Background: an optimization exercise with open tools, aiming at small area, a short achievable clock period and few clock cycles per item. Do not read the settings as production practice.
RTL that was checked went through simulation tests only; none was proved equivalent to the original.
The series may have gaps, and a smaller design here may also do less where the tests do not look.
No functional check of the RTL was part of runs 2 and 7 to 10.

File: flow/run.sh
#!/bin/bash
# synth_recipe.tcl (not shown) runs the flow's synth.tcl, then flattens the netlist and writes it again
# the make line also repeats each setting of config.mk as NAME=value (left out here)
make -C /OpenROAD-flow-scripts/flow DESIGN_CONFIG=/design/flow/config.mk WORK_HOME=/design/flow/orfs CLKGATE_MAP_FILE= SYNTH_SCRIPT=/design/flow/synth_recipe.tcl finish
File: flow/config.mk
export PLATFORM = sky130hd
export DESIGN_NAME = angle_frame
export DESIGN_NICKNAME = angle_frame
export VERILOG_FILES = /design/flow/design.v
export SDC_FILE = /design/flow/constraint.sdc
export NUM_CORES = 8
export LEC_CHECK = 0
export CAP_MARGIN = 20
export CORE_MARGIN = 2
export CORE_UTILIZATION = 40
export SLEW_MARGIN = 20
export SYNTH_MEMORY_MAX_BITS = 65536
File: flow/constraint.sdc
create_clock -name core_clock -period 8.0 [get_ports {clk}]
set_input_delay 1.6000 -clock core_clock [delete_from_list [all_inputs] [get_ports {clk}]]
set_output_delay 1.6000 -clock core_clock [all_outputs]
set_load 0.01 [all_outputs]
File: flow/design.v
module atang(clk,en,rst,x_in,y_in,z_out,en_conv
    );
	 input clk,rst,en;
	 input  signed [31:0] x_in;
	 input  signed [31:0] y_in;
	 output [16:0] z_out;
	 output en_conv;
	 reg  signed [33:0] x_reg ;
	 reg  signed [33:0] y_reg ;
	 reg  [31:0] z_reg ;
	 reg [3:0] state ;
	 reg [5:0] count ;
	 reg reg_en_conv;
	 reg [9:0] reg_q ;
	 parameter idle = 4'b0;
	 parameter start = 4'b0001;
	 parameter vect_mode = 4'b0010;
	 parameter end_state = 4'b0011;
	 parameter end_aproximari = 4'b0100;
	 parameter end_final = 4'b0101;
	 parameter final_st = 4'b0110;
	 assign en_conv = reg_en_conv;
	always @(posedge clk) begin
		if (rst) begin
			state <= idle;
			count <= 6'b0;
			reg_en_conv <= 1'b0;
		end else
		case (state)
				idle : begin
					x_reg[33:0] <= 34'b0;
					y_reg[33:0] <= 34'b0;
					z_reg[31:0] <= 32'b0;
					count <= 6'b0;
					if (rst) 
						state <= idle;
					else
						state <= (en) ? start : idle ;
				end
				start: begin
					if (rst) 
						state <= idle;
					else begin
					x_reg[33:0] <= x_in[31:0] ;
					y_reg[33:0] <= y_in[31:0] ;
					state <= vect_mode ;
					end
				end
				vect_mode: begin
					if ( count[5:0] > 6'b011111 ) begin
						state <= end_final ;
						count <= 6'b0;
					end else begin
						x_reg[33:0] <= x_reg[33:0] + (d_sign ? -y_sift : y_sift);
						y_reg[33:0] <= (d_sign ? x_sift : -x_sift) + y_reg[33:0];
						z_reg[31:0] <= z_reg + (d_sign ? -unghi : unghi);
						count <= count + 1'b1 ;
						state <= vect_mode ;
					end
				end
				end_final : begin
					case(z_reg[24:15])
					  10'b0000000000: reg_q <= 10'd000;
					  10'b0000000001: reg_q <= 10'd000;
					  10'b0000000010: reg_q <= 10'd001;
					  10'b0000000011: reg_q <= 10'd002;
					  10'b0000000100: reg_q <= 10'd003;
					  10'b0000000101: reg_q <= 10'd004;
					  10'b0000000110: reg_q <= 10'd005;
					  10'b0000000111: reg_q <= 10'd006;
					  10'b0000001000: reg_q <= 10'd007;
					  10'b0000001001: reg_q <= 10'd008;
					  10'b0000001010: reg_q <= 10'd009;
					  10'b0000001011: reg_q <= 10'd010;
					  10'b0000001100: reg_q <= 10'd011;
					  10'b0000001101: reg_q <= 10'd012;
					  10'b0000001110: reg_q <= 10'd013;
					  10'b0000001111: reg_q <= 10'd014;
					  10'b0000010000: reg_q <= 10'd015;
					  10'b0000010001: reg_q <= 10'd016;
					  10'b0000010010: reg_q <= 10'd017;
					  10'b0000010011: reg_q <= 10'd018;
					  10'b0000010100: reg_q <= 10'd019;
					  10'b0000010101: reg_q <= 10'd020;
					  10'b0000010110: reg_q <= 10'd021;
					  10'b0000010111: reg_q <= 10'd022;
					  10'b0000011000: reg_q <= 10'd023;
					  10'b0000011001: reg_q <= 10'd024;
					  10'b0000011010: reg_q <= 10'd025;
					  10'b0000011011: reg_q <= 10'd026;
					  10'b0000011100: reg_q <= 10'd027;
					  10'b0000011101: reg_q <= 10'd028;
					  10'b0000011110: reg_q <= 10'd029;
					  10'b0000011111: reg_q <= 10'd030;
					  10'b0000100000: reg_q <= 10'd031;
					  10'b0000100001: reg_q <= 10'd032;
					  10'b0000100010: reg_q <= 10'd033;
					  10'b0000100011: reg_q <= 10'd034;
					  10'b0000100100: reg_q <= 10'd035;
					  10'b0000100101: reg_q <= 10'd036;
					  10'b0000100110: reg_q <= 10'd037;
					  10'b0000100111: reg_q <= 10'd038;
					  10'b0000101000: reg_q <= 10'd039;
					  10'b0000101001: reg_q <= 10'd040;
					  10'b0000101010: reg_q <= 10'd041;
					  10'b0000101011: reg_q <= 10'd041;
					  10'b0000101100: reg_q <= 10'd042;
					  10'b0000101101: reg_q <= 10'd043;
					  10'b0000101110: reg_q <= 10'd044;
					  10'b0000101111: reg_q <= 10'd045;
					  10'b0000110000: reg_q <= 10'd046;
					  10'b0000110001: reg_q <= 10'd047;
					  10'b0000110010: reg_q <= 10'd048;
					  10'b0000110011: reg_q <= 10'd049;
					  10'b0000110100: reg_q <= 10'd050;
					  10'b0000110101: reg_q <= 10'd051;
					  10'b0000110110: reg_q <= 10'd052;
					  10'b0000110111: reg_q <= 10'd053;
					  10'b0000111000: reg_q <= 10'd054;
					  10'b0000111001: reg_q <= 10'd055;
					  10'b0000111010: reg_q <= 10'd056;
					  10'b0000111011: reg_q <= 10'd057;
					  10'b0000111100: reg_q <= 10'd058;
					  10'b0000111101: reg_q <= 10'd059;
					  10'b0000111110: reg_q <= 10'd060;
					  10'b0000111111: reg_q <= 10'd061;
					  10'b0001000000: reg_q <= 10'd062;
					  10'b0001000001: reg_q <= 10'd063;
					  10'b0001000010: reg_q <= 10'd064;
					  10'b0001000011: reg_q <= 10'd065;
					  10'b0001000100: reg_q <= 10'd066;
					  10'b0001000101: reg_q <= 10'd067;
					  10'b0001000110: reg_q <= 10'd068;
					  10'b0001000111: reg_q <= 10'd069;
					  10'b0001001000: reg_q <= 10'd070;
					  10'b0001001001: reg_q <= 10'd071;
					  10'b0001001010: reg_q <= 10'd072;
					  10'b0001001011: reg_q <= 10'd073;
					  10'b0001001100: reg_q <= 10'd074;
					  10'b0001001101: reg_q <= 10'd075;
					  10'b0001001110: reg_q <= 10'd076;
					  10'b0001001111: reg_q <= 10'd077;
					  10'b0001010000: reg_q <= 10'd078;
					  10'b0001010001: reg_q <= 10'd079;
					  10'b0001010010: reg_q <= 10'd080;
					  10'b0001010011: reg_q <= 10'd081;
					  10'b0001010100: reg_q <= 10'd082;
					  10'b0001010101: reg_q <= 10'd083;
					  10'b0001010110: reg_q <= 10'd083;
					  10'b0001010111: reg_q <= 10'd084;
					  10'b0001011000: reg_q <= 10'd085;
					  10'b0001011001: reg_q <= 10'd086;
					  10'b0001011010: reg_q <= 10'd087;
					  10'b0001011011: reg_q <= 10'd088;
					  10'b0001011100: reg_q <= 10'd089;
					  10'b0001011101: reg_q <= 10'd090;
					  10'b0001011110: reg_q <= 10'd091;
					  10'b0001011111: reg_q <= 10'd092;
					  10'b0001100000: reg_q <= 10'd093;
					  10'b0001100001: reg_q <= 10'd094;
					  10'b0001100010: reg_q <= 10'd095;
					  10'b0001100011: reg_q <= 10'd096;
					  10'b0001100100: reg_q <= 10'd097;
					  10'b0001100101: reg_q <= 10'd098;
					  10'b0001100110: reg_q <= 10'd099;
					  10'b0001100111: reg_q <= 10'd100;
					  10'b0001101000: reg_q <= 10'd101;
					  10'b0001101001: reg_q <= 10'd102;
					  10'b0001101010: reg_q <= 10'd103;
					  10'b0001101011: reg_q <= 10'd104;
					  10'b0001101100: reg_q <= 10'd105;
					  10'b0001101101: reg_q <= 10'd106;
					  10'b0001101110: reg_q <= 10'd107;
					  10'b0001101111: reg_q <= 10'd108;
					  10'b0001110000: reg_q <= 10'd109;
					  10'b0001110001: reg_q <= 10'd110;
					  10'b0001110010: reg_q <= 10'd111;
					  10'b0001110011: reg_q <= 10'd112;
					  10'b0001110100: reg_q <= 10'd113;
					  10'b0001110101: reg_q <= 10'd114;
					  10'b0001110110: reg_q <= 10'd115;
					  10'b0001110111: reg_q <= 10'd116;
					  10'b0001111000: reg_q <= 10'd117;
					  10'b0001111001: reg_q <= 10'd118;
					  10'b0001111010: reg_q <= 10'd119;
					  10'b0001111011: reg_q <= 10'd120;
					  10'b0001111100: reg_q <= 10'd121;
					  10'b0001111101: reg_q <= 10'd122;
					  10'b0001111110: reg_q <= 10'd123;
					  10'b0001111111: reg_q <= 10'd124;
					  10'b0010000000: reg_q <= 10'd125;
					  10'b0010000001: reg_q <= 10'd125;
					  10'b0010000010: reg_q <= 10'd126;
					  10'b0010000011: reg_q <= 10'd127;
					  10'b0010000100: reg_q <= 10'd128;
					  10'b0010000101: reg_q <= 10'd129;
					  10'b0010000110: reg_q <= 10'd130;
					  10'b0010000111: reg_q <= 10'd131;
					  10'b0010001000: reg_q <= 10'd132;
					  10'b0010001001: reg_q <= 10'd133;
					  10'b0010001010: reg_q <= 10'd134;
					  10'b0010001011: reg_q <= 10'd135;
					  10'b0010001100: reg_q <= 10'd136;
					  10'b0010001101: reg_q <= 10'd137;
					  10'b0010001110: reg_q <= 10'd138;
					  10'b0010001111: reg_q <= 10'd139;
					  10'b0010010000: reg_q <= 10'd140;
					  10'b0010010001: reg_q <= 10'd141;
					  10'b0010010010: reg_q <= 10'd142;
					  10'b0010010011: reg_q <= 10'd143;
					  10'b0010010100: reg_q <= 10'd144;
					  10'b0010010101: reg_q <= 10'd145;
					  10'b0010010110: reg_q <= 10'd146;
					  10'b0010010111: reg_q <= 10'd147;
					  10'b0010011000: reg_q <= 10'd148;
					  10'b0010011001: reg_q <= 10'd149;
					  10'b0010011010: reg_q <= 10'd150;
					  10'b0010011011: reg_q <= 10'd151;
					  10'b0010011100: reg_q <= 10'd152;
					  10'b0010011101: reg_q <= 10'd153;
					  10'b0010011110: reg_q <= 10'd154;
					  10'b0010011111: reg_q <= 10'd155;
					  10'b0010100000: reg_q <= 10'd156;
					  10'b0010100001: reg_q <= 10'd157;
					  10'b0010100010: reg_q <= 10'd158;
					  10'b0010100011: reg_q <= 10'd159;
					  10'b0010100100: reg_q <= 10'd160;
					  10'b0010100101: reg_q <= 10'd161;
					  10'b0010100110: reg_q <= 10'd162;
					  10'b0010100111: reg_q <= 10'd163;
					  10'b0010101000: reg_q <= 10'd164;
					  10'b0010101001: reg_q <= 10'd165;
					  10'b0010101010: reg_q <= 10'd166;
					  10'b0010101011: reg_q <= 10'd166;
					  10'b0010101100: reg_q <= 10'd167;
					  10'b0010101101: reg_q <= 10'd168;
					  10'b0010101110: reg_q <= 10'd169;
					  10'b0010101111: reg_q <= 10'd170;
					  10'b0010110000: reg_q <= 10'd171;
					  10'b0010110001: reg_q <= 10'd172;
					  10'b0010110010: reg_q <= 10'd173;
					  10'b0010110011: reg_q <= 10'd174;
					  10'b0010110100: reg_q <= 10'd175;
					  10'b0010110101: reg_q <= 10'd176;
					  10'b0010110110: reg_q <= 10'd177;
					  10'b0010110111: reg_q <= 10'd178;
					  10'b0010111000: reg_q <= 10'd179;
					  10'b0010111001: reg_q <= 10'd180;
					  10'b0010111010: reg_q <= 10'd181;
					  10'b0010111011: reg_q <= 10'd182;
					  10'b0010111100: reg_q <= 10'd183;
					  10'b0010111101: reg_q <= 10'd184;
					  10'b0010111110: reg_q <= 10'd185;
					  10'b0010111111: reg_q <= 10'd186;
					  10'b0011000000: reg_q <= 10'd187;
					  10'b0011000001: reg_q <= 10'd188;
					  10'b0011000010: reg_q <= 10'd189;
					  10'b0011000011: reg_q <= 10'd190;
					  10'b0011000100: reg_q <= 10'd191;
					  10'b0011000101: reg_q <= 10'd192;
					  10'b0011000110: reg_q <= 10'd193;
					  10'b0011000111: reg_q <= 10'd194;
					  10'b0011001000: reg_q <= 10'd195;
					  10'b0011001001: reg_q <= 10'd196;
					  10'b0011001010: reg_q <= 10'd197;
					  10'b0011001011: reg_q <= 10'd198;
					  10'b0011001100: reg_q <= 10'd199;
					  10'b0011001101: reg_q <= 10'd200;
					  10'b0011001110: reg_q <= 10'd201;
					  10'b0011001111: reg_q <= 10'd202;
					  10'b0011010000: reg_q <= 10'd203;
					  10'b0011010001: reg_q <= 10'd204;
					  10'b0011010010: reg_q <= 10'd205;
					  10'b0011010011: reg_q <= 10'd206;
					  10'b0011010100: reg_q <= 10'd207;
					  10'b0011010101: reg_q <= 10'd208;
					  10'b0011010110: reg_q <= 10'd208;
					  10'b0011010111: reg_q <= 10'd209;
					  10'b0011011000: reg_q <= 10'd210;
					  10'b0011011001: reg_q <= 10'd211;
					  10'b0011011010: reg_q <= 10'd212;
					  10'b0011011011: reg_q <= 10'd213;
					  10'b0011011100: reg_q <= 10'd214;
					  10'b0011011101: reg_q <= 10'd215;
					  10'b0011011110: reg_q <= 10'd216;
					  10'b0011011111: reg_q <= 10'd217;
					  10'b0011100000: reg_q <= 10'd218;
					  10'b0011100001: reg_q <= 10'd219;
					  10'b0011100010: reg_q <= 10'd220;
					  10'b0011100011: reg_q <= 10'd221;
					  10'b0011100100: reg_q <= 10'd222;
					  10'b0011100101: reg_q <= 10'd223;
					  10'b0011100110: reg_q <= 10'd224;
					  10'b0011100111: reg_q <= 10'd225;
					  10'b0011101000: reg_q <= 10'd226;
					  10'b0011101001: reg_q <= 10'd227;
					  10'b0011101010: reg_q <= 10'd228;
					  10'b0011101011: reg_q <= 10'd229;
					  10'b0011101100: reg_q <= 10'd230;
					  10'b0011101101: reg_q <= 10'd231;
					  10'b0011101110: reg_q <= 10'd232;
					  10'b0011101111: reg_q <= 10'd233;
					  10'b0011110000: reg_q <= 10'd234;
					  10'b0011110001: reg_q <= 10'd235;
					  10'b0011110010: reg_q <= 10'd236;
					  10'b0011110011: reg_q <= 10'd237;
					  10'b0011110100: reg_q <= 10'd238;
					  10'b0011110101: reg_q <= 10'd239;
					  10'b0011110110: reg_q <= 10'd240;
					  10'b0011110111: reg_q <= 10'd241;
					  10'b0011111000: reg_q <= 10'd242;
					  10'b0011111001: reg_q <= 10'd243;
					  10'b0011111010: reg_q <= 10'd244;
					  10'b0011111011: reg_q <= 10'd245;
					  10'b0011111100: reg_q <= 10'd246;
					  10'b0011111101: reg_q <= 10'd247;
					  10'b0011111110: reg_q <= 10'd248;
					  10'b0011111111: reg_q <= 10'd249;
					  10'b0100000000: reg_q <= 10'd250;
					  10'b0100000001: reg_q <= 10'd250;
					  10'b0100000010: reg_q <= 10'd251;
					  10'b0100000011: reg_q <= 10'd252;
					  10'b0100000100: reg_q <= 10'd253;
					  10'b0100000101: reg_q <= 10'd254;
					  10'b0100000110: reg_q <= 10'd255;
					  10'b0100000111: reg_q <= 10'd256;
					  10'b0100001000: reg_q <= 10'd257;
					  10'b0100001001: reg_q <= 10'd258;
					  10'b0100001010: reg_q <= 10'd259;
					  10'b0100001011: reg_q <= 10'd260;
					  10'b0100001100: reg_q <= 10'd261;
					  10'b0100001101: reg_q <= 10'd262;
					  10'b0100001110: reg_q <= 10'd263;
					  10'b0100001111: reg_q <= 10'd264;
					  10'b0100010000: reg_q <= 10'd265;
					  10'b0100010001: reg_q <= 10'd266;
					  10'b0100010010: reg_q <= 10'd267;
					  10'b0100010011: reg_q <= 10'd268;
					  10'b0100010100: reg_q <= 10'd269;
					  10'b0100010101: reg_q <= 10'd270;
					  10'b0100010110: reg_q <= 10'd271;
					  10'b0100010111: reg_q <= 10'd272;
					  10'b0100011000: reg_q <= 10'd273;
					  10'b0100011001: reg_q <= 10'd274;
					  10'b0100011010: reg_q <= 10'd275;
					  10'b0100011011: reg_q <= 10'd276;
					  10'b0100011100: reg_q <= 10'd277;
					  10'b0100011101: reg_q <= 10'd278;
					  10'b0100011110: reg_q <= 10'd279;
					  10'b0100011111: reg_q <= 10'd280;
					  10'b0100100000: reg_q <= 10'd281;
					  10'b0100100001: reg_q <= 10'd282;
					  10'b0100100010: reg_q <= 10'd283;
					  10'b0100100011: reg_q <= 10'd284;
					  10'b0100100100: reg_q <= 10'd285;
					  10'b0100100101: reg_q <= 10'd286;
					  10'b0100100110: reg_q <= 10'd287;
					  10'b0100100111: reg_q <= 10'd288;
					  10'b0100101000: reg_q <= 10'd289;
					  10'b0100101001: reg_q <= 10'd290;
					  10'b0100101010: reg_q <= 10'd291;
					  10'b0100101011: reg_q <= 10'd291;
					  10'b0100101100: reg_q <= 10'd292;
					  10'b0100101101: reg_q <= 10'd293;
					  10'b0100101110: reg_q <= 10'd294;
					  10'b0100101111: reg_q <= 10'd295;
					  10'b0100110000: reg_q <= 10'd296;
					  10'b0100110001: reg_q <= 10'd297;
					  10'b0100110010: reg_q <= 10'd298;
					  10'b0100110011: reg_q <= 10'd299;
					  10'b0100110100: reg_q <= 10'd300;
					  10'b0100110101: reg_q <= 10'd301;
					  10'b0100110110: reg_q <= 10'd302;
					  10'b0100110111: reg_q <= 10'd303;
					  10'b0100111000: reg_q <= 10'd304;
					  10'b0100111001: reg_q <= 10'd305;
					  10'b0100111010: reg_q <= 10'd306;
					  10'b0100111011: reg_q <= 10'd307;
					  10'b0100111100: reg_q <= 10'd308;
					  10'b0100111101: reg_q <= 10'd309;
					  10'b0100111110: reg_q <= 10'd310;
					  10'b0100111111: reg_q <= 10'd311;
					  10'b0101000000: reg_q <= 10'd312;
					  10'b0101000001: reg_q <= 10'd313;
					  10'b0101000010: reg_q <= 10'd314;
					  10'b0101000011: reg_q <= 10'd315;
					  10'b0101000100: reg_q <= 10'd316;
					  10'b0101000101: reg_q <= 10'd317;
					  10'b0101000110: reg_q <= 10'd318;
					  10'b0101000111: reg_q <= 10'd319;
					  10'b0101001000: reg_q <= 10'd320;
					  10'b0101001001: reg_q <= 10'd321;
					  10'b0101001010: reg_q <= 10'd322;
					  10'b0101001011: reg_q <= 10'd323;
					  10'b0101001100: reg_q <= 10'd324;
					  10'b0101001101: reg_q <= 10'd325;
					  10'b0101001110: reg_q <= 10'd326;
					  10'b0101001111: reg_q <= 10'd327;
					  10'b0101010000: reg_q <= 10'd328;
					  10'b0101010001: reg_q <= 10'd329;
					  10'b0101010010: reg_q <= 10'd330;
					  10'b0101010011: reg_q <= 10'd331;
					  10'b0101010100: reg_q <= 10'd332;
					  10'b0101010101: reg_q <= 10'd333;
					  10'b0101010110: reg_q <= 10'd333;
					  10'b0101010111: reg_q <= 10'd334;
					  10'b0101011000: reg_q <= 10'd335;
					  10'b0101011001: reg_q <= 10'd336;
					  10'b0101011010: reg_q <= 10'd337;
					  10'b0101011011: reg_q <= 10'd338;
					  10'b0101011100: reg_q <= 10'd339;
					  10'b0101011101: reg_q <= 10'd340;
					  10'b0101011110: reg_q <= 10'd341;
					  10'b0101011111: reg_q <= 10'd342;
					  10'b0101100000: reg_q <= 10'd343;
					  10'b0101100001: reg_q <= 10'd344;
					  10'b0101100010: reg_q <= 10'd345;
					  10'b0101100011: reg_q <= 10'd346;
					  10'b0101100100: reg_q <= 10'd347;
					  10'b0101100101: reg_q <= 10'd348;
					  10'b0101100110: reg_q <= 10'd349;
					  10'b0101100111: reg_q <= 10'd350;
					  10'b0101101000: reg_q <= 10'd351;
					  10'b0101101001: reg_q <= 10'd352;
					  10'b0101101010: reg_q <= 10'd353;
					  10'b0101101011: reg_q <= 10'd354;
					  10'b0101101100: reg_q <= 10'd355;
					  10'b0101101101: reg_q <= 10'd356;
					  10'b0101101110: reg_q <= 10'd357;
					  10'b0101101111: reg_q <= 10'd358;
					  10'b0101110000: reg_q <= 10'd359;
					  10'b0101110001: reg_q <= 10'd360;
					  10'b0101110010: reg_q <= 10'd361;
					  10'b0101110011: reg_q <= 10'd362;
					  10'b0101110100: reg_q <= 10'd363;
					  10'b0101110101: reg_q <= 10'd364;
					  10'b0101110110: reg_q <= 10'd365;
					  10'b0101110111: reg_q <= 10'd366;
					  10'b0101111000: reg_q <= 10'd367;
					  10'b0101111001: reg_q <= 10'd368;
					  10'b0101111010: reg_q <= 10'd369;
					  10'b0101111011: reg_q <= 10'd370;
					  10'b0101111100: reg_q <= 10'd371;
					  10'b0101111101: reg_q <= 10'd372;
					  10'b0101111110: reg_q <= 10'd373;
					  10'b0101111111: reg_q <= 10'd374;
					  10'b0110000000: reg_q <= 10'd375;
					  10'b0110000001: reg_q <= 10'd375;
					  10'b0110000010: reg_q <= 10'd376;
					  10'b0110000011: reg_q <= 10'd377;
					  10'b0110000100: reg_q <= 10'd378;
					  10'b0110000101: reg_q <= 10'd379;
					  10'b0110000110: reg_q <= 10'd380;
					  10'b0110000111: reg_q <= 10'd381;
					  10'b0110001000: reg_q <= 10'd382;
					  10'b0110001001: reg_q <= 10'd383;
					  10'b0110001010: reg_q <= 10'd384;
					  10'b0110001011: reg_q <= 10'd385;
					  10'b0110001100: reg_q <= 10'd386;
					  10'b0110001101: reg_q <= 10'd387;
					  10'b0110001110: reg_q <= 10'd388;
					  10'b0110001111: reg_q <= 10'd389;
					  10'b0110010000: reg_q <= 10'd390;
					  10'b0110010001: reg_q <= 10'd391;
					  10'b0110010010: reg_q <= 10'd392;
					  10'b0110010011: reg_q <= 10'd393;
					  10'b0110010100: reg_q <= 10'd394;
					  10'b0110010101: reg_q <= 10'd395;
					  10'b0110010110: reg_q <= 10'd396;
					  10'b0110010111: reg_q <= 10'd397;
					  10'b0110011000: reg_q <= 10'd398;
					  10'b0110011001: reg_q <= 10'd399;
					  10'b0110011010: reg_q <= 10'd400;
					  10'b0110011011: reg_q <= 10'd401;
					  10'b0110011100: reg_q <= 10'd402;
					  10'b0110011101: reg_q <= 10'd403;
					  10'b0110011110: reg_q <= 10'd404;
					  10'b0110011111: reg_q <= 10'd405;
					  10'b0110100000: reg_q <= 10'd406;
					  10'b0110100001: reg_q <= 10'd407;
					  10'b0110100010: reg_q <= 10'd408;
					  10'b0110100011: reg_q <= 10'd409;
					  10'b0110100100: reg_q <= 10'd410;
					  10'b0110100101: reg_q <= 10'd411;
					  10'b0110100110: reg_q <= 10'd412;
					  10'b0110100111: reg_q <= 10'd413;
					  10'b0110101000: reg_q <= 10'd414;
					  10'b0110101001: reg_q <= 10'd415;
					  10'b0110101010: reg_q <= 10'd416;
					  10'b0110101011: reg_q <= 10'd416;
					  10'b0110101100: reg_q <= 10'd417;
					  10'b0110101101: reg_q <= 10'd418;
					  10'b0110101110: reg_q <= 10'd419;
					  10'b0110101111: reg_q <= 10'd420;
					  10'b0110110000: reg_q <= 10'd421;
					  10'b0110110001: reg_q <= 10'd422;
					  10'b0110110010: reg_q <= 10'd423;
					  10'b0110110011: reg_q <= 10'd424;
					  10'b0110110100: reg_q <= 10'd425;
					  10'b0110110101: reg_q <= 10'd426;
					  10'b0110110110: reg_q <= 10'd427;
					  10'b0110110111: reg_q <= 10'd428;
					  10'b0110111000: reg_q <= 10'd429;
					  10'b0110111001: reg_q <= 10'd430;
					  10'b0110111010: reg_q <= 10'd431;
					  10'b0110111011: reg_q <= 10'd432;
					  10'b0110111100: reg_q <= 10'd433;
					  10'b0110111101: reg_q <= 10'd434;
					  10'b0110111110: reg_q <= 10'd435;
					  10'b0110111111: reg_q <= 10'd436;
					  10'b0111000000: reg_q <= 10'd437;
					  10'b0111000001: reg_q <= 10'd438;
					  10'b0111000010: reg_q <= 10'd439;
					  10'b0111000011: reg_q <= 10'd440;
					  10'b0111000100: reg_q <= 10'd441;
					  10'b0111000101: reg_q <= 10'd442;
					  10'b0111000110: reg_q <= 10'd443;
					  10'b0111000111: reg_q <= 10'd444;
					  10'b0111001000: reg_q <= 10'd445;
					  10'b0111001001: reg_q <= 10'd446;
					  10'b0111001010: reg_q <= 10'd447;
					  10'b0111001011: reg_q <= 10'd448;
					  10'b0111001100: reg_q <= 10'd449;
					  10'b0111001101: reg_q <= 10'd450;
					  10'b0111001110: reg_q <= 10'd451;
					  10'b0111001111: reg_q <= 10'd452;
					  10'b0111010000: reg_q <= 10'd453;
					  10'b0111010001: reg_q <= 10'd454;
					  10'b0111010010: reg_q <= 10'd455;
					  10'b0111010011: reg_q <= 10'd456;
					  10'b0111010100: reg_q <= 10'd457;
					  10'b0111010101: reg_q <= 10'd458;
					  10'b0111010110: reg_q <= 10'd458;
					  10'b0111010111: reg_q <= 10'd459;
					  10'b0111011000: reg_q <= 10'd460;
					  10'b0111011001: reg_q <= 10'd461;
					  10'b0111011010: reg_q <= 10'd462;
					  10'b0111011011: reg_q <= 10'd463;
					  10'b0111011100: reg_q <= 10'd464;
					  10'b0111011101: reg_q <= 10'd465;
					  10'b0111011110: reg_q <= 10'd466;
					  10'b0111011111: reg_q <= 10'd467;
					  10'b0111100000: reg_q <= 10'd468;
					  10'b0111100001: reg_q <= 10'd469;
					  10'b0111100010: reg_q <= 10'd470;
					  10'b0111100011: reg_q <= 10'd471;
					  10'b0111100100: reg_q <= 10'd472;
					  10'b0111100101: reg_q <= 10'd473;
					  10'b0111100110: reg_q <= 10'd474;
					  10'b0111100111: reg_q <= 10'd475;
					  10'b0111101000: reg_q <= 10'd476;
					  10'b0111101001: reg_q <= 10'd477;
					  10'b0111101010: reg_q <= 10'd478;
					  10'b0111101011: reg_q <= 10'd479;
					  10'b0111101100: reg_q <= 10'd480;
					  10'b0111101101: reg_q <= 10'd481;
					  10'b0111101110: reg_q <= 10'd482;
					  10'b0111101111: reg_q <= 10'd483;
					  10'b0111110000: reg_q <= 10'd484;
					  10'b0111110001: reg_q <= 10'd485;
					  10'b0111110010: reg_q <= 10'd486;
					  10'b0111110011: reg_q <= 10'd487;
					  10'b0111110100: reg_q <= 10'd488;
					  10'b0111110101: reg_q <= 10'd489;
					  10'b0111110110: reg_q <= 10'd490;
					  10'b0111110111: reg_q <= 10'd491;
					  10'b0111111000: reg_q <= 10'd492;
					  10'b0111111001: reg_q <= 10'd493;
					  10'b0111111010: reg_q <= 10'd494;
					  10'b0111111011: reg_q <= 10'd495;
					  10'b0111111100: reg_q <= 10'd496;
					  10'b0111111101: reg_q <= 10'd497;
					  10'b0111111110: reg_q <= 10'd498;
					  10'b0111111111: reg_q <= 10'd499;
					  10'b1000000000: reg_q <= 10'd500;
					  10'b1000000001: reg_q <= 10'd500;
					  10'b1000000010: reg_q <= 10'd501;
					  10'b1000000011: reg_q <= 10'd502;
					  10'b1000000100: reg_q <= 10'd503;
					  10'b1000000101: reg_q <= 10'd504;
					  10'b1000000110: reg_q <= 10'd505;
					  10'b1000000111: reg_q <= 10'd506;
					  10'b1000001000: reg_q <= 10'd507;
					  10'b1000001001: reg_q <= 10'd508;
					  10'b1000001010: reg_q <= 10'd509;
					  10'b1000001011: reg_q <= 10'd510;
					  10'b1000001100: reg_q <= 10'd511;
					  10'b1000001101: reg_q <= 10'd512;
					  10'b1000001110: reg_q <= 10'd513;
					  10'b1000001111: reg_q <= 10'd514;
					  10'b1000010000: reg_q <= 10'd515;
					  10'b1000010001: reg_q <= 10'd516;
					  10'b1000010010: reg_q <= 10'd517;
					  10'b1000010011: reg_q <= 10'd518;
					  10'b1000010100: reg_q <= 10'd519;
					  10'b1000010101: reg_q <= 10'd520;
					  10'b1000010110: reg_q <= 10'd521;
					  10'b1000010111: reg_q <= 10'd522;
					  10'b1000011000: reg_q <= 10'd523;
					  10'b1000011001: reg_q <= 10'd524;
					  10'b1000011010: reg_q <= 10'd525;
					  10'b1000011011: reg_q <= 10'd526;
					  10'b1000011100: reg_q <= 10'd527;
					  10'b1000011101: reg_q <= 10'd528;
					  10'b1000011110: reg_q <= 10'd529;
					  10'b1000011111: reg_q <= 10'd530;
					  10'b1000100000: reg_q <= 10'd531;
					  10'b1000100001: reg_q <= 10'd532;
					  10'b1000100010: reg_q <= 10'd533;
					  10'b1000100011: reg_q <= 10'd534;
					  10'b1000100100: reg_q <= 10'd535;
					  10'b1000100101: reg_q <= 10'd536;
					  10'b1000100110: reg_q <= 10'd537;
					  10'b1000100111: reg_q <= 10'd538;
					  10'b1000101000: reg_q <= 10'd539;
					  10'b1000101001: reg_q <= 10'd540;
					  10'b1000101010: reg_q <= 10'd541;
					  10'b1000101011: reg_q <= 10'd541;
					  10'b1000101100: reg_q <= 10'd542;
					  10'b1000101101: reg_q <= 10'd543;
					  10'b1000101110: reg_q <= 10'd544;
					  10'b1000101111: reg_q <= 10'd545;
					  10'b1000110000: reg_q <= 10'd546;
					  10'b1000110001: reg_q <= 10'd547;
					  10'b1000110010: reg_q <= 10'd548;
					  10'b1000110011: reg_q <= 10'd549;
					  10'b1000110100: reg_q <= 10'd550;
					  10'b1000110101: reg_q <= 10'd551;
					  10'b1000110110: reg_q <= 10'd552;
					  10'b1000110111: reg_q <= 10'd553;
					  10'b1000111000: reg_q <= 10'd554;
					  10'b1000111001: reg_q <= 10'd555;
					  10'b1000111010: reg_q <= 10'd556;
					  10'b1000111011: reg_q <= 10'd557;
					  10'b1000111100: reg_q <= 10'd558;
					  10'b1000111101: reg_q <= 10'd559;
					  10'b1000111110: reg_q <= 10'd560;
					  10'b1000111111: reg_q <= 10'd561;
					  10'b1001000000: reg_q <= 10'd562;
					  10'b1001000001: reg_q <= 10'd563;
					  10'b1001000010: reg_q <= 10'd564;
					  10'b1001000011: reg_q <= 10'd565;
					  10'b1001000100: reg_q <= 10'd566;
					  10'b1001000101: reg_q <= 10'd567;
					  10'b1001000110: reg_q <= 10'd568;
					  10'b1001000111: reg_q <= 10'd569;
					  10'b1001001000: reg_q <= 10'd570;
					  10'b1001001001: reg_q <= 10'd571;
					  10'b1001001010: reg_q <= 10'd572;
					  10'b1001001011: reg_q <= 10'd573;
					  10'b1001001100: reg_q <= 10'd574;
					  10'b1001001101: reg_q <= 10'd575;
					  10'b1001001110: reg_q <= 10'd576;
					  10'b1001001111: reg_q <= 10'd577;
					  10'b1001010000: reg_q <= 10'd578;
					  10'b1001010001: reg_q <= 10'd579;
					  10'b1001010010: reg_q <= 10'd580;
					  10'b1001010011: reg_q <= 10'd581;
					  10'b1001010100: reg_q <= 10'd582;
					  10'b1001010101: reg_q <= 10'd583;
					  10'b1001010110: reg_q <= 10'd583;
					  10'b1001010111: reg_q <= 10'd584;
					  10'b1001011000: reg_q <= 10'd585;
					  10'b1001011001: reg_q <= 10'd586;
					  10'b1001011010: reg_q <= 10'd587;
					  10'b1001011011: reg_q <= 10'd588;
					  10'b1001011100: reg_q <= 10'd589;
					  10'b1001011101: reg_q <= 10'd590;
					  10'b1001011110: reg_q <= 10'd591;
					  10'b1001011111: reg_q <= 10'd592;
					  10'b1001100000: reg_q <= 10'd593;
					  10'b1001100001: reg_q <= 10'd594;
					  10'b1001100010: reg_q <= 10'd595;
					  10'b1001100011: reg_q <= 10'd596;
					  10'b1001100100: reg_q <= 10'd597;
					  10'b1001100101: reg_q <= 10'd598;
					  10'b1001100110: reg_q <= 10'd599;
					  10'b1001100111: reg_q <= 10'd600;
					  10'b1001101000: reg_q <= 10'd601;
					  10'b1001101001: reg_q <= 10'd602;
					  10'b1001101010: reg_q <= 10'd603;
					  10'b1001101011: reg_q <= 10'd604;
					  10'b1001101100: reg_q <= 10'd605;
					  10'b1001101101: reg_q <= 10'd606;
					  10'b1001101110: reg_q <= 10'd607;
					  10'b1001101111: reg_q <= 10'd608;
					  10'b1001110000: reg_q <= 10'd609;
					  10'b1001110001: reg_q <= 10'd610;
					  10'b1001110010: reg_q <= 10'd611;
					  10'b1001110011: reg_q <= 10'd612;
					  10'b1001110100: reg_q <= 10'd613;
					  10'b1001110101: reg_q <= 10'd614;
					  10'b1001110110: reg_q <= 10'd615;
					  10'b1001110111: reg_q <= 10'd616;
					  10'b1001111000: reg_q <= 10'd617;
					  10'b1001111001: reg_q <= 10'd618;
					  10'b1001111010: reg_q <= 10'd619;
					  10'b1001111011: reg_q <= 10'd620;
					  10'b1001111100: reg_q <= 10'd621;
					  10'b1001111101: reg_q <= 10'd622;
					  10'b1001111110: reg_q <= 10'd623;
					  10'b1001111111: reg_q <= 10'd624;
					  10'b1010000000: reg_q <= 10'd625;
					  10'b1010000001: reg_q <= 10'd625;
					  10'b1010000010: reg_q <= 10'd626;
					  10'b1010000011: reg_q <= 10'd627;
					  10'b1010000100: reg_q <= 10'd628;
					  10'b1010000101: reg_q <= 10'd629;
					  10'b1010000110: reg_q <= 10'd630;
					  10'b1010000111: reg_q <= 10'd631;
					  10'b1010001000: reg_q <= 10'd632;
					  10'b1010001001: reg_q <= 10'd633;
					  10'b1010001010: reg_q <= 10'd634;
					  10'b1010001011: reg_q <= 10'd635;
					  10'b1010001100: reg_q <= 10'd636;
					  10'b1010001101: reg_q <= 10'd637;
					  10'b1010001110: reg_q <= 10'd638;
					  10'b1010001111: reg_q <= 10'd639;
					  10'b1010010000: reg_q <= 10'd640;
					  10'b1010010001: reg_q <= 10'd641;
					  10'b1010010010: reg_q <= 10'd642;
					  10'b1010010011: reg_q <= 10'd643;
					  10'b1010010100: reg_q <= 10'd644;
					  10'b1010010101: reg_q <= 10'd645;
					  10'b1010010110: reg_q <= 10'd646;
					  10'b1010010111: reg_q <= 10'd647;
					  10'b1010011000: reg_q <= 10'd648;
					  10'b1010011001: reg_q <= 10'd649;
					  10'b1010011010: reg_q <= 10'd650;
					  10'b1010011011: reg_q <= 10'd651;
					  10'b1010011100: reg_q <= 10'd652;
					  10'b1010011101: reg_q <= 10'd653;
					  10'b1010011110: reg_q <= 10'd654;
					  10'b1010011111: reg_q <= 10'd655;
					  10'b1010100000: reg_q <= 10'd656;
					  10'b1010100001: reg_q <= 10'd657;
					  10'b1010100010: reg_q <= 10'd658;
					  10'b1010100011: reg_q <= 10'd659;
					  10'b1010100100: reg_q <= 10'd660;
					  10'b1010100101: reg_q <= 10'd661;
					  10'b1010100110: reg_q <= 10'd662;
					  10'b1010100111: reg_q <= 10'd663;
					  10'b1010101000: reg_q <= 10'd664;
					  10'b1010101001: reg_q <= 10'd665;
					  10'b1010101010: reg_q <= 10'd666;
					  10'b1010101011: reg_q <= 10'd666;
					  10'b1010101100: reg_q <= 10'd667;
					  10'b1010101101: reg_q <= 10'd668;
					  10'b1010101110: reg_q <= 10'd669;
					  10'b1010101111: reg_q <= 10'd670;
					  10'b1010110000: reg_q <= 10'd671;
					  10'b1010110001: reg_q <= 10'd672;
					  10'b1010110010: reg_q <= 10'd673;
					  10'b1010110011: reg_q <= 10'd674;
					  10'b1010110100: reg_q <= 10'd675;
					  10'b1010110101: reg_q <= 10'd676;
					  10'b1010110110: reg_q <= 10'd677;
					  10'b1010110111: reg_q <= 10'd678;
					  10'b1010111000: reg_q <= 10'd679;
					  10'b1010111001: reg_q <= 10'd680;
					  10'b1010111010: reg_q <= 10'd681;
					  10'b1010111011: reg_q <= 10'd682;
					  10'b1010111100: reg_q <= 10'd683;
					  10'b1010111101: reg_q <= 10'd684;
					  10'b1010111110: reg_q <= 10'd685;
					  10'b1010111111: reg_q <= 10'd686;
					  10'b1011000000: reg_q <= 10'd687;
					  10'b1011000001: reg_q <= 10'd688;
					  10'b1011000010: reg_q <= 10'd689;
					  10'b1011000011: reg_q <= 10'd690;
					  10'b1011000100: reg_q <= 10'd691;
					  10'b1011000101: reg_q <= 10'd692;
					  10'b1011000110: reg_q <= 10'd693;
					  10'b1011000111: reg_q <= 10'd694;
					  10'b1011001000: reg_q <= 10'd695;
					  10'b1011001001: reg_q <= 10'd696;
					  10'b1011001010: reg_q <= 10'd697;
					  10'b1011001011: reg_q <= 10'd698;
					  10'b1011001100: reg_q <= 10'd699;
					  10'b1011001101: reg_q <= 10'd700;
					  10'b1011001110: reg_q <= 10'd701;
					  10'b1011001111: reg_q <= 10'd702;
					  10'b1011010000: reg_q <= 10'd703;
					  10'b1011010001: reg_q <= 10'd704;
					  10'b1011010010: reg_q <= 10'd705;
					  10'b1011010011: reg_q <= 10'd706;
					  10'b1011010100: reg_q <= 10'd707;
					  10'b1011010101: reg_q <= 10'd708;
					  10'b1011010110: reg_q <= 10'd708;
					  10'b1011010111: reg_q <= 10'd709;
					  10'b1011011000: reg_q <= 10'd710;
					  10'b1011011001: reg_q <= 10'd711;
					  10'b1011011010: reg_q <= 10'd712;
					  10'b1011011011: reg_q <= 10'd713;
					  10'b1011011100: reg_q <= 10'd714;
					  10'b1011011101: reg_q <= 10'd715;
					  10'b1011011110: reg_q <= 10'd716;
					  10'b1011011111: reg_q <= 10'd717;
					  10'b1011100000: reg_q <= 10'd718;
					  10'b1011100001: reg_q <= 10'd719;
					  10'b1011100010: reg_q <= 10'd720;
					  10'b1011100011: reg_q <= 10'd721;
					  10'b1011100100: reg_q <= 10'd722;
					  10'b1011100101: reg_q <= 10'd723;
					  10'b1011100110: reg_q <= 10'd724;
					  10'b1011100111: reg_q <= 10'd725;
					  10'b1011101000: reg_q <= 10'd726;
					  10'b1011101001: reg_q <= 10'd727;
					  10'b1011101010: reg_q <= 10'd728;
					  10'b1011101011: reg_q <= 10'd729;
					  10'b1011101100: reg_q <= 10'd730;
					  10'b1011101101: reg_q <= 10'd731;
					  10'b1011101110: reg_q <= 10'd732;
					  10'b1011101111: reg_q <= 10'd733;
					  10'b1011110000: reg_q <= 10'd734;
					  10'b1011110001: reg_q <= 10'd735;
					  10'b1011110010: reg_q <= 10'd736;
					  10'b1011110011: reg_q <= 10'd737;
					  10'b1011110100: reg_q <= 10'd738;
					  10'b1011110101: reg_q <= 10'd739;
					  10'b1011110110: reg_q <= 10'd740;
					  10'b1011110111: reg_q <= 10'd741;
					  10'b1011111000: reg_q <= 10'd742;
					  10'b1011111001: reg_q <= 10'd743;
					  10'b1011111010: reg_q <= 10'd744;
					  10'b1011111011: reg_q <= 10'd745;
					  10'b1011111100: reg_q <= 10'd746;
					  10'b1011111101: reg_q <= 10'd747;
					  10'b1011111110: reg_q <= 10'd748;
					  10'b1011111111: reg_q <= 10'd749;
					  10'b1100000000: reg_q <= 10'd750;
					  10'b1100000001: reg_q <= 10'd750;
					  10'b1100000010: reg_q <= 10'd751;
					  10'b1100000011: reg_q <= 10'd752;
					  10'b1100000100: reg_q <= 10'd753;
					  10'b1100000101: reg_q <= 10'd754;
					  10'b1100000110: reg_q <= 10'd755;
					  10'b1100000111: reg_q <= 10'd756;
					  10'b1100001000: reg_q <= 10'd757;
					  10'b1100001001: reg_q <= 10'd758;
					  10'b1100001010: reg_q <= 10'd759;
					  10'b1100001011: reg_q <= 10'd760;
					  10'b1100001100: reg_q <= 10'd761;
					  10'b1100001101: reg_q <= 10'd762;
					  10'b1100001110: reg_q <= 10'd763;
					  10'b1100001111: reg_q <= 10'd764;
					  10'b1100010000: reg_q <= 10'd765;
					  10'b1100010001: reg_q <= 10'd766;
					  10'b1100010010: reg_q <= 10'd767;
					  10'b1100010011: reg_q <= 10'd768;
					  10'b1100010100: reg_q <= 10'd769;
					  10'b1100010101: reg_q <= 10'd770;
					  10'b1100010110: reg_q <= 10'd771;
					  10'b1100010111: reg_q <= 10'd772;
					  10'b1100011000: reg_q <= 10'd773;
					  10'b1100011001: reg_q <= 10'd774;
					  10'b1100011010: reg_q <= 10'd775;
					  10'b1100011011: reg_q <= 10'd776;
					  10'b1100011100: reg_q <= 10'd777;
					  10'b1100011101: reg_q <= 10'd778;
					  10'b1100011110: reg_q <= 10'd779;
					  10'b1100011111: reg_q <= 10'd780;
					  10'b1100100000: reg_q <= 10'd781;
					  10'b1100100001: reg_q <= 10'd782;
					  10'b1100100010: reg_q <= 10'd783;
					  10'b1100100011: reg_q <= 10'd784;
					  10'b1100100100: reg_q <= 10'd785;
					  10'b1100100101: reg_q <= 10'd786;
					  10'b1100100110: reg_q <= 10'd787;
					  10'b1100100111: reg_q <= 10'd788;
					  10'b1100101000: reg_q <= 10'd789;
					  10'b1100101001: reg_q <= 10'd790;
					  10'b1100101010: reg_q <= 10'd791;
					  10'b1100101011: reg_q <= 10'd791;
					  10'b1100101100: reg_q <= 10'd792;
					  10'b1100101101: reg_q <= 10'd793;
					  10'b1100101110: reg_q <= 10'd794;
					  10'b1100101111: reg_q <= 10'd795;
					  10'b1100110000: reg_q <= 10'd796;
					  10'b1100110001: reg_q <= 10'd797;
					  10'b1100110010: reg_q <= 10'd798;
					  10'b1100110011: reg_q <= 10'd799;
					  10'b1100110100: reg_q <= 10'd800;
					  10'b1100110101: reg_q <= 10'd801;
					  10'b1100110110: reg_q <= 10'd802;
					  10'b1100110111: reg_q <= 10'd803;
					  10'b1100111000: reg_q <= 10'd804;
					  10'b1100111001: reg_q <= 10'd805;
					  10'b1100111010: reg_q <= 10'd806;
					  10'b1100111011: reg_q <= 10'd807;
					  10'b1100111100: reg_q <= 10'd808;
					  10'b1100111101: reg_q <= 10'd809;
					  10'b1100111110: reg_q <= 10'd810;
					  10'b1100111111: reg_q <= 10'd811;
					  10'b1101000000: reg_q <= 10'd812;
					  10'b1101000001: reg_q <= 10'd813;
					  10'b1101000010: reg_q <= 10'd814;
					  10'b1101000011: reg_q <= 10'd815;
					  10'b1101000100: reg_q <= 10'd816;
					  10'b1101000101: reg_q <= 10'd817;
					  10'b1101000110: reg_q <= 10'd818;
					  10'b1101000111: reg_q <= 10'd819;
					  10'b1101001000: reg_q <= 10'd820;
					  10'b1101001001: reg_q <= 10'd821;
					  10'b1101001010: reg_q <= 10'd822;
					  10'b1101001011: reg_q <= 10'd823;
					  10'b1101001100: reg_q <= 10'd824;
					  10'b1101001101: reg_q <= 10'd825;
					  10'b1101001110: reg_q <= 10'd826;
					  10'b1101001111: reg_q <= 10'd827;
					  10'b1101010000: reg_q <= 10'd828;
					  10'b1101010001: reg_q <= 10'd829;
					  10'b1101010010: reg_q <= 10'd830;
					  10'b1101010011: reg_q <= 10'd831;
					  10'b1101010100: reg_q <= 10'd832;
					  10'b1101010101: reg_q <= 10'd833;
					  10'b1101010110: reg_q <= 10'd833;
					  10'b1101010111: reg_q <= 10'd834;
					  10'b1101011000: reg_q <= 10'd835;
					  10'b1101011001: reg_q <= 10'd836;
					  10'b1101011010: reg_q <= 10'd837;
					  10'b1101011011: reg_q <= 10'd838;
					  10'b1101011100: reg_q <= 10'd839;
					  10'b1101011101: reg_q <= 10'd840;
					  10'b1101011110: reg_q <= 10'd841;
					  10'b1101011111: reg_q <= 10'd842;
					  10'b1101100000: reg_q <= 10'd843;
					  10'b1101100001: reg_q <= 10'd844;
					  10'b1101100010: reg_q <= 10'd845;
					  10'b1101100011: reg_q <= 10'd846;
					  10'b1101100100: reg_q <= 10'd847;
					  10'b1101100101: reg_q <= 10'd848;
					  10'b1101100110: reg_q <= 10'd849;
					  10'b1101100111: reg_q <= 10'd850;
					  10'b1101101000: reg_q <= 10'd851;
					  10'b1101101001: reg_q <= 10'd852;
					  10'b1101101010: reg_q <= 10'd853;
					  10'b1101101011: reg_q <= 10'd854;
					  10'b1101101100: reg_q <= 10'd855;
					  10'b1101101101: reg_q <= 10'd856;
					  10'b1101101110: reg_q <= 10'd857;
					  10'b1101101111: reg_q <= 10'd858;
					  10'b1101110000: reg_q <= 10'd859;
					  10'b1101110001: reg_q <= 10'd860;
					  10'b1101110010: reg_q <= 10'd861;
					  10'b1101110011: reg_q <= 10'd862;
					  10'b1101110100: reg_q <= 10'd863;
					  10'b1101110101: reg_q <= 10'd864;
					  10'b1101110110: reg_q <= 10'd865;
					  10'b1101110111: reg_q <= 10'd866;
					  10'b1101111000: reg_q <= 10'd867;
					  10'b1101111001: reg_q <= 10'd868;
					  10'b1101111010: reg_q <= 10'd869;
					  10'b1101111011: reg_q <= 10'd870;
					  10'b1101111100: reg_q <= 10'd871;
					  10'b1101111101: reg_q <= 10'd872;
					  10'b1101111110: reg_q <= 10'd873;
					  10'b1101111111: reg_q <= 10'd874;
					  10'b1110000000: reg_q <= 10'd875;
					  10'b1110000001: reg_q <= 10'd875;
					  10'b1110000010: reg_q <= 10'd876;
					  10'b1110000011: reg_q <= 10'd877;
					  10'b1110000100: reg_q <= 10'd878;
					  10'b1110000101: reg_q <= 10'd879;
					  10'b1110000110: reg_q <= 10'd880;
					  10'b1110000111: reg_q <= 10'd881;
					  10'b1110001000: reg_q <= 10'd882;
					  10'b1110001001: reg_q <= 10'd883;
					  10'b1110001010: reg_q <= 10'd884;
					  10'b1110001011: reg_q <= 10'd885;
					  10'b1110001100: reg_q <= 10'd886;
					  10'b1110001101: reg_q <= 10'd887;
					  10'b1110001110: reg_q <= 10'd888;
					  10'b1110001111: reg_q <= 10'd889;
					  10'b1110010000: reg_q <= 10'd890;
					  10'b1110010001: reg_q <= 10'd891;
					  10'b1110010010: reg_q <= 10'd892;
					  10'b1110010011: reg_q <= 10'd893;
					  10'b1110010100: reg_q <= 10'd894;
					  10'b1110010101: reg_q <= 10'd895;
					  10'b1110010110: reg_q <= 10'd896;
					  10'b1110010111: reg_q <= 10'd897;
					  10'b1110011000: reg_q <= 10'd898;
					  10'b1110011001: reg_q <= 10'd899;
					  10'b1110011010: reg_q <= 10'd900;
					  10'b1110011011: reg_q <= 10'd901;
					  10'b1110011100: reg_q <= 10'd902;
					  10'b1110011101: reg_q <= 10'd903;
					  10'b1110011110: reg_q <= 10'd904;
					  10'b1110011111: reg_q <= 10'd905;
					  10'b1110100000: reg_q <= 10'd906;
					  10'b1110100001: reg_q <= 10'd907;
					  10'b1110100010: reg_q <= 10'd908;
					  10'b1110100011: reg_q <= 10'd909;
					  10'b1110100100: reg_q <= 10'd910;
					  10'b1110100101: reg_q <= 10'd911;
					  10'b1110100110: reg_q <= 10'd912;
					  10'b1110100111: reg_q <= 10'd913;
					  10'b1110101000: reg_q <= 10'd914;
					  10'b1110101001: reg_q <= 10'd915;
					  10'b1110101010: reg_q <= 10'd916;
					  10'b1110101011: reg_q <= 10'd916;
					  10'b1110101100: reg_q <= 10'd917;
					  10'b1110101101: reg_q <= 10'd918;
					  10'b1110101110: reg_q <= 10'd919;
					  10'b1110101111: reg_q <= 10'd920;
					  10'b1110110000: reg_q <= 10'd921;
					  10'b1110110001: reg_q <= 10'd922;
					  10'b1110110010: reg_q <= 10'd923;
					  10'b1110110011: reg_q <= 10'd924;
					  10'b1110110100: reg_q <= 10'd925;
					  10'b1110110101: reg_q <= 10'd926;
					  10'b1110110110: reg_q <= 10'd927;
					  10'b1110110111: reg_q <= 10'd928;
					  10'b1110111000: reg_q <= 10'd929;
					  10'b1110111001: reg_q <= 10'd930;
					  10'b1110111010: reg_q <= 10'd931;
					  10'b1110111011: reg_q <= 10'd932;
					  10'b1110111100: reg_q <= 10'd933;
					  10'b1110111101: reg_q <= 10'd934;
					  10'b1110111110: reg_q <= 10'd935;
					  10'b1110111111: reg_q <= 10'd936;
					  10'b1111000000: reg_q <= 10'd937;
					  10'b1111000001: reg_q <= 10'd938;
					  10'b1111000010: reg_q <= 10'd939;
					  10'b1111000011: reg_q <= 10'd940;
					  10'b1111000100: reg_q <= 10'd941;
					  10'b1111000101: reg_q <= 10'd942;
					  10'b1111000110: reg_q <= 10'd943;
					  10'b1111000111: reg_q <= 10'd944;
					  10'b1111001000: reg_q <= 10'd945;
					  10'b1111001001: reg_q <= 10'd946;
					  10'b1111001010: reg_q <= 10'd947;
					  10'b1111001011: reg_q <= 10'd948;
					  10'b1111001100: reg_q <= 10'd949;
					  10'b1111001101: reg_q <= 10'd950;
					  10'b1111001110: reg_q <= 10'd951;
					  10'b1111001111: reg_q <= 10'd952;
					  10'b1111010000: reg_q <= 10'd953;
					  10'b1111010001: reg_q <= 10'd954;
					  10'b1111010010: reg_q <= 10'd955;
					  10'b1111010011: reg_q <= 10'd956;
					  10'b1111010100: reg_q <= 10'd957;
					  10'b1111010101: reg_q <= 10'd958;
					  10'b1111010110: reg_q <= 10'd958;
					  10'b1111010111: reg_q <= 10'd959;
					  10'b1111011000: reg_q <= 10'd960;
					  10'b1111011001: reg_q <= 10'd961;
					  10'b1111011010: reg_q <= 10'd962;
					  10'b1111011011: reg_q <= 10'd963;
					  10'b1111011100: reg_q <= 10'd964;
					  10'b1111011101: reg_q <= 10'd965;
					  10'b1111011110: reg_q <= 10'd966;
					  10'b1111011111: reg_q <= 10'd967;
					  10'b1111100000: reg_q <= 10'd968;
					  10'b1111100001: reg_q <= 10'd969;
					  10'b1111100010: reg_q <= 10'd970;
					  10'b1111100011: reg_q <= 10'd971;
					  10'b1111100100: reg_q <= 10'd972;
					  10'b1111100101: reg_q <= 10'd973;
					  10'b1111100110: reg_q <= 10'd974;
					  10'b1111100111: reg_q <= 10'd975;
					  10'b1111101000: reg_q <= 10'd976;
					  10'b1111101001: reg_q <= 10'd977;
					  10'b1111101010: reg_q <= 10'd978;
					  10'b1111101011: reg_q <= 10'd979;
					  10'b1111101100: reg_q <= 10'd980;
					  10'b1111101101: reg_q <= 10'd981;
					  10'b1111101110: reg_q <= 10'd982;
					  10'b1111101111: reg_q <= 10'd983;
					  10'b1111110000: reg_q <= 10'd984;
					  10'b1111110001: reg_q <= 10'd985;
					  10'b1111110010: reg_q <= 10'd986;
					  10'b1111110011: reg_q <= 10'd987;
					  10'b1111110100: reg_q <= 10'd988;
					  10'b1111110101: reg_q <= 10'd989;
					  10'b1111110110: reg_q <= 10'd990;
					  10'b1111110111: reg_q <= 10'd991;
					  10'b1111111000: reg_q <= 10'd992;
					  10'b1111111001: reg_q <= 10'd993;
					  10'b1111111010: reg_q <= 10'd994;
					  10'b1111111011: reg_q <= 10'd995;
					  10'b1111111100: reg_q <= 10'd996;
					  10'b1111111101: reg_q <= 10'd997;
					  10'b1111111110: reg_q <= 10'd998;
					  10'b1111111111: reg_q <= 10'd999;
					  default: reg_q <= 10'd999;
					endcase
					state <= final_st ;	
					reg_en_conv <= 1'b1;
					x_reg[33:0] <= 34'b0;
					y_reg[33:0] <= 34'b0;
					end
				final_st : begin
					state <= (en) ? start : final_st ;
					reg_en_conv <= 1'b0;
					z_reg[31:0] <= (en) ? 32'b0: z_reg[31:0];
					end
			endcase
		end
	assign z_out[16:0] = {z_reg[31:25],reg_q} ;
	wire  [33:0] x_sift_sign = { 34{x_reg[33]}} ;
	wire  [33:0] y_sift_sign = { 34{y_reg[33]}} ;
	wire  [33:0] x_sift = {x_sift_sign,x_reg} >> count ;
	wire  [33:0] y_sift = {y_sift_sign,y_reg} >> count ;	
	wire d_sign = y_reg[33];
	wire [31:0] unghi_it [0:31];
	assign	unghi_it[0] = 32'h5A000000 ;
	assign	unghi_it[1] = 32'h35214E63 ;
	assign	unghi_it[2] = 32'h1C128E80 ;
	assign	unghi_it[3] = 32'h0E400224 ;
	assign	unghi_it[4] = 32'h0727154C ;
	assign	unghi_it[5] = 32'h03946F29 ;
	assign	unghi_it[6] = 32'h01CA5435 ;
	assign	unghi_it[7] = 32'h00E52D8D ;
	assign	unghi_it[8] = 32'h007296C6 ;
	assign	unghi_it[9] = 32'h00394B63 ;
	assign	unghi_it[10] = 32'h001CA5B1 ;
	assign	unghi_it[11] = 32'h000E52D8 ;
	assign	unghi_it[12] = 32'h0007296C ;
	assign	unghi_it[13] = 32'h000394B6 ;
	assign	unghi_it[14] = 32'h0001CA5B ;
	assign	unghi_it[15] = 32'h0000E52D ;
	assign	unghi_it[16] = 32'h00007296 ;
	assign	unghi_it[17] = 32'h0000394B ;
	assign	unghi_it[18] = 32'h00001CA5 ;
	assign	unghi_it[19] = 32'h00000E52 ;
	assign	unghi_it[20] = 32'h00000729 ;
	assign	unghi_it[21] = 32'h00000394 ;
	assign	unghi_it[22] = 32'h000001CA ;
	assign	unghi_it[23] = 32'h000000E5 ;
	assign	unghi_it[24] = 32'h00000072 ;
	assign	unghi_it[25] = 32'h00000039 ;
	assign	unghi_it[26] = 32'h0000001c ;
	assign	unghi_it[27] = 32'h0000000e ;
	assign	unghi_it[28] = 32'h00000007 ;
	assign	unghi_it[29] = 32'h00000003 ;
	assign	unghi_it[30] = 32'h00000001 ;
	assign	unghi_it[31] = 32'h00000000 ;
	wire [31:0] unghi = unghi_it[count] ;
endmodule
module conv_dec_ascii(
	input [16:0] d_in,
	input clk,
	input rst,
	input en_conv,
	input again,
	output en_crc,
	output [47:0] d_out
    );
	reg [23:0] reg_d_out_i;
	reg [23:0] reg_data_out_q;
	reg reg_en_crc;
	assign d_out = {reg_d_out_i,reg_data_out_q};
	assign en_crc = reg_en_crc;
	always @(posedge clk) begin
		if(rst)
			reg_en_crc <= 1'b0;
		else if(en_conv) begin
			reg_en_crc <= 1'b1;
			case (d_in[16:10])
				7'd0: reg_d_out_i <= {3{8'b00110000}};
				7'd1: reg_d_out_i <= {{2{8'b00110000}},8'b00110001};					
				7'd2: reg_d_out_i <= {{2{8'b00110000}},8'b00110010};
				7'd3: reg_d_out_i<= {{2{8'b00110000}},8'b00110011};
				7'd4: reg_d_out_i <= {{2{8'b00110000}},8'b00110100};
				7'd5: reg_d_out_i <= {{2{8'b00110000}},8'b00110101};
				7'd6: reg_d_out_i <= {{2{8'b00110000}},8'b00110110};
				7'd7: reg_d_out_i  <= {{2{8'b00110000}},8'b00110111};
				7'd8: reg_d_out_i  <= {{2{8'b00110000}},8'b00111000};
				7'd9: reg_d_out_i  <= {{2{8'b00110000}},8'b00111001};
				7'd10: reg_d_out_i  <= {8'b00110000,8'b00110001,8'b00110000};
				7'd11: reg_d_out_i  <= {8'b00110000,8'b00110001,8'b00110001};
				7'd12: reg_d_out_i  <= {8'b00110000,8'b00110001,8'b00110010};
				7'd13: reg_d_out_i  <= {8'b00110000,8'b00110001,8'b00110011};
				7'd14: reg_d_out_i  <= {8'b00110000,8'b00110001,8'b00110100};
				7'd15: reg_d_out_i  <= {8'b00110000,8'b00110001,8'b00110101};
				7'd16: reg_d_out_i  <= {8'b00110000,8'b00110001,8'b00110110};
				7'd17: reg_d_out_i  <= {8'b00110000,8'b00110001,8'b00110111};
				7'd18: reg_d_out_i  <= {8'b00110000,8'b00110001,8'b00111000};
				7'd19: reg_d_out_i  <= {8'b00110000,8'b00110001,8'b00111001};
				7'd20: reg_d_out_i  <= {8'b00110000,8'b00110010,8'b00110000};
				7'd21: reg_d_out_i  <= {8'b00110000,8'b00110010,8'b00110001};
				7'd22: reg_d_out_i  <= {8'b00110000,8'b00110010,8'b00110010};
				7'd23: reg_d_out_i  <= {8'b00110000,8'b00110010,8'b00110011};
				7'd24: reg_d_out_i  <= {8'b00110000,8'b00110010,8'b00110100};
				7'd25: reg_d_out_i  <= {8'b00110000,8'b00110010,8'b00110101};
				7'd26: reg_d_out_i  <= {8'b00110000,8'b00110010,8'b00110110};
				7'd27: reg_d_out_i  <= {8'b00110000,8'b00110010,8'b00110111};
				7'd28: reg_d_out_i  <= {8'b00110000,8'b00110010,8'b00111000};
				7'd29: reg_d_out_i  <= {8'b00110000,8'b00110010,8'b00111001};
				7'd30: reg_d_out_i  <= {8'b00110000,8'b00110011,8'b00110000};
				7'd31: reg_d_out_i  <= {8'b00110000,8'b00110011,8'b00110001};
				7'd32: reg_d_out_i  <= {8'b00110000,8'b00110011,8'b00110010};
				7'd33: reg_d_out_i  <= {8'b00110000,8'b00110011,8'b00110011};
				7'd34: reg_d_out_i  <= {8'b00110000,8'b00110011,8'b00110100};
				7'd35: reg_d_out_i  <= {8'b00110000,8'b00110011,8'b00110101};
				7'd36: reg_d_out_i  <= {8'b00110000,8'b00110011,8'b00110110};
				7'd37: reg_d_out_i  <= {8'b00110000,8'b00110011,8'b00110111};
				7'd38: reg_d_out_i  <= {8'b00110000,8'b00110011,8'b00111000};
				7'd39: reg_d_out_i  <= {8'b00110000,8'b00110011,8'b00111001};
				7'd40: reg_d_out_i  <= {8'b00110000,8'b00110100,8'b00110000};
				7'd41: reg_d_out_i  <= {8'b00110000,8'b00110100,8'b00110001};
				7'd42: reg_d_out_i  <= {8'b00110000,8'b00110100,8'b00110010};
				7'd43: reg_d_out_i  <= {8'b00110000,8'b00110100,8'b00110011};
				7'd44: reg_d_out_i  <= {8'b00110000,8'b00110100,8'b00110100};
				7'd45: reg_d_out_i  <= {8'b00110000,8'b00110100,8'b00110101};
				7'd46: reg_d_out_i  <= {8'b00110000,8'b00110100,8'b00110110};
				7'd47: reg_d_out_i  <= {8'b00110000,8'b00110100,8'b00110111};
				7'd48: reg_d_out_i  <= {8'b00110000,8'b00110100,8'b00111000};
				7'd49: reg_d_out_i  <= {8'b00110000,8'b00110100,8'b00111001};
				7'd50: reg_d_out_i  <= {8'b00110000,8'b00110101,8'b00110000};
				7'd51: reg_d_out_i  <= {8'b00110000,8'b00110101,8'b00110001};
				7'd52: reg_d_out_i  <= {8'b00110000,8'b00110101,8'b00110010};
				7'd53: reg_d_out_i  <= {8'b00110000,8'b00110101,8'b00110011};
				7'd54: reg_d_out_i  <= {8'b00110000,8'b00110101,8'b00110100};
				7'd55: reg_d_out_i  <= {8'b00110000,8'b00110101,8'b00110101};
				7'd56: reg_d_out_i  <= {8'b00110000,8'b00110101,8'b00110110};
				7'd57: reg_d_out_i  <= {8'b00110000,8'b00110101,8'b00110111};
				7'd58: reg_d_out_i  <= {8'b00110000,8'b00110101,8'b00111000};
				7'd59: reg_d_out_i  <= {8'b00110000,8'b00110101,8'b00111001};
				7'd60: reg_d_out_i  <= {8'b00110000,8'b00110110,8'b00110000};
				7'd61: reg_d_out_i  <= {8'b00110000,8'b00110110,8'b00110001};
				7'd62: reg_d_out_i  <= {8'b00110000,8'b00110110,8'b00110010};
				7'd63: reg_d_out_i  <= {8'b00110000,8'b00110110,8'b00110011};
				7'd64: reg_d_out_i  <= {8'b00110000,8'b00110110,8'b00110100};
				7'd65: reg_d_out_i  <= {8'b00110000,8'b00110110,8'b00110101};
				7'd66: reg_d_out_i  <= {8'b00110000,8'b00110110,8'b00110110};
				7'd67: reg_d_out_i  <= {8'b00110000,8'b00110110,8'b00110111};
				7'd68: reg_d_out_i  <= {8'b00110000,8'b00110110,8'b00111000};
				7'd69: reg_d_out_i  <= {8'b00110000,8'b00110110,8'b00111001};
				7'd70: reg_d_out_i  <= {8'b00110000,8'b00110111,8'b00110000};
				7'd71: reg_d_out_i  <= {8'b00110000,8'b00110111,8'b00110001};
				7'd72: reg_d_out_i  <= {8'b00110000,8'b00110111,8'b00110010};
				7'd73: reg_d_out_i  <= {8'b00110000,8'b00110111,8'b00110011};
				7'd74: reg_d_out_i  <= {8'b00110000,8'b00110111,8'b00110100};
				7'd75: reg_d_out_i  <= {8'b00110000,8'b00110111,8'b00110101};
				7'd76: reg_d_out_i  <= {8'b00110000,8'b00110111,8'b00110110};
				7'd77: reg_d_out_i  <= {8'b00110000,8'b00110111,8'b00110111};
				7'd78: reg_d_out_i  <= {8'b00110000,8'b00110111,8'b00111000};
				7'd79: reg_d_out_i  <= {8'b00110000,8'b00110111,8'b00111001};
				7'd80: reg_d_out_i  <= {8'b00110000,8'b00111000,8'b00110000};
				7'd81: reg_d_out_i  <= {8'b00110000,8'b00111000,8'b00110001};
				7'd82: reg_d_out_i  <= {8'b00110000,8'b00111000,8'b00110010};
				7'd83: reg_d_out_i  <= {8'b00110000,8'b00111000,8'b00110011};
				7'd84: reg_d_out_i  <= {8'b00110000,8'b00111000,8'b00110100};
				7'd85: reg_d_out_i  <= {8'b00110000,8'b00111000,8'b00110101};
				7'd86: reg_d_out_i  <= {8'b00110000,8'b00111000,8'b00110110};
				7'd87: reg_d_out_i  <= {8'b00110000,8'b00111000,8'b00110111};
				7'd88: reg_d_out_i  <= {8'b00110000,8'b00111000,8'b00111000};
				7'd89: reg_d_out_i  <= {8'b00110000,8'b00111000,8'b00111001};
				7'd90: reg_d_out_i  <= {8'b00110000,8'b00111001,8'b00110000};
				7'd91: reg_d_out_i  <= {8'b00110000,8'b00111001,8'b00110001};
				7'd92: reg_d_out_i  <= {8'b00110000,8'b00111001,8'b00110010};
				7'd93: reg_d_out_i  <= {8'b00110000,8'b00111001,8'b00110011};
				7'd94: reg_d_out_i  <= {8'b00110000,8'b00111001,8'b00110100};
				7'd95: reg_d_out_i  <= {8'b00110000,8'b00111001,8'b00110101};
				7'd96: reg_d_out_i  <= {8'b00110000,8'b00111001,8'b00110110};
				7'd97: reg_d_out_i  <= {8'b00110000,8'b00111001,8'b00110111};
				7'd98: reg_d_out_i  <= {8'b00110000,8'b00111001,8'b00111000};
				7'd99: reg_d_out_i  <= {8'b00110000,8'b00111001,8'b00111001};
				7'd100: reg_d_out_i  <= {8'b00110001,8'b00110000,8'b00110000};
				7'd101: reg_d_out_i  <= {8'b00110001,8'b00110000,8'b00110001};
				7'd102: reg_d_out_i  <= {8'b00110001,8'b00110000,8'b00110010};
				7'd103: reg_d_out_i  <= {8'b00110001,8'b00110000,8'b00110011};
				7'd104: reg_d_out_i  <= {8'b00110001,8'b00110000,8'b00110100};
				7'd105: reg_d_out_i  <= {8'b00110001,8'b00110000,8'b00110101};
				7'd106: reg_d_out_i  <= {8'b00110001,8'b00110000,8'b00110110};
				7'd107: reg_d_out_i  <= {8'b00110001,8'b00110000,8'b00110111};
				7'd108: reg_d_out_i  <= {8'b00110001,8'b00110000,8'b00111000};
				7'd109: reg_d_out_i  <= {8'b00110001,8'b00110000,8'b00111001};
				7'd110: reg_d_out_i  <= {8'b00110001,8'b00110001,8'b00110000};
				7'd111: reg_d_out_i  <= {8'b00110001,8'b00110001,8'b00110001};
				7'd112: reg_d_out_i  <= {8'b00110001,8'b00110001,8'b00110010};
				7'd113: reg_d_out_i  <= {8'b00110001,8'b00110001,8'b00110011};
				7'd114: reg_d_out_i  <= {8'b00110001,8'b00110001,8'b00110100};
				7'd115: reg_d_out_i  <= {8'b00110001,8'b00110001,8'b00110101};
				7'd116: reg_d_out_i  <= {8'b00110001,8'b00110001,8'b00110110};
				7'd117: reg_d_out_i  <= {8'b00110001,8'b00110001,8'b00110111};
				7'd118: reg_d_out_i  <= {8'b00110001,8'b00110001,8'b00111000};
				7'd119: reg_d_out_i  <= {8'b00110001,8'b00110001,8'b00111001};
				7'd120: reg_d_out_i  <= {8'b00110001,8'b00110010,8'b00110000};
				7'd121: reg_d_out_i  <= {8'b00110001,8'b00110010,8'b00110001};
				7'd122: reg_d_out_i  <= {8'b00110001,8'b00110010,8'b00110010};
				7'd123: reg_d_out_i  <= {8'b00110001,8'b00110010,8'b00110011};
				7'd124: reg_d_out_i  <= {8'b00110001,8'b00110010,8'b00110100};
				7'd125: reg_d_out_i  <= {8'b00110001,8'b00110010,8'b00110101};
				7'd126: reg_d_out_i  <= {8'b00110001,8'b00110010,8'b00110110};
				7'd127: reg_d_out_i  <= {8'b00110001,8'b00110010,8'b00110111};
			endcase
			case (d_in[9:0])
				  10'd000: reg_data_out_q <= {8'b00110000,8'b00110000,8'b00110000};
				  10'd001: reg_data_out_q <= {8'b00110000,8'b00110000,8'b00110001};
				  10'd002: reg_data_out_q <= {8'b00110000,8'b00110000,8'b00110010};
				  10'd003: reg_data_out_q <= {8'b00110000,8'b00110000,8'b00110011};
				  10'd004: reg_data_out_q <= {8'b00110000,8'b00110000,8'b00110100};
				  10'd005: reg_data_out_q <= {8'b00110000,8'b00110000,8'b00110101};
				  10'd006: reg_data_out_q <= {8'b00110000,8'b00110000,8'b00110110};
				  10'd007: reg_data_out_q <= {8'b00110000,8'b00110000,8'b00110111};
				  10'd008: reg_data_out_q <= {8'b00110000,8'b00110000,8'b00111000};
				  10'd009: reg_data_out_q <= {8'b00110000,8'b00110000,8'b00111001};
				  10'd010: reg_data_out_q <= {8'b00110000,8'b00110001,8'b00110000};
				  10'd011: reg_data_out_q <= {8'b00110000,8'b00110001,8'b00110001};
				  10'd012: reg_data_out_q <= {8'b00110000,8'b00110001,8'b00110010};
				  10'd013: reg_data_out_q <= {8'b00110000,8'b00110001,8'b00110011};
				  10'd014: reg_data_out_q <= {8'b00110000,8'b00110001,8'b00110100};
				  10'd015: reg_data_out_q <= {8'b00110000,8'b00110001,8'b00110101};
				  10'd016: reg_data_out_q <= {8'b00110000,8'b00110001,8'b00110110};
				  10'd017: reg_data_out_q <= {8'b00110000,8'b00110001,8'b00110111};
				  10'd018: reg_data_out_q <= {8'b00110000,8'b00110001,8'b00111000};
				  10'd019: reg_data_out_q <= {8'b00110000,8'b00110001,8'b00111001};
				  10'd020: reg_data_out_q <= {8'b00110000,8'b00110010,8'b00110000};
				  10'd021: reg_data_out_q <= {8'b00110000,8'b00110010,8'b00110001};
				  10'd022: reg_data_out_q <= {8'b00110000,8'b00110010,8'b00110010};
				  10'd023: reg_data_out_q <= {8'b00110000,8'b00110010,8'b00110011};
				  10'd024: reg_data_out_q <= {8'b00110000,8'b00110010,8'b00110100};
				  10'd025: reg_data_out_q <= {8'b00110000,8'b00110010,8'b00110101};
				  10'd026: reg_data_out_q <= {8'b00110000,8'b00110010,8'b00110110};
				  10'd027: reg_data_out_q <= {8'b00110000,8'b00110010,8'b00110111};
				  10'd028: reg_data_out_q <= {8'b00110000,8'b00110010,8'b00111000};
				  10'd029: reg_data_out_q <= {8'b00110000,8'b00110010,8'b00111001};
				  10'd030: reg_data_out_q <= {8'b00110000,8'b00110011,8'b00110000};
				  10'd031: reg_data_out_q <= {8'b00110000,8'b00110011,8'b00110001};
				  10'd032: reg_data_out_q <= {8'b00110000,8'b00110011,8'b00110010};
				  10'd033: reg_data_out_q <= {8'b00110000,8'b00110011,8'b00110011};
				  10'd034: reg_data_out_q <= {8'b00110000,8'b00110011,8'b00110100};
				  10'd035: reg_data_out_q <= {8'b00110000,8'b00110011,8'b00110101};
				  10'd036: reg_data_out_q <= {8'b00110000,8'b00110011,8'b00110110};
				  10'd037: reg_data_out_q <= {8'b00110000,8'b00110011,8'b00110111};
				  10'd038: reg_data_out_q <= {8'b00110000,8'b00110011,8'b00111000};
				  10'd039: reg_data_out_q <= {8'b00110000,8'b00110011,8'b00111001};
				  10'd040: reg_data_out_q <= {8'b00110000,8'b00110100,8'b00110000};
				  10'd041: reg_data_out_q <= {8'b00110000,8'b00110100,8'b00110001};
				  10'd041: reg_data_out_q <= {8'b00110000,8'b00110100,8'b00110001};
				  10'd042: reg_data_out_q <= {8'b00110000,8'b00110100,8'b00110010};
				  10'd043: reg_data_out_q <= {8'b00110000,8'b00110100,8'b00110011};
				  10'd044: reg_data_out_q <= {8'b00110000,8'b00110100,8'b00110100};
				  10'd045: reg_data_out_q <= {8'b00110000,8'b00110100,8'b00110101};
				  10'd046: reg_data_out_q <= {8'b00110000,8'b00110100,8'b00110110};
				  10'd047: reg_data_out_q <= {8'b00110000,8'b00110100,8'b00110111};
				  10'd048: reg_data_out_q <= {8'b00110000,8'b00110100,8'b00111000};
				  10'd049: reg_data_out_q <= {8'b00110000,8'b00110100,8'b00111001};
				  10'd050: reg_data_out_q <= {8'b00110000,8'b00110101,8'b00110000};
				  10'd051: reg_data_out_q <= {8'b00110000,8'b00110101,8'b00110001};
				  10'd052: reg_data_out_q <= {8'b00110000,8'b00110101,8'b00110010};
				  10'd053: reg_data_out_q <= {8'b00110000,8'b00110101,8'b00110011};
				  10'd054: reg_data_out_q <= {8'b00110000,8'b00110101,8'b00110100};
				  10'd055: reg_data_out_q <= {8'b00110000,8'b00110101,8'b00110101};
				  10'd056: reg_data_out_q <= {8'b00110000,8'b00110101,8'b00110110};
				  10'd057: reg_data_out_q <= {8'b00110000,8'b00110101,8'b00110111};
				  10'd058: reg_data_out_q <= {8'b00110000,8'b00110101,8'b00111000};
				  10'd059: reg_data_out_q <= {8'b00110000,8'b00110101,8'b00111001};
				  10'd060: reg_data_out_q <= {8'b00110000,8'b00110110,8'b00110000};
				  10'd061: reg_data_out_q <= {8'b00110000,8'b00110110,8'b00110001};
				  10'd062: reg_data_out_q <= {8'b00110000,8'b00110110,8'b00110010};
				  10'd063: reg_data_out_q <= {8'b00110000,8'b00110110,8'b00110011};
				  10'd064: reg_data_out_q <= {8'b00110000,8'b00110110,8'b00110100};
				  10'd065: reg_data_out_q <= {8'b00110000,8'b00110110,8'b00110101};
				  10'd066: reg_data_out_q <= {8'b00110000,8'b00110110,8'b00110110};
				  10'd067: reg_data_out_q <= {8'b00110000,8'b00110110,8'b00110111};
				  10'd068: reg_data_out_q <= {8'b00110000,8'b00110110,8'b00111000};
				  10'd069: reg_data_out_q <= {8'b00110000,8'b00110110,8'b00111001};
				  10'd070: reg_data_out_q <= {8'b00110000,8'b00110111,8'b00110000};
				  10'd071: reg_data_out_q <= {8'b00110000,8'b00110111,8'b00110001};
				  10'd072: reg_data_out_q <= {8'b00110000,8'b00110111,8'b00110010};
				  10'd073: reg_data_out_q <= {8'b00110000,8'b00110111,8'b00110011};
				  10'd074: reg_data_out_q <= {8'b00110000,8'b00110111,8'b00110100};
				  10'd075: reg_data_out_q <= {8'b00110000,8'b00110111,8'b00110101};
				  10'd076: reg_data_out_q <= {8'b00110000,8'b00110111,8'b00110110};
				  10'd077: reg_data_out_q <= {8'b00110000,8'b00110111,8'b00110111};
				  10'd078: reg_data_out_q <= {8'b00110000,8'b00110111,8'b00111000};
				  10'd079: reg_data_out_q <= {8'b00110000,8'b00110111,8'b00111001};
				  10'd080: reg_data_out_q <= {8'b00110000,8'b00111000,8'b00110000};
				  10'd081: reg_data_out_q <= {8'b00110000,8'b00111000,8'b00110001};
				  10'd082: reg_data_out_q <= {8'b00110000,8'b00111000,8'b00110010};
				  10'd083: reg_data_out_q <= {8'b00110000,8'b00111000,8'b00110011};
				  10'd083: reg_data_out_q <= {8'b00110000,8'b00111000,8'b00110011};
				  10'd084: reg_data_out_q <= {8'b00110000,8'b00111000,8'b00110100};
				  10'd085: reg_data_out_q <= {8'b00110000,8'b00111000,8'b00110101};
				  10'd086: reg_data_out_q <= {8'b00110000,8'b00111000,8'b00110110};
				  10'd087: reg_data_out_q <= {8'b00110000,8'b00111000,8'b00110111};
				  10'd088: reg_data_out_q <= {8'b00110000,8'b00111000,8'b00111000};
				  10'd089: reg_data_out_q <= {8'b00110000,8'b00111000,8'b00111001};
				  10'd090: reg_data_out_q <= {8'b00110000,8'b00111001,8'b00110000};
				  10'd091: reg_data_out_q <= {8'b00110000,8'b00111001,8'b00110001};
				  10'd092: reg_data_out_q <= {8'b00110000,8'b00111001,8'b00110010};
				  10'd093: reg_data_out_q <= {8'b00110000,8'b00111001,8'b00110011};
				  10'd094: reg_data_out_q <= {8'b00110000,8'b00111001,8'b00110100};
				  10'd095: reg_data_out_q <= {8'b00110000,8'b00111001,8'b00110101};
				  10'd096: reg_data_out_q <= {8'b00110000,8'b00111001,8'b00110110};
				  10'd097: reg_data_out_q <= {8'b00110000,8'b00111001,8'b00110111};
				  10'd098: reg_data_out_q <= {8'b00110000,8'b00111001,8'b00111000};
				  10'd099: reg_data_out_q <= {8'b00110000,8'b00111001,8'b00111001};
				  10'd100: reg_data_out_q <= {8'b00110001,8'b00110000,8'b00110000};
				  10'd101: reg_data_out_q <= {8'b00110001,8'b00110000,8'b00110001};
				  10'd102: reg_data_out_q <= {8'b00110001,8'b00110000,8'b00110010};
				  10'd103: reg_data_out_q <= {8'b00110001,8'b00110000,8'b00110011};
				  10'd104: reg_data_out_q <= {8'b00110001,8'b00110000,8'b00110100};
				  10'd105: reg_data_out_q <= {8'b00110001,8'b00110000,8'b00110101};
				  10'd106: reg_data_out_q <= {8'b00110001,8'b00110000,8'b00110110};
				  10'd107: reg_data_out_q <= {8'b00110001,8'b00110000,8'b00110111};
				  10'd108: reg_data_out_q <= {8'b00110001,8'b00110000,8'b00111000};
				  10'd109: reg_data_out_q <= {8'b00110001,8'b00110000,8'b00111001};
				  10'd110: reg_data_out_q <= {8'b00110001,8'b00110001,8'b00110000};
				  10'd111: reg_data_out_q <= {8'b00110001,8'b00110001,8'b00110001};
				  10'd112: reg_data_out_q <= {8'b00110001,8'b00110001,8'b00110010};
				  10'd113: reg_data_out_q <= {8'b00110001,8'b00110001,8'b00110011};
				  10'd114: reg_data_out_q <= {8'b00110001,8'b00110001,8'b00110100};
				  10'd115: reg_data_out_q <= {8'b00110001,8'b00110001,8'b00110101};
				  10'd116: reg_data_out_q <= {8'b00110001,8'b00110001,8'b00110110};
				  10'd117: reg_data_out_q <= {8'b00110001,8'b00110001,8'b00110111};
				  10'd118: reg_data_out_q <= {8'b00110001,8'b00110001,8'b00111000};
				  10'd119: reg_data_out_q <= {8'b00110001,8'b00110001,8'b00111001};
				  10'd120: reg_data_out_q <= {8'b00110001,8'b00110010,8'b00110000};
				  10'd121: reg_data_out_q <= {8'b00110001,8'b00110010,8'b00110001};
				  10'd122: reg_data_out_q <= {8'b00110001,8'b00110010,8'b00110010};
				  10'd123: reg_data_out_q <= {8'b00110001,8'b00110010,8'b00110011};
				  10'd124: reg_data_out_q <= {8'b00110001,8'b00110010,8'b00110100};
				  10'd125: reg_data_out_q <= {8'b00110001,8'b00110010,8'b00110101};
				  10'd125: reg_data_out_q <= {8'b00110001,8'b00110010,8'b00110101};
				  10'd126: reg_data_out_q <= {8'b00110001,8'b00110010,8'b00110110};
				  10'd127: reg_data_out_q <= {8'b00110001,8'b00110010,8'b00110111};
				  10'd128: reg_data_out_q <= {8'b00110001,8'b00110010,8'b00111000};
				  10'd129: reg_data_out_q <= {8'b00110001,8'b00110010,8'b00111001};
				  10'd130: reg_data_out_q <= {8'b00110001,8'b00110011,8'b00110000};
				  10'd131: reg_data_out_q <= {8'b00110001,8'b00110011,8'b00110001};
				  10'd132: reg_data_out_q <= {8'b00110001,8'b00110011,8'b00110010};
				  10'd133: reg_data_out_q <= {8'b00110001,8'b00110011,8'b00110011};
				  10'd134: reg_data_out_q <= {8'b00110001,8'b00110011,8'b00110100};
				  10'd135: reg_data_out_q <= {8'b00110001,8'b00110011,8'b00110101};
				  10'd136: reg_data_out_q <= {8'b00110001,8'b00110011,8'b00110110};
				  10'd137: reg_data_out_q <= {8'b00110001,8'b00110011,8'b00110111};
				  10'd138: reg_data_out_q <= {8'b00110001,8'b00110011,8'b00111000};
				  10'd139: reg_data_out_q <= {8'b00110001,8'b00110011,8'b00111001};
				  10'd140: reg_data_out_q <= {8'b00110001,8'b00110100,8'b00110000};
				  10'd141: reg_data_out_q <= {8'b00110001,8'b00110100,8'b00110001};
				  10'd142: reg_data_out_q <= {8'b00110001,8'b00110100,8'b00110010};
				  10'd143: reg_data_out_q <= {8'b00110001,8'b00110100,8'b00110011};
				  10'd144: reg_data_out_q <= {8'b00110001,8'b00110100,8'b00110100};
				  10'd145: reg_data_out_q <= {8'b00110001,8'b00110100,8'b00110101};
				  10'd146: reg_data_out_q <= {8'b00110001,8'b00110100,8'b00110110};
				  10'd147: reg_data_out_q <= {8'b00110001,8'b00110100,8'b00110111};
				  10'd148: reg_data_out_q <= {8'b00110001,8'b00110100,8'b00111000};
				  10'd149: reg_data_out_q <= {8'b00110001,8'b00110100,8'b00111001};
				  10'd150: reg_data_out_q <= {8'b00110001,8'b00110101,8'b00110000};
				  10'd151: reg_data_out_q <= {8'b00110001,8'b00110101,8'b00110001};
				  10'd152: reg_data_out_q <= {8'b00110001,8'b00110101,8'b00110010};
				  10'd153: reg_data_out_q <= {8'b00110001,8'b00110101,8'b00110011};
				  10'd154: reg_data_out_q <= {8'b00110001,8'b00110101,8'b00110100};
				  10'd155: reg_data_out_q <= {8'b00110001,8'b00110101,8'b00110101};
				  10'd156: reg_data_out_q <= {8'b00110001,8'b00110101,8'b00110110};
				  10'd157: reg_data_out_q <= {8'b00110001,8'b00110101,8'b00110111};
				  10'd158: reg_data_out_q <= {8'b00110001,8'b00110101,8'b00111000};
				  10'd159: reg_data_out_q <= {8'b00110001,8'b00110101,8'b00111001};
				  10'd160: reg_data_out_q <= {8'b00110001,8'b00110110,8'b00110000};
				  10'd161: reg_data_out_q <= {8'b00110001,8'b00110110,8'b00110001};
				  10'd162: reg_data_out_q <= {8'b00110001,8'b00110110,8'b00110010};
				  10'd163: reg_data_out_q <= {8'b00110001,8'b00110110,8'b00110011};
				  10'd164: reg_data_out_q <= {8'b00110001,8'b00110110,8'b00110100};
				  10'd165: reg_data_out_q <= {8'b00110001,8'b00110110,8'b00110101};
				  10'd166: reg_data_out_q <= {8'b00110001,8'b00110110,8'b00110110};
				  10'd166: reg_data_out_q <= {8'b00110001,8'b00110110,8'b00110110};
				  10'd167: reg_data_out_q <= {8'b00110001,8'b00110110,8'b00110111};
				  10'd168: reg_data_out_q <= {8'b00110001,8'b00110110,8'b00111000};
				  10'd169: reg_data_out_q <= {8'b00110001,8'b00110110,8'b00111001};
				  10'd170: reg_data_out_q <= {8'b00110001,8'b00110111,8'b00110000};
				  10'd171: reg_data_out_q <= {8'b00110001,8'b00110111,8'b00110001};
				  10'd172: reg_data_out_q <= {8'b00110001,8'b00110111,8'b00110010};
				  10'd173: reg_data_out_q <= {8'b00110001,8'b00110111,8'b00110011};
				  10'd174: reg_data_out_q <= {8'b00110001,8'b00110111,8'b00110100};
				  10'd175: reg_data_out_q <= {8'b00110001,8'b00110111,8'b00110101};
				  10'd176: reg_data_out_q <= {8'b00110001,8'b00110111,8'b00110110};
				  10'd177: reg_data_out_q <= {8'b00110001,8'b00110111,8'b00110111};
				  10'd178: reg_data_out_q <= {8'b00110001,8'b00110111,8'b00111000};
				  10'd179: reg_data_out_q <= {8'b00110001,8'b00110111,8'b00111001};
				  10'd180: reg_data_out_q <= {8'b00110001,8'b00111000,8'b00110000};
				  10'd181: reg_data_out_q <= {8'b00110001,8'b00111000,8'b00110001};
				  10'd182: reg_data_out_q <= {8'b00110001,8'b00111000,8'b00110010};
				  10'd183: reg_data_out_q <= {8'b00110001,8'b00111000,8'b00110011};
				  10'd184: reg_data_out_q <= {8'b00110001,8'b00111000,8'b00110100};
				  10'd185: reg_data_out_q <= {8'b00110001,8'b00111000,8'b00110101};
				  10'd186: reg_data_out_q <= {8'b00110001,8'b00111000,8'b00110110};
				  10'd187: reg_data_out_q <= {8'b00110001,8'b00111000,8'b00110111};
				  10'd188: reg_data_out_q <= {8'b00110001,8'b00111000,8'b00111000};
				  10'd189: reg_data_out_q <= {8'b00110001,8'b00111000,8'b00111001};
				  10'd190: reg_data_out_q <= {8'b00110001,8'b00111001,8'b00110000};
				  10'd191: reg_data_out_q <= {8'b00110001,8'b00111001,8'b00110001};
				  10'd192: reg_data_out_q <= {8'b00110001,8'b00111001,8'b00110010};
				  10'd193: reg_data_out_q <= {8'b00110001,8'b00111001,8'b00110011};
				  10'd194: reg_data_out_q <= {8'b00110001,8'b00111001,8'b00110100};
				  10'd195: reg_data_out_q <= {8'b00110001,8'b00111001,8'b00110101};
				  10'd196: reg_data_out_q <= {8'b00110001,8'b00111001,8'b00110110};
				  10'd197: reg_data_out_q <= {8'b00110001,8'b00111001,8'b00110111};
				  10'd198: reg_data_out_q <= {8'b00110001,8'b00111001,8'b00111000};
				  10'd199: reg_data_out_q <= {8'b00110001,8'b00111001,8'b00111001};
				  10'd200: reg_data_out_q <= {8'b00110010,8'b00110000,8'b00110000};
				  10'd201: reg_data_out_q <= {8'b00110010,8'b00110000,8'b00110001};
				  10'd202: reg_data_out_q <= {8'b00110010,8'b00110000,8'b00110010};
				  10'd203: reg_data_out_q <= {8'b00110010,8'b00110000,8'b00110011};
				  10'd204: reg_data_out_q <= {8'b00110010,8'b00110000,8'b00110100};
				  10'd205: reg_data_out_q <= {8'b00110010,8'b00110000,8'b00110101};
				  10'd206: reg_data_out_q <= {8'b00110010,8'b00110000,8'b00110110};
				  10'd207: reg_data_out_q <= {8'b00110010,8'b00110000,8'b00110111};
				  10'd208: reg_data_out_q <= {8'b00110010,8'b00110000,8'b00111000};
				  10'd208: reg_data_out_q <= {8'b00110010,8'b00110000,8'b00111000};
				  10'd209: reg_data_out_q <= {8'b00110010,8'b00110000,8'b00111001};
				  10'd210: reg_data_out_q <= {8'b00110010,8'b00110001,8'b00110000};
				  10'd211: reg_data_out_q <= {8'b00110010,8'b00110001,8'b00110001};
				  10'd212: reg_data_out_q <= {8'b00110010,8'b00110001,8'b00110010};
				  10'd213: reg_data_out_q <= {8'b00110010,8'b00110001,8'b00110011};
				  10'd214: reg_data_out_q <= {8'b00110010,8'b00110001,8'b00110100};
				  10'd215: reg_data_out_q <= {8'b00110010,8'b00110001,8'b00110101};
				  10'd216: reg_data_out_q <= {8'b00110010,8'b00110001,8'b00110110};
				  10'd217: reg_data_out_q <= {8'b00110010,8'b00110001,8'b00110111};
				  10'd218: reg_data_out_q <= {8'b00110010,8'b00110001,8'b00111000};
				  10'd219: reg_data_out_q <= {8'b00110010,8'b00110001,8'b00111001};
				  10'd220: reg_data_out_q <= {8'b00110010,8'b00110010,8'b00110000};
				  10'd221: reg_data_out_q <= {8'b00110010,8'b00110010,8'b00110001};
				  10'd222: reg_data_out_q <= {8'b00110010,8'b00110010,8'b00110010};
				  10'd223: reg_data_out_q <= {8'b00110010,8'b00110010,8'b00110011};
				  10'd224: reg_data_out_q <= {8'b00110010,8'b00110010,8'b00110100};
				  10'd225: reg_data_out_q <= {8'b00110010,8'b00110010,8'b00110101};
				  10'd226: reg_data_out_q <= {8'b00110010,8'b00110010,8'b00110110};
				  10'd227: reg_data_out_q <= {8'b00110010,8'b00110010,8'b00110111};
				  10'd228: reg_data_out_q <= {8'b00110010,8'b00110010,8'b00111000};
				  10'd229: reg_data_out_q <= {8'b00110010,8'b00110010,8'b00111001};
				  10'd230: reg_data_out_q <= {8'b00110010,8'b00110011,8'b00110000};
				  10'd231: reg_data_out_q <= {8'b00110010,8'b00110011,8'b00110001};
				  10'd232: reg_data_out_q <= {8'b00110010,8'b00110011,8'b00110010};
				  10'd233: reg_data_out_q <= {8'b00110010,8'b00110011,8'b00110011};
				  10'd234: reg_data_out_q <= {8'b00110010,8'b00110011,8'b00110100};
				  10'd235: reg_data_out_q <= {8'b00110010,8'b00110011,8'b00110101};
				  10'd236: reg_data_out_q <= {8'b00110010,8'b00110011,8'b00110110};
				  10'd237: reg_data_out_q <= {8'b00110010,8'b00110011,8'b00110111};
				  10'd238: reg_data_out_q <= {8'b00110010,8'b00110011,8'b00111000};
				  10'd239: reg_data_out_q <= {8'b00110010,8'b00110011,8'b00111001};
				  10'd240: reg_data_out_q <= {8'b00110010,8'b00110100,8'b00110000};
				  10'd241: reg_data_out_q <= {8'b00110010,8'b00110100,8'b00110001};
				  10'd242: reg_data_out_q <= {8'b00110010,8'b00110100,8'b00110010};
				  10'd243: reg_data_out_q <= {8'b00110010,8'b00110100,8'b00110011};
				  10'd244: reg_data_out_q <= {8'b00110010,8'b00110100,8'b00110100};
				  10'd245: reg_data_out_q <= {8'b00110010,8'b00110100,8'b00110101};
				  10'd246: reg_data_out_q <= {8'b00110010,8'b00110100,8'b00110110};
				  10'd247: reg_data_out_q <= {8'b00110010,8'b00110100,8'b00110111};
				  10'd248: reg_data_out_q <= {8'b00110010,8'b00110100,8'b00111000};
				  10'd249: reg_data_out_q <= {8'b00110010,8'b00110100,8'b00111001};
				  10'd250: reg_data_out_q <= {8'b00110010,8'b00110101,8'b00110000};
				  10'd251: reg_data_out_q <= {8'b00110010,8'b00110101,8'b00110001};
				  10'd252: reg_data_out_q <= {8'b00110010,8'b00110101,8'b00110010};
				  10'd253: reg_data_out_q <= {8'b00110010,8'b00110101,8'b00110011};
				  10'd254: reg_data_out_q <= {8'b00110010,8'b00110101,8'b00110100};
				  10'd255: reg_data_out_q <= {8'b00110010,8'b00110101,8'b00110101};
				  10'd256: reg_data_out_q <= {8'b00110010,8'b00110101,8'b00110110};
				  10'd257: reg_data_out_q <= {8'b00110010,8'b00110101,8'b00110111};
				  10'd258: reg_data_out_q <= {8'b00110010,8'b00110101,8'b00111000};
				  10'd259: reg_data_out_q <= {8'b00110010,8'b00110101,8'b00111001};
				  10'd260: reg_data_out_q <= {8'b00110010,8'b00110110,8'b00110000};
				  10'd261: reg_data_out_q <= {8'b00110010,8'b00110110,8'b00110001};
				  10'd262: reg_data_out_q <= {8'b00110010,8'b00110110,8'b00110010};
				  10'd263: reg_data_out_q <= {8'b00110010,8'b00110110,8'b00110011};
				  10'd264: reg_data_out_q <= {8'b00110010,8'b00110110,8'b00110100};
				  10'd265: reg_data_out_q <= {8'b00110010,8'b00110110,8'b00110101};
				  10'd266: reg_data_out_q <= {8'b00110010,8'b00110110,8'b00110110};
				  10'd267: reg_data_out_q <= {8'b00110010,8'b00110110,8'b00110111};
				  10'd268: reg_data_out_q <= {8'b00110010,8'b00110110,8'b00111000};
				  10'd269: reg_data_out_q <= {8'b00110010,8'b00110110,8'b00111001};
				  10'd270: reg_data_out_q <= {8'b00110010,8'b00110111,8'b00110000};
				  10'd271: reg_data_out_q <= {8'b00110010,8'b00110111,8'b00110001};
				  10'd272: reg_data_out_q <= {8'b00110010,8'b00110111,8'b00110010};
				  10'd273: reg_data_out_q <= {8'b00110010,8'b00110111,8'b00110011};
				  10'd274: reg_data_out_q <= {8'b00110010,8'b00110111,8'b00110100};
				  10'd275: reg_data_out_q <= {8'b00110010,8'b00110111,8'b00110101};
				  10'd276: reg_data_out_q <= {8'b00110010,8'b00110111,8'b00110110};
				  10'd277: reg_data_out_q <= {8'b00110010,8'b00110111,8'b00110111};
				  10'd278: reg_data_out_q <= {8'b00110010,8'b00110111,8'b00111000};
				  10'd279: reg_data_out_q <= {8'b00110010,8'b00110111,8'b00111001};
				  10'd280: reg_data_out_q <= {8'b00110010,8'b00111000,8'b00110000};
				  10'd281: reg_data_out_q <= {8'b00110010,8'b00111000,8'b00110001};
				  10'd282: reg_data_out_q <= {8'b00110010,8'b00111000,8'b00110010};
				  10'd283: reg_data_out_q <= {8'b00110010,8'b00111000,8'b00110011};
				  10'd284: reg_data_out_q <= {8'b00110010,8'b00111000,8'b00110100};
				  10'd285: reg_data_out_q <= {8'b00110010,8'b00111000,8'b00110101};
				  10'd286: reg_data_out_q <= {8'b00110010,8'b00111000,8'b00110110};
				  10'd287: reg_data_out_q <= {8'b00110010,8'b00111000,8'b00110111};
				  10'd288: reg_data_out_q <= {8'b00110010,8'b00111000,8'b00111000};
				  10'd289: reg_data_out_q <= {8'b00110010,8'b00111000,8'b00111001};
				  10'd290: reg_data_out_q <= {8'b00110010,8'b00111001,8'b00110000};
				  10'd291: reg_data_out_q <= {8'b00110010,8'b00111001,8'b00110001};
				  10'd291: reg_data_out_q <= {8'b00110010,8'b00111001,8'b00110001};
				  10'd292: reg_data_out_q <= {8'b00110010,8'b00111001,8'b00110010};
				  10'd293: reg_data_out_q <= {8'b00110010,8'b00111001,8'b00110011};
				  10'd294: reg_data_out_q <= {8'b00110010,8'b00111001,8'b00110100};
				  10'd295: reg_data_out_q <= {8'b00110010,8'b00111001,8'b00110101};
				  10'd296: reg_data_out_q <= {8'b00110010,8'b00111001,8'b00110110};
				  10'd297: reg_data_out_q <= {8'b00110010,8'b00111001,8'b00110111};
				  10'd298: reg_data_out_q <= {8'b00110010,8'b00111001,8'b00111000};
				  10'd299: reg_data_out_q <= {8'b00110010,8'b00111001,8'b00111001};
				  10'd300: reg_data_out_q <= {8'b00110011,8'b00110000,8'b00110000};
				  10'd301: reg_data_out_q <= {8'b00110011,8'b00110000,8'b00110001};
				  10'd302: reg_data_out_q <= {8'b00110011,8'b00110000,8'b00110010};
				  10'd303: reg_data_out_q <= {8'b00110011,8'b00110000,8'b00110011};
				  10'd304: reg_data_out_q <= {8'b00110011,8'b00110000,8'b00110100};
				  10'd305: reg_data_out_q <= {8'b00110011,8'b00110000,8'b00110101};
				  10'd306: reg_data_out_q <= {8'b00110011,8'b00110000,8'b00110110};
				  10'd307: reg_data_out_q <= {8'b00110011,8'b00110000,8'b00110111};
				  10'd308: reg_data_out_q <= {8'b00110011,8'b00110000,8'b00111000};
				  10'd309: reg_data_out_q <= {8'b00110011,8'b00110000,8'b00111001};
				  10'd310: reg_data_out_q <= {8'b00110011,8'b00110001,8'b00110000};
				  10'd311: reg_data_out_q <= {8'b00110011,8'b00110001,8'b00110001};
				  10'd312: reg_data_out_q <= {8'b00110011,8'b00110001,8'b00110010};
				  10'd313: reg_data_out_q <= {8'b00110011,8'b00110001,8'b00110011};
				  10'd314: reg_data_out_q <= {8'b00110011,8'b00110001,8'b00110100};
				  10'd315: reg_data_out_q <= {8'b00110011,8'b00110001,8'b00110101};
				  10'd316: reg_data_out_q <= {8'b00110011,8'b00110001,8'b00110110};
				  10'd317: reg_data_out_q <= {8'b00110011,8'b00110001,8'b00110111};
				  10'd318: reg_data_out_q <= {8'b00110011,8'b00110001,8'b00111000};
				  10'd319: reg_data_out_q <= {8'b00110011,8'b00110001,8'b00111001};
				  10'd320: reg_data_out_q <= {8'b00110011,8'b00110010,8'b00110000};
				  10'd321: reg_data_out_q <= {8'b00110011,8'b00110010,8'b00110001};
				  10'd322: reg_data_out_q <= {8'b00110011,8'b00110010,8'b00110010};
				  10'd323: reg_data_out_q <= {8'b00110011,8'b00110010,8'b00110011};
				  10'd324: reg_data_out_q <= {8'b00110011,8'b00110010,8'b00110100};
				  10'd325: reg_data_out_q <= {8'b00110011,8'b00110010,8'b00110101};
				  10'd326: reg_data_out_q <= {8'b00110011,8'b00110010,8'b00110110};
				  10'd327: reg_data_out_q <= {8'b00110011,8'b00110010,8'b00110111};
				  10'd328: reg_data_out_q <= {8'b00110011,8'b00110010,8'b00111000};
				  10'd329: reg_data_out_q <= {8'b00110011,8'b00110010,8'b00111001};
				  10'd330: reg_data_out_q <= {8'b00110011,8'b00110011,8'b00110000};
				  10'd331: reg_data_out_q <= {8'b00110011,8'b00110011,8'b00110001};
				  10'd332: reg_data_out_q <= {8'b00110011,8'b00110011,8'b00110010};
				  10'd333: reg_data_out_q <= {8'b00110011,8'b00110011,8'b00110011};
				  10'd333: reg_data_out_q <= {8'b00110011,8'b00110011,8'b00110011};
				  10'd334: reg_data_out_q <= {8'b00110011,8'b00110011,8'b00110100};
				  10'd335: reg_data_out_q <= {8'b00110011,8'b00110011,8'b00110101};
				  10'd336: reg_data_out_q <= {8'b00110011,8'b00110011,8'b00110110};
				  10'd337: reg_data_out_q <= {8'b00110011,8'b00110011,8'b00110111};
				  10'd338: reg_data_out_q <= {8'b00110011,8'b00110011,8'b00111000};
				  10'd339: reg_data_out_q <= {8'b00110011,8'b00110011,8'b00111001};
				  10'd340: reg_data_out_q <= {8'b00110011,8'b00110100,8'b00110000};
				  10'd341: reg_data_out_q <= {8'b00110011,8'b00110100,8'b00110001};
				  10'd342: reg_data_out_q <= {8'b00110011,8'b00110100,8'b00110010};
				  10'd343: reg_data_out_q <= {8'b00110011,8'b00110100,8'b00110011};
				  10'd344: reg_data_out_q <= {8'b00110011,8'b00110100,8'b00110100};
				  10'd345: reg_data_out_q <= {8'b00110011,8'b00110100,8'b00110101};
				  10'd346: reg_data_out_q <= {8'b00110011,8'b00110100,8'b00110110};
				  10'd347: reg_data_out_q <= {8'b00110011,8'b00110100,8'b00110111};
				  10'd348: reg_data_out_q <= {8'b00110011,8'b00110100,8'b00111000};
				  10'd349: reg_data_out_q <= {8'b00110011,8'b00110100,8'b00111001};
				  10'd350: reg_data_out_q <= {8'b00110011,8'b00110101,8'b00110000};
				  10'd351: reg_data_out_q <= {8'b00110011,8'b00110101,8'b00110001};
				  10'd352: reg_data_out_q <= {8'b00110011,8'b00110101,8'b00110010};
				  10'd353: reg_data_out_q <= {8'b00110011,8'b00110101,8'b00110011};
				  10'd354: reg_data_out_q <= {8'b00110011,8'b00110101,8'b00110100};
				  10'd355: reg_data_out_q <= {8'b00110011,8'b00110101,8'b00110101};
				  10'd356: reg_data_out_q <= {8'b00110011,8'b00110101,8'b00110110};
				  10'd357: reg_data_out_q <= {8'b00110011,8'b00110101,8'b00110111};
				  10'd358: reg_data_out_q <= {8'b00110011,8'b00110101,8'b00111000};
				  10'd359: reg_data_out_q <= {8'b00110011,8'b00110101,8'b00111001};
				  10'd360: reg_data_out_q <= {8'b00110011,8'b00110110,8'b00110000};
				  10'd361: reg_data_out_q <= {8'b00110011,8'b00110110,8'b00110001};
				  10'd362: reg_data_out_q <= {8'b00110011,8'b00110110,8'b00110010};
				  10'd363: reg_data_out_q <= {8'b00110011,8'b00110110,8'b00110011};
				  10'd364: reg_data_out_q <= {8'b00110011,8'b00110110,8'b00110100};
				  10'd365: reg_data_out_q <= {8'b00110011,8'b00110110,8'b00110101};
				  10'd366: reg_data_out_q <= {8'b00110011,8'b00110110,8'b00110110};
				  10'd367: reg_data_out_q <= {8'b00110011,8'b00110110,8'b00110111};
				  10'd368: reg_data_out_q <= {8'b00110011,8'b00110110,8'b00111000};
				  10'd369: reg_data_out_q <= {8'b00110011,8'b00110110,8'b00111001};
				  10'd370: reg_data_out_q <= {8'b00110011,8'b00110111,8'b00110000};
				  10'd371: reg_data_out_q <= {8'b00110011,8'b00110111,8'b00110001};
				  10'd372: reg_data_out_q <= {8'b00110011,8'b00110111,8'b00110010};
				  10'd373: reg_data_out_q <= {8'b00110011,8'b00110111,8'b00110011};
				  10'd374: reg_data_out_q <= {8'b00110011,8'b00110111,8'b00110100};
				  10'd375: reg_data_out_q <= {8'b00110011,8'b00110111,8'b00110101};
				  10'd375: reg_data_out_q <= {8'b00110011,8'b00110111,8'b00110101};
				  10'd376: reg_data_out_q <= {8'b00110011,8'b00110111,8'b00110110};
				  10'd377: reg_data_out_q <= {8'b00110011,8'b00110111,8'b00110111};
				  10'd378: reg_data_out_q <= {8'b00110011,8'b00110111,8'b00111000};
				  10'd379: reg_data_out_q <= {8'b00110011,8'b00110111,8'b00111001};
				  10'd380: reg_data_out_q <= {8'b00110011,8'b00111000,8'b00110000};
				  10'd381: reg_data_out_q <= {8'b00110011,8'b00111000,8'b00110001};
				  10'd382: reg_data_out_q <= {8'b00110011,8'b00111000,8'b00110010};
				  10'd383: reg_data_out_q <= {8'b00110011,8'b00111000,8'b00110011};
				  10'd384: reg_data_out_q <= {8'b00110011,8'b00111000,8'b00110100};
				  10'd385: reg_data_out_q <= {8'b00110011,8'b00111000,8'b00110101};
				  10'd386: reg_data_out_q <= {8'b00110011,8'b00111000,8'b00110110};
				  10'd387: reg_data_out_q <= {8'b00110011,8'b00111000,8'b00110111};
				  10'd388: reg_data_out_q <= {8'b00110011,8'b00111000,8'b00111000};
				  10'd389: reg_data_out_q <= {8'b00110011,8'b00111000,8'b00111001};
				  10'd390: reg_data_out_q <= {8'b00110011,8'b00111001,8'b00110000};
				  10'd391: reg_data_out_q <= {8'b00110011,8'b00111001,8'b00110001};
				  10'd392: reg_data_out_q <= {8'b00110011,8'b00111001,8'b00110010};
				  10'd393: reg_data_out_q <= {8'b00110011,8'b00111001,8'b00110011};
				  10'd394: reg_data_out_q <= {8'b00110011,8'b00111001,8'b00110100};
				  10'd395: reg_data_out_q <= {8'b00110011,8'b00111001,8'b00110101};
				  10'd396: reg_data_out_q <= {8'b00110011,8'b00111001,8'b00110110};
				  10'd397: reg_data_out_q <= {8'b00110011,8'b00111001,8'b00110111};
				  10'd398: reg_data_out_q <= {8'b00110011,8'b00111001,8'b00111000};
				  10'd399: reg_data_out_q <= {8'b00110011,8'b00111001,8'b00111001};
				  10'd400: reg_data_out_q <= {8'b00110100,8'b00110000,8'b00110000};
				  10'd401: reg_data_out_q <= {8'b00110100,8'b00110000,8'b00110001};
				  10'd402: reg_data_out_q <= {8'b00110100,8'b00110000,8'b00110010};
				  10'd403: reg_data_out_q <= {8'b00110100,8'b00110000,8'b00110011};
				  10'd404: reg_data_out_q <= {8'b00110100,8'b00110000,8'b00110100};
				  10'd405: reg_data_out_q <= {8'b00110100,8'b00110000,8'b00110101};
				  10'd406: reg_data_out_q <= {8'b00110100,8'b00110000,8'b00110110};
				  10'd407: reg_data_out_q <= {8'b00110100,8'b00110000,8'b00110111};
				  10'd408: reg_data_out_q <= {8'b00110100,8'b00110000,8'b00111000};
				  10'd409: reg_data_out_q <= {8'b00110100,8'b00110000,8'b00111001};
				  10'd410: reg_data_out_q <= {8'b00110100,8'b00110001,8'b00110000};
				  10'd411: reg_data_out_q <= {8'b00110100,8'b00110001,8'b00110001};
				  10'd412: reg_data_out_q <= {8'b00110100,8'b00110001,8'b00110010};
				  10'd413: reg_data_out_q <= {8'b00110100,8'b00110001,8'b00110011};
				  10'd414: reg_data_out_q <= {8'b00110100,8'b00110001,8'b00110100};
				  10'd415: reg_data_out_q <= {8'b00110100,8'b00110001,8'b00110101};
				  10'd416: reg_data_out_q <= {8'b00110100,8'b00110001,8'b00110110};
				  10'd416: reg_data_out_q <= {8'b00110100,8'b00110001,8'b00110110};
				  10'd417: reg_data_out_q <= {8'b00110100,8'b00110001,8'b00110111};
				  10'd418: reg_data_out_q <= {8'b00110100,8'b00110001,8'b00111000};
				  10'd419: reg_data_out_q <= {8'b00110100,8'b00110001,8'b00111001};
				  10'd420: reg_data_out_q <= {8'b00110100,8'b00110010,8'b00110000};
				  10'd421: reg_data_out_q <= {8'b00110100,8'b00110010,8'b00110001};
				  10'd422: reg_data_out_q <= {8'b00110100,8'b00110010,8'b00110010};
				  10'd423: reg_data_out_q <= {8'b00110100,8'b00110010,8'b00110011};
				  10'd424: reg_data_out_q <= {8'b00110100,8'b00110010,8'b00110100};
				  10'd425: reg_data_out_q <= {8'b00110100,8'b00110010,8'b00110101};
				  10'd426: reg_data_out_q <= {8'b00110100,8'b00110010,8'b00110110};
				  10'd427: reg_data_out_q <= {8'b00110100,8'b00110010,8'b00110111};
				  10'd428: reg_data_out_q <= {8'b00110100,8'b00110010,8'b00111000};
				  10'd429: reg_data_out_q <= {8'b00110100,8'b00110010,8'b00111001};
				  10'd430: reg_data_out_q <= {8'b00110100,8'b00110011,8'b00110000};
				  10'd431: reg_data_out_q <= {8'b00110100,8'b00110011,8'b00110001};
				  10'd432: reg_data_out_q <= {8'b00110100,8'b00110011,8'b00110010};
				  10'd433: reg_data_out_q <= {8'b00110100,8'b00110011,8'b00110011};
				  10'd434: reg_data_out_q <= {8'b00110100,8'b00110011,8'b00110100};
				  10'd435: reg_data_out_q <= {8'b00110100,8'b00110011,8'b00110101};
				  10'd436: reg_data_out_q <= {8'b00110100,8'b00110011,8'b00110110};
				  10'd437: reg_data_out_q <= {8'b00110100,8'b00110011,8'b00110111};
				  10'd438: reg_data_out_q <= {8'b00110100,8'b00110011,8'b00111000};
				  10'd439: reg_data_out_q <= {8'b00110100,8'b00110011,8'b00111001};
				  10'd440: reg_data_out_q <= {8'b00110100,8'b00110100,8'b00110000};
				  10'd441: reg_data_out_q <= {8'b00110100,8'b00110100,8'b00110001};
				  10'd442: reg_data_out_q <= {8'b00110100,8'b00110100,8'b00110010};
				  10'd443: reg_data_out_q <= {8'b00110100,8'b00110100,8'b00110011};
				  10'd444: reg_data_out_q <= {8'b00110100,8'b00110100,8'b00110100};
				  10'd445: reg_data_out_q <= {8'b00110100,8'b00110100,8'b00110101};
				  10'd446: reg_data_out_q <= {8'b00110100,8'b00110100,8'b00110110};
				  10'd447: reg_data_out_q <= {8'b00110100,8'b00110100,8'b00110111};
				  10'd448: reg_data_out_q <= {8'b00110100,8'b00110100,8'b00111000};
				  10'd449: reg_data_out_q <= {8'b00110100,8'b00110100,8'b00111001};
				  10'd450: reg_data_out_q <= {8'b00110100,8'b00110101,8'b00110000};
				  10'd451: reg_data_out_q <= {8'b00110100,8'b00110101,8'b00110001};
				  10'd452: reg_data_out_q <= {8'b00110100,8'b00110101,8'b00110010};
				  10'd453: reg_data_out_q <= {8'b00110100,8'b00110101,8'b00110011};
				  10'd454: reg_data_out_q <= {8'b00110100,8'b00110101,8'b00110100};
				  10'd455: reg_data_out_q <= {8'b00110100,8'b00110101,8'b00110101};
				  10'd456: reg_data_out_q <= {8'b00110100,8'b00110101,8'b00110110};
				  10'd457: reg_data_out_q <= {8'b00110100,8'b00110101,8'b00110111};
				  10'd458: reg_data_out_q <= {8'b00110100,8'b00110101,8'b00111000};
				  10'd458: reg_data_out_q <= {8'b00110100,8'b00110101,8'b00111000};
				  10'd459: reg_data_out_q <= {8'b00110100,8'b00110101,8'b00111001};
				  10'd460: reg_data_out_q <= {8'b00110100,8'b00110110,8'b00110000};
				  10'd461: reg_data_out_q <= {8'b00110100,8'b00110110,8'b00110001};
				  10'd462: reg_data_out_q <= {8'b00110100,8'b00110110,8'b00110010};
				  10'd463: reg_data_out_q <= {8'b00110100,8'b00110110,8'b00110011};
				  10'd464: reg_data_out_q <= {8'b00110100,8'b00110110,8'b00110100};
				  10'd465: reg_data_out_q <= {8'b00110100,8'b00110110,8'b00110101};
				  10'd466: reg_data_out_q <= {8'b00110100,8'b00110110,8'b00110110};
				  10'd467: reg_data_out_q <= {8'b00110100,8'b00110110,8'b00110111};
				  10'd468: reg_data_out_q <= {8'b00110100,8'b00110110,8'b00111000};
				  10'd469: reg_data_out_q <= {8'b00110100,8'b00110110,8'b00111001};
				  10'd470: reg_data_out_q <= {8'b00110100,8'b00110111,8'b00110000};
				  10'd471: reg_data_out_q <= {8'b00110100,8'b00110111,8'b00110001};
				  10'd472: reg_data_out_q <= {8'b00110100,8'b00110111,8'b00110010};
				  10'd473: reg_data_out_q <= {8'b00110100,8'b00110111,8'b00110011};
				  10'd474: reg_data_out_q <= {8'b00110100,8'b00110111,8'b00110100};
				  10'd475: reg_data_out_q <= {8'b00110100,8'b00110111,8'b00110101};
				  10'd476: reg_data_out_q <= {8'b00110100,8'b00110111,8'b00110110};
				  10'd477: reg_data_out_q <= {8'b00110100,8'b00110111,8'b00110111};
				  10'd478: reg_data_out_q <= {8'b00110100,8'b00110111,8'b00111000};
				  10'd479: reg_data_out_q <= {8'b00110100,8'b00110111,8'b00111001};
				  10'd480: reg_data_out_q <= {8'b00110100,8'b00111000,8'b00110000};
				  10'd481: reg_data_out_q <= {8'b00110100,8'b00111000,8'b00110001};
				  10'd482: reg_data_out_q <= {8'b00110100,8'b00111000,8'b00110010};
				  10'd483: reg_data_out_q <= {8'b00110100,8'b00111000,8'b00110011};
				  10'd484: reg_data_out_q <= {8'b00110100,8'b00111000,8'b00110100};
				  10'd485: reg_data_out_q <= {8'b00110100,8'b00111000,8'b00110101};
				  10'd486: reg_data_out_q <= {8'b00110100,8'b00111000,8'b00110110};
				  10'd487: reg_data_out_q <= {8'b00110100,8'b00111000,8'b00110111};
				  10'd488: reg_data_out_q <= {8'b00110100,8'b00111000,8'b00111000};
				  10'd489: reg_data_out_q <= {8'b00110100,8'b00111000,8'b00111001};
				  10'd490: reg_data_out_q <= {8'b00110100,8'b00111001,8'b00110000};
				  10'd491: reg_data_out_q <= {8'b00110100,8'b00111001,8'b00110001};
				  10'd492: reg_data_out_q <= {8'b00110100,8'b00111001,8'b00110010};
				  10'd493: reg_data_out_q <= {8'b00110100,8'b00111001,8'b00110011};
				  10'd494: reg_data_out_q <= {8'b00110100,8'b00111001,8'b00110100};
				  10'd495: reg_data_out_q <= {8'b00110100,8'b00111001,8'b00110101};
				  10'd496: reg_data_out_q <= {8'b00110100,8'b00111001,8'b00110110};
				  10'd497: reg_data_out_q <= {8'b00110100,8'b00111001,8'b00110111};
				  10'd498: reg_data_out_q <= {8'b00110100,8'b00111001,8'b00111000};
				  10'd499: reg_data_out_q <= {8'b00110100,8'b00111001,8'b00111001};
				  10'd500: reg_data_out_q <= {8'b00110101,8'b00110000,8'b00110000};
				  10'd501: reg_data_out_q <= {8'b00110101,8'b00110000,8'b00110001};
				  10'd502: reg_data_out_q <= {8'b00110101,8'b00110000,8'b00110010};
				  10'd503: reg_data_out_q <= {8'b00110101,8'b00110000,8'b00110011};
				  10'd504: reg_data_out_q <= {8'b00110101,8'b00110000,8'b00110100};
				  10'd505: reg_data_out_q <= {8'b00110101,8'b00110000,8'b00110101};
				  10'd506: reg_data_out_q <= {8'b00110101,8'b00110000,8'b00110110};
				  10'd507: reg_data_out_q <= {8'b00110101,8'b00110000,8'b00110111};
				  10'd508: reg_data_out_q <= {8'b00110101,8'b00110000,8'b00111000};
				  10'd509: reg_data_out_q <= {8'b00110101,8'b00110000,8'b00111001};
				  10'd510: reg_data_out_q <= {8'b00110101,8'b00110001,8'b00110000};
				  10'd511: reg_data_out_q <= {8'b00110101,8'b00110001,8'b00110001};
				  10'd512: reg_data_out_q <= {8'b00110101,8'b00110001,8'b00110010};
				  10'd513: reg_data_out_q <= {8'b00110101,8'b00110001,8'b00110011};
				  10'd514: reg_data_out_q <= {8'b00110101,8'b00110001,8'b00110100};
				  10'd515: reg_data_out_q <= {8'b00110101,8'b00110001,8'b00110101};
				  10'd516: reg_data_out_q <= {8'b00110101,8'b00110001,8'b00110110};
				  10'd517: reg_data_out_q <= {8'b00110101,8'b00110001,8'b00110111};
				  10'd518: reg_data_out_q <= {8'b00110101,8'b00110001,8'b00111000};
				  10'd519: reg_data_out_q <= {8'b00110101,8'b00110001,8'b00111001};
				  10'd520: reg_data_out_q <= {8'b00110101,8'b00110010,8'b00110000};
				  10'd521: reg_data_out_q <= {8'b00110101,8'b00110010,8'b00110001};
				  10'd522: reg_data_out_q <= {8'b00110101,8'b00110010,8'b00110010};
				  10'd523: reg_data_out_q <= {8'b00110101,8'b00110010,8'b00110011};
				  10'd524: reg_data_out_q <= {8'b00110101,8'b00110010,8'b00110100};
				  10'd525: reg_data_out_q <= {8'b00110101,8'b00110010,8'b00110101};
				  10'd526: reg_data_out_q <= {8'b00110101,8'b00110010,8'b00110110};
				  10'd527: reg_data_out_q <= {8'b00110101,8'b00110010,8'b00110111};
				  10'd528: reg_data_out_q <= {8'b00110101,8'b00110010,8'b00111000};
				  10'd529: reg_data_out_q <= {8'b00110101,8'b00110010,8'b00111001};
				  10'd530: reg_data_out_q <= {8'b00110101,8'b00110011,8'b00110000};
				  10'd531: reg_data_out_q <= {8'b00110101,8'b00110011,8'b00110001};
				  10'd532: reg_data_out_q <= {8'b00110101,8'b00110011,8'b00110010};
				  10'd533: reg_data_out_q <= {8'b00110101,8'b00110011,8'b00110011};
				  10'd534: reg_data_out_q <= {8'b00110101,8'b00110011,8'b00110100};
				  10'd535: reg_data_out_q <= {8'b00110101,8'b00110011,8'b00110101};
				  10'd536: reg_data_out_q <= {8'b00110101,8'b00110011,8'b00110110};
				  10'd537: reg_data_out_q <= {8'b00110101,8'b00110011,8'b00110111};
				  10'd538: reg_data_out_q <= {8'b00110101,8'b00110011,8'b00111000};
				  10'd539: reg_data_out_q <= {8'b00110101,8'b00110011,8'b00111001};
				  10'd540: reg_data_out_q <= {8'b00110101,8'b00110100,8'b00110000};
				  10'd541: reg_data_out_q <= {8'b00110101,8'b00110100,8'b00110001};
				  10'd541: reg_data_out_q <= {8'b00110101,8'b00110100,8'b00110001};
				  10'd542: reg_data_out_q <= {8'b00110101,8'b00110100,8'b00110010};
				  10'd543: reg_data_out_q <= {8'b00110101,8'b00110100,8'b00110011};
				  10'd544: reg_data_out_q <= {8'b00110101,8'b00110100,8'b00110100};
				  10'd545: reg_data_out_q <= {8'b00110101,8'b00110100,8'b00110101};
				  10'd546: reg_data_out_q <= {8'b00110101,8'b00110100,8'b00110110};
				  10'd547: reg_data_out_q <= {8'b00110101,8'b00110100,8'b00110111};
				  10'd548: reg_data_out_q <= {8'b00110101,8'b00110100,8'b00111000};
				  10'd549: reg_data_out_q <= {8'b00110101,8'b00110100,8'b00111001};
				  10'd550: reg_data_out_q <= {8'b00110101,8'b00110101,8'b00110000};
				  10'd551: reg_data_out_q <= {8'b00110101,8'b00110101,8'b00110001};
				  10'd552: reg_data_out_q <= {8'b00110101,8'b00110101,8'b00110010};
				  10'd553: reg_data_out_q <= {8'b00110101,8'b00110101,8'b00110011};
				  10'd554: reg_data_out_q <= {8'b00110101,8'b00110101,8'b00110100};
				  10'd555: reg_data_out_q <= {8'b00110101,8'b00110101,8'b00110101};
				  10'd556: reg_data_out_q <= {8'b00110101,8'b00110101,8'b00110110};
				  10'd557: reg_data_out_q <= {8'b00110101,8'b00110101,8'b00110111};
				  10'd558: reg_data_out_q <= {8'b00110101,8'b00110101,8'b00111000};
				  10'd559: reg_data_out_q <= {8'b00110101,8'b00110101,8'b00111001};
				  10'd560: reg_data_out_q <= {8'b00110101,8'b00110110,8'b00110000};
				  10'd561: reg_data_out_q <= {8'b00110101,8'b00110110,8'b00110001};
				  10'd562: reg_data_out_q <= {8'b00110101,8'b00110110,8'b00110010};
				  10'd563: reg_data_out_q <= {8'b00110101,8'b00110110,8'b00110011};
				  10'd564: reg_data_out_q <= {8'b00110101,8'b00110110,8'b00110100};
				  10'd565: reg_data_out_q <= {8'b00110101,8'b00110110,8'b00110101};
				  10'd566: reg_data_out_q <= {8'b00110101,8'b00110110,8'b00110110};
				  10'd567: reg_data_out_q <= {8'b00110101,8'b00110110,8'b00110111};
				  10'd568: reg_data_out_q <= {8'b00110101,8'b00110110,8'b00111000};
				  10'd569: reg_data_out_q <= {8'b00110101,8'b00110110,8'b00111001};
				  10'd570: reg_data_out_q <= {8'b00110101,8'b00110111,8'b00110000};
				  10'd571: reg_data_out_q <= {8'b00110101,8'b00110111,8'b00110001};
				  10'd572: reg_data_out_q <= {8'b00110101,8'b00110111,8'b00110010};
				  10'd573: reg_data_out_q <= {8'b00110101,8'b00110111,8'b00110011};
				  10'd574: reg_data_out_q <= {8'b00110101,8'b00110111,8'b00110100};
				  10'd575: reg_data_out_q <= {8'b00110101,8'b00110111,8'b00110101};
				  10'd576: reg_data_out_q <= {8'b00110101,8'b00110111,8'b00110110};
				  10'd577: reg_data_out_q <= {8'b00110101,8'b00110111,8'b00110111};
				  10'd578: reg_data_out_q <= {8'b00110101,8'b00110111,8'b00111000};
				  10'd579: reg_data_out_q <= {8'b00110101,8'b00110111,8'b00111001};
				  10'd580: reg_data_out_q <= {8'b00110101,8'b00111000,8'b00110000};
				  10'd581: reg_data_out_q <= {8'b00110101,8'b00111000,8'b00110001};
				  10'd582: reg_data_out_q <= {8'b00110101,8'b00111000,8'b00110010};
				  10'd583: reg_data_out_q <= {8'b00110101,8'b00111000,8'b00110011};
				  10'd583: reg_data_out_q <= {8'b00110101,8'b00111000,8'b00110011};
				  10'd584: reg_data_out_q <= {8'b00110101,8'b00111000,8'b00110100};
				  10'd585: reg_data_out_q <= {8'b00110101,8'b00111000,8'b00110101};
				  10'd586: reg_data_out_q <= {8'b00110101,8'b00111000,8'b00110110};
				  10'd587: reg_data_out_q <= {8'b00110101,8'b00111000,8'b00110111};
				  10'd588: reg_data_out_q <= {8'b00110101,8'b00111000,8'b00111000};
				  10'd589: reg_data_out_q <= {8'b00110101,8'b00111000,8'b00111001};
				  10'd590: reg_data_out_q <= {8'b00110101,8'b00111001,8'b00110000};
				  10'd591: reg_data_out_q <= {8'b00110101,8'b00111001,8'b00110001};
				  10'd592: reg_data_out_q <= {8'b00110101,8'b00111001,8'b00110010};
				  10'd593: reg_data_out_q <= {8'b00110101,8'b00111001,8'b00110011};
				  10'd594: reg_data_out_q <= {8'b00110101,8'b00111001,8'b00110100};
				  10'd595: reg_data_out_q <= {8'b00110101,8'b00111001,8'b00110101};
				  10'd596: reg_data_out_q <= {8'b00110101,8'b00111001,8'b00110110};
				  10'd597: reg_data_out_q <= {8'b00110101,8'b00111001,8'b00110111};
				  10'd598: reg_data_out_q <= {8'b00110101,8'b00111001,8'b00111000};
				  10'd599: reg_data_out_q <= {8'b00110101,8'b00111001,8'b00111001};
				  10'd600: reg_data_out_q <= {8'b00110110,8'b00110000,8'b00110000};
				  10'd601: reg_data_out_q <= {8'b00110110,8'b00110000,8'b00110001};
				  10'd602: reg_data_out_q <= {8'b00110110,8'b00110000,8'b00110010};
				  10'd603: reg_data_out_q <= {8'b00110110,8'b00110000,8'b00110011};
				  10'd604: reg_data_out_q <= {8'b00110110,8'b00110000,8'b00110100};
				  10'd605: reg_data_out_q <= {8'b00110110,8'b00110000,8'b00110101};
				  10'd606: reg_data_out_q <= {8'b00110110,8'b00110000,8'b00110110};
				  10'd607: reg_data_out_q <= {8'b00110110,8'b00110000,8'b00110111};
				  10'd608: reg_data_out_q <= {8'b00110110,8'b00110000,8'b00111000};
				  10'd609: reg_data_out_q <= {8'b00110110,8'b00110000,8'b00111001};
				  10'd610: reg_data_out_q <= {8'b00110110,8'b00110001,8'b00110000};
				  10'd611: reg_data_out_q <= {8'b00110110,8'b00110001,8'b00110001};
				  10'd612: reg_data_out_q <= {8'b00110110,8'b00110001,8'b00110010};
				  10'd613: reg_data_out_q <= {8'b00110110,8'b00110001,8'b00110011};
				  10'd614: reg_data_out_q <= {8'b00110110,8'b00110001,8'b00110100};
				  10'd615: reg_data_out_q <= {8'b00110110,8'b00110001,8'b00110101};
				  10'd616: reg_data_out_q <= {8'b00110110,8'b00110001,8'b00110110};
				  10'd617: reg_data_out_q <= {8'b00110110,8'b00110001,8'b00110111};
				  10'd618: reg_data_out_q <= {8'b00110110,8'b00110001,8'b00111000};
				  10'd619: reg_data_out_q <= {8'b00110110,8'b00110001,8'b00111001};
				  10'd620: reg_data_out_q <= {8'b00110110,8'b00110010,8'b00110000};
				  10'd621: reg_data_out_q <= {8'b00110110,8'b00110010,8'b00110001};
				  10'd622: reg_data_out_q <= {8'b00110110,8'b00110010,8'b00110010};
				  10'd623: reg_data_out_q <= {8'b00110110,8'b00110010,8'b00110011};
				  10'd624: reg_data_out_q <= {8'b00110110,8'b00110010,8'b00110100};
				  10'd625: reg_data_out_q <= {8'b00110110,8'b00110010,8'b00110101};
				  10'd625: reg_data_out_q <= {8'b00110110,8'b00110010,8'b00110101};
				  10'd626: reg_data_out_q <= {8'b00110110,8'b00110010,8'b00110110};
				  10'd627: reg_data_out_q <= {8'b00110110,8'b00110010,8'b00110111};
				  10'd628: reg_data_out_q <= {8'b00110110,8'b00110010,8'b00111000};
				  10'd629: reg_data_out_q <= {8'b00110110,8'b00110010,8'b00111001};
				  10'd630: reg_data_out_q <= {8'b00110110,8'b00110011,8'b00110000};
				  10'd631: reg_data_out_q <= {8'b00110110,8'b00110011,8'b00110001};
				  10'd632: reg_data_out_q <= {8'b00110110,8'b00110011,8'b00110010};
				  10'd633: reg_data_out_q <= {8'b00110110,8'b00110011,8'b00110011};
				  10'd634: reg_data_out_q <= {8'b00110110,8'b00110011,8'b00110100};
				  10'd635: reg_data_out_q <= {8'b00110110,8'b00110011,8'b00110101};
				  10'd636: reg_data_out_q <= {8'b00110110,8'b00110011,8'b00110110};
				  10'd637: reg_data_out_q <= {8'b00110110,8'b00110011,8'b00110111};
				  10'd638: reg_data_out_q <= {8'b00110110,8'b00110011,8'b00111000};
				  10'd639: reg_data_out_q <= {8'b00110110,8'b00110011,8'b00111001};
				  10'd640: reg_data_out_q <= {8'b00110110,8'b00110100,8'b00110000};
				  10'd641: reg_data_out_q <= {8'b00110110,8'b00110100,8'b00110001};
				  10'd642: reg_data_out_q <= {8'b00110110,8'b00110100,8'b00110010};
				  10'd643: reg_data_out_q <= {8'b00110110,8'b00110100,8'b00110011};
				  10'd644: reg_data_out_q <= {8'b00110110,8'b00110100,8'b00110100};
				  10'd645: reg_data_out_q <= {8'b00110110,8'b00110100,8'b00110101};
				  10'd646: reg_data_out_q <= {8'b00110110,8'b00110100,8'b00110110};
				  10'd647: reg_data_out_q <= {8'b00110110,8'b00110100,8'b00110111};
				  10'd648: reg_data_out_q <= {8'b00110110,8'b00110100,8'b00111000};
				  10'd649: reg_data_out_q <= {8'b00110110,8'b00110100,8'b00111001};
				  10'd650: reg_data_out_q <= {8'b00110110,8'b00110101,8'b00110000};
				  10'd651: reg_data_out_q <= {8'b00110110,8'b00110101,8'b00110001};
				  10'd652: reg_data_out_q <= {8'b00110110,8'b00110101,8'b00110010};
				  10'd653: reg_data_out_q <= {8'b00110110,8'b00110101,8'b00110011};
				  10'd654: reg_data_out_q <= {8'b00110110,8'b00110101,8'b00110100};
				  10'd655: reg_data_out_q <= {8'b00110110,8'b00110101,8'b00110101};
				  10'd656: reg_data_out_q <= {8'b00110110,8'b00110101,8'b00110110};
				  10'd657: reg_data_out_q <= {8'b00110110,8'b00110101,8'b00110111};
				  10'd658: reg_data_out_q <= {8'b00110110,8'b00110101,8'b00111000};
				  10'd659: reg_data_out_q <= {8'b00110110,8'b00110101,8'b00111001};
				  10'd660: reg_data_out_q <= {8'b00110110,8'b00110110,8'b00110000};
				  10'd661: reg_data_out_q <= {8'b00110110,8'b00110110,8'b00110001};
				  10'd662: reg_data_out_q <= {8'b00110110,8'b00110110,8'b00110010};
				  10'd663: reg_data_out_q <= {8'b00110110,8'b00110110,8'b00110011};
				  10'd664: reg_data_out_q <= {8'b00110110,8'b00110110,8'b00110100};
				  10'd665: reg_data_out_q <= {8'b00110110,8'b00110110,8'b00110101};
				  10'd666: reg_data_out_q <= {8'b00110110,8'b00110110,8'b00110110};
				  10'd666: reg_data_out_q <= {8'b00110110,8'b00110110,8'b00110110};
				  10'd667: reg_data_out_q <= {8'b00110110,8'b00110110,8'b00110111};
				  10'd668: reg_data_out_q <= {8'b00110110,8'b00110110,8'b00111000};
				  10'd669: reg_data_out_q <= {8'b00110110,8'b00110110,8'b00111001};
				  10'd670: reg_data_out_q <= {8'b00110110,8'b00110111,8'b00110000};
				  10'd671: reg_data_out_q <= {8'b00110110,8'b00110111,8'b00110001};
				  10'd672: reg_data_out_q <= {8'b00110110,8'b00110111,8'b00110010};
				  10'd673: reg_data_out_q <= {8'b00110110,8'b00110111,8'b00110011};
				  10'd674: reg_data_out_q <= {8'b00110110,8'b00110111,8'b00110100};
				  10'd675: reg_data_out_q <= {8'b00110110,8'b00110111,8'b00110101};
				  10'd676: reg_data_out_q <= {8'b00110110,8'b00110111,8'b00110110};
				  10'd677: reg_data_out_q <= {8'b00110110,8'b00110111,8'b00110111};
				  10'd678: reg_data_out_q <= {8'b00110110,8'b00110111,8'b00111000};
				  10'd679: reg_data_out_q <= {8'b00110110,8'b00110111,8'b00111001};
				  10'd680: reg_data_out_q <= {8'b00110110,8'b00111000,8'b00110000};
				  10'd681: reg_data_out_q <= {8'b00110110,8'b00111000,8'b00110001};
				  10'd682: reg_data_out_q <= {8'b00110110,8'b00111000,8'b00110010};
				  10'd683: reg_data_out_q <= {8'b00110110,8'b00111000,8'b00110011};
				  10'd684: reg_data_out_q <= {8'b00110110,8'b00111000,8'b00110100};
				  10'd685: reg_data_out_q <= {8'b00110110,8'b00111000,8'b00110101};
				  10'd686: reg_data_out_q <= {8'b00110110,8'b00111000,8'b00110110};
				  10'd687: reg_data_out_q <= {8'b00110110,8'b00111000,8'b00110111};
				  10'd688: reg_data_out_q <= {8'b00110110,8'b00111000,8'b00111000};
				  10'd689: reg_data_out_q <= {8'b00110110,8'b00111000,8'b00111001};
				  10'd690: reg_data_out_q <= {8'b00110110,8'b00111001,8'b00110000};
				  10'd691: reg_data_out_q <= {8'b00110110,8'b00111001,8'b00110001};
				  10'd692: reg_data_out_q <= {8'b00110110,8'b00111001,8'b00110010};
				  10'd693: reg_data_out_q <= {8'b00110110,8'b00111001,8'b00110011};
				  10'd694: reg_data_out_q <= {8'b00110110,8'b00111001,8'b00110100};
				  10'd695: reg_data_out_q <= {8'b00110110,8'b00111001,8'b00110101};
				  10'd696: reg_data_out_q <= {8'b00110110,8'b00111001,8'b00110110};
				  10'd697: reg_data_out_q <= {8'b00110110,8'b00111001,8'b00110111};
				  10'd698: reg_data_out_q <= {8'b00110110,8'b00111001,8'b00111000};
				  10'd699: reg_data_out_q <= {8'b00110110,8'b00111001,8'b00111001};
				  10'd700: reg_data_out_q <= {8'b00110111,8'b00110000,8'b00110000};
				  10'd701: reg_data_out_q <= {8'b00110111,8'b00110000,8'b00110001};
				  10'd702: reg_data_out_q <= {8'b00110111,8'b00110000,8'b00110010};
				  10'd703: reg_data_out_q <= {8'b00110111,8'b00110000,8'b00110011};
				  10'd704: reg_data_out_q <= {8'b00110111,8'b00110000,8'b00110100};
				  10'd705: reg_data_out_q <= {8'b00110111,8'b00110000,8'b00110101};
				  10'd706: reg_data_out_q <= {8'b00110111,8'b00110000,8'b00110110};
				  10'd707: reg_data_out_q <= {8'b00110111,8'b00110000,8'b00110111};
				  10'd708: reg_data_out_q <= {8'b00110111,8'b00110000,8'b00111000};
				  10'd708: reg_data_out_q <= {8'b00110111,8'b00110000,8'b00111000};
				  10'd709: reg_data_out_q <= {8'b00110111,8'b00110000,8'b00111001};
				  10'd710: reg_data_out_q <= {8'b00110111,8'b00110001,8'b00110000};
				  10'd711: reg_data_out_q <= {8'b00110111,8'b00110001,8'b00110001};
				  10'd712: reg_data_out_q <= {8'b00110111,8'b00110001,8'b00110010};
				  10'd713: reg_data_out_q <= {8'b00110111,8'b00110001,8'b00110011};
				  10'd714: reg_data_out_q <= {8'b00110111,8'b00110001,8'b00110100};
				  10'd715: reg_data_out_q <= {8'b00110111,8'b00110001,8'b00110101};
				  10'd716: reg_data_out_q <= {8'b00110111,8'b00110001,8'b00110110};
				  10'd717: reg_data_out_q <= {8'b00110111,8'b00110001,8'b00110111};
				  10'd718: reg_data_out_q <= {8'b00110111,8'b00110001,8'b00111000};
				  10'd719: reg_data_out_q <= {8'b00110111,8'b00110001,8'b00111001};
				  10'd720: reg_data_out_q <= {8'b00110111,8'b00110010,8'b00110000};
				  10'd721: reg_data_out_q <= {8'b00110111,8'b00110010,8'b00110001};
				  10'd722: reg_data_out_q <= {8'b00110111,8'b00110010,8'b00110010};
				  10'd723: reg_data_out_q <= {8'b00110111,8'b00110010,8'b00110011};
				  10'd724: reg_data_out_q <= {8'b00110111,8'b00110010,8'b00110100};
				  10'd725: reg_data_out_q <= {8'b00110111,8'b00110010,8'b00110101};
				  10'd726: reg_data_out_q <= {8'b00110111,8'b00110010,8'b00110110};
				  10'd727: reg_data_out_q <= {8'b00110111,8'b00110010,8'b00110111};
				  10'd728: reg_data_out_q <= {8'b00110111,8'b00110010,8'b00111000};
				  10'd729: reg_data_out_q <= {8'b00110111,8'b00110010,8'b00111001};
				  10'd730: reg_data_out_q <= {8'b00110111,8'b00110011,8'b00110000};
				  10'd731: reg_data_out_q <= {8'b00110111,8'b00110011,8'b00110001};
				  10'd732: reg_data_out_q <= {8'b00110111,8'b00110011,8'b00110010};
				  10'd733: reg_data_out_q <= {8'b00110111,8'b00110011,8'b00110011};
				  10'd734: reg_data_out_q <= {8'b00110111,8'b00110011,8'b00110100};
				  10'd735: reg_data_out_q <= {8'b00110111,8'b00110011,8'b00110101};
				  10'd736: reg_data_out_q <= {8'b00110111,8'b00110011,8'b00110110};
				  10'd737: reg_data_out_q <= {8'b00110111,8'b00110011,8'b00110111};
				  10'd738: reg_data_out_q <= {8'b00110111,8'b00110011,8'b00111000};
				  10'd739: reg_data_out_q <= {8'b00110111,8'b00110011,8'b00111001};
				  10'd740: reg_data_out_q <= {8'b00110111,8'b00110100,8'b00110000};
				  10'd741: reg_data_out_q <= {8'b00110111,8'b00110100,8'b00110001};
				  10'd742: reg_data_out_q <= {8'b00110111,8'b00110100,8'b00110010};
				  10'd743: reg_data_out_q <= {8'b00110111,8'b00110100,8'b00110011};
				  10'd744: reg_data_out_q <= {8'b00110111,8'b00110100,8'b00110100};
				  10'd745: reg_data_out_q <= {8'b00110111,8'b00110100,8'b00110101};
				  10'd746: reg_data_out_q <= {8'b00110111,8'b00110100,8'b00110110};
				  10'd747: reg_data_out_q <= {8'b00110111,8'b00110100,8'b00110111};
				  10'd748: reg_data_out_q <= {8'b00110111,8'b00110100,8'b00111000};
				  10'd749: reg_data_out_q <= {8'b00110111,8'b00110100,8'b00111001};
				  10'd750: reg_data_out_q <= {8'b00110111,8'b00110101,8'b00110000};
				  10'd751: reg_data_out_q <= {8'b00110111,8'b00110101,8'b00110001};
				  10'd752: reg_data_out_q <= {8'b00110111,8'b00110101,8'b00110010};
				  10'd753: reg_data_out_q <= {8'b00110111,8'b00110101,8'b00110011};
				  10'd754: reg_data_out_q <= {8'b00110111,8'b00110101,8'b00110100};
				  10'd755: reg_data_out_q <= {8'b00110111,8'b00110101,8'b00110101};
				  10'd756: reg_data_out_q <= {8'b00110111,8'b00110101,8'b00110110};
				  10'd757: reg_data_out_q <= {8'b00110111,8'b00110101,8'b00110111};
				  10'd758: reg_data_out_q <= {8'b00110111,8'b00110101,8'b00111000};
				  10'd759: reg_data_out_q <= {8'b00110111,8'b00110101,8'b00111001};
				  10'd760: reg_data_out_q <= {8'b00110111,8'b00110110,8'b00110000};
				  10'd761: reg_data_out_q <= {8'b00110111,8'b00110110,8'b00110001};
				  10'd762: reg_data_out_q <= {8'b00110111,8'b00110110,8'b00110010};
				  10'd763: reg_data_out_q <= {8'b00110111,8'b00110110,8'b00110011};
				  10'd764: reg_data_out_q <= {8'b00110111,8'b00110110,8'b00110100};
				  10'd765: reg_data_out_q <= {8'b00110111,8'b00110110,8'b00110101};
				  10'd766: reg_data_out_q <= {8'b00110111,8'b00110110,8'b00110110};
				  10'd767: reg_data_out_q <= {8'b00110111,8'b00110110,8'b00110111};
				  10'd768: reg_data_out_q <= {8'b00110111,8'b00110110,8'b00111000};
				  10'd769: reg_data_out_q <= {8'b00110111,8'b00110110,8'b00111001};
				  10'd770: reg_data_out_q <= {8'b00110111,8'b00110111,8'b00110000};
				  10'd771: reg_data_out_q <= {8'b00110111,8'b00110111,8'b00110001};
				  10'd772: reg_data_out_q <= {8'b00110111,8'b00110111,8'b00110010};
				  10'd773: reg_data_out_q <= {8'b00110111,8'b00110111,8'b00110011};
				  10'd774: reg_data_out_q <= {8'b00110111,8'b00110111,8'b00110100};
				  10'd775: reg_data_out_q <= {8'b00110111,8'b00110111,8'b00110101};
				  10'd776: reg_data_out_q <= {8'b00110111,8'b00110111,8'b00110110};
				  10'd777: reg_data_out_q <= {8'b00110111,8'b00110111,8'b00110111};
				  10'd778: reg_data_out_q <= {8'b00110111,8'b00110111,8'b00111000};
				  10'd779: reg_data_out_q <= {8'b00110111,8'b00110111,8'b00111001};
				  10'd780: reg_data_out_q <= {8'b00110111,8'b00111000,8'b00110000};
				  10'd781: reg_data_out_q <= {8'b00110111,8'b00111000,8'b00110001};
				  10'd782: reg_data_out_q <= {8'b00110111,8'b00111000,8'b00110010};
				  10'd783: reg_data_out_q <= {8'b00110111,8'b00111000,8'b00110011};
				  10'd784: reg_data_out_q <= {8'b00110111,8'b00111000,8'b00110100};
				  10'd785: reg_data_out_q <= {8'b00110111,8'b00111000,8'b00110101};
				  10'd786: reg_data_out_q <= {8'b00110111,8'b00111000,8'b00110110};
				  10'd787: reg_data_out_q <= {8'b00110111,8'b00111000,8'b00110111};
				  10'd788: reg_data_out_q <= {8'b00110111,8'b00111000,8'b00111000};
				  10'd789: reg_data_out_q <= {8'b00110111,8'b00111000,8'b00111001};
				  10'd790: reg_data_out_q <= {8'b00110111,8'b00111001,8'b00110000};
				  10'd791: reg_data_out_q <= {8'b00110111,8'b00111001,8'b00110001};
				  10'd791: reg_data_out_q <= {8'b00110111,8'b00111001,8'b00110001};
				  10'd792: reg_data_out_q <= {8'b00110111,8'b00111001,8'b00110010};
				  10'd793: reg_data_out_q <= {8'b00110111,8'b00111001,8'b00110011};
				  10'd794: reg_data_out_q <= {8'b00110111,8'b00111001,8'b00110100};
				  10'd795: reg_data_out_q <= {8'b00110111,8'b00111001,8'b00110101};
				  10'd796: reg_data_out_q <= {8'b00110111,8'b00111001,8'b00110110};
				  10'd797: reg_data_out_q <= {8'b00110111,8'b00111001,8'b00110111};
				  10'd798: reg_data_out_q <= {8'b00110111,8'b00111001,8'b00111000};
				  10'd799: reg_data_out_q <= {8'b00110111,8'b00111001,8'b00111001};
				  10'd800: reg_data_out_q <= {8'b00111000,8'b00110000,8'b00110000};
				  10'd801: reg_data_out_q <= {8'b00111000,8'b00110000,8'b00110001};
				  10'd802: reg_data_out_q <= {8'b00111000,8'b00110000,8'b00110010};
				  10'd803: reg_data_out_q <= {8'b00111000,8'b00110000,8'b00110011};
				  10'd804: reg_data_out_q <= {8'b00111000,8'b00110000,8'b00110100};
				  10'd805: reg_data_out_q <= {8'b00111000,8'b00110000,8'b00110101};
				  10'd806: reg_data_out_q <= {8'b00111000,8'b00110000,8'b00110110};
				  10'd807: reg_data_out_q <= {8'b00111000,8'b00110000,8'b00110111};
				  10'd808: reg_data_out_q <= {8'b00111000,8'b00110000,8'b00111000};
				  10'd809: reg_data_out_q <= {8'b00111000,8'b00110000,8'b00111001};
				  10'd810: reg_data_out_q <= {8'b00111000,8'b00110001,8'b00110000};
				  10'd811: reg_data_out_q <= {8'b00111000,8'b00110001,8'b00110001};
				  10'd812: reg_data_out_q <= {8'b00111000,8'b00110001,8'b00110010};
				  10'd813: reg_data_out_q <= {8'b00111000,8'b00110001,8'b00110011};
				  10'd814: reg_data_out_q <= {8'b00111000,8'b00110001,8'b00110100};
				  10'd815: reg_data_out_q <= {8'b00111000,8'b00110001,8'b00110101};
				  10'd816: reg_data_out_q <= {8'b00111000,8'b00110001,8'b00110110};
				  10'd817: reg_data_out_q <= {8'b00111000,8'b00110001,8'b00110111};
				  10'd818: reg_data_out_q <= {8'b00111000,8'b00110001,8'b00111000};
				  10'd819: reg_data_out_q <= {8'b00111000,8'b00110001,8'b00111001};
				  10'd820: reg_data_out_q <= {8'b00111000,8'b00110010,8'b00110000};
				  10'd821: reg_data_out_q <= {8'b00111000,8'b00110010,8'b00110001};
				  10'd822: reg_data_out_q <= {8'b00111000,8'b00110010,8'b00110010};
				  10'd823: reg_data_out_q <= {8'b00111000,8'b00110010,8'b00110011};
				  10'd824: reg_data_out_q <= {8'b00111000,8'b00110010,8'b00110100};
				  10'd825: reg_data_out_q <= {8'b00111000,8'b00110010,8'b00110101};
				  10'd826: reg_data_out_q <= {8'b00111000,8'b00110010,8'b00110110};
				  10'd827: reg_data_out_q <= {8'b00111000,8'b00110010,8'b00110111};
				  10'd828: reg_data_out_q <= {8'b00111000,8'b00110010,8'b00111000};
				  10'd829: reg_data_out_q <= {8'b00111000,8'b00110010,8'b00111001};
				  10'd830: reg_data_out_q <= {8'b00111000,8'b00110011,8'b00110000};
				  10'd831: reg_data_out_q <= {8'b00111000,8'b00110011,8'b00110001};
				  10'd832: reg_data_out_q <= {8'b00111000,8'b00110011,8'b00110010};
				  10'd833: reg_data_out_q <= {8'b00111000,8'b00110011,8'b00110011};
				  10'd833: reg_data_out_q <= {8'b00111000,8'b00110011,8'b00110011};
				  10'd834: reg_data_out_q <= {8'b00111000,8'b00110011,8'b00110100};
				  10'd835: reg_data_out_q <= {8'b00111000,8'b00110011,8'b00110101};
				  10'd836: reg_data_out_q <= {8'b00111000,8'b00110011,8'b00110110};
				  10'd837: reg_data_out_q <= {8'b00111000,8'b00110011,8'b00110111};
				  10'd838: reg_data_out_q <= {8'b00111000,8'b00110011,8'b00111000};
				  10'd839: reg_data_out_q <= {8'b00111000,8'b00110011,8'b00111001};
				  10'd840: reg_data_out_q <= {8'b00111000,8'b00110100,8'b00110000};
				  10'd841: reg_data_out_q <= {8'b00111000,8'b00110100,8'b00110001};
				  10'd842: reg_data_out_q <= {8'b00111000,8'b00110100,8'b00110010};
				  10'd843: reg_data_out_q <= {8'b00111000,8'b00110100,8'b00110011};
				  10'd844: reg_data_out_q <= {8'b00111000,8'b00110100,8'b00110100};
				  10'd845: reg_data_out_q <= {8'b00111000,8'b00110100,8'b00110101};
				  10'd846: reg_data_out_q <= {8'b00111000,8'b00110100,8'b00110110};
				  10'd847: reg_data_out_q <= {8'b00111000,8'b00110100,8'b00110111};
				  10'd848: reg_data_out_q <= {8'b00111000,8'b00110100,8'b00111000};
				  10'd849: reg_data_out_q <= {8'b00111000,8'b00110100,8'b00111001};
				  10'd850: reg_data_out_q <= {8'b00111000,8'b00110101,8'b00110000};
				  10'd851: reg_data_out_q <= {8'b00111000,8'b00110101,8'b00110001};
				  10'd852: reg_data_out_q <= {8'b00111000,8'b00110101,8'b00110010};
				  10'd853: reg_data_out_q <= {8'b00111000,8'b00110101,8'b00110011};
				  10'd854: reg_data_out_q <= {8'b00111000,8'b00110101,8'b00110100};
				  10'd855: reg_data_out_q <= {8'b00111000,8'b00110101,8'b00110101};
				  10'd856: reg_data_out_q <= {8'b00111000,8'b00110101,8'b00110110};
				  10'd857: reg_data_out_q <= {8'b00111000,8'b00110101,8'b00110111};
				  10'd858: reg_data_out_q <= {8'b00111000,8'b00110101,8'b00111000};
				  10'd859: reg_data_out_q <= {8'b00111000,8'b00110101,8'b00111001};
				  10'd860: reg_data_out_q <= {8'b00111000,8'b00110110,8'b00110000};
				  10'd861: reg_data_out_q <= {8'b00111000,8'b00110110,8'b00110001};
				  10'd862: reg_data_out_q <= {8'b00111000,8'b00110110,8'b00110010};
				  10'd863: reg_data_out_q <= {8'b00111000,8'b00110110,8'b00110011};
				  10'd864: reg_data_out_q <= {8'b00111000,8'b00110110,8'b00110100};
				  10'd865: reg_data_out_q <= {8'b00111000,8'b00110110,8'b00110101};
				  10'd866: reg_data_out_q <= {8'b00111000,8'b00110110,8'b00110110};
				  10'd867: reg_data_out_q <= {8'b00111000,8'b00110110,8'b00110111};
				  10'd868: reg_data_out_q <= {8'b00111000,8'b00110110,8'b00111000};
				  10'd869: reg_data_out_q <= {8'b00111000,8'b00110110,8'b00111001};
				  10'd870: reg_data_out_q <= {8'b00111000,8'b00110111,8'b00110000};
				  10'd871: reg_data_out_q <= {8'b00111000,8'b00110111,8'b00110001};
				  10'd872: reg_data_out_q <= {8'b00111000,8'b00110111,8'b00110010};
				  10'd873: reg_data_out_q <= {8'b00111000,8'b00110111,8'b00110011};
				  10'd874: reg_data_out_q <= {8'b00111000,8'b00110111,8'b00110100};
				  10'd875: reg_data_out_q <= {8'b00111000,8'b00110111,8'b00110101};
				  10'd875: reg_data_out_q <= {8'b00111000,8'b00110111,8'b00110101};
				  10'd876: reg_data_out_q <= {8'b00111000,8'b00110111,8'b00110110};
				  10'd877: reg_data_out_q <= {8'b00111000,8'b00110111,8'b00110111};
				  10'd878: reg_data_out_q <= {8'b00111000,8'b00110111,8'b00111000};
				  10'd879: reg_data_out_q <= {8'b00111000,8'b00110111,8'b00111001};
				  10'd880: reg_data_out_q <= {8'b00111000,8'b00111000,8'b00110000};
				  10'd881: reg_data_out_q <= {8'b00111000,8'b00111000,8'b00110001};
				  10'd882: reg_data_out_q <= {8'b00111000,8'b00111000,8'b00110010};
				  10'd883: reg_data_out_q <= {8'b00111000,8'b00111000,8'b00110011};
				  10'd884: reg_data_out_q <= {8'b00111000,8'b00111000,8'b00110100};
				  10'd885: reg_data_out_q <= {8'b00111000,8'b00111000,8'b00110101};
				  10'd886: reg_data_out_q <= {8'b00111000,8'b00111000,8'b00110110};
				  10'd887: reg_data_out_q <= {8'b00111000,8'b00111000,8'b00110111};
				  10'd888: reg_data_out_q <= {8'b00111000,8'b00111000,8'b00111000};
				  10'd889: reg_data_out_q <= {8'b00111000,8'b00111000,8'b00111001};
				  10'd890: reg_data_out_q <= {8'b00111000,8'b00111001,8'b00110000};
				  10'd891: reg_data_out_q <= {8'b00111000,8'b00111001,8'b00110001};
				  10'd892: reg_data_out_q <= {8'b00111000,8'b00111001,8'b00110010};
				  10'd893: reg_data_out_q <= {8'b00111000,8'b00111001,8'b00110011};
				  10'd894: reg_data_out_q <= {8'b00111000,8'b00111001,8'b00110100};
				  10'd895: reg_data_out_q <= {8'b00111000,8'b00111001,8'b00110101};
				  10'd896: reg_data_out_q <= {8'b00111000,8'b00111001,8'b00110110};
				  10'd897: reg_data_out_q <= {8'b00111000,8'b00111001,8'b00110111};
				  10'd898: reg_data_out_q <= {8'b00111000,8'b00111001,8'b00111000};
				  10'd899: reg_data_out_q <= {8'b00111000,8'b00111001,8'b00111001};
				  10'd900: reg_data_out_q <= {8'b00111001,8'b00110000,8'b00110000};
				  10'd901: reg_data_out_q <= {8'b00111001,8'b00110000,8'b00110001};
				  10'd902: reg_data_out_q <= {8'b00111001,8'b00110000,8'b00110010};
				  10'd903: reg_data_out_q <= {8'b00111001,8'b00110000,8'b00110011};
				  10'd904: reg_data_out_q <= {8'b00111001,8'b00110000,8'b00110100};
				  10'd905: reg_data_out_q <= {8'b00111001,8'b00110000,8'b00110101};
				  10'd906: reg_data_out_q <= {8'b00111001,8'b00110000,8'b00110110};
				  10'd907: reg_data_out_q <= {8'b00111001,8'b00110000,8'b00110111};
				  10'd908: reg_data_out_q <= {8'b00111001,8'b00110000,8'b00111000};
				  10'd909: reg_data_out_q <= {8'b00111001,8'b00110000,8'b00111001};
				  10'd910: reg_data_out_q <= {8'b00111001,8'b00110001,8'b00110000};
				  10'd911: reg_data_out_q <= {8'b00111001,8'b00110001,8'b00110001};
				  10'd912: reg_data_out_q <= {8'b00111001,8'b00110001,8'b00110010};
				  10'd913: reg_data_out_q <= {8'b00111001,8'b00110001,8'b00110011};
				  10'd914: reg_data_out_q <= {8'b00111001,8'b00110001,8'b00110100};
				  10'd915: reg_data_out_q <= {8'b00111001,8'b00110001,8'b00110101};
				  10'd916: reg_data_out_q <= {8'b00111001,8'b00110001,8'b00110110};
				  10'd916: reg_data_out_q <= {8'b00111001,8'b00110001,8'b00110110};
				  10'd917: reg_data_out_q <= {8'b00111001,8'b00110001,8'b00110111};
				  10'd918: reg_data_out_q <= {8'b00111001,8'b00110001,8'b00111000};
				  10'd919: reg_data_out_q <= {8'b00111001,8'b00110001,8'b00111001};
				  10'd920: reg_data_out_q <= {8'b00111001,8'b00110010,8'b00110000};
				  10'd921: reg_data_out_q <= {8'b00111001,8'b00110010,8'b00110001};
				  10'd922: reg_data_out_q <= {8'b00111001,8'b00110010,8'b00110010};
				  10'd923: reg_data_out_q <= {8'b00111001,8'b00110010,8'b00110011};
				  10'd924: reg_data_out_q <= {8'b00111001,8'b00110010,8'b00110100};
				  10'd925: reg_data_out_q <= {8'b00111001,8'b00110010,8'b00110101};
				  10'd926: reg_data_out_q <= {8'b00111001,8'b00110010,8'b00110110};
				  10'd927: reg_data_out_q <= {8'b00111001,8'b00110010,8'b00110111};
				  10'd928: reg_data_out_q <= {8'b00111001,8'b00110010,8'b00111000};
				  10'd929: reg_data_out_q <= {8'b00111001,8'b00110010,8'b00111001};
				  10'd930: reg_data_out_q <= {8'b00111001,8'b00110011,8'b00110000};
				  10'd931: reg_data_out_q <= {8'b00111001,8'b00110011,8'b00110001};
				  10'd932: reg_data_out_q <= {8'b00111001,8'b00110011,8'b00110010};
				  10'd933: reg_data_out_q <= {8'b00111001,8'b00110011,8'b00110011};
				  10'd934: reg_data_out_q <= {8'b00111001,8'b00110011,8'b00110100};
				  10'd935: reg_data_out_q <= {8'b00111001,8'b00110011,8'b00110101};
				  10'd936: reg_data_out_q <= {8'b00111001,8'b00110011,8'b00110110};
				  10'd937: reg_data_out_q <= {8'b00111001,8'b00110011,8'b00110111};
				  10'd938: reg_data_out_q <= {8'b00111001,8'b00110011,8'b00111000};
				  10'd939: reg_data_out_q <= {8'b00111001,8'b00110011,8'b00111001};
				  10'd940: reg_data_out_q <= {8'b00111001,8'b00110100,8'b00110000};
				  10'd941: reg_data_out_q <= {8'b00111001,8'b00110100,8'b00110001};
				  10'd942: reg_data_out_q <= {8'b00111001,8'b00110100,8'b00110010};
				  10'd943: reg_data_out_q <= {8'b00111001,8'b00110100,8'b00110011};
				  10'd944: reg_data_out_q <= {8'b00111001,8'b00110100,8'b00110100};
				  10'd945: reg_data_out_q <= {8'b00111001,8'b00110100,8'b00110101};
				  10'd946: reg_data_out_q <= {8'b00111001,8'b00110100,8'b00110110};
				  10'd947: reg_data_out_q <= {8'b00111001,8'b00110100,8'b00110111};
				  10'd948: reg_data_out_q <= {8'b00111001,8'b00110100,8'b00111000};
				  10'd949: reg_data_out_q <= {8'b00111001,8'b00110100,8'b00111001};
				  10'd950: reg_data_out_q <= {8'b00111001,8'b00110101,8'b00110000};
				  10'd951: reg_data_out_q <= {8'b00111001,8'b00110101,8'b00110001};
				  10'd952: reg_data_out_q <= {8'b00111001,8'b00110101,8'b00110010};
				  10'd953: reg_data_out_q <= {8'b00111001,8'b00110101,8'b00110011};
				  10'd954: reg_data_out_q <= {8'b00111001,8'b00110101,8'b00110100};
				  10'd955: reg_data_out_q <= {8'b00111001,8'b00110101,8'b00110101};
				  10'd956: reg_data_out_q <= {8'b00111001,8'b00110101,8'b00110110};
				  10'd957: reg_data_out_q <= {8'b00111001,8'b00110101,8'b00110111};
				  10'd958: reg_data_out_q <= {8'b00111001,8'b00110101,8'b00111000};
				  10'd959: reg_data_out_q <= {8'b00111001,8'b00110101,8'b00111001};
				  10'd960: reg_data_out_q <= {8'b00111001,8'b00110110,8'b00110000};
				  10'd961: reg_data_out_q <= {8'b00111001,8'b00110110,8'b00110001};
				  10'd962: reg_data_out_q <= {8'b00111001,8'b00110110,8'b00110010};
				  10'd963: reg_data_out_q <= {8'b00111001,8'b00110110,8'b00110011};
				  10'd964: reg_data_out_q <= {8'b00111001,8'b00110110,8'b00110100};
				  10'd965: reg_data_out_q <= {8'b00111001,8'b00110110,8'b00110101};
				  10'd966: reg_data_out_q <= {8'b00111001,8'b00110110,8'b00110110};
				  10'd967: reg_data_out_q <= {8'b00111001,8'b00110110,8'b00110111};
				  10'd968: reg_data_out_q <= {8'b00111001,8'b00110110,8'b00111000};
				  10'd969: reg_data_out_q <= {8'b00111001,8'b00110110,8'b00111001};
				  10'd970: reg_data_out_q <= {8'b00111001,8'b00110111,8'b00110000};
				  10'd971: reg_data_out_q <= {8'b00111001,8'b00110111,8'b00110001};
				  10'd972: reg_data_out_q <= {8'b00111001,8'b00110111,8'b00110010};
				  10'd973: reg_data_out_q <= {8'b00111001,8'b00110111,8'b00110011};
				  10'd974: reg_data_out_q <= {8'b00111001,8'b00110111,8'b00110100};
				  10'd975: reg_data_out_q <= {8'b00111001,8'b00110111,8'b00110101};
				  10'd976: reg_data_out_q <= {8'b00111001,8'b00110111,8'b00110110};
				  10'd977: reg_data_out_q <= {8'b00111001,8'b00110111,8'b00110111};
				  10'd978: reg_data_out_q <= {8'b00111001,8'b00110111,8'b00111000};
				  10'd979: reg_data_out_q <= {8'b00111001,8'b00110111,8'b00111001};
				  10'd980: reg_data_out_q <= {8'b00111001,8'b00111000,8'b00110000};
				  10'd981: reg_data_out_q <= {8'b00111001,8'b00111000,8'b00110001};
				  10'd982: reg_data_out_q <= {8'b00111001,8'b00111000,8'b00110010};
				  10'd983: reg_data_out_q <= {8'b00111001,8'b00111000,8'b00110011};
				  10'd984: reg_data_out_q <= {8'b00111001,8'b00111000,8'b00110100};
				  10'd985: reg_data_out_q <= {8'b00111001,8'b00111000,8'b00110101};
				  10'd986: reg_data_out_q <= {8'b00111001,8'b00111000,8'b00110110};
				  10'd987: reg_data_out_q <= {8'b00111001,8'b00111000,8'b00110111};
				  10'd988: reg_data_out_q <= {8'b00111001,8'b00111000,8'b00111000};
				  10'd989: reg_data_out_q <= {8'b00111001,8'b00111000,8'b00111001};
				  10'd990: reg_data_out_q <= {8'b00111001,8'b00111001,8'b00110000};
				  10'd991: reg_data_out_q <= {8'b00111001,8'b00111001,8'b00110001};
				  10'd992: reg_data_out_q <= {8'b00111001,8'b00111001,8'b00110010};
				  10'd993: reg_data_out_q <= {8'b00111001,8'b00111001,8'b00110011};
				  10'd994: reg_data_out_q <= {8'b00111001,8'b00111001,8'b00110100};
				  10'd995: reg_data_out_q <= {8'b00111001,8'b00111001,8'b00110101};
				  10'd996: reg_data_out_q <= {8'b00111001,8'b00111001,8'b00110110};
				  10'd997: reg_data_out_q <= {8'b00111001,8'b00111001,8'b00110111};
				  10'd998: reg_data_out_q <= {8'b00111001,8'b00111001,8'b00111000};
				  10'd999: reg_data_out_q <= {8'b00111001,8'b00111001,8'b00111001};
				  endcase
		end else begin
			if(again) begin
				reg_d_out_i <= 0;
				reg_data_out_q <=0;
			end
			reg_en_crc <=1'b0;
		end
	end
endmodule
module CRC #(	parameter length_in=48,  
					parameter length_gen=9,
					parameter length_rest=length_gen-1)
				( 	input clk,
					input rst,
					input [length_in-1:0] data_in,
					input en,
					output en_seriala,
					output [length_in+length_rest-1:0] data_out
				);
	reg [1:0] state;
	reg reg_en_seriala;
	wire [length_in+length_rest-1:0] m_zero = {data_in,8'b0}; 
	reg [length_gen-1:0 ] deimpartit;
	reg [7:0] count; 
	reg [length_rest-1:0] rest; 
	wire [length_gen-1:0] pol_gen = 9'b100110001;
	parameter idle = 2'b0;
	parameter start = 2'b01;
	parameter crc = 2'b10;
	parameter end_state = 2'b11;
	assign data_out = {data_in,rest};
	assign en_seriala = reg_en_seriala;
	always @(posedge clk) begin
		if (rst) begin
			state <= idle;
			reg_en_seriala <= 1'b0;
			count <= 8'b1;
		end else
		case (state)
			idle:  begin
				deimpartit <= 0;
				reg_en_seriala <=1'b0;
				count <= 8'b1;
				if (rst)
					state <= idle;
				else if(~rst && en)
					state <= start;
			end
			start: begin
				deimpartit <= {(m_zero[length_in+length_rest-1:length_in+length_rest-length_gen] ^ pol_gen) , m_zero[length_in+length_rest-length_gen-count]};
				count <= count + 1'b1;
				state <= crc;
			end
			crc: begin
				if ( count == length_in+length_rest-length_gen+1 ) begin 
					state <= end_state;
					count <= 0;
					if ( deimpartit[length_gen-1] == 1'b0 )
						rest <= (deimpartit[length_gen-2:0] ^ 8'b0); 
					else 
						rest <= (deimpartit[length_gen-2:0]  ^ pol_gen[length_gen-2:0]);
				end else if ( count < length_in+length_rest-length_gen+1 ) begin
					state <= crc;
					count <= count + 1'b1;
					if ( deimpartit[length_gen-1] == 1'b0 )
						deimpartit <=  {(deimpartit ^ 9'b0),m_zero[length_in+length_rest-length_gen-count]}; 
					else
						deimpartit <=  {(deimpartit ^ pol_gen),m_zero[length_in+length_rest-length_gen-count]};
				end
			end
			end_state: begin
				rest <= rest;
				state <= idle;
				reg_en_seriala <=1'b1;
			end
		endcase
	end
endmodule
module angle_frame(
	input clk,
	input rst,
	input start,
	input [11:0] x,
	input [11:0] y,
	output [55:0] frame,
	output frame_valid
    );
	 wire [16:0] rez_f_atang;
	 wire en_conv;
	 wire [47:0] d_out_conv;
	 wire [31:0] x_in_atang;
	 wire [31:0] y_in_atang;
	 wire en_atang = start_atang;
	 wire en_crc;
	 reg start_atang;
	 reg [31:0] x_intrare;
	 reg [31:0] y_intrare;
	 assign x_in_atang = x_intrare;
	 assign y_in_atang = y_intrare;
	 atang Arctg_alg(.clk(clk),.en(en_atang),.rst(rst),.x_in(x_in_atang),.y_in(y_in_atang),.z_out(rez_f_atang),.en_conv(en_conv));
	 conv_dec_ascii Conversie(.clk(clk),.rst(rst),.en_conv(en_conv),.again(1'b0),.d_in(rez_f_atang),.d_out(d_out_conv),.en_crc(en_crc));
	 CRC crc(.clk(clk),.rst(rst),.en(en_crc),.data_in(d_out_conv),.data_out(frame),.en_seriala(frame_valid));
	 always @(posedge clk) begin
		if (start) begin
			x_intrare[31:0] <= {1'b0,x,19'b0};
			y_intrare[31:0] <= {1'b0,y,19'b0};
		end
	 end
	 always @(posedge clk) begin
		if (rst)
			start_atang <= 1'b0;
		else
			start_atang <= start;
	 end
endmodule
==> qor.yml, run 1 <==
run:
  maxCapViolations: 0
worst_setup_path:
  critical-path-slowest-cell: "a2111oi_0"
  crit_family: "compound AO/OA/AOI/OAI gates"
  rr_endpoint: "Arctg_alg.x_reg[32]"
  crit_path_frequent_cell: "o21ai_0"
timing:
  setup_viol: 0
  relSlewSlack: 0.1802
  finalHoldViolations: 0
synth:
  ys_ff_latch: 195
  synth-edff-count: 172
  synthTopCellsByArea: "edfxtp_1 18%, ha_1 6.8%, mux4_2 6.8%, a21oi_1 5.9%, o21ai_0 5.8%"
  synth_top_family_by_area: "compound AO/OA/AOI/OAI gates"
  yosys.area.top_type_share: 0.1752
  synth_warnings: 4
placement:
  place_congestion: 1.021
floorplanning:
  die_h_microns: 275.5
clock_tree:
  clkLatencyLatePin_ns: 0.50
  cts-resized-gates: 0
  postCtsSetupRepairBufs: 0
min_path:
  hold_path_class: "reg2reg"
  whs_path_depth: 1
drt:
  dr.pass1.iters: 6
  avgRoutedWirePerCell_microns: 25.07
cells_and_area:
  area_delta_synth_final_pct: 5.408
run_status:
  status: "finished clean"
Testbench counts for the RTL of run 1, summed over its fixed seeds: cycles 704,008, frames 8,000.
## run 1: layer usage
metal,share of wire,vias to the layer above,global-route usage,wire length [microns]
met3,0.11,332,0.06403,13170
met5,0,-,0,0
li1,-,14170,-,-
met1,0.44,14840,0.4392,51040
met2,0.41,1994,0.4298,48030
met4,0.039,0,0.1137,4591
## run 1: final cells by class
type | count | share of cell area
Antenna cell | 1 | 0.00008054
Clock buffer | 17 | 0.01369
Clock inverter | 15 | 0.006121
Inverter | 100 | 0.01208
Multi-Input combinational cell | 3225 | 0.7067
Sequential cell | 195 | 0.1816
Tap cell | 959 | 0.03862
Timing Repair Buffer | 148 | 0.04108
## run 1: worst reg2reg max path, delay by kind of cell (launching register included)
kind | cells | cell delay (ns)
compound gates | 11 | 4.01
fa+ha+maj | 1 | 0.25
buf+inv | 2 | 0.76
flops | 1 | 0.64
mux | 2 | 0.76
simple gates | 3 | 0.52
## run 1: worst max path at each step
stage / startpoint / to / slack [ns] / depth (start not counted)
floorplan: rst / Arctg_alg.x_reg[0] / 0.60 / 2
global placement: Arctg_alg.count[1] / Arctg_alg.x_reg[32] / 1.11 / 19
detailed placement: Arctg_alg.count[1] / Arctg_alg.x_reg[32] / 1.11 / 19
CTS: Arctg_alg.count[1] / Arctg_alg.x_reg[32] / 1.08 / 21
global route: Arctg_alg.count[0] / Arctg_alg.y_reg[33] / 0.35 / 22
finish: Arctg_alg.count[1] / Arctg_alg.x_reg[32] / 0.84 / 19
## run 1: placed cells by master, fill, tap and decap left out, drive strengths merged, types with 67 or more instances in the layout
cell type	Yosys	final
nand2	387	387
nor2	387	387
o21ai	346	346
a21oi	345	345
edfxtp	172	172
ha	161	161
inv	94	101
mux2i	99	99
xor2	98	98
buf	140	92
mux4	89	89
nor3	89	89
xnor2	86	86
nand3	67	67
## run 1: per-stage QoR
step	worst slack [ns]	std cells
CTS	1.083	4659
global route	0.3479	4659
floorplan	0.5973	3867
detailed placement	1.110	4627
global placement	1.109	4627
finish	0.8447	4660
==> run_1/final_worst_path.png <==
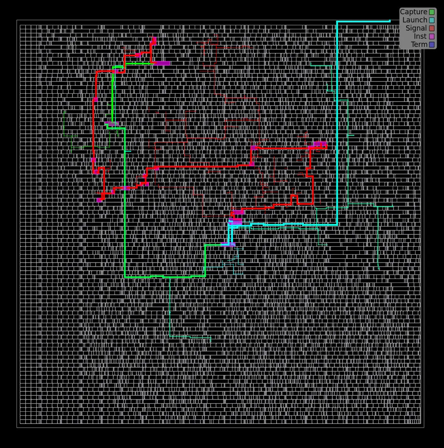
fin util: 0.4258
Final min period: 7.155 ns
Final TNS setup: 0 ns
Final WS setup: 0.8447 ns
final cell count without fillers: 4660

==> run_1/port_nets.png <==
Scale bar: 100 microns.
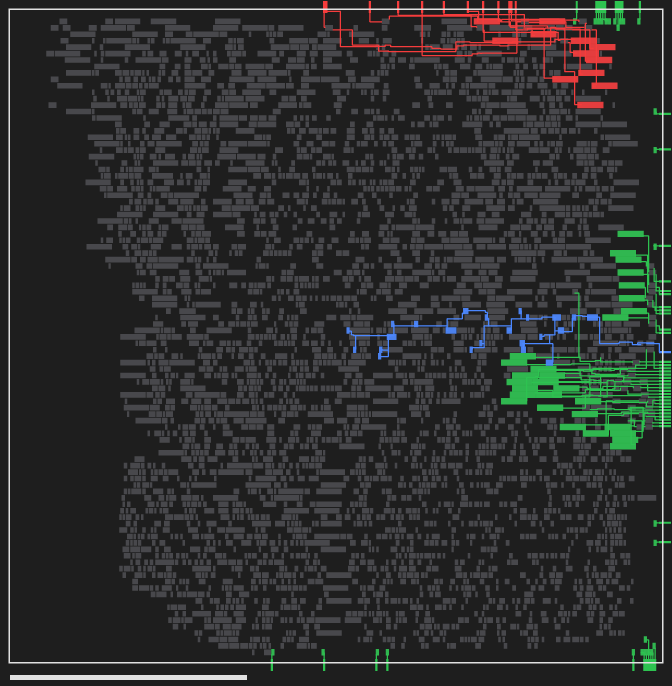
y -> red  # bits 12, direction input, edge top, end cells 12, wire 856 microns
rst -> blue  # bits 1, direction input, edge right, end cells 23, wire 276 microns
frame -> green  # bits 56, direction output, edge 34 right, 11 top, 11 bottom, end cells 56, wire 1170 microns

==> run_1/registers.png <==
Other sequential cells in the stronger gray, the rest of the logic in the fainter gray.
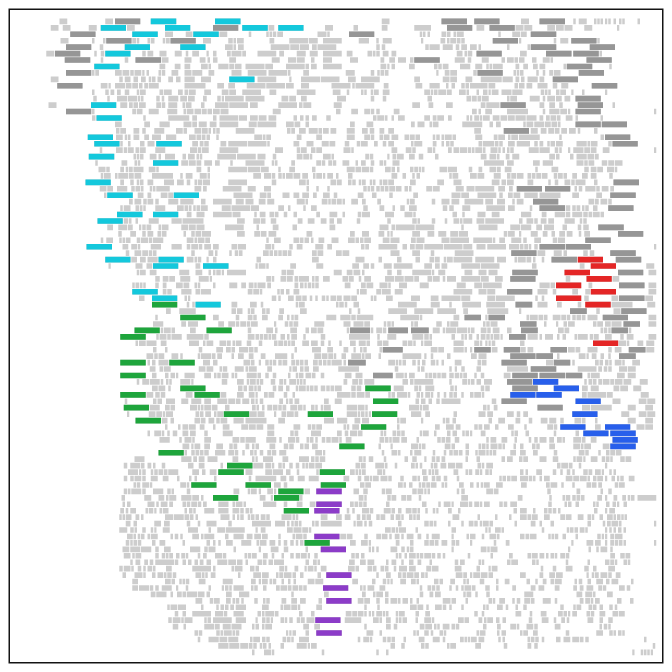
Conversie.reg_data_out_q -> blue  # flops 12
Arctg_alg.x_reg -> cyan  # flops 34, where top left
Arctg_alg.z_reg -> green  # flops 32
crc.deimpartit -> red  # flops 9, where right middle
Arctg_alg.reg_q -> purple  # flops 10, where bottom middle
not colored = 98
Register Area: 0.005643 sq mm
sequential cell area share: 0.1816

## Run 2: files that changed since run 1, shown whole
==> flow/design.v <==
module atang(
	input             clk,
	input             load,       
	input      [11:0] x,
	input      [11:0] y,
	input      [4:0]  k,          
	output     [31:0] z
    );
	reg  [32:0] xr;              
	reg  [34:0] rr;              
	reg  [31:0] zr;
	wire d = rr[34];
	reg [31:0] a;
	always @(*) begin
		case (k)
		5'd0:  a = 32'h35214E63;
		5'd1:  a = 32'h1C128E80;
		5'd2:  a = 32'h0E400224;
		5'd3:  a = 32'h0727154C;
		5'd4:  a = 32'h03946F29;
		5'd5:  a = 32'h01CA5435;
		5'd6:  a = 32'h00E52D8D;
		5'd7:  a = 32'h007296C6;
		5'd8:  a = 32'h00394B63;
		5'd9:  a = 32'h001CA5B1;
		5'd10: a = 32'h000E52D8;
		5'd11: a = 32'h0007296C;
		5'd12: a = 32'h000394B6;
		5'd13: a = 32'h0001CA5B;
		5'd14: a = 32'h0000E52D;
		5'd15: a = 32'h00007296;
		5'd16: a = 32'h0000394B;
		5'd17: a = 32'h00001CA5;
		5'd18: a = 32'h00000E52;
		5'd19: a = 32'h00000729;
		5'd20: a = 32'h00000394;
		5'd21: a = 32'h000001CA;
		5'd22: a = 32'h000000E5;
		5'd23: a = 32'h00000072;
		5'd24: a = 32'h00000039;
		5'd25: a = 32'h0000001C;
		5'd26: a = 32'h0000000E;
		5'd27: a = 32'h00000007;
		5'd28: a = 32'h00000003;
		5'd29: a = 32'h00000001;
		default: a = 32'h00000000;
		endcase
	end
	wire [32:0] lowj = ~(33'h1fffffffe << k);
	wire [32:0] xm = xr & ~lowj;
	wire signed [34:0] rs = $signed(rr) >>> 1;
	wire signed [34:0] ysh = rs >>> {k, 1'b0};
	wire [34:0] rnext = {rr[33:0], 1'b0} + ({2'b00, xm} ^ {35{~d}}) + {34'd0, ~d};
	wire [32:0] xnext = xr + (ysh[32:0] ^ {33{d}}) + {32'd0, d};
	wire [31:0] znext = zr + (a ^ {32{d}}) + {31'd0, d};
	wire [12:0] xy_sum = {1'b0, x} + {1'b0, y};
	wire [12:0] xy_dif = {1'b0, y} - {1'b0, x};
	always @(posedge clk) begin
		if (load) begin
			xr <= {1'b0, xy_sum, 19'b0};
			rr <= {{3{xy_dif[12]}}, xy_dif, 19'b0};
			zr <= 32'h5A000000;
		end else begin
			xr <= xnext;
			rr <= rnext;
			zr <= znext;
		end
	end
	assign z = zr;
endmodule
module conv_dec_ascii(
	input  [16:0] d_in,
	output [20:0] digits     
    );
	wire [6:0] i = d_in[16:10];
	wire [9:0] f = d_in[9:0];
	wire [13:0] m1 = {1'b0, f, 3'b0} + {3'b0, f, 1'b0};
	wire [13:0] m2 = {1'b0, m1[9:0], 3'b0} + {3'b0, m1[9:0], 1'b0};
	wire [13:0] m3 = {1'b0, m2[9:0], 3'b0} + {3'b0, m2[9:0], 1'b0};
	wire [3:0] qh = m1[13:10];
	wire [3:0] qt = m2[13:10];
	wire [3:0] qo = m3[13:10];
	reg [8:0] ti;     
	always @(*) begin
		case (i)
		7'd0: ti = 9'h000;
		7'd1: ti = 9'h001;
		7'd2: ti = 9'h002;
		7'd3: ti = 9'h003;
		7'd4: ti = 9'h004;
		7'd5: ti = 9'h005;
		7'd6: ti = 9'h006;
		7'd7: ti = 9'h007;
		7'd8: ti = 9'h008;
		7'd9: ti = 9'h009;
		7'd10: ti = 9'h010;
		7'd11: ti = 9'h011;
		7'd12: ti = 9'h012;
		7'd13: ti = 9'h013;
		7'd14: ti = 9'h014;
		7'd15: ti = 9'h015;
		7'd16: ti = 9'h016;
		7'd17: ti = 9'h017;
		7'd18: ti = 9'h018;
		7'd19: ti = 9'h019;
		7'd20: ti = 9'h020;
		7'd21: ti = 9'h021;
		7'd22: ti = 9'h022;
		7'd23: ti = 9'h023;
		7'd24: ti = 9'h024;
		7'd25: ti = 9'h025;
		7'd26: ti = 9'h026;
		7'd27: ti = 9'h027;
		7'd28: ti = 9'h028;
		7'd29: ti = 9'h029;
		7'd30: ti = 9'h030;
		7'd31: ti = 9'h031;
		7'd32: ti = 9'h032;
		7'd33: ti = 9'h033;
		7'd34: ti = 9'h034;
		7'd35: ti = 9'h035;
		7'd36: ti = 9'h036;
		7'd37: ti = 9'h037;
		7'd38: ti = 9'h038;
		7'd39: ti = 9'h039;
		7'd40: ti = 9'h040;
		7'd41: ti = 9'h041;
		7'd42: ti = 9'h042;
		7'd43: ti = 9'h043;
		7'd44: ti = 9'h044;
		7'd45: ti = 9'h045;
		7'd46: ti = 9'h046;
		7'd47: ti = 9'h047;
		7'd48: ti = 9'h048;
		7'd49: ti = 9'h049;
		7'd50: ti = 9'h050;
		7'd51: ti = 9'h051;
		7'd52: ti = 9'h052;
		7'd53: ti = 9'h053;
		7'd54: ti = 9'h054;
		7'd55: ti = 9'h055;
		7'd56: ti = 9'h056;
		7'd57: ti = 9'h057;
		7'd58: ti = 9'h058;
		7'd59: ti = 9'h059;
		7'd60: ti = 9'h060;
		7'd61: ti = 9'h061;
		7'd62: ti = 9'h062;
		7'd63: ti = 9'h063;
		7'd64: ti = 9'h064;
		7'd65: ti = 9'h065;
		7'd66: ti = 9'h066;
		7'd67: ti = 9'h067;
		7'd68: ti = 9'h068;
		7'd69: ti = 9'h069;
		7'd70: ti = 9'h070;
		7'd71: ti = 9'h071;
		7'd72: ti = 9'h072;
		7'd73: ti = 9'h073;
		7'd74: ti = 9'h074;
		7'd75: ti = 9'h075;
		7'd76: ti = 9'h076;
		7'd77: ti = 9'h077;
		7'd78: ti = 9'h078;
		7'd79: ti = 9'h079;
		7'd80: ti = 9'h080;
		7'd81: ti = 9'h081;
		7'd82: ti = 9'h082;
		7'd83: ti = 9'h083;
		7'd84: ti = 9'h084;
		7'd85: ti = 9'h085;
		7'd86: ti = 9'h086;
		7'd87: ti = 9'h087;
		7'd88: ti = 9'h088;
		7'd89: ti = 9'h089;
		7'd90: ti = 9'h090;
		7'd91: ti = 9'h091;
		7'd92: ti = 9'h092;
		7'd93: ti = 9'h093;
		7'd94: ti = 9'h094;
		7'd95: ti = 9'h095;
		7'd96: ti = 9'h096;
		7'd97: ti = 9'h097;
		7'd98: ti = 9'h098;
		7'd99: ti = 9'h099;
		7'd100: ti = 9'h100;
		7'd101: ti = 9'h101;
		7'd102: ti = 9'h102;
		7'd103: ti = 9'h103;
		7'd104: ti = 9'h104;
		7'd105: ti = 9'h105;
		7'd106: ti = 9'h106;
		7'd107: ti = 9'h107;
		7'd108: ti = 9'h108;
		7'd109: ti = 9'h109;
		7'd110: ti = 9'h110;
		7'd111: ti = 9'h111;
		7'd112: ti = 9'h112;
		7'd113: ti = 9'h113;
		7'd114: ti = 9'h114;
		7'd115: ti = 9'h115;
		7'd116: ti = 9'h116;
		7'd117: ti = 9'h117;
		7'd118: ti = 9'h118;
		7'd119: ti = 9'h119;
		7'd120: ti = 9'h120;
		7'd121: ti = 9'h121;
		7'd122: ti = 9'h122;
		7'd123: ti = 9'h123;
		7'd124: ti = 9'h124;
		7'd125: ti = 9'h125;
		7'd126: ti = 9'h126;
		7'd127: ti = 9'h127;
		default: ti = 9'h0;
		endcase
	end
	assign digits = {ti, qh, qt, qo};
endmodule
module CRC(
	input  [20:0] digits,    
	output [7:0]  crc
    );
	function [7:0] crc8;
		input [47:0] m;
		integer k;
		reg [7:0] c;
		reg fb;
		begin
			c = 8'h80;
			for (k = 47; k >= 0; k = k - 1) begin
				fb = c[7] ^ m[k];
				c = {c[6:0], 1'b0} ^ (fb ? 8'h31 : 8'h00);
			end
			crc8 = c;
		end
	endfunction
	wire [47:0] text = {7'b0011000, digits[20], 4'h3, digits[19:16], 4'h3, digits[15:12],
	                    4'h3, digits[11:8], 4'h3, digits[7:4], 4'h3, digits[3:0]};
	assign crc = crc8(text);
endmodule
module angle_frame(
	input clk,
	input rst,
	input start,
	input [11:0] x,
	input [11:0] y,
	output [55:0] frame,
	output frame_valid
    );
	reg        busy;
	reg  [4:0] k;
	reg        valid;
	reg  [20:0] dig;
	wire [31:0] z;
	wire [20:0] dig_next;
	wire [7:0]  crc;
	atang Arctg_alg(.clk(clk), .load(start), .x(x), .y(y), .k(k), .z(z));
	conv_dec_ascii Conversie(.d_in(z[31:15]), .digits(dig_next));
	CRC crc8(.digits(dig), .crc(crc));
	wire last = (k == 5'd30);
	always @(posedge clk) begin
		k <= start ? 5'd0 : k + 5'd1;
		dig <= dig_next;
		if (rst) begin
			busy  <= 1'b0;
			valid <= 1'b0;
		end else begin
			busy  <= start | (busy & ~last);
			valid <= busy & last;
		end
	end
	assign frame = {7'b0011000, dig[20], 4'h3, dig[19:16], 4'h3, dig[15:12],
	                4'h3, dig[11:8], 4'h3, dig[7:4], 4'h3, dig[3:0], crc};
	assign frame_valid = valid;
endmodule
==> flow/config.mk <==
export PLATFORM = sky130hd
export DESIGN_NAME = angle_frame
export DESIGN_NICKNAME = angle_frame
export VERILOG_FILES = /design/flow/design.v
export SDC_FILE = /design/flow/constraint.sdc
export NUM_CORES = 8
export LEC_CHECK = 0
export CAP_MARGIN = 20
export CORE_MARGIN = 2
export CORE_UTILIZATION = 40
export SETUP_SLACK_MARGIN = 4.0
export SLEW_MARGIN = 20
export SYNTH_MEMORY_MAX_BITS = 65536
==> run_2/final_worst_path.png <==
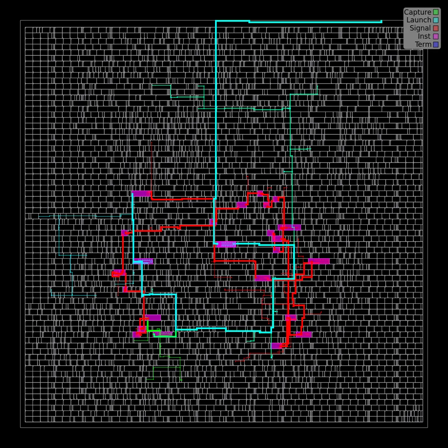
Final min period: 4.195 ns
Final WS setup: 3.805 ns
fin util: 0.4974
final cell count without fillers: 2415

==> run_2/port_nets.png <==
Scale bar: 50 microns.
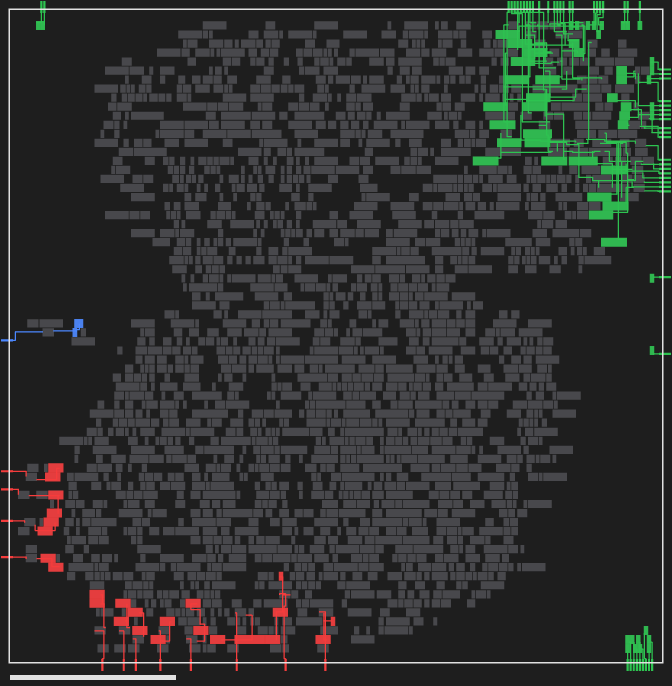
y -> red  # bits 12, direction input, edge 8 bottom, 4 left, end cells 25, wire 278 microns
rst -> blue  # bits 1, direction input, edge left, end cells 2, wire 22.2 microns
frame -> green  # bits 56, direction output, edge 26 top, 21 right, 9 bottom, end cells 56, wire 1190 microns
I/O Buffers: 56
io pins: 84

==> qor.yml, run 2 <==
timing:
  finalHoldViolations: 0  # unchanged
  relSlewSlack: 0.3373  # +0.1571
  setup_viol: 0  # unchanged
  setup_tns_ns: 0  # unchanged
min_path:
  whs_path_depth: 0  # -1
  hold_path_class: "reg2reg"
synth:
  synth.most_common_cell: "nor2_1"
  yosys.area.top_type_share: 0.2122  # +0.03698
  synth-edff-count: 0  # -100%
  synth_warnings: 4  # unchanged
  ys_ff_latch: 157  # -19%
  yosysTopAreaCell: "dfxtp_1"
  dominantRegCellSynth: "dfxtp_1"
  synth_top_family_by_area: "compound AO/OA/AOI/OAI gates"
  synthTopCellsByArea: "dfxtp_1 21%, ha_1 13%, xnor2_1 10%, a21oi_1 5.4%, xor2_1 5.1%"
cells_and_area:
  final_cell_mix: "181 x nor2_1, 147 x xnor2_1, 146 x a21oi_1, 145 x dfxtp_1, 144 x ha_1"
  area_delta_synth_final_pct: 22.66
  diodes: 0  # -1
worst_setup_path:
  crit_path_frequent_cell: "a21o_1"
  critPathMaxFanout: 14
run_status:
  status: "finished clean"
global_routing:
  antenna_found_initial: 0
drt:
  dr.pass1.iters: 6  # unchanged
  avgRoutedWirePerCell_microns: 18.08  # -28%
  route.vias.total: 13760
placement:
  place_congestion: 0.9188  # -10%
  dp_slack_ns: 3.049  # +1.939 ns
clock_tree:
  clkLatencyLatePin_ns: 0.45  # -0.05 ns
run:
  maxCapViolations: 0  # unchanged
[run 2: cell type report]
cell class	count	area, sq um
repair inverters	1	11.26
inverters	85	379.1
multi-input cells	1522	11850
clock inverters	15	191.4
fillers	3399	18360
repair buffers	150	1554
well taps	468	585.6
clock buffers	17	425.4
flip-flops and latches	157	3171
[run 2: path summary, 6_finish.rpt]
kind / from / slack (ns) / to
max reg2reg: k[0] / 3.80 / Arctg_alg.xr[22]
min: Arctg_alg.zr[25] / 0.36 / dig[12]
max: k[0] / 3.80 / Arctg_alg.xr[22]
min reg2reg: Arctg_alg.zr[25] / 0.36 / dig[12]
[run 2: per-stage QoR]
| stage | instance area (sq um) | hold slack (ns) | cells | utilization |
|---|---|---|---|---|
| 2_1_floorplan | 14940 | 0.3368 | 1872 | - |
| 3_3_place_gp | 15610 | 0.3597 | 2298 | 0.4275 |
| 3_5_place_dp | 15610 | 0.3589 | 2298 | 0.4275 |
| 4_1_cts | 17530 | 0.3612 | 2392 | 0.4801 |
| 5_1_grt | 18170 | 0.3674 | 2415 | 0.4974 |
| 6_report | 18170 | 0.3591 | 2415 | 0.4974 |
[run 2: timing repair]
| item | 4_1_cts | 5_1_grt |
|---|---|---|
| pin swaps | 59 | 49 |
| setup endpoints to repair | 83 | 48 |
| cloned | 6 | 2 |
| resized for setup | 183 | 108 |
| setup buffers | 56 | 21 |
| hold endpoints to repair | 0 | 0 |
[run 2: cell families after synthesis]
kind of cell	after synthesis
AO/OA/AOI/OAI	530
AND/OR/NAND/NOR	473
XOR/XNOR	258
buffers and inverters	193
adder cells (fa/ha/maj)	162
flip-flops	157
multiplexers	72
other	2
[run 2: layer usage]
metal	global-route usage	vias up	routed length, microns
met5	0	-	0
met4	0.07071	0	1145
met3	0.03525	89	3093
met2	0.3420	511	19550
met1	0.3061	6507	19860
li1	-	6655	-
[run 2: worst max-delay path: cells and delay by family, from the launching register on]
family          cells  cell delay [ns]
simple gates        3             0.29
fa+ha+maj           1             0.41
mux                 2             0.47
buf+inv             4             0.56
xor+xnor            1             0.21
compound gates     10             1.66
flops               1             0.46
==> run 3, diff against run 2 <==
--- a/flow/design.v
+++ b/flow/design.v
@@ -4,7 +4,8 @@
 	input      [11:0] x,
 	input      [11:0] y,
 	input      [4:0]  k,          
-	output     [31:0] z
+	output     [31:0] z,
+	output            done        
     );
 	reg  [32:0] xr;              
 	reg  [34:0] rr;              
@@ -48,7 +49,7 @@
 	end
 	wire [32:0] lowj = ~(33'h1fffffffe << k);
 	wire [32:0] xm = xr & ~lowj;
-	wire signed [34:0] rs = $signed(rr) >>> 1;
+	wire signed [34:0] rs = {rr[34], rr[34:1]};
 	wire signed [34:0] ysh = rs >>> {k, 1'b0};
 	wire [34:0] rnext = {rr[33:0], 1'b0} + ({2'b00, xm} ^ {35{~d}}) + {34'd0, ~d};
 	wire [32:0] xnext = xr + (ysh[32:0] ^ {33{d}}) + {32'd0, d};
@@ -66,6 +67,8 @@
 			zr <= znext;
 		end
 	end
+	wire [14:0] zl = zr[14:0] ^ {15{~d}};
+	assign done = ~|a[31:14] & (zl >= {a[13:0], 1'b0});
 	assign z = zr;
 endmodule
 module conv_dec_ascii(
@@ -254,10 +257,11 @@
 	wire [31:0] z;
 	wire [20:0] dig_next;
 	wire [7:0]  crc;
-	atang Arctg_alg(.clk(clk), .load(start), .x(x), .y(y), .k(k), .z(z));
+	wire        done;
+	atang Arctg_alg(.clk(clk), .load(start), .x(x), .y(y), .k(k), .z(z), .done(done));
 	conv_dec_ascii Conversie(.d_in(z[31:15]), .digits(dig_next));
 	CRC crc8(.digits(dig), .crc(crc));
-	wire last = (k == 5'd30);
+	wire last = done;
 	always @(posedge clk) begin
 		k <= start ? 5'd0 : k + 5'd1;
 		dig <= dig_next;
==> run_3/final_worst_path.png <==
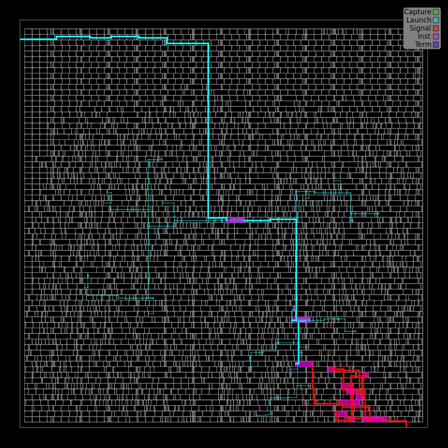
Final WS setup: 3.793 ns
fin util: 0.4840

==> run_3/cell_classes.png <==
Scale bar: 50 microns.
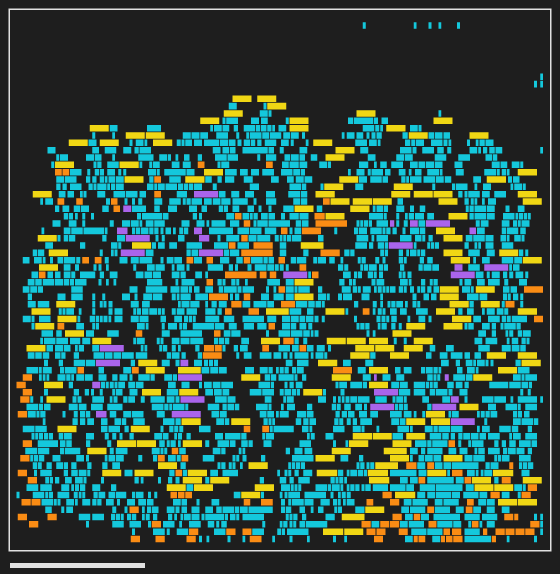
other buffers and delay cells -> orange  # cells 137, share of their area 7.6%
clock drivers and dummy loads -> purple  # cells 32, share of their area 3.2%
all other logic -> cyan  # cells 1728, share of their area 71%
flip-flops -> yellow  # cells 157, share of their area 18%
Final Cell Area: 0.01827 sq mm
# rows: 71
sequential cell area share: 0.1736

==> qor.yml, run 3 <==
cells_and_area:
  multi_input_area_sq_mm: 0.01215  # +2.5%
  filler_cell_count: 3613  # +6.3%
  seq_area_sq_mm: 0.003173  # about the same
  largest_register: "Arctg_alg.rr"
  diodes: 0  # unchanged
  final_cell_mix: "208 x nor2_1, 163 x xnor2_1, 162 x ha_1, 160 x a21oi_1, 145 x dfxtp_1"
  area_delta_synth_final_pct: 18.67
  stdcell_count: 2565  # +6.2%
worst_setup_path:
  rr_endpoint: "Arctg_alg.xr[32]"
  crit_path_start_kind: "flop"
  regToRegStartpoint: "k[0]"
  critPathMaxFanout: 4  # -10
  r2r_setup_slack_ns: 4.00  # +0.20 ns
timing:
  fin_worst_skew_ns: 0.009867
  relSlewSlack: 0.3542  # +0.01694
  setup_viol: 0  # unchanged
  setup_tns_ns: 0  # unchanged
  post-route-min-period_ns: 4.207  # +0.01153 ns
  finalHoldViolations: 0  # unchanged
  rsz0062_at_grt: "yes"
placement:
  dp_slack_ns: 3.000  # -0.04930 ns
  io_buffers: 56  # unchanged
  place_congestion: 0.9348  # +1.7%
  dp_cells: 2459  # +7.0%
synth:
  dominantRegCellSynth: "dfxtp_1"
  yosysTopAreaCell: "dfxtp_1"
  synth.most_common_cell: "nor2_1"
  ys_ff_latch: 157  # unchanged
  synthTopCellsByArea: "dfxtp_1 20%, ha_1 14%, xnor2_1 10%, xor2_1 6.0%, a21oi_1 5.9%"
  yosys.area.top_type_share: 0.2041  # -0.008104
  synth-edff-count: 0  # unchanged
  synth_warnings: 4  # unchanged
run:
  maxCapViolations: 0  # unchanged
drt:
  avgRoutedWirePerCell_microns: 17.18  # -5.0%
  dr.pass1.iters: 5  # -1
floorplanning:
  pin_count: 84  # unchanged
min_path:
  whs_path_depth: 0  # unchanged
  min_from: "Arctg_alg.zr[25]"
  hold_path_class: "reg2reg"
  hold-path-endpoint: "dig[12]"
clock_tree:
  clkLatencyLatePin_ns: 0.45  # about the same
global_routing:
  antenna_found_initial: 0  # unchanged
  grtUsageMet1: 0.2790  # -0.02709
  grtUsageMet3: 0.02782  # -0.007427
  use_met2: 0.3574  # +0.01539
  grt.busiest_layer: "met2"
run_status:
  status: "finished clean"
Testbench counts for the RTL of run 3, summed over its fixed seeds: cycles 159,356, frames 8,000.
run 3: cell count changes after synthesis, moves of 8 or more:
cell     before  now
mux2i_1      48   40
xor2_1       87  105
nor2_1      194  212
a21oi_1     161  181
nand2_1     110  137
nor2b_1      24   33
inv_1        78   90
xnor2_1     170  182
and3_1       18    8
ha_1        155  168
run 3: stage by stage:
step                      cell area [sq um]  hold slack, ns
after CTS                             17590          0.3648
after detailed placement              16220          0.3640
after global routing                  18270          0.3726
after floorplan                       15520          0.3368
final                                 18270          0.3588
after global placement                16220          0.3665
run 3: per-layer routing:
metal  vias up  wire length (microns)  part of all wire
li1       6975                      -                 -
met1      6669                  20010              0.45
met5         -                      0                 0
met3        52                   2067             0.047
met2       355                  21150              0.48
met4         0                    824             0.019
run 3: cells by family (layout without fill, tap and decap cells):
kind of cell    after synthesis  count (layout)  synth area share
simple gates                528             528            0.1563
compound gates              553             553            0.2245
flops                       157             157            0.2041
xor+xnor                    287             287            0.1632
mux                          61              61           0.04818
buf+inv                     208             267           0.05891
fa+ha+maj                   174             174            0.1443
other cells                   2              27         0.0004877
run 3: final cells by class:
type,count,area share
clock inverter,14,0.007806
multi-input combinational,1630,0.6647
clock buffer,18,0.02349
timing repair inverter,2,0.0006847
sequential,157,0.1736
timing repair buffer,137,0.07313
inverter,96,0.02157
tap,511,0.03499
run 3: worst max-delay path by stage:
stage	from	cells after the start	endpoint	slack, ns
final	dig[18]	10	frame[0]	3.79
after global routing	dig[18]	10	frame[4]	3.71
after CTS	dig[12]	10	frame[1]	3.85
after detailed placement	k[1]	17	Arctg_alg.rr[34]	3.00
after global placement	k[1]	17	Arctg_alg.rr[34]	3.04
after floorplan	k[0]	21	Arctg_alg.xr[22]	4.00
run 3: critical path, cell delays in order (launching register included):
cell	delay, ns
dfxtp_4	0.40
xor2_4	0.17
xnor2_2	0.28
xnor2_1	0.20
xnor2_1	0.16
buf_4	0.17
xnor2_4	0.08
xnor2_2	0.23
buf_4	0.18
xor2_2	0.13
buf_2	0.15
run 3: what timing repair did:
item                                    4_1_cts  5_1_grt
endpoints found under the setup margin       71       48
pin swaps                                    37       56
cloned                                        4        1
resized for setup                           119      119
setup buffers                                43       26
==> run 4: too many edits to list; what changed since run 3 <==
flow/design.v: 279 -> 892 lines; modules unchanged: 2
  atang: edited, 73 -> 120 lines
  add35: new, 178 lines
  add33: new, 170 lines
  add32: new, 168 lines
  add13: new, 52 lines
  angle_frame: edited, 36 -> 34 lines
==> module add33 as of run 4 <==
module add33(input [32:0] a, input [32:0] b, input ci, output [32:0] s);
	wire [32:0] p0 = a ^ b;
	wire [32:0] g0 = a & b;
	wire gc0 = g0[0] | (p0[0] & ci);
	wire gn1 = g0[1] | (p0[1] & gc0);
	wire gn2 = g0[3] | (p0[3] & g0[2]);
	wire pn2 = p0[3] & p0[2];
	wire gn3 = g0[5] | (p0[5] & g0[4]);
	wire pn3 = p0[5] & p0[4];
	wire gn4 = g0[7] | (p0[7] & g0[6]);
	wire pn4 = p0[7] & p0[6];
	wire gn5 = g0[9] | (p0[9] & g0[8]);
	wire pn5 = p0[9] & p0[8];
	wire gn6 = g0[11] | (p0[11] & g0[10]);
	wire pn6 = p0[11] & p0[10];
	wire gn7 = g0[13] | (p0[13] & g0[12]);
	wire pn7 = p0[13] & p0[12];
	wire gn8 = g0[15] | (p0[15] & g0[14]);
	wire pn8 = p0[15] & p0[14];
	wire gn9 = g0[17] | (p0[17] & g0[16]);
	wire pn9 = p0[17] & p0[16];
	wire gn10 = g0[19] | (p0[19] & g0[18]);
	wire pn10 = p0[19] & p0[18];
	wire gn11 = g0[21] | (p0[21] & g0[20]);
	wire pn11 = p0[21] & p0[20];
	wire gn12 = g0[23] | (p0[23] & g0[22]);
	wire pn12 = p0[23] & p0[22];
	wire gn13 = g0[25] | (p0[25] & g0[24]);
	wire pn13 = p0[25] & p0[24];
	wire gn14 = g0[27] | (p0[27] & g0[26]);
	wire pn14 = p0[27] & p0[26];
	wire gn15 = g0[29] | (p0[29] & g0[28]);
	wire pn15 = p0[29] & p0[28];
	wire gn16 = g0[31] | (p0[31] & g0[30]);
	wire pn16 = p0[31] & p0[30];
	wire gn17 = g0[2] | (p0[2] & gn1);
	wire gn18 = gn2 | (pn2 & gn1);
	wire gn19 = g0[6] | (p0[6] & gn3);
	wire pn19 = p0[6] & pn3;
	wire gn20 = gn4 | (pn4 & gn3);
	wire pn20 = pn4 & pn3;
	wire gn21 = g0[10] | (p0[10] & gn5);
	wire pn21 = p0[10] & pn5;
	wire gn22 = gn6 | (pn6 & gn5);
	wire pn22 = pn6 & pn5;
	wire gn23 = g0[14] | (p0[14] & gn7);
	wire pn23 = p0[14] & pn7;
	wire gn24 = gn8 | (pn8 & gn7);
	wire pn24 = pn8 & pn7;
	wire gn25 = g0[18] | (p0[18] & gn9);
	wire pn25 = p0[18] & pn9;
	wire gn26 = gn10 | (pn10 & gn9);
	wire pn26 = pn10 & pn9;
	wire gn27 = g0[22] | (p0[22] & gn11);
	wire pn27 = p0[22] & pn11;
	wire gn28 = gn12 | (pn12 & gn11);
	wire pn28 = pn12 & pn11;
	wire gn29 = g0[26] | (p0[26] & gn13);
	wire pn29 = p0[26] & pn13;
	wire gn30 = gn14 | (pn14 & gn13);
	wire pn30 = pn14 & pn13;
	wire gn31 = g0[30] | (p0[30] & gn15);
	wire pn31 = p0[30] & pn15;
	wire gn32 = gn16 | (pn16 & gn15);
	wire pn32 = pn16 & pn15;
	wire gn33 = g0[4] | (p0[4] & gn18);
	wire gn34 = gn3 | (pn3 & gn18);
	wire gn35 = gn19 | (pn19 & gn18);
	wire gn36 = gn20 | (pn20 & gn18);
	wire gn37 = g0[12] | (p0[12] & gn22);
	wire pn37 = p0[12] & pn22;
	wire gn38 = gn7 | (pn7 & gn22);
	wire pn38 = pn7 & pn22;
	wire gn39 = gn23 | (pn23 & gn22);
	wire pn39 = pn23 & pn22;
	wire gn40 = gn24 | (pn24 & gn22);
	wire pn40 = pn24 & pn22;
	wire gn41 = g0[20] | (p0[20] & gn26);
	wire pn41 = p0[20] & pn26;
	wire gn42 = gn11 | (pn11 & gn26);
	wire pn42 = pn11 & pn26;
	wire gn43 = gn27 | (pn27 & gn26);
	wire pn43 = pn27 & pn26;
	wire gn44 = gn28 | (pn28 & gn26);
	wire pn44 = pn28 & pn26;
	wire gn45 = g0[28] | (p0[28] & gn30);
	wire pn45 = p0[28] & pn30;
	wire gn46 = gn15 | (pn15 & gn30);
	wire pn46 = pn15 & pn30;
	wire gn47 = gn31 | (pn31 & gn30);
	wire pn47 = pn31 & pn30;
	wire gn48 = gn32 | (pn32 & gn30);
	wire pn48 = pn32 & pn30;
	wire gn49 = g0[8] | (p0[8] & gn36);
	wire gn50 = gn5 | (pn5 & gn36);
	wire gn51 = gn21 | (pn21 & gn36);
	wire gn52 = gn22 | (pn22 & gn36);
	wire gn53 = gn37 | (pn37 & gn36);
	wire gn54 = gn38 | (pn38 & gn36);
	wire gn55 = gn39 | (pn39 & gn36);
	wire gn56 = gn40 | (pn40 & gn36);
	wire gn57 = g0[24] | (p0[24] & gn44);
	wire pn57 = p0[24] & pn44;
	wire gn58 = gn13 | (pn13 & gn44);
	wire pn58 = pn13 & pn44;
	wire gn59 = gn29 | (pn29 & gn44);
	wire pn59 = pn29 & pn44;
	wire gn60 = gn30 | (pn30 & gn44);
	wire pn60 = pn30 & pn44;
	wire gn61 = gn45 | (pn45 & gn44);
	wire pn61 = pn45 & pn44;
	wire gn62 = gn46 | (pn46 & gn44);
	wire pn62 = pn46 & pn44;
	wire gn63 = gn47 | (pn47 & gn44);
	wire pn63 = pn47 & pn44;
	wire gn64 = gn48 | (pn48 & gn44);
	wire pn64 = pn48 & pn44;
	wire gn65 = g0[16] | (p0[16] & gn56);
	wire gn66 = gn9 | (pn9 & gn56);
	wire gn67 = gn25 | (pn25 & gn56);
	wire gn68 = gn26 | (pn26 & gn56);
	wire gn69 = gn41 | (pn41 & gn56);
	wire gn70 = gn42 | (pn42 & gn56);
	wire gn71 = gn43 | (pn43 & gn56);
	wire gn72 = gn44 | (pn44 & gn56);
	wire gn73 = gn57 | (pn57 & gn56);
	wire gn74 = gn58 | (pn58 & gn56);
	wire gn75 = gn59 | (pn59 & gn56);
	wire gn76 = gn60 | (pn60 & gn56);
	wire gn77 = gn61 | (pn61 & gn56);
	wire gn78 = gn62 | (pn62 & gn56);
	wire gn79 = gn63 | (pn63 & gn56);
	wire gn80 = gn64 | (pn64 & gn56);
	wire gn81 = g0[32] | (p0[32] & gn80);
	wire [32:0] c;
	assign c[0] = ci;
	assign c[1] = gc0;
	assign c[2] = gn1;
	assign c[3] = gn17;
	assign c[4] = gn18;
	assign c[5] = gn33;
	assign c[6] = gn34;
	assign c[7] = gn35;
	assign c[8] = gn36;
	assign c[9] = gn49;
	assign c[10] = gn50;
	assign c[11] = gn51;
	assign c[12] = gn52;
	assign c[13] = gn53;
	assign c[14] = gn54;
	assign c[15] = gn55;
	assign c[16] = gn56;
	assign c[17] = gn65;
	assign c[18] = gn66;
	assign c[19] = gn67;
	assign c[20] = gn68;
	assign c[21] = gn69;
	assign c[22] = gn70;
	assign c[23] = gn71;
	assign c[24] = gn72;
	assign c[25] = gn73;
	assign c[26] = gn74;
	assign c[27] = gn75;
	assign c[28] = gn76;
	assign c[29] = gn77;
	assign c[30] = gn78;
	assign c[31] = gn79;
	assign c[32] = gn80;
	assign s = p0 ^ c;
endmodule
==> module add32 as of run 4 <==
module add32(input [31:0] a, input [31:0] b, input ci, output [31:0] s);
	wire [31:0] p0 = a ^ b;
	wire [31:0] g0 = a & b;
	wire gc0 = g0[0] | (p0[0] & ci);
	wire gn1 = g0[1] | (p0[1] & gc0);
	wire gn2 = g0[3] | (p0[3] & g0[2]);
	wire pn2 = p0[3] & p0[2];
	wire gn3 = g0[5] | (p0[5] & g0[4]);
	wire pn3 = p0[5] & p0[4];
	wire gn4 = g0[7] | (p0[7] & g0[6]);
	wire pn4 = p0[7] & p0[6];
	wire gn5 = g0[9] | (p0[9] & g0[8]);
	wire pn5 = p0[9] & p0[8];
	wire gn6 = g0[11] | (p0[11] & g0[10]);
	wire pn6 = p0[11] & p0[10];
	wire gn7 = g0[13] | (p0[13] & g0[12]);
	wire pn7 = p0[13] & p0[12];
	wire gn8 = g0[15] | (p0[15] & g0[14]);
	wire pn8 = p0[15] & p0[14];
	wire gn9 = g0[17] | (p0[17] & g0[16]);
	wire pn9 = p0[17] & p0[16];
	wire gn10 = g0[19] | (p0[19] & g0[18]);
	wire pn10 = p0[19] & p0[18];
	wire gn11 = g0[21] | (p0[21] & g0[20]);
	wire pn11 = p0[21] & p0[20];
	wire gn12 = g0[23] | (p0[23] & g0[22]);
	wire pn12 = p0[23] & p0[22];
	wire gn13 = g0[25] | (p0[25] & g0[24]);
	wire pn13 = p0[25] & p0[24];
	wire gn14 = g0[27] | (p0[27] & g0[26]);
	wire pn14 = p0[27] & p0[26];
	wire gn15 = g0[29] | (p0[29] & g0[28]);
	wire pn15 = p0[29] & p0[28];
	wire gn16 = g0[31] | (p0[31] & g0[30]);
	wire pn16 = p0[31] & p0[30];
	wire gn17 = g0[2] | (p0[2] & gn1);
	wire gn18 = gn2 | (pn2 & gn1);
	wire gn19 = g0[6] | (p0[6] & gn3);
	wire pn19 = p0[6] & pn3;
	wire gn20 = gn4 | (pn4 & gn3);
	wire pn20 = pn4 & pn3;
	wire gn21 = g0[10] | (p0[10] & gn5);
	wire pn21 = p0[10] & pn5;
	wire gn22 = gn6 | (pn6 & gn5);
	wire pn22 = pn6 & pn5;
	wire gn23 = g0[14] | (p0[14] & gn7);
	wire pn23 = p0[14] & pn7;
	wire gn24 = gn8 | (pn8 & gn7);
	wire pn24 = pn8 & pn7;
	wire gn25 = g0[18] | (p0[18] & gn9);
	wire pn25 = p0[18] & pn9;
	wire gn26 = gn10 | (pn10 & gn9);
	wire pn26 = pn10 & pn9;
	wire gn27 = g0[22] | (p0[22] & gn11);
	wire pn27 = p0[22] & pn11;
	wire gn28 = gn12 | (pn12 & gn11);
	wire pn28 = pn12 & pn11;
	wire gn29 = g0[26] | (p0[26] & gn13);
	wire pn29 = p0[26] & pn13;
	wire gn30 = gn14 | (pn14 & gn13);
	wire pn30 = pn14 & pn13;
	wire gn31 = g0[30] | (p0[30] & gn15);
	wire pn31 = p0[30] & pn15;
	wire gn32 = gn16 | (pn16 & gn15);
	wire pn32 = pn16 & pn15;
	wire gn33 = g0[4] | (p0[4] & gn18);
	wire gn34 = gn3 | (pn3 & gn18);
	wire gn35 = gn19 | (pn19 & gn18);
	wire gn36 = gn20 | (pn20 & gn18);
	wire gn37 = g0[12] | (p0[12] & gn22);
	wire pn37 = p0[12] & pn22;
	wire gn38 = gn7 | (pn7 & gn22);
	wire pn38 = pn7 & pn22;
	wire gn39 = gn23 | (pn23 & gn22);
	wire pn39 = pn23 & pn22;
	wire gn40 = gn24 | (pn24 & gn22);
	wire pn40 = pn24 & pn22;
	wire gn41 = g0[20] | (p0[20] & gn26);
	wire pn41 = p0[20] & pn26;
	wire gn42 = gn11 | (pn11 & gn26);
	wire pn42 = pn11 & pn26;
	wire gn43 = gn27 | (pn27 & gn26);
	wire pn43 = pn27 & pn26;
	wire gn44 = gn28 | (pn28 & gn26);
	wire pn44 = pn28 & pn26;
	wire gn45 = g0[28] | (p0[28] & gn30);
	wire pn45 = p0[28] & pn30;
	wire gn46 = gn15 | (pn15 & gn30);
	wire pn46 = pn15 & pn30;
	wire gn47 = gn31 | (pn31 & gn30);
	wire pn47 = pn31 & pn30;
	wire gn48 = gn32 | (pn32 & gn30);
	wire pn48 = pn32 & pn30;
	wire gn49 = g0[8] | (p0[8] & gn36);
	wire gn50 = gn5 | (pn5 & gn36);
	wire gn51 = gn21 | (pn21 & gn36);
	wire gn52 = gn22 | (pn22 & gn36);
	wire gn53 = gn37 | (pn37 & gn36);
	wire gn54 = gn38 | (pn38 & gn36);
	wire gn55 = gn39 | (pn39 & gn36);
	wire gn56 = gn40 | (pn40 & gn36);
	wire gn57 = g0[24] | (p0[24] & gn44);
	wire pn57 = p0[24] & pn44;
	wire gn58 = gn13 | (pn13 & gn44);
	wire pn58 = pn13 & pn44;
	wire gn59 = gn29 | (pn29 & gn44);
	wire pn59 = pn29 & pn44;
	wire gn60 = gn30 | (pn30 & gn44);
	wire pn60 = pn30 & pn44;
	wire gn61 = gn45 | (pn45 & gn44);
	wire pn61 = pn45 & pn44;
	wire gn62 = gn46 | (pn46 & gn44);
	wire pn62 = pn46 & pn44;
	wire gn63 = gn47 | (pn47 & gn44);
	wire pn63 = pn47 & pn44;
	wire gn64 = gn48 | (pn48 & gn44);
	wire pn64 = pn48 & pn44;
	wire gn65 = g0[16] | (p0[16] & gn56);
	wire gn66 = gn9 | (pn9 & gn56);
	wire gn67 = gn25 | (pn25 & gn56);
	wire gn68 = gn26 | (pn26 & gn56);
	wire gn69 = gn41 | (pn41 & gn56);
	wire gn70 = gn42 | (pn42 & gn56);
	wire gn71 = gn43 | (pn43 & gn56);
	wire gn72 = gn44 | (pn44 & gn56);
	wire gn73 = gn57 | (pn57 & gn56);
	wire gn74 = gn58 | (pn58 & gn56);
	wire gn75 = gn59 | (pn59 & gn56);
	wire gn76 = gn60 | (pn60 & gn56);
	wire gn77 = gn61 | (pn61 & gn56);
	wire gn78 = gn62 | (pn62 & gn56);
	wire gn79 = gn63 | (pn63 & gn56);
	wire gn80 = gn64 | (pn64 & gn56);
	wire [31:0] c;
	assign c[0] = ci;
	assign c[1] = gc0;
	assign c[2] = gn1;
	assign c[3] = gn17;
	assign c[4] = gn18;
	assign c[5] = gn33;
	assign c[6] = gn34;
	assign c[7] = gn35;
	assign c[8] = gn36;
	assign c[9] = gn49;
	assign c[10] = gn50;
	assign c[11] = gn51;
	assign c[12] = gn52;
	assign c[13] = gn53;
	assign c[14] = gn54;
	assign c[15] = gn55;
	assign c[16] = gn56;
	assign c[17] = gn65;
	assign c[18] = gn66;
	assign c[19] = gn67;
	assign c[20] = gn68;
	assign c[21] = gn69;
	assign c[22] = gn70;
	assign c[23] = gn71;
	assign c[24] = gn72;
	assign c[25] = gn73;
	assign c[26] = gn74;
	assign c[27] = gn75;
	assign c[28] = gn76;
	assign c[29] = gn77;
	assign c[30] = gn78;
	assign c[31] = gn79;
	assign s = p0 ^ c;
endmodule
==> module angle_frame as of run 4 <==
module angle_frame(
	input clk,
	input rst,
	input start,
	input [11:0] x,
	input [11:0] y,
	output [55:0] frame,
	output frame_valid
    );
	reg        busy;
	reg        valid;
	reg  [20:0] dig;
	wire [31:0] z;
	wire [20:0] dig_next;
	wire [7:0]  crc;
	wire        done;
	atang Arctg_alg(.clk(clk), .load(start), .x(x), .y(y), .z(z), .done(done));
	conv_dec_ascii Conversie(.d_in(z[31:15]), .digits(dig_next));
	CRC crc8(.digits(dig), .crc(crc));
	wire last = done;
	always @(posedge clk) begin
		dig <= dig_next;
		if (rst) begin
			busy  <= 1'b0;
			valid <= 1'b0;
		end else begin
			busy  <= start | (busy & ~last);
			valid <= busy & last;
		end
	end
	assign frame = {7'b0011000, dig[20], 4'h3, dig[19:16], 4'h3, dig[15:12],
	                4'h3, dig[11:8], 4'h3, dig[7:4], 4'h3, dig[3:0], crc};
	assign frame_valid = valid;
endmodule
==> module add13 as of run 4 <==
module add13(input [12:0] a, input [12:0] b, input ci, output [12:0] s);
	wire [12:0] p0 = a ^ b;
	wire [12:0] g0 = a & b;
	wire gc0 = g0[0] | (p0[0] & ci);
	wire gn1 = g0[1] | (p0[1] & gc0);
	wire gn2 = g0[3] | (p0[3] & g0[2]);
	wire pn2 = p0[3] & p0[2];
	wire gn3 = g0[5] | (p0[5] & g0[4]);
	wire pn3 = p0[5] & p0[4];
	wire gn4 = g0[7] | (p0[7] & g0[6]);
	wire pn4 = p0[7] & p0[6];
	wire gn5 = g0[9] | (p0[9] & g0[8]);
	wire pn5 = p0[9] & p0[8];
	wire gn6 = g0[11] | (p0[11] & g0[10]);
	wire pn6 = p0[11] & p0[10];
	wire gn7 = g0[2] | (p0[2] & gn1);
	wire gn8 = gn2 | (pn2 & gn1);
	wire gn9 = g0[6] | (p0[6] & gn3);
	wire pn9 = p0[6] & pn3;
	wire gn10 = gn4 | (pn4 & gn3);
	wire pn10 = pn4 & pn3;
	wire gn11 = g0[10] | (p0[10] & gn5);
	wire pn11 = p0[10] & pn5;
	wire gn12 = gn6 | (pn6 & gn5);
	wire pn12 = pn6 & pn5;
	wire gn13 = g0[4] | (p0[4] & gn8);
	wire gn14 = gn3 | (pn3 & gn8);
	wire gn15 = gn9 | (pn9 & gn8);
	wire gn16 = gn10 | (pn10 & gn8);
	wire gn17 = g0[12] | (p0[12] & gn12);
	wire pn17 = p0[12] & pn12;
	wire gn18 = g0[8] | (p0[8] & gn16);
	wire gn19 = gn5 | (pn5 & gn16);
	wire gn20 = gn11 | (pn11 & gn16);
	wire gn21 = gn12 | (pn12 & gn16);
	wire gn22 = gn17 | (pn17 & gn16);
	wire [12:0] c;
	assign c[0] = ci;
	assign c[1] = gc0;
	assign c[2] = gn1;
	assign c[3] = gn7;
	assign c[4] = gn8;
	assign c[5] = gn13;
	assign c[6] = gn14;
	assign c[7] = gn15;
	assign c[8] = gn16;
	assign c[9] = gn18;
	assign c[10] = gn19;
	assign c[11] = gn20;
	assign c[12] = gn21;
	assign s = p0 ^ c;
endmodule
==> flow/flow/run.sh (new file) <==
#!/bin/bash
# Layout flow: the standard flow (standard.sh), with the port buffers
# made of sky130_fd_sc_hd__buf_4 instead of the resizer's default choice.
# Every tool's output goes to a log file in this folder.
set -euo pipefail
bash standard.sh BUFFER_PORTS_ARGS="-buffer_cell sky130_fd_sc_hd__buf_4" finish > flow_standard.log 2>&1
==> flow/standard.sh (new file) <==
#!/bin/bash
# synth_recipe.tcl (not shown) runs the flow's synth.tcl, then flattens the netlist and writes it again
# the make line also repeats each setting of config.mk as NAME=value (left out here)
make -C /OpenROAD-flow-scripts/flow DESIGN_CONFIG=/design/flow/config.mk WORK_HOME=/design/flow/orfs CLKGATE_MAP_FILE= SYNTH_SCRIPT=/design/flow/synth_recipe.tcl "${@:-finish}"
removed: flow/run.sh
==> run_4/final_worst_path.png <==
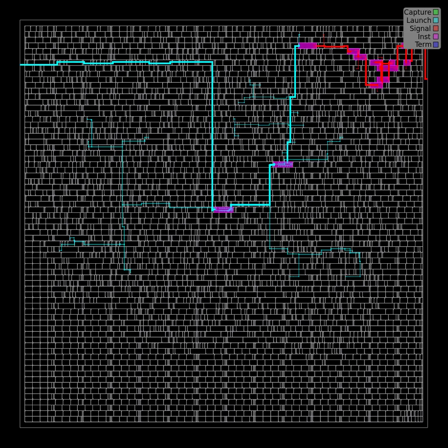
final cell count without fillers: 2245
Final WS setup: 3.854 ns
Final min period: 4.146 ns
fin util: 0.4633

==> run_4/port_nets.png <==
Scale bar: 50 microns.
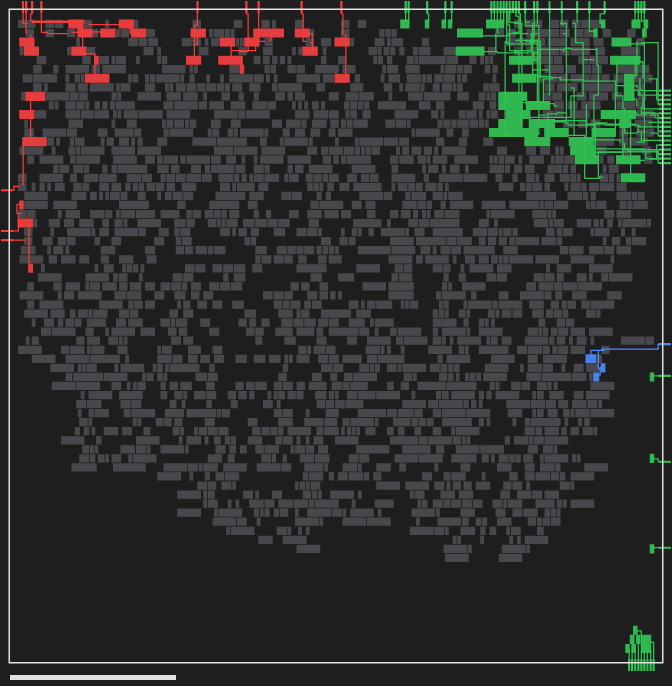
y -> red  # bits 12, direction input, edge 9 top, 3 left, end cells 29, wire 297 microns
frame -> green  # bits 56, direction output, edge 27 top, 20 right, 9 bottom, end cells 56, wire 1180 microns
rst -> blue  # bits 1, direction input, edge right, end cells 3, wire 35.5 microns

==> qor.yml, run 4 <==
synth:
  synth_warnings: 4  # unchanged
  synth.most_common_cell: "xnor2_1"
  yosys.area.top_type_share: 0.2486  # +0.04445
  yosysTopAreaCell: "dfxtp_1"
  synthArstFlopShare: 0
  synthTopCellsByArea: "dfxtp_1 25%, ha_1 13%, xnor2_1 11%, xor2_1 4.6%, nor2_1 3.7%"
  dominantRegCellSynth: "dfxtp_1"
placement:
  io_buffers: 56  # unchanged
  dp_slack_ns: 3.042  # +0.04242 ns
  dp_cells: 2180  # -11%
  place_congestion: 0.9133  # -2.3%
worst_setup_path:
  crit_chain: "xor2_2 > xnor2_2 > xnor2_2 > xnor2_2 > xnor2_2 > buf_4 > xnor2_4 > xnor2_2 > xnor2_1 > buf_4"
  critPathMaxFanout: 3  # -1
  critical-path-slowest-cell: "dfxtp_4"
  rr_endpoint: "Arctg_alg.xr[17]"
  regToRegStartpoint: "Arctg_alg.t[8]"
  r2r_setup_slack_ns: 4.16  # +0.16 ns
  crit_path_frequent_cell: "xnor2_2"
  slowest_delay_ns: 0.38  # -0.02 ns
  crit_path_start_kind: "flop"
floorplanning:
  std_cell_rows: 70  # -1.4%
  pin_count: 84  # unchanged
timing:
  rsz0062_at_grt: "yes"
  slew_violations: 0
  fin_hold_ws_ns: 0.3933  # +0.03445 ns
  fin_worst_skew_ns: 0.01099  # +0.001121 ns
  relSlewSlack: 0.2976  # -0.05660
  finalHoldViolations: 0  # unchanged
  setup_viol: 0  # unchanged
  setup_tns_ns: 0  # unchanged
run:
  maxCapViolations: 0  # unchanged
clock_tree:
  clkLatencyLatePin_ns: 0.45  # about the same
  cts_root_buf: "clkbuf_16"
min_path:
  hold-path-endpoint: "dig[12]"
  min_from: "Arctg_alg.zr[25]"
  whs_path_depth: 0  # unchanged
  hold_path_class: "reg2reg"
cells_and_area:
  final_cell_mix: "169 x xnor2_1, 168 x dfxtp_1, 151 x ha_1, 142 x nor2_1, 99 x a21oi_1"
  largest_register: "Arctg_alg.rr"
  diodes: 0  # unchanged
  final_area_sq_mm: 0.01688  # -7.6%
drt:
  route.vias.total: 12640
  avgRoutedWirePerCell_microns: 17.30  # +0.72%
  dr.pass1.iters: 12  # +7
run_status:
  status: "finished clean"
global_routing:
  antenna_found_initial: 0  # unchanged
Testbench counts for the RTL of run 4, summed over its fixed seeds: cycles 159,356, frames 8,000.
run 4: changes by cell type after synthesis, moves of 27 or more:
cell	before	now
xor2_1	105	78
nor2_1	212	144
a221oi_1	3	43
a21oi_1	181	104
nand2_1	137	99
mux2i_1	40	13
a22oi_1	3	39
o21ai_0	120	57
run 4: cell type report:
cell class	count	area (sq um)
fillers	3571	19560
multi-input cells	1349	10590
flip-flops and latches	183	3705
repair buffers	110	996.0
well taps	468	585.6
clock buffers	18	450.4
inverters	102	394.1
clock inverters	14	148.9
repair inverters	1	5.005
run 4: cells by family after synthesis:
family / share of synthesized area
AOI/OAI and AO/OA: 0.2147
and+or+nand+nor: 0.1375
xor gates and xnor gates: 0.1602
buffers and inverters: 0.06451
DFF: 0.2486
adders and majority gates: 0.1621
muxes: 0.01188
other: 0.0005095
run 4: repair_timing:
action,4_1_cts,5_1_grt
endpoints found under the setup margin,59,40
gates resized for setup,47,71
pin swaps,6,28
setup buffers,7,21
gates cloned,1,4
run 4: critical path: cells and delay by family, from the launching register on:
| family | cells | cell delay (ns) |
|---|---|---|
| buf+inv | 2 | 0.33 |
| flops | 1 | 0.38 |
| xor+xnor | 8 | 1.39 |
run 4: per-layer routing:
layer  up-vias  routed length [microns]  track usage
met5         -                        0            0
met3        99                     2438      0.03902
met1      5945                    17160       0.2546
met2       442                    18300       0.3402
li1       6152                        -            -
met4         0                      936      0.06313
run 4: how the worst max path moves through the flow:
stage | depth (start not counted) | start | endpoint
floorplan | 17 | Arctg_alg.rr[34] | Arctg_alg.rr[32]
global placement | 19 | Arctg_alg.t[7] | Arctg_alg.xr[31]
detailed placement | 19 | Arctg_alg.t[7] | Arctg_alg.xr[31]
CTS | 9 | dig[17] | frame[1]
global route | 10 | dig[13] | frame[6]
finish | 10 | dig[13] | frame[6]
==> run 5, diff against run 4 <==
==> flow/run.sh (new file) <==
#!/bin/bash
# synth_recipe.tcl (not shown) runs the flow's synth.tcl, then flattens the netlist and writes it again
# the make line also repeats each setting of config.mk as NAME=value (left out here)
make -C /OpenROAD-flow-scripts/flow DESIGN_CONFIG=/design/flow/config.mk WORK_HOME=/design/flow/orfs CLKGATE_MAP_FILE= SYNTH_SCRIPT=/design/flow/synth_recipe.tcl finish
removed: flow/flow/run.sh
removed: flow/standard.sh
==> run_5/pins.png <==
Scale bar: 50 microns. Pins as bars across the die edge, other pins in gray.
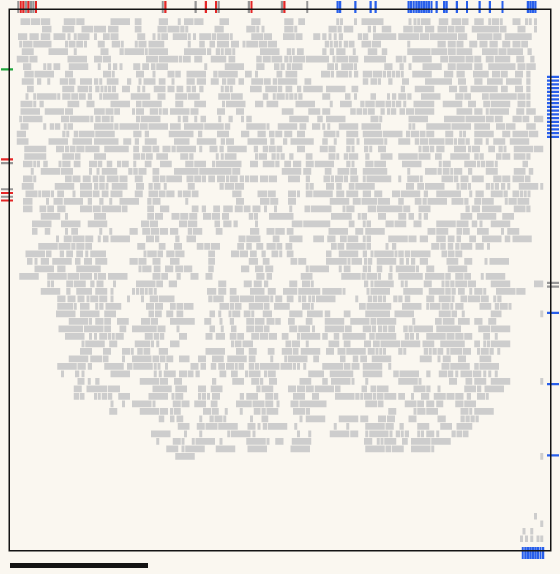
clk -> green  # pins 1, direction input, edge left
frame -> blue  # pins 56, direction output, edge 27 top, 20 right, 9 bottom
y -> red  # pins 12, direction input, edge 9 top, 3 left
all pins by edge = 46 top, 22 right, 9 bottom, 7 left

==> run_5/port_nets.png <==
Scale bar: 50 microns.
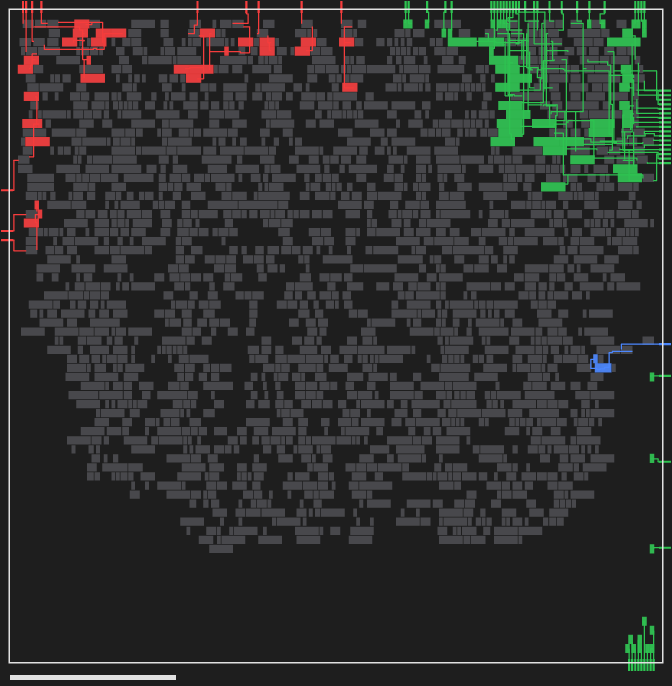
rst -> blue  # bits 1, direction input, edge right, end cells 3, wire 35.3 microns
y -> red  # bits 12, direction input, edge 9 top, 3 left, end cells 29, wire 319 microns
frame -> green  # bits 56, direction output, edge 27 top, 20 right, 9 bottom, end cells 56, wire 1210 microns

==> qor.yml, run 5 <==
synth:
  synthArstFlopShare: 0  # unchanged
  synthTopCellsByArea: "dfxtp_1 25%, ha_1 13%, xnor2_1 11%, xor2_1 4.6%, nor2_1 3.7%"
  yosys.area.top_type_share: 0.2486  # unchanged
timing:
  rsz0062_at_grt: "yes"
  finalHoldViolations: 0  # unchanged
  setup_viol: 0  # unchanged
  slew_violations: 0  # unchanged
  relSlewSlack: 0.3145  # +0.01686
floorplanning:
  pin_count: 84  # unchanged
  std_cell_rows: 70  # unchanged
min_path:
  whs_path_depth: 0  # unchanged
  min_from: "Arctg_alg.zr[25]"
  hold_path_class: "reg2reg"
  hold-path-endpoint: "dig[12]"
worst_setup_path:
  regToRegStartpoint: "Arctg_alg.t[8]"
  slowest_delay_ns: 0.38  # about the same
  critical-path-slowest-cell: "dfxtp_4"
  crit_path_start_kind: "flop"
  rr_endpoint: "Arctg_alg.xr[17]"
  startpoint: "dig[13]"
  crit_path_frequent_cell: "xnor2_2"
run:
  maxCapViolations: 0  # unchanged
placement:
  place_congestion: 0.9211  # +0.85%
  dp_cells: 2180  # unchanged
drt:
  avgRoutedWirePerCell_microns: 17.43  # +0.77%
  routed.top_layer: "met4"
  route.met2.wl_microns: 18710  # +2.2%
cells_and_area:
  stdcell_count: 2255  # +0.45%
clock_tree:
  cts_root_buf: "clkbuf_16"
  clkLatencyLatePin_ns: 0.46  # about the same
run_status:
  status: "finished clean"
## run 5: final cells by class
type / instances / area [sq um] / share of cell area
multi-input cells: 1349 / 10700 / 0.6250
flip-flops and latches: 183 / 3696 / 0.2159
repair buffers: 120 / 1111 / 0.06489
well taps: 468 / 585.6 / 0.03420
clock buffers: 17 / 425.4 / 0.02484
inverters: 102 / 389.1 / 0.02273
clock inverters: 15 / 209.0 / 0.01220
repair inverters: 1 / 5.005 / 0.0002923
## run 5: worst max-delay path by stage
| stage | endpoint | slack [ns] |
|---|---|---|
| floorplan | Arctg_alg.rr[32] | 4.03 |
| global placement | Arctg_alg.xr[31] | 3.10 |
| detailed placement | Arctg_alg.xr[31] | 3.08 |
| CTS | frame[6] | 3.80 |
| global route | frame[6] | 3.57 |
| finish | frame[6] | 3.72 |
## run 5: kinds of logic (layout without fill, tap and decap cells)
logic type | after synthesis | in the layout | share of synthesized area
simple gates | 426 | 426 | 0.1375
mux | 15 | 15 | 0.01188
fa+ha+maj | 176 | 176 | 0.1621
flops | 183 | 183 | 0.2486
xor+xnor | 267 | 267 | 0.1602
buf+inv | 226 | 255 | 0.06451
other cells | 2 | 27 | 0.0005095
compound gates | 438 | 438 | 0.2147
## run 5: repair_timing
| action | in CTS | in global routing |
|---|---|---|
| buffers inserted | 14 | 26 |
| endpoints found under the setup margin | 60 | 42 |
| gates cloned | 2 | 1 |
| resized for setup | 97 | 57 |
| pin swaps | 22 | 37 |
| hold buffers | 0 | 0 |
## run 5: through the flow
stage / util / setup WS (ns) / hold WS, ns
6_report: 0.4700 / 3.716 / 0.3829
5_1_grt: 0.4700 / 3.574 / 0.3801
4_1_cts: 0.4576 / 3.799 / 0.3858
3_5_place_dp: 0.4279 / 3.082 / 0.3755
3_3_place_gp: 0.4279 / 3.099 / 0.3828
2_1_floorplan: - / 4.034 / 0.3345
## run 5: critical path: cells and delay by family, from the launching register on
kind | cells | cell delay (ns)
DFF | 1 | 0.38
buffers and inverters | 3 | 0.51
xor gates and xnor gates | 8 | 1.32
## run 5: metal layers
metal | track usage | up-vias
li1 | - | 6150
met1 | 0.2576 | 5979
met4 | 0.06818 | 0
met5 | 0 | -
met2 | 0.3434 | 433
met3 | 0.03782 | 91
==> run 6, diff against run 5 <==
==> flow/flow/run.sh (new file) <==
#!/bin/bash
# Layout flow: the standard synthesis, then the combinational logic
# (everything but the flip-flops, which keep their names and cells) is
# re-mapped by ABC with an area-recovering script; then the standard
# layout from the netlist, with sky130_fd_sc_hd__buf_4 port buffers.
# Every tool's output goes to a log file in this folder.
set -euo pipefail
bash standard.sh synth > flow_synth.log 2>&1
R=orfs/results/sky130hd/angle_frame/base
cp $R/1_2_yosys.v $R/1_2_yosys_standard.v
LIB=$FLOW_HOME/platforms/sky130hd/lib/sky130_fd_sc_hd__tt_025C_1v80.lib
sed -e "s#@IN@#$R/1_2_yosys_standard.v#" -e "s#@OUT@#$R/1_2_yosys.v#" \
    -e "s#@LIB@#$LIB#g" -e "s#@ABC@#flow/resynth.abc#" flow/resynth.ys > resynth.ys
yosys -l yosys_resynth.log -q resynth.ys > /dev/null 2>&1
bash standard.sh BUFFER_PORTS_ARGS="-buffer_cell sky130_fd_sc_hd__buf_4" finish > flow_finish.log 2>&1
==> flow/flow/resynth.abc (new file) <==
strash
dch
map -B 0.2
topo
stime -c
upsize -c
dnsize -c
==> flow/flow/resynth.ys (new file) <==
read_liberty -overwrite -ignore_miss_func @LIB@
read_verilog -overwrite @IN@
hierarchy -top angle_frame
setattr -mod -set keep_hierarchy 1 sky130_fd_sc_hd__df*
flatten
opt_clean
abc -script @ABC@ -liberty @LIB@ -dont_use sky130_fd_sc_hd__lpflow_bleeder_1 -dont_use sky130_fd_sc_hd__lpflow_clkbufkapwr_1 -dont_use sky130_fd_sc_hd__lpflow_clkbufkapwr_16 -dont_use sky130_fd_sc_hd__lpflow_clkbufkapwr_2 -dont_use sky130_fd_sc_hd__lpflow_clkbufkapwr_4 -dont_use sky130_fd_sc_hd__lpflow_clkbufkapwr_8 -dont_use sky130_fd_sc_hd__lpflow_clkinvkapwr_1 -dont_use sky130_fd_sc_hd__lpflow_clkinvkapwr_16 -dont_use sky130_fd_sc_hd__lpflow_clkinvkapwr_2 -dont_use sky130_fd_sc_hd__lpflow_clkinvkapwr_4 -dont_use sky130_fd_sc_hd__lpflow_clkinvkapwr_8 -dont_use sky130_fd_sc_hd__lpflow_decapkapwr_12 -dont_use sky130_fd_sc_hd__lpflow_decapkapwr_3 -dont_use sky130_fd_sc_hd__lpflow_decapkapwr_4 -dont_use sky130_fd_sc_hd__lpflow_decapkapwr_6 -dont_use sky130_fd_sc_hd__lpflow_decapkapwr_8 -dont_use sky130_fd_sc_hd__lpflow_inputiso0n_1 -dont_use sky130_fd_sc_hd__lpflow_inputiso0p_1 -dont_use sky130_fd_sc_hd__lpflow_inputiso1n_1 -dont_use sky130_fd_sc_hd__lpflow_inputiso1p_1 -dont_use sky130_fd_sc_hd__lpflow_inputisolatch_1 -dont_use sky130_fd_sc_hd__lpflow_isobufsrc_1 -dont_use sky130_fd_sc_hd__lpflow_isobufsrc_16 -dont_use sky130_fd_sc_hd__lpflow_isobufsrc_2 -dont_use sky130_fd_sc_hd__lpflow_isobufsrc_4 -dont_use sky130_fd_sc_hd__lpflow_isobufsrc_8 -dont_use sky130_fd_sc_hd__lpflow_isobufsrckapwr_16 -dont_use sky130_fd_sc_hd__lpflow_lsbuf_lh_hl_isowell_tap_1 -dont_use sky130_fd_sc_hd__lpflow_lsbuf_lh_hl_isowell_tap_2 -dont_use sky130_fd_sc_hd__lpflow_lsbuf_lh_hl_isowell_tap_4 -dont_use sky130_fd_sc_hd__lpflow_lsbuf_lh_isowell_4 -dont_use sky130_fd_sc_hd__lpflow_lsbuf_lh_isowell_tap_1 -dont_use sky130_fd_sc_hd__lpflow_lsbuf_lh_isowell_tap_2 -dont_use sky130_fd_sc_hd__lpflow_lsbuf_lh_isowell_tap_4 -dont_use sky130_fd_sc_hd__probe_p_8 -dont_use sky130_fd_sc_hd__probec_p_8 
opt_clean -purge
hilomap -singleton -hicell sky130_fd_sc_hd__conb_1 HI -locell sky130_fd_sc_hd__conb_1 LO
setundef -zero
splitnets
opt_clean -purge
stat -liberty @LIB@
delete =sky130_fd_sc_hd__*
write_verilog -noattr -noexpr -nohex -nodec @OUT@
==> flow/standard.sh (new file) <==
#!/bin/bash
# synth_recipe.tcl (not shown) runs the flow's synth.tcl, then flattens the netlist and writes it again
# the make line also repeats each setting of config.mk as NAME=value (left out here)
make -C /OpenROAD-flow-scripts/flow DESIGN_CONFIG=/design/flow/config.mk WORK_HOME=/design/flow/orfs CLKGATE_MAP_FILE= SYNTH_SCRIPT=/design/flow/synth_recipe.tcl "${@:-finish}"
removed: flow/run.sh
==> run_6/registers.png <==
Other sequential cells in the stronger gray, the rest of the logic in the fainter gray.
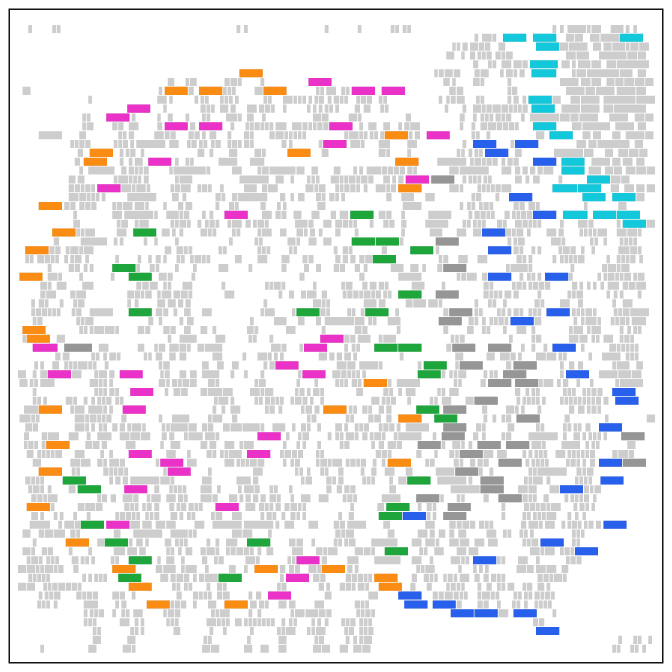
dig -> cyan  # flops 21, where top right
Arctg_alg.rr -> magenta  # flops 34
Arctg_alg.zr -> blue  # flops 32
Arctg_alg.t -> green  # flops 30
Arctg_alg.xr -> orange  # flops 33
not colored = 33

==> run_6/pins.png <==
Scale bar: 50 microns. Pins as bars across the die edge, other pins in gray.
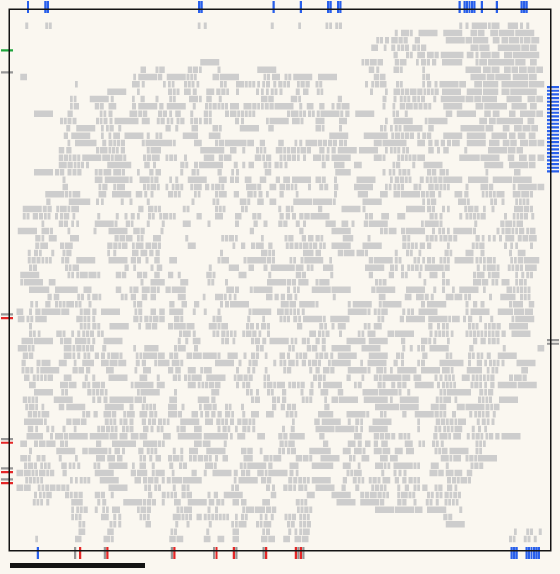
frame -> blue  # pins 56, direction output, edge 24 right, 22 top, 10 bottom
y -> red  # pins 12, direction input, edge 8 bottom, 4 left
clk -> green  # pins 1, direction input, edge left
all pins by edge = 26 right, 26 bottom, 22 top, 10 left

==> qor.yml, run 6 <==
global_routing:
  grt_pass1_wl_microns: 82320
timing:
  fin_worst_skew_ns: 0.01421
  slew_violations: 0  # unchanged
  finalHoldViolations: 0  # unchanged
  setup_viol: 0  # unchanged
  fin_hold_ws_ns: 0.3620  # -0.02090 ns
  fin_ws_ns: 3.876  # +0.1605 ns
  rsz0062_at_grt: "yes"
  relSlewSlack: 0.3198  # +0.005299
run_status:
  status: "finished clean"
synth:
  synth.cell_area_sq_mm: 0.01541
  avgSynthCellArea_sq_um: 6.400
  synth_warnings: 4
run:
  maxCapViolations: 0  # unchanged
cells_and_area:
  final_util: 0.4621  # -0.007874
  final_nets: 2552
worst_setup_path:
  startpoint: "dig[17]"
  regToRegStartpoint: "Arctg_alg.t[7]"
  worstSetupEndpoint: "frame[0]"
  rr_endpoint: "Arctg_alg.xr[27]"
  crit_path_start_kind: "flop"
min_path:
  min_from: "Arctg_alg.zr[25]"
  hold_path_class: "reg2reg"
clock_tree:
  cts_root_buf: "clkbuf_16"
  clkTransAtPathRegs_ns: 0.07
  clkLatencyLatePin_ns: 0.46  # about the same
floorplanning:
  die_h_microns: 200.3
  pin_count: 84  # unchanged
  std_cell_rows: 71  # +1.4%
drt:
  first_iter_violations: 1484
  avgRoutedWirePerCell_microns: 16.88  # -3.2%
placement:
  dp_slack_ns: 4.117  # +1.035 ns
  place_congestion: 0.9578  # +4.0%
-- run 6: per-layer routing --
layer,GRT usage,vias up,routed length (microns)
met4,0.09180,0,1641
met1,0.3240,7676,22130
met2,0.4284,595,23980
met5,0,-,0
li1,-,8332,-
met3,0.04393,116,3692
-- run 6: what timing repair did --
| action | CTS | global route |
|---|---|---|
| buffers inserted | 8 | 5 |
| cloned | 0 | 0 |
| setup endpoints to repair | 5 | 17 |
| hold buffers | 0 | 0 |
| pin swaps | 9 | 11 |
| gates resized for setup | 19 | 19 |
-- run 6: worst min-delay path by stage --
stage	to	slack, ns	cells after the start
detailed placement	dig[12]	0.36	0
floorplan	dig[12]	0.34	0
finish	dig[12]	0.36	0
CTS	dig[12]	0.37	0
global route	dig[12]	0.38	0
global placement	dig[12]	0.36	0
-- run 6: cell type report --
| type | instances | area (sq um) | share of cell area |
|---|---|---|---|
| clock inverters | 10 | 83.83 | 0.004794 |
| inverters | 286 | 1181 | 0.06754 |
| flip-flops and latches | 183 | 3676 | 0.2102 |
| multi-input cells | 1964 | 10870 | 0.6213 |
| well taps | 511 | 639.4 | 0.03656 |
| repair buffers | 73 | 579.3 | 0.03313 |
| clock buffers | 21 | 461.7 | 0.02640 |
-- run 6: worst max-delay path, cell delays in order, from the launching register on --
cell	delay (ns)
dfxtp_4	0.37
inv_2	0.04
or2_4	0.23
nand2_4	0.08
buf_6	0.11
xor2_4	0.17
xnor3_2	0.42
buf_4	0.18
xor2_4	0.18
xor2_1	0.15
buf_4	0.14
-- run 6: through the flow --
step                instances  cell area (sq um)
floorplan                2433              15510
finish                   3048              17490
detailed placement       3004              16600
CTS                      3043              17300
global placement         3004              16600
global route             3048              17490
==> run 7, diff against run 6 <==
--- a/flow/design.v
+++ b/flow/design.v
@@ -698,140 +698,13 @@
 	wire [3:0] qh = m1[13:10];
 	wire [3:0] qt = m2[13:10];
 	wire [3:0] qo = m3[13:10];
-	reg [8:0] ti;     
-	always @(*) begin
-		case (i)
-		7'd0: ti = 9'h000;
-		7'd1: ti = 9'h001;
-		7'd2: ti = 9'h002;
-		7'd3: ti = 9'h003;
-		7'd4: ti = 9'h004;
-		7'd5: ti = 9'h005;
-		7'd6: ti = 9'h006;
-		7'd7: ti = 9'h007;
-		7'd8: ti = 9'h008;
-		7'd9: ti = 9'h009;
-		7'd10: ti = 9'h010;
-		7'd11: ti = 9'h011;
-		7'd12: ti = 9'h012;
-		7'd13: ti = 9'h013;
-		7'd14: ti = 9'h014;
-		7'd15: ti = 9'h015;
-		7'd16: ti = 9'h016;
-		7'd17: ti = 9'h017;
-		7'd18: ti = 9'h018;
-		7'd19: ti = 9'h019;
-		7'd20: ti = 9'h020;
-		7'd21: ti = 9'h021;
-		7'd22: ti = 9'h022;
-		7'd23: ti = 9'h023;
-		7'd24: ti = 9'h024;
-		7'd25: ti = 9'h025;
-		7'd26: ti = 9'h026;
-		7'd27: ti = 9'h027;
-		7'd28: ti = 9'h028;
-		7'd29: ti = 9'h029;
-		7'd30: ti = 9'h030;
-		7'd31: ti = 9'h031;
-		7'd32: ti = 9'h032;
-		7'd33: ti = 9'h033;
-		7'd34: ti = 9'h034;
-		7'd35: ti = 9'h035;
-		7'd36: ti = 9'h036;
-		7'd37: ti = 9'h037;
-		7'd38: ti = 9'h038;
-		7'd39: ti = 9'h039;
-		7'd40: ti = 9'h040;
-		7'd41: ti = 9'h041;
-		7'd42: ti = 9'h042;
-		7'd43: ti = 9'h043;
-		7'd44: ti = 9'h044;
-		7'd45: ti = 9'h045;
-		7'd46: ti = 9'h046;
-		7'd47: ti = 9'h047;
-		7'd48: ti = 9'h048;
-		7'd49: ti = 9'h049;
-		7'd50: ti = 9'h050;
-		7'd51: ti = 9'h051;
-		7'd52: ti = 9'h052;
-		7'd53: ti = 9'h053;
-		7'd54: ti = 9'h054;
-		7'd55: ti = 9'h055;
-		7'd56: ti = 9'h056;
-		7'd57: ti = 9'h057;
-		7'd58: ti = 9'h058;
-		7'd59: ti = 9'h059;
-		7'd60: ti = 9'h060;
-		7'd61: ti = 9'h061;
-		7'd62: ti = 9'h062;
-		7'd63: ti = 9'h063;
-		7'd64: ti = 9'h064;
-		7'd65: ti = 9'h065;
-		7'd66: ti = 9'h066;
-		7'd67: ti = 9'h067;
-		7'd68: ti = 9'h068;
-		7'd69: ti = 9'h069;
-		7'd70: ti = 9'h070;
-		7'd71: ti = 9'h071;
-		7'd72: ti = 9'h072;
-		7'd73: ti = 9'h073;
-		7'd74: ti = 9'h074;
-		7'd75: ti = 9'h075;
-		7'd76: ti = 9'h076;
-		7'd77: ti = 9'h077;
-		7'd78: ti = 9'h078;
-		7'd79: ti = 9'h079;
-		7'd80: ti = 9'h080;
-		7'd81: ti = 9'h081;
-		7'd82: ti = 9'h082;
-		7'd83: ti = 9'h083;
-		7'd84: ti = 9'h084;
-		7'd85: ti = 9'h085;
-		7'd86: ti = 9'h086;
-		7'd87: ti = 9'h087;
-		7'd88: ti = 9'h088;
-		7'd89: ti = 9'h089;
-		7'd90: ti = 9'h090;
-		7'd91: ti = 9'h091;
-		7'd92: ti = 9'h092;
-		7'd93: ti = 9'h093;
-		7'd94: ti = 9'h094;
-		7'd95: ti = 9'h095;
-		7'd96: ti = 9'h096;
-		7'd97: ti = 9'h097;
-		7'd98: ti = 9'h098;
-		7'd99: ti = 9'h099;
-		7'd100: ti = 9'h100;
-		7'd101: ti = 9'h101;
-		7'd102: ti = 9'h102;
-		7'd103: ti = 9'h103;
-		7'd104: ti = 9'h104;
-		7'd105: ti = 9'h105;
-		7'd106: ti = 9'h106;
-		7'd107: ti = 9'h107;
-		7'd108: ti = 9'h108;
-		7'd109: ti = 9'h109;
-		7'd110: ti = 9'h110;
-		7'd111: ti = 9'h111;
-		7'd112: ti = 9'h112;
-		7'd113: ti = 9'h113;
-		7'd114: ti = 9'h114;
-		7'd115: ti = 9'h115;
-		7'd116: ti = 9'h116;
-		7'd117: ti = 9'h117;
-		7'd118: ti = 9'h118;
-		7'd119: ti = 9'h119;
-		7'd120: ti = 9'h120;
-		7'd121: ti = 9'h121;
-		7'd122: ti = 9'h122;
-		7'd123: ti = 9'h123;
-		7'd124: ti = 9'h124;
-		7'd125: ti = 9'h125;
-		7'd126: ti = 9'h126;
-		7'd127: ti = 9'h127;
-		default: ti = 9'h0;
-		endcase
-	end
+	wire [3:0] it = (i >= 7'd120) ? 4'd12 : (i >= 7'd110) ? 4'd11 : (i >= 7'd100) ? 4'd10 :
+	                (i >= 7'd90) ? 4'd9 : (i >= 7'd80) ? 4'd8 : (i >= 7'd70) ? 4'd7 :
+	                (i >= 7'd60) ? 4'd6 : (i >= 7'd50) ? 4'd5 : (i >= 7'd40) ? 4'd4 :
+	                (i >= 7'd30) ? 4'd3 : (i >= 7'd20) ? 4'd2 : (i >= 7'd10) ? 4'd1 : 4'd0;
+	wire [6:0] io = i - {it, 3'b0} - {2'b0, it, 1'b0};
+	wire       ih = it[3] & (it[2] | it[1]);
+	wire [8:0] ti = {ih, ih ? it - 4'd10 : it, io[3:0]};
 	assign digits = {ti, qh, qt, qo};
 endmodule
 module CRC(
@@ -868,16 +741,20 @@
 	reg        busy;
 	reg        valid;
 	reg  [20:0] dig;
+	reg  [7:0]  crc_hi;          
 	wire [31:0] z;
 	wire [20:0] dig_next;
-	wire [7:0]  crc;
+	wire [7:0]  crc_hi_next, crc_lo, crc_0;
 	wire        done;
 	atang Arctg_alg(.clk(clk), .load(start), .x(x), .y(y), .z(z), .done(done));
 	conv_dec_ascii Conversie(.d_in(z[31:15]), .digits(dig_next));
-	CRC crc8(.digits(dig), .crc(crc));
+	CRC crc_a(.digits({dig_next[20:4], 4'd0}), .crc(crc_hi_next));
+	CRC crc_b(.digits({17'd0, dig[3:0]}), .crc(crc_lo));
+	CRC crc_c(.digits(21'd0), .crc(crc_0));
 	wire last = done;
 	always @(posedge clk) begin
 		dig <= dig_next;
+		crc_hi <= crc_hi_next;
 		if (rst) begin
 			busy  <= 1'b0;
 			valid <= 1'b0;
@@ -887,6 +764,7 @@
 		end
 	end
 	assign frame = {7'b0011000, dig[20], 4'h3, dig[19:16], 4'h3, dig[15:12],
-	                4'h3, dig[11:8], 4'h3, dig[7:4], 4'h3, dig[3:0], crc};
+	                4'h3, dig[11:8], 4'h3, dig[7:4], 4'h3, dig[3:0],
+	                crc_hi ^ crc_lo ^ crc_0};
 	assign frame_valid = valid;
 endmodule
==> run_7/final_worst_path.png <==
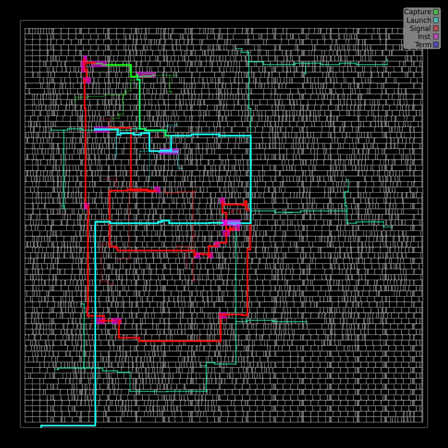
fin util: 0.4553
Final min period: 3.858 ns
Final WS setup: 4.142 ns
final cell count without fillers: 3046

==> run_7/pins.png <==
Scale bar: 50 microns. Pins as bars across the die edge, other pins in gray.
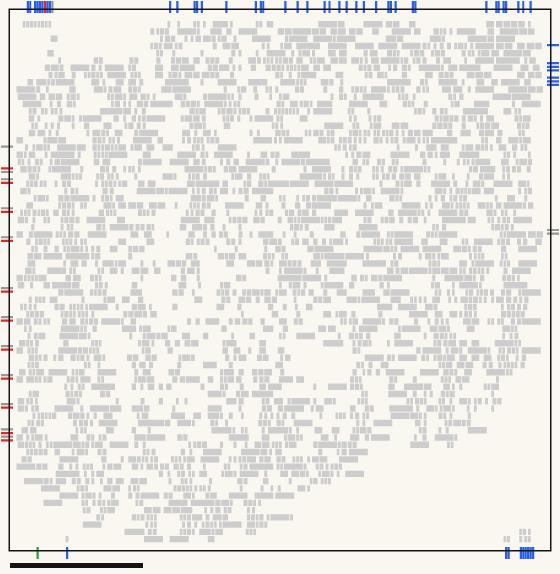
clk -> green  # pins 1, direction input, edge bottom
frame -> blue  # pins 56, direction output, edge 40 top, 9 bottom, 7 right
y -> red  # pins 12, direction input, edge 11 left, 1 top
die height: 202.5 microns
Die Wd: 202.5 microns

==> qor.yml, run 7 <==
floorplanning:
  std_cell_rows: 72  # +1.4%
  core_area_sq_mm: 0.03874
  pin_count: 84  # unchanged
  start_util: 0.4070
run:
  maxCapViolations: 0  # unchanged
clock_tree:
  clkTransAtPathRegs_ns: 0.07  # about the same
  hold_buffers: 0  # unchanged
  cts_buffers: 17
  clock_path_buffers: 2
  clkLatencyLatePin_ns: 0.50  # +0.04 ns
  cts_root_buf: "clkbuf_16"
run_status:
  status: "finished clean"
worst_setup_path:
  slowest_delay_ns: 0.73  # +0.31 ns
  crit_buf_inv: 1  # -3
  critPathMaxFanout: 10
  crit_family: "simple AND/OR/NAND/NOR gates"
  crit_path_frequent_cell: "nand4_1"
  path_class: "reg2reg"
  crit_chain: "clkinvlp_4 > o22ai_1 > nor3_1 > nand4_1 > xor2_1 > xor2_1 > nand4_1 > nand3_2 > nand4_2 > a31oi_2 > nand4_1 > nand3_2 > nand3_1 > nand3_1 > a21oi_1"
  arrival_ns: 4.24
  crit_path_start_kind: "flop"
  critical-path-slowest-cell: "dfxtp_1"
  end_kind: "flop"
timing:
  relSlewSlack: 0.4571  # +0.1374
  tightest_slew_ns: 0.8143
  setup_viol: 0  # unchanged
  fin_worst_skew_ns: 0.01386  # -0.0003505 ns
  rsz0062_at_grt: "yes"
  finalHoldViolations: 0  # unchanged
  slew_violations: 0  # unchanged
  setup_tns_ns: 0
  fmax_mhz: 259.2
placement:
  dp_cells: 3009  # +0.17%
  place_congestion: 1.019  # +6.4%
  place_hpwl_microns: 39710
synth:
  avgSynthCellArea_sq_um: 6.553  # +2.4%
  synth.cell_area_sq_mm: 0.01577  # +2.3%
  synth_warnings: 3  # -1
global_routing:
  grt_pass1_wl_microns: 85560  # +3.9%
  grt_max_degree: 112
  antenna_found_initial: 0
cells_and_area:
  layout_commonest_cell: "nand2_1"
  drive_gt1_frac: 0.1206
  diodes: 0
  final_cell_mix: "514 x nand2_1, 280 x nor2_1, 274 x clkinv_1, 189 x nand3_1, 181 x dfxtp_1"
  final_nets: 2543  # -0.35%
drt:
  avgViaCountPerCell: 5.532
  antenna_left: 0
  avgRoutedWirePerCell_microns: 17.70  # +4.9%
  first_iter_violations: 1533  # +3.3%
min_path:
  hold_path_class: "reg2reg"
==> run 7: what timing repair did <==
action,in CTS,in global routing
buffers inserted,0,6
gates resized for setup,1,20
setup endpoints to repair,1,36
pin swaps,0,1
==> run 7: path summary, 6_finish.rpt <==
kind | startpoint | end | slack (ns) | cells after the start
max | Arctg_alg.rr[29] | Arctg_alg.xr[32] | 4.14 | 15
min | Arctg_alg.t[26] | Arctg_alg.t[27] | 0.45 | 1
max reg2reg | Arctg_alg.rr[29] | Arctg_alg.xr[32] | 4.14 | 15
min reg2reg | Arctg_alg.t[26] | Arctg_alg.t[27] | 0.45 | 1
==> run 7: metal layers <==
metal,share of wire,track usage,vias to the layer above
met4,0.038,0.1105,0
met5,0,0,-
li1,-,-,8413
met2,0.46,0.4342,614
met1,0.43,0.3377,7680
met3,0.072,0.05008,144
==> run 7: metrics by stage <==
stage	utilization	instance area, sq um	setup WS (ns)	hold slack (ns)
after CTS	0.4526	17530	4.011	0.4497
final	0.4553	17640	4.142	0.4462
after global routing	0.4553	17640	3.949	0.4684
after detailed placement	0.4380	16970	3.821	0.4273
after floorplan	-	15860	4.178	0.4147
after global placement	0.4380	16970	3.904	0.4257
==> run 7: final cells by class <==
type | count | area [sq um]
Inverter | 323 | 1320
Clock inverter | 13 | 120.1
Tap cell | 518 | 648.1
Sequential cell | 191 | 3844
Multi-Input combinational cell | 1916 | 10730
Clock buffer | 18 | 439.2
Timing Repair Buffer | 67 | 534.3
Fill cell | 4116 | 21100
==> run 7: worst register-to-register path, cell delays in order, from the launching register on <==
cell and delay [ns]:
dfxtp_1 0.73, clkinvlp_4 0.46, o22ai_1 0.23, nor3_1 0.08
nand4_1 0.12, xor2_1 0.22, xor2_1 0.34, nand4_1 0.33
nand3_2 0.24, nand4_2 0.13, a31oi_2 0.26, nand4_1 0.25
nand3_2 0.16, nand3_1 0.07, nand3_1 0.07, a21oi_1 0.05
==> run 8, diff against run 7 <==
==> flow/flow/run.sh (replaced) <==
#!/bin/bash
# Layout flow: the standard synthesis, then the combinational logic
# (everything but the flip-flops, which keep their names and cells) is
# re-mapped by ABC with an area-recovering script; then the standard
# layout from the netlist, with sky130_fd_sc_hd__buf_2 port buffers.
# Every tool's output goes to a log file in this folder.
set -euo pipefail
bash standard.sh synth > flow_synth.log 2>&1
R=orfs/results/sky130hd/angle_frame/base
cp $R/1_2_yosys.v $R/1_2_yosys_standard.v
LIB=$FLOW_HOME/platforms/sky130hd/lib/sky130_fd_sc_hd__tt_025C_1v80.lib
sed -e "s#@IN@#$R/1_2_yosys_standard.v#" -e "s#@OUT@#$R/1_2_yosys.v#" \
    -e "s#@LIB@#$LIB#g" -e "s#@ABC@#flow/resynth.abc#" flow/resynth.ys > resynth.ys
yosys -l yosys_resynth.log -q resynth.ys > /dev/null 2>&1
bash standard.sh BUFFER_PORTS_ARGS="-buffer_cell sky130_fd_sc_hd__buf_2" finish > flow_finish.log 2>&1
==> run_8/registers.png <==
Other sequential cells in the stronger gray, the rest of the logic in the fainter gray.
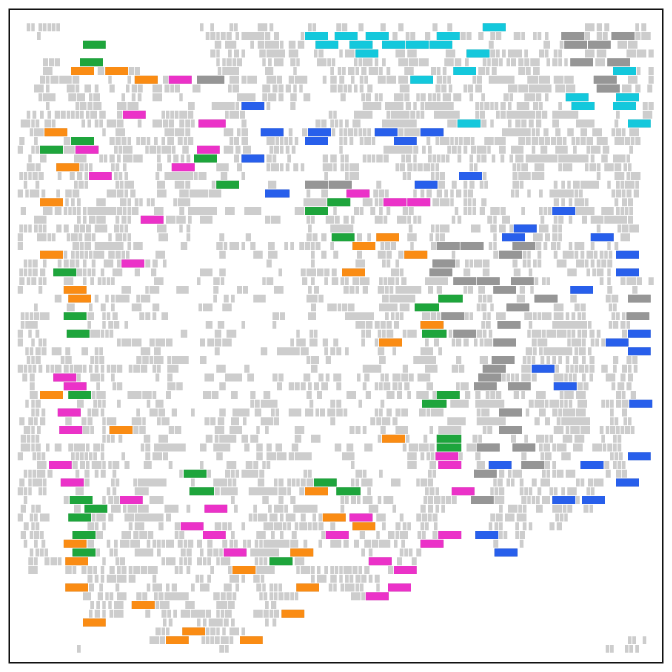
dig -> cyan  # flops 21
Arctg_alg.xr -> orange  # flops 33
Arctg_alg.t -> green  # flops 30
Arctg_alg.rr -> magenta  # flops 34
Arctg_alg.zr -> blue  # flops 32

==> run_8/cell_classes.png <==
Scale bar: 50 microns.
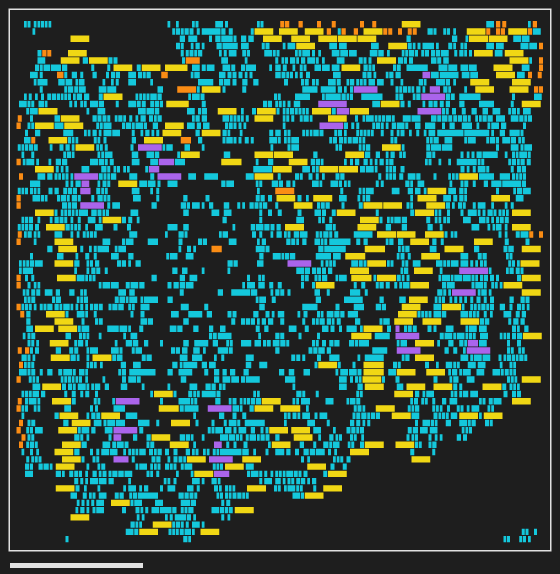
other buffers and delay cells -> orange  # cells 63, share of their area 2.2%
all other logic -> cyan  # cells 2239, share of their area 71%
flip-flops -> yellow  # cells 191, share of their area 23%
clock drivers and dummy loads -> purple  # cells 32, share of their area 3.7%
sequential cell area share: 0.2186
core area: 0.03874 sq mm
Final Cell Area: 0.01758 sq mm

==> qor.yml, run 8 <==
cells_and_area:
  diodes: 0  # unchanged
  stdcell_count: 3043  # -0.098%
  drive_gt1_frac: 0.1232  # +0.002520
clock_tree:
  clkLatencyLatePin_ns: 0.48  # -0.02 ns
  cts_root_buf: "clkbuf_16"
  clkTransAtPathRegs_ns: 0.08  # about the same
  clock_path_buffers: 2  # unchanged
  hold_buffers: 0  # unchanged
floorplanning:
  pin_count: 84  # unchanged
  start_util: 0.4070  # unchanged
drt:
  avgRoutedWirePerCell_microns: 17.93  # +1.3%
  first_iter_violations: 1348  # -12%
  avgViaCountPerCell: 5.573  # +0.75%
global_routing:
  grt_max_degree: 112  # unchanged
worst_setup_path:
  path_class: "reg2reg"
  arrival_ns: 4.23  # about the same
  end_kind: "flop"
  crit_path_start_kind: "flop"
  critPathMaxFanout: 26  # +16
run:
  maxCapViolations: 0  # unchanged
placement:
  place_congestion: 1.054  # +3.4%
  dp_slack_ns: 3.718  # -0.1031 ns
timing:
  setup_viol: 0  # unchanged
  fmax_mhz: 258.3  # -0.34%
  post-route-min-period_ns: 3.871  # +0.01316 ns
  fin_worst_skew_ns: 0.01025  # -0.003608 ns
run_status:
  status: "finished clean"
synth:
  synth.cell_area_sq_mm: 0.01577  # unchanged
min_path:
  whs_path_depth: 1  # unchanged
==> run 8: changes by cell type in the layout (fill, tap and decap cells not counted), moves of 2 or more <==
cell and delta:
buf_4 -60, buf_2 +56, clkinv_8 +3, clkinvlp_4 -3, a21oi_1 -2, a21oi_2 +2
bufinv_16 +2, dfxtp_2 +2, o21ai_1 -2, o21ai_2 +2, o21bai_1 -2, o21bai_2 +2
==> run 8: through the flow <==
stage               hold slack (ns)  instance area, sq um
CTS                          0.4477                 17480
finish                       0.4430                 17580
floorplan                    0.4147                 15860
global route                 0.4579                 17580
detailed placement           0.4221                 16830
global placement             0.4284                 16830
==> run 8: critical path: stages (launching register included) <==
cell and delay [ns]:
dfxtp_1 0.33, buf_6 0.30, inv_8 0.15, nand2_8 0.20
o22ai_1 0.11, nor3_1 0.36, nand4_1 0.20, xor2_1 0.34
xor2_2 0.27, nand4_1 0.26, nand3_2 0.22, nand4_2 0.13
a31oi_2 0.35, nand4_1 0.20, nand3_2 0.12, nand3_1 0.07
nand3_1 0.08, a21oi_1 0.05
==> run 8: metal layers <==
metal	vias to the layer above	GRT usage	wire [microns]
met5	-	0	0
met4	0	0.1259	2418
met3	152	0.03515	3209
met2	594	0.4437	25100
met1	7817	0.3371	23850
li1	8397	-	-
==> run 8: timing repair <==
action	4_1_cts	5_1_grt
buffers inserted	0	2
pin swaps	0	1
gates resized for setup	5	24
endpoints found under the setup margin	18	41
==> run 8: final timing paths <==
kind | startpoint | end
setup / recovery | Arctg_alg.t[1] | Arctg_alg.xr[32]
setup reg to reg | Arctg_alg.t[1] | Arctg_alg.xr[32]
hold / removal | Arctg_alg.t[24] | Arctg_alg.t[25]
hold reg to reg | Arctg_alg.t[24] | Arctg_alg.t[25]
==> run 8: area by class of cell <==
type | instances | area (sq um) | area share
clock inverters | 14 | 193.9 | 0.01103
repair buffers | 63 | 372.9 | 0.02121
multi-input cells | 1916 | 10770 | 0.6124
well taps | 518 | 648.1 | 0.03687
flip-flops and latches | 191 | 3842 | 0.2186
clock buffers | 18 | 439.2 | 0.02498
inverters | 323 | 1318 | 0.07495
==> run 9, diff against run 8 <==
--- a/flow/config.mk
+++ b/flow/config.mk
@@ -8,6 +8,7 @@
 export CAP_MARGIN = 20
 export CORE_MARGIN = 2
 export CORE_UTILIZATION = 40
+export CTS_BUF_LIST = sky130_fd_sc_hd__clkbuf_8
 export SETUP_SLACK_MARGIN = 4.0
 export SLEW_MARGIN = 20
 export SYNTH_MEMORY_MAX_BITS = 65536
==> run_9/final_worst_path.png <==
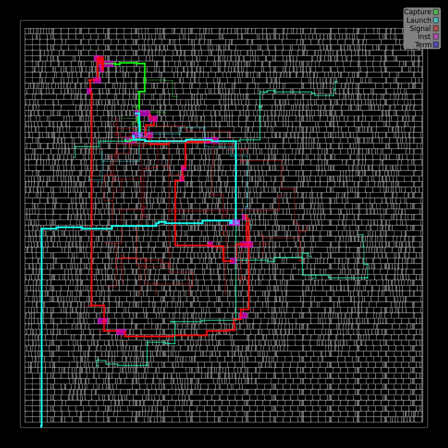
Final min period: 3.843 ns
Final WS setup: 4.157 ns

==> run_9/pins.png <==
Scale bar: 50 microns. Pins as bars across the die edge, other pins in gray.
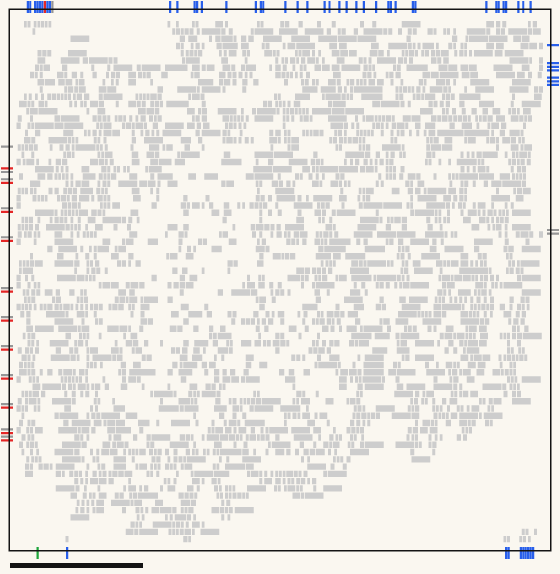
frame -> blue  # pins 56, direction output, edge 40 top, 9 bottom, 7 right
y -> red  # pins 12, direction input, edge 11 left, 1 top
clk -> green  # pins 1, direction input, edge bottom
all pins by edge = 42 top, 23 left, 10 bottom, 9 right

==> qor.yml, run 9 <==
timing:
  fin_crit_sh: 0.4803
  fin_worst_skew_ns: 0.01666  # +0.006412 ns
  fmax_mhz: 260.2  # +0.74%
  setup_viol: 0  # unchanged
cells_and_area:
  drive_gt1_frac: 0.1228  # -0.0003960
  diodes: 0  # unchanged
  filler_cell_count: 4073
  stdcell_count: 3043  # unchanged
  layout_commonest_cell: "nand2_1"
  largest_register: "Arctg_alg.rr"
placement:
  place_hpwl_microns: 40310
  place_congestion: 1.054  # unchanged
clock_tree:
  cts_buffers: 17
  clock_path_buffers: 2  # unchanged
  hold_buffers: 0  # unchanged
  numClockSinks: 191
  clkLatencyLatePin_ns: 0.52  # +0.04 ns
  tritoncts: "done"
  clkTransAtPathRegs_ns: 0.12  # +0.04 ns
  cts_root_buf: "clkbuf_8"
run:
  maxCapViolations: 0  # unchanged
worst_setup_path:
  path_class: "reg2reg"
  regToRegStartpoint: "Arctg_alg.t[1]"
  rr_endpoint: "Arctg_alg.xr[32]"
  end_kind: "flop"
  arrival_ns: 4.25  # +0.02 ns
  critPathMaxFanout: 26  # unchanged
  crit_path_start_kind: "flop"
global_routing:
  grt_max_degree: 112  # unchanged
  grt_pass1_vias: 16090
  grt_pass1_wl_microns: 86290
floorplanning:
  start_util: 0.4070  # unchanged
  pin_count: 84  # unchanged
  die_h_microns: 202.5
  core_area_sq_mm: 0.03874  # unchanged
run_status:
  status: "finished clean"
synth:
  synth.cell_area_sq_mm: 0.01577  # unchanged
  synth_warnings: 3
min_path:
  whs_path_depth: 1  # unchanged
  min_from: "Arctg_alg.t[20]"
  hold-path-endpoint: "Arctg_alg.t[21]"
drt:
  avgViaCountPerCell: 5.543  # -0.55%
  first_iter_violations: 1415  # +5.0%
  avgRoutedWirePerCell_microns: 17.91  # -0.16%
[run 9: timing repair]
action | in CTS | in global routing
gates resized for setup | 5 | 23
gates cloned | 0 | 0
setup buffers | 0 | 2
setup endpoints to repair | 18 | 42
[run 9: worst max path at each step]
stage,slack (ns),depth (start not counted),startpoint,to
global route,3.93,20,Arctg_alg.rr[34],Arctg_alg.rr[28]
global placement,3.78,19,x[1],Arctg_alg.xr[31]
finish,4.16,17,Arctg_alg.t[1],Arctg_alg.xr[32]
detailed placement,3.72,20,Arctg_alg.rr[34],Arctg_alg.rr[28]
CTS,4.00,20,Arctg_alg.rr[34],Arctg_alg.rr[28]
floorplan,4.18,19,Arctg_alg.rr[34],Arctg_alg.rr[23]
[run 9: routing by layer]
metal	vias up	wire length (microns)	GRT usage
li1	8395	-	-
met1	7744	23780	0.3360
met2	563	24730	0.4362
met3	162	3292	0.04270
met4	2	2672	0.1280
met5	-	12	0
[run 9: per-stage QoR]
stage / worst slack [ns] / hold slack, ns / cell area [sq um] / util
CTS: 4.005 / 0.4472 / 17290 / 0.4462
detailed placement: 3.718 / 0.4221 / 16830 / 0.4344
global placement: 3.785 / 0.4284 / 16830 / 0.4344
floorplan: 4.178 / 0.4147 / 15860 / -
global route: 3.933 / 0.4660 / 17380 / 0.4486
finish: 4.157 / 0.4439 / 17380 / 0.4486
[run 9: final cells by class]
cell class,instances,area [sq um],share of cell area
tap,518,648.1,0.03729
timing repair buffer,63,372.9,0.02145
inverter,323,1318,0.07581
multi-input combinational,1916,10750,0.6188
clock buffer,18,247.7,0.01425
sequential,191,3845,0.2212
clock inverter,14,193.9,0.01116
[run 9: worst max-delay path, stage by stage (launching register included)]
cell and delay [ns]:
dfxtp_1 0.34, buf_6 0.29, inv_8 0.15, nand2_8 0.20, o22ai_1 0.11, nor3_1 0.35
nand4_1 0.20, xor2_1 0.34, xor2_2 0.27, nand4_1 0.26, nand3_2 0.21, nand4_2 0.13
a31oi_2 0.35, nand4_1 0.20, nand3_2 0.12, nand3_1 0.07, nand3_1 0.08, a21oi_1 0.05
==> run 10, diff against run 9 <==
--- a/flow/config.mk
+++ b/flow/config.mk
@@ -9,6 +9,8 @@
 export CORE_MARGIN = 2
 export CORE_UTILIZATION = 40
 export CTS_BUF_LIST = sky130_fd_sc_hd__clkbuf_8
+export CTS_CLUSTER_DIAMETER = 100
+export CTS_CLUSTER_SIZE = 20
 export SETUP_SLACK_MARGIN = 4.0
 export SLEW_MARGIN = 20
 export SYNTH_MEMORY_MAX_BITS = 65536
==> run_10/registers.png <==
Other sequential cells in the stronger gray, the rest of the logic in the fainter gray.
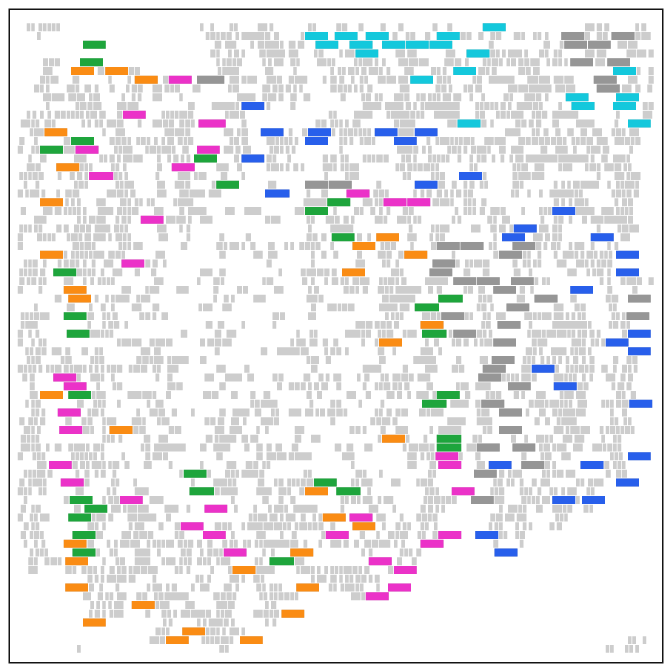
Arctg_alg.zr -> blue  # flops 32
Arctg_alg.rr -> magenta  # flops 34
Arctg_alg.xr -> orange  # flops 33
dig -> cyan  # flops 21
Arctg_alg.t -> green  # flops 30
fin util: 0.4486
sequential cell area share: 0.2212

==> run_10/cell_classes.png <==
Scale bar: 50 microns.
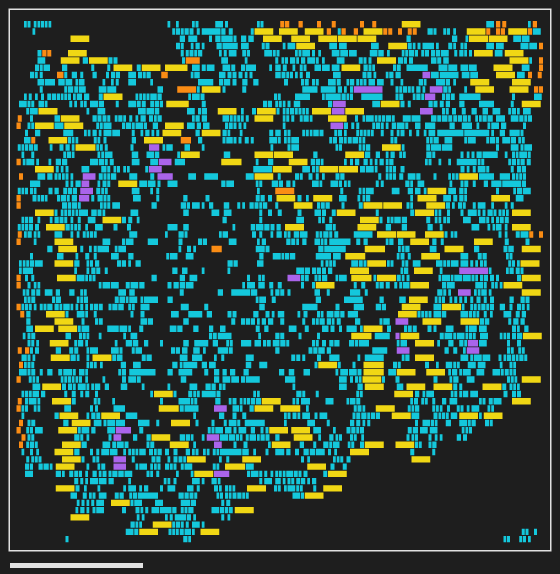
flip-flops -> yellow  # cells 191, share of their area 23%
clock drivers and dummy loads -> purple  # cells 32, share of their area 2.6%
other buffers and delay cells -> orange  # cells 63, share of their area 2.2%
all other logic -> cyan  # cells 2239, share of their area 72%
Final Cell Area: 0.01738 sq mm
# rows: 72

==> qor.yml, run 10 <==
cells_and_area:
  layout_commonest_cell: "nand2_1"
  stdcell_count: 3043  # unchanged
  largest_register: "Arctg_alg.rr"
  filler_cell_count: 4073  # unchanged
  drive_gt1_frac: 0.1228  # unchanged
worst_setup_path:
  arrival_ns: 4.25  # about the same
  rr_endpoint: "Arctg_alg.xr[32]"
  path_class: "reg2reg"
  startpoint: "Arctg_alg.t[1]"
  worstSetupEndpoint: "Arctg_alg.xr[32]"
  regToRegStartpoint: "Arctg_alg.t[1]"
  critPathMaxFanout: 26  # unchanged
  critical_path_required_ns: 8.41
  end_kind: "flop"
  crit_path_start_kind: "flop"
clock_tree:
  cts_root_buf: "clkbuf_8"
  tritoncts: "done"
  numClockSinks: 191  # unchanged
  cts_buffers: 17  # unchanged
  clkLatencyLatePin_ns: 0.52  # about the same
  clkTransAtPathRegs_ns: 0.12  # about the same
  clock_path_buffers: 2  # unchanged
timing:
  slew_violations: 0
  fin_crit_sh: 0.4803  # unchanged
  fin_worst_skew_ns: 0.01666  # unchanged
  fin_hold_ws_ns: 0.4439  # unchanged
  setup_viol: 0  # unchanged
  fmax_mhz: 260.2  # unchanged
  post-route-min-period_ns: 3.843  # unchanged
global_routing:
  grt_max_degree: 112  # unchanged
  grt_pass1_wl_microns: 86290  # unchanged
  grt_pass1_vias: 16090  # unchanged
drt:
  avgViaCountPerCell: 5.543  # unchanged
  first_iter_violations: 1415  # unchanged
  avgRoutedWirePerCell_microns: 17.91  # unchanged
floorplanning:
  start_util: 0.4070  # unchanged
  die_h_microns: 202.5  # unchanged
  pin_count: 84  # unchanged
  core_area_sq_mm: 0.03874  # unchanged
run:
  maxCapViolations: 0  # unchanged
synth:
  synth_warnings: 3  # unchanged
  syn_inst: 2406
  synth.cell_area_sq_mm: 0.01577  # unchanged
placement:
  place_hpwl_microns: 40310  # unchanged
  place_congestion: 1.054  # unchanged
run_status:
  status: "finished clean"
## run 10: worst min path at each step
stage | end | slack (ns) | cells after the start | start
global route | Arctg_alg.t[25] | 0.47 | 1 | Arctg_alg.t[24]
floorplan | Arctg_alg.t[19] | 0.41 | 1 | Arctg_alg.t[18]
CTS | Arctg_alg.t[21] | 0.45 | 1 | Arctg_alg.t[20]
detailed placement | Arctg_alg.t[21] | 0.42 | 1 | Arctg_alg.t[20]
global placement | Arctg_alg.t[20] | 0.43 | 1 | Arctg_alg.t[19]
finish | Arctg_alg.t[21] | 0.44 | 1 | Arctg_alg.t[20]
## run 10: critical path, cell delays in order, from the launching register on
cell,delay (ns)
dfxtp_1,0.34
buf_6,0.29
inv_8,0.15
nand2_8,0.20
o22ai_1,0.11
nor3_1,0.35
nand4_1,0.20
xor2_1,0.34
xor2_2,0.27
nand4_1,0.26
nand3_2,0.21
nand4_2,0.13
a31oi_2,0.35
nand4_1,0.20
nand3_2,0.12
nand3_1,0.07
nand3_1,0.08
a21oi_1,0.05
## run 10: cell type report
| type | count | area [sq um] | share of cell area |
|---|---|---|---|
| inverters | 323 | 1318 | 0.07581 |
| multi-input cells | 1916 | 10750 | 0.6188 |
| repair buffers | 63 | 372.9 | 0.02145 |
| flip-flops and latches | 191 | 3845 | 0.2212 |
| clock inverters | 14 | 193.9 | 0.01116 |
| clock buffers | 18 | 247.7 | 0.01425 |
| well taps | 518 | 648.1 | 0.03729 |
## run 10: per-stage QoR
step                  util  instance area (sq um)  setup WS (ns)
floorplan                -                  15860          4.178
global placement    0.4344                  16830          3.785
detailed placement  0.4344                  16830          3.718
CTS                 0.4462                  17290          4.005
global route        0.4486                  17380          3.933
finish              0.4486                  17380          4.157
## run 10: per-layer routing
layer  wire length [microns]  GRT usage  vias to the layer above
met4                    2672     0.1280                        2
met3                    3292    0.04270                      162
met5                      12          0                        -
li1                        -          -                     8395
met1                   23780     0.3360                     7744
met2                   24730     0.4362                      563
## run 10: repair_timing
action | in CTS | in global routing
hold buffers | 0 | 0
endpoints found under the setup margin | 18 | 42
gates resized for setup | 5 | 23
setup buffers | 0 | 2
pin swaps | 0 | 0

## re-timing with driven ports
How much do the figures lean on ideal ports? The routed layouts below were timed once more, with nothing changed but the port constraints.
Step 1 assumes that a clkbuf_16 drives the clock port and a buf_2 every other input.
Step 2 also shifts input and output timing later by t, the mid clock arrival at the registers, as if the neighbouring blocks saw the same clock.
a / b / c = ideal / step 1 / step 2; a / b = the first two.
run | t, ns | slack for setup (ns) | worst hold slack (ns) | clock arrival spread, ns | worst slew at a driven data input, ns
run 1 | 0.554 | 0.845 / 0.845 / 0.845 | 0.459 / 0.459 / 0.459 | 0.024 / 0.025 | 0.12
run 2 | 0.497 | 3.805 / 3.805 / 3.592 | 0.359 / 0.359 / 0.359 | 0.016 / 0.016 | 0.04
run 3 | 0.496 | 3.793 / 3.742 / 3.725 | 0.359 / 0.359 / 0.359 | 0.011 / 0.010 | 0.06
run 4 | 0.494 | 3.854 / 3.803 / 3.787 | 0.393 / 0.393 / 0.393 | 0.012 / 0.011 | 0.04
run 5 | 0.496 | 3.716 / 3.668 / 3.670 | 0.383 / 0.383 / 0.383 | 0.017 / 0.017 | 0.03
run 6 | 0.506 | 3.876 / 3.820 / 4.216 | 0.362 / 0.362 / 0.362 | 0.014 / 0.015 | 0.04
run 7 | 0.556 | 4.142 / 4.142 / 3.890 | 0.446 / 0.446 / 0.446 | 0.013 / 0.014 | 0.04
run 8 | 0.522 | 4.129 / 4.129 / 3.895 | 0.443 / 0.443 / 0.443 | 0.010 / 0.010 | 0.03
run 9 | 0.570 | 4.157 / 4.157 / 3.833 | 0.444 / 0.444 / 0.444 | 0.017 / 0.017 | 0.03
run 10 | 0.570 | 4.157 / 4.157 / 3.833 | 0.444 / 0.444 / 0.444 | 0.017 / 0.017 | 0.03
After both steps every run listed still meets setup and hold.
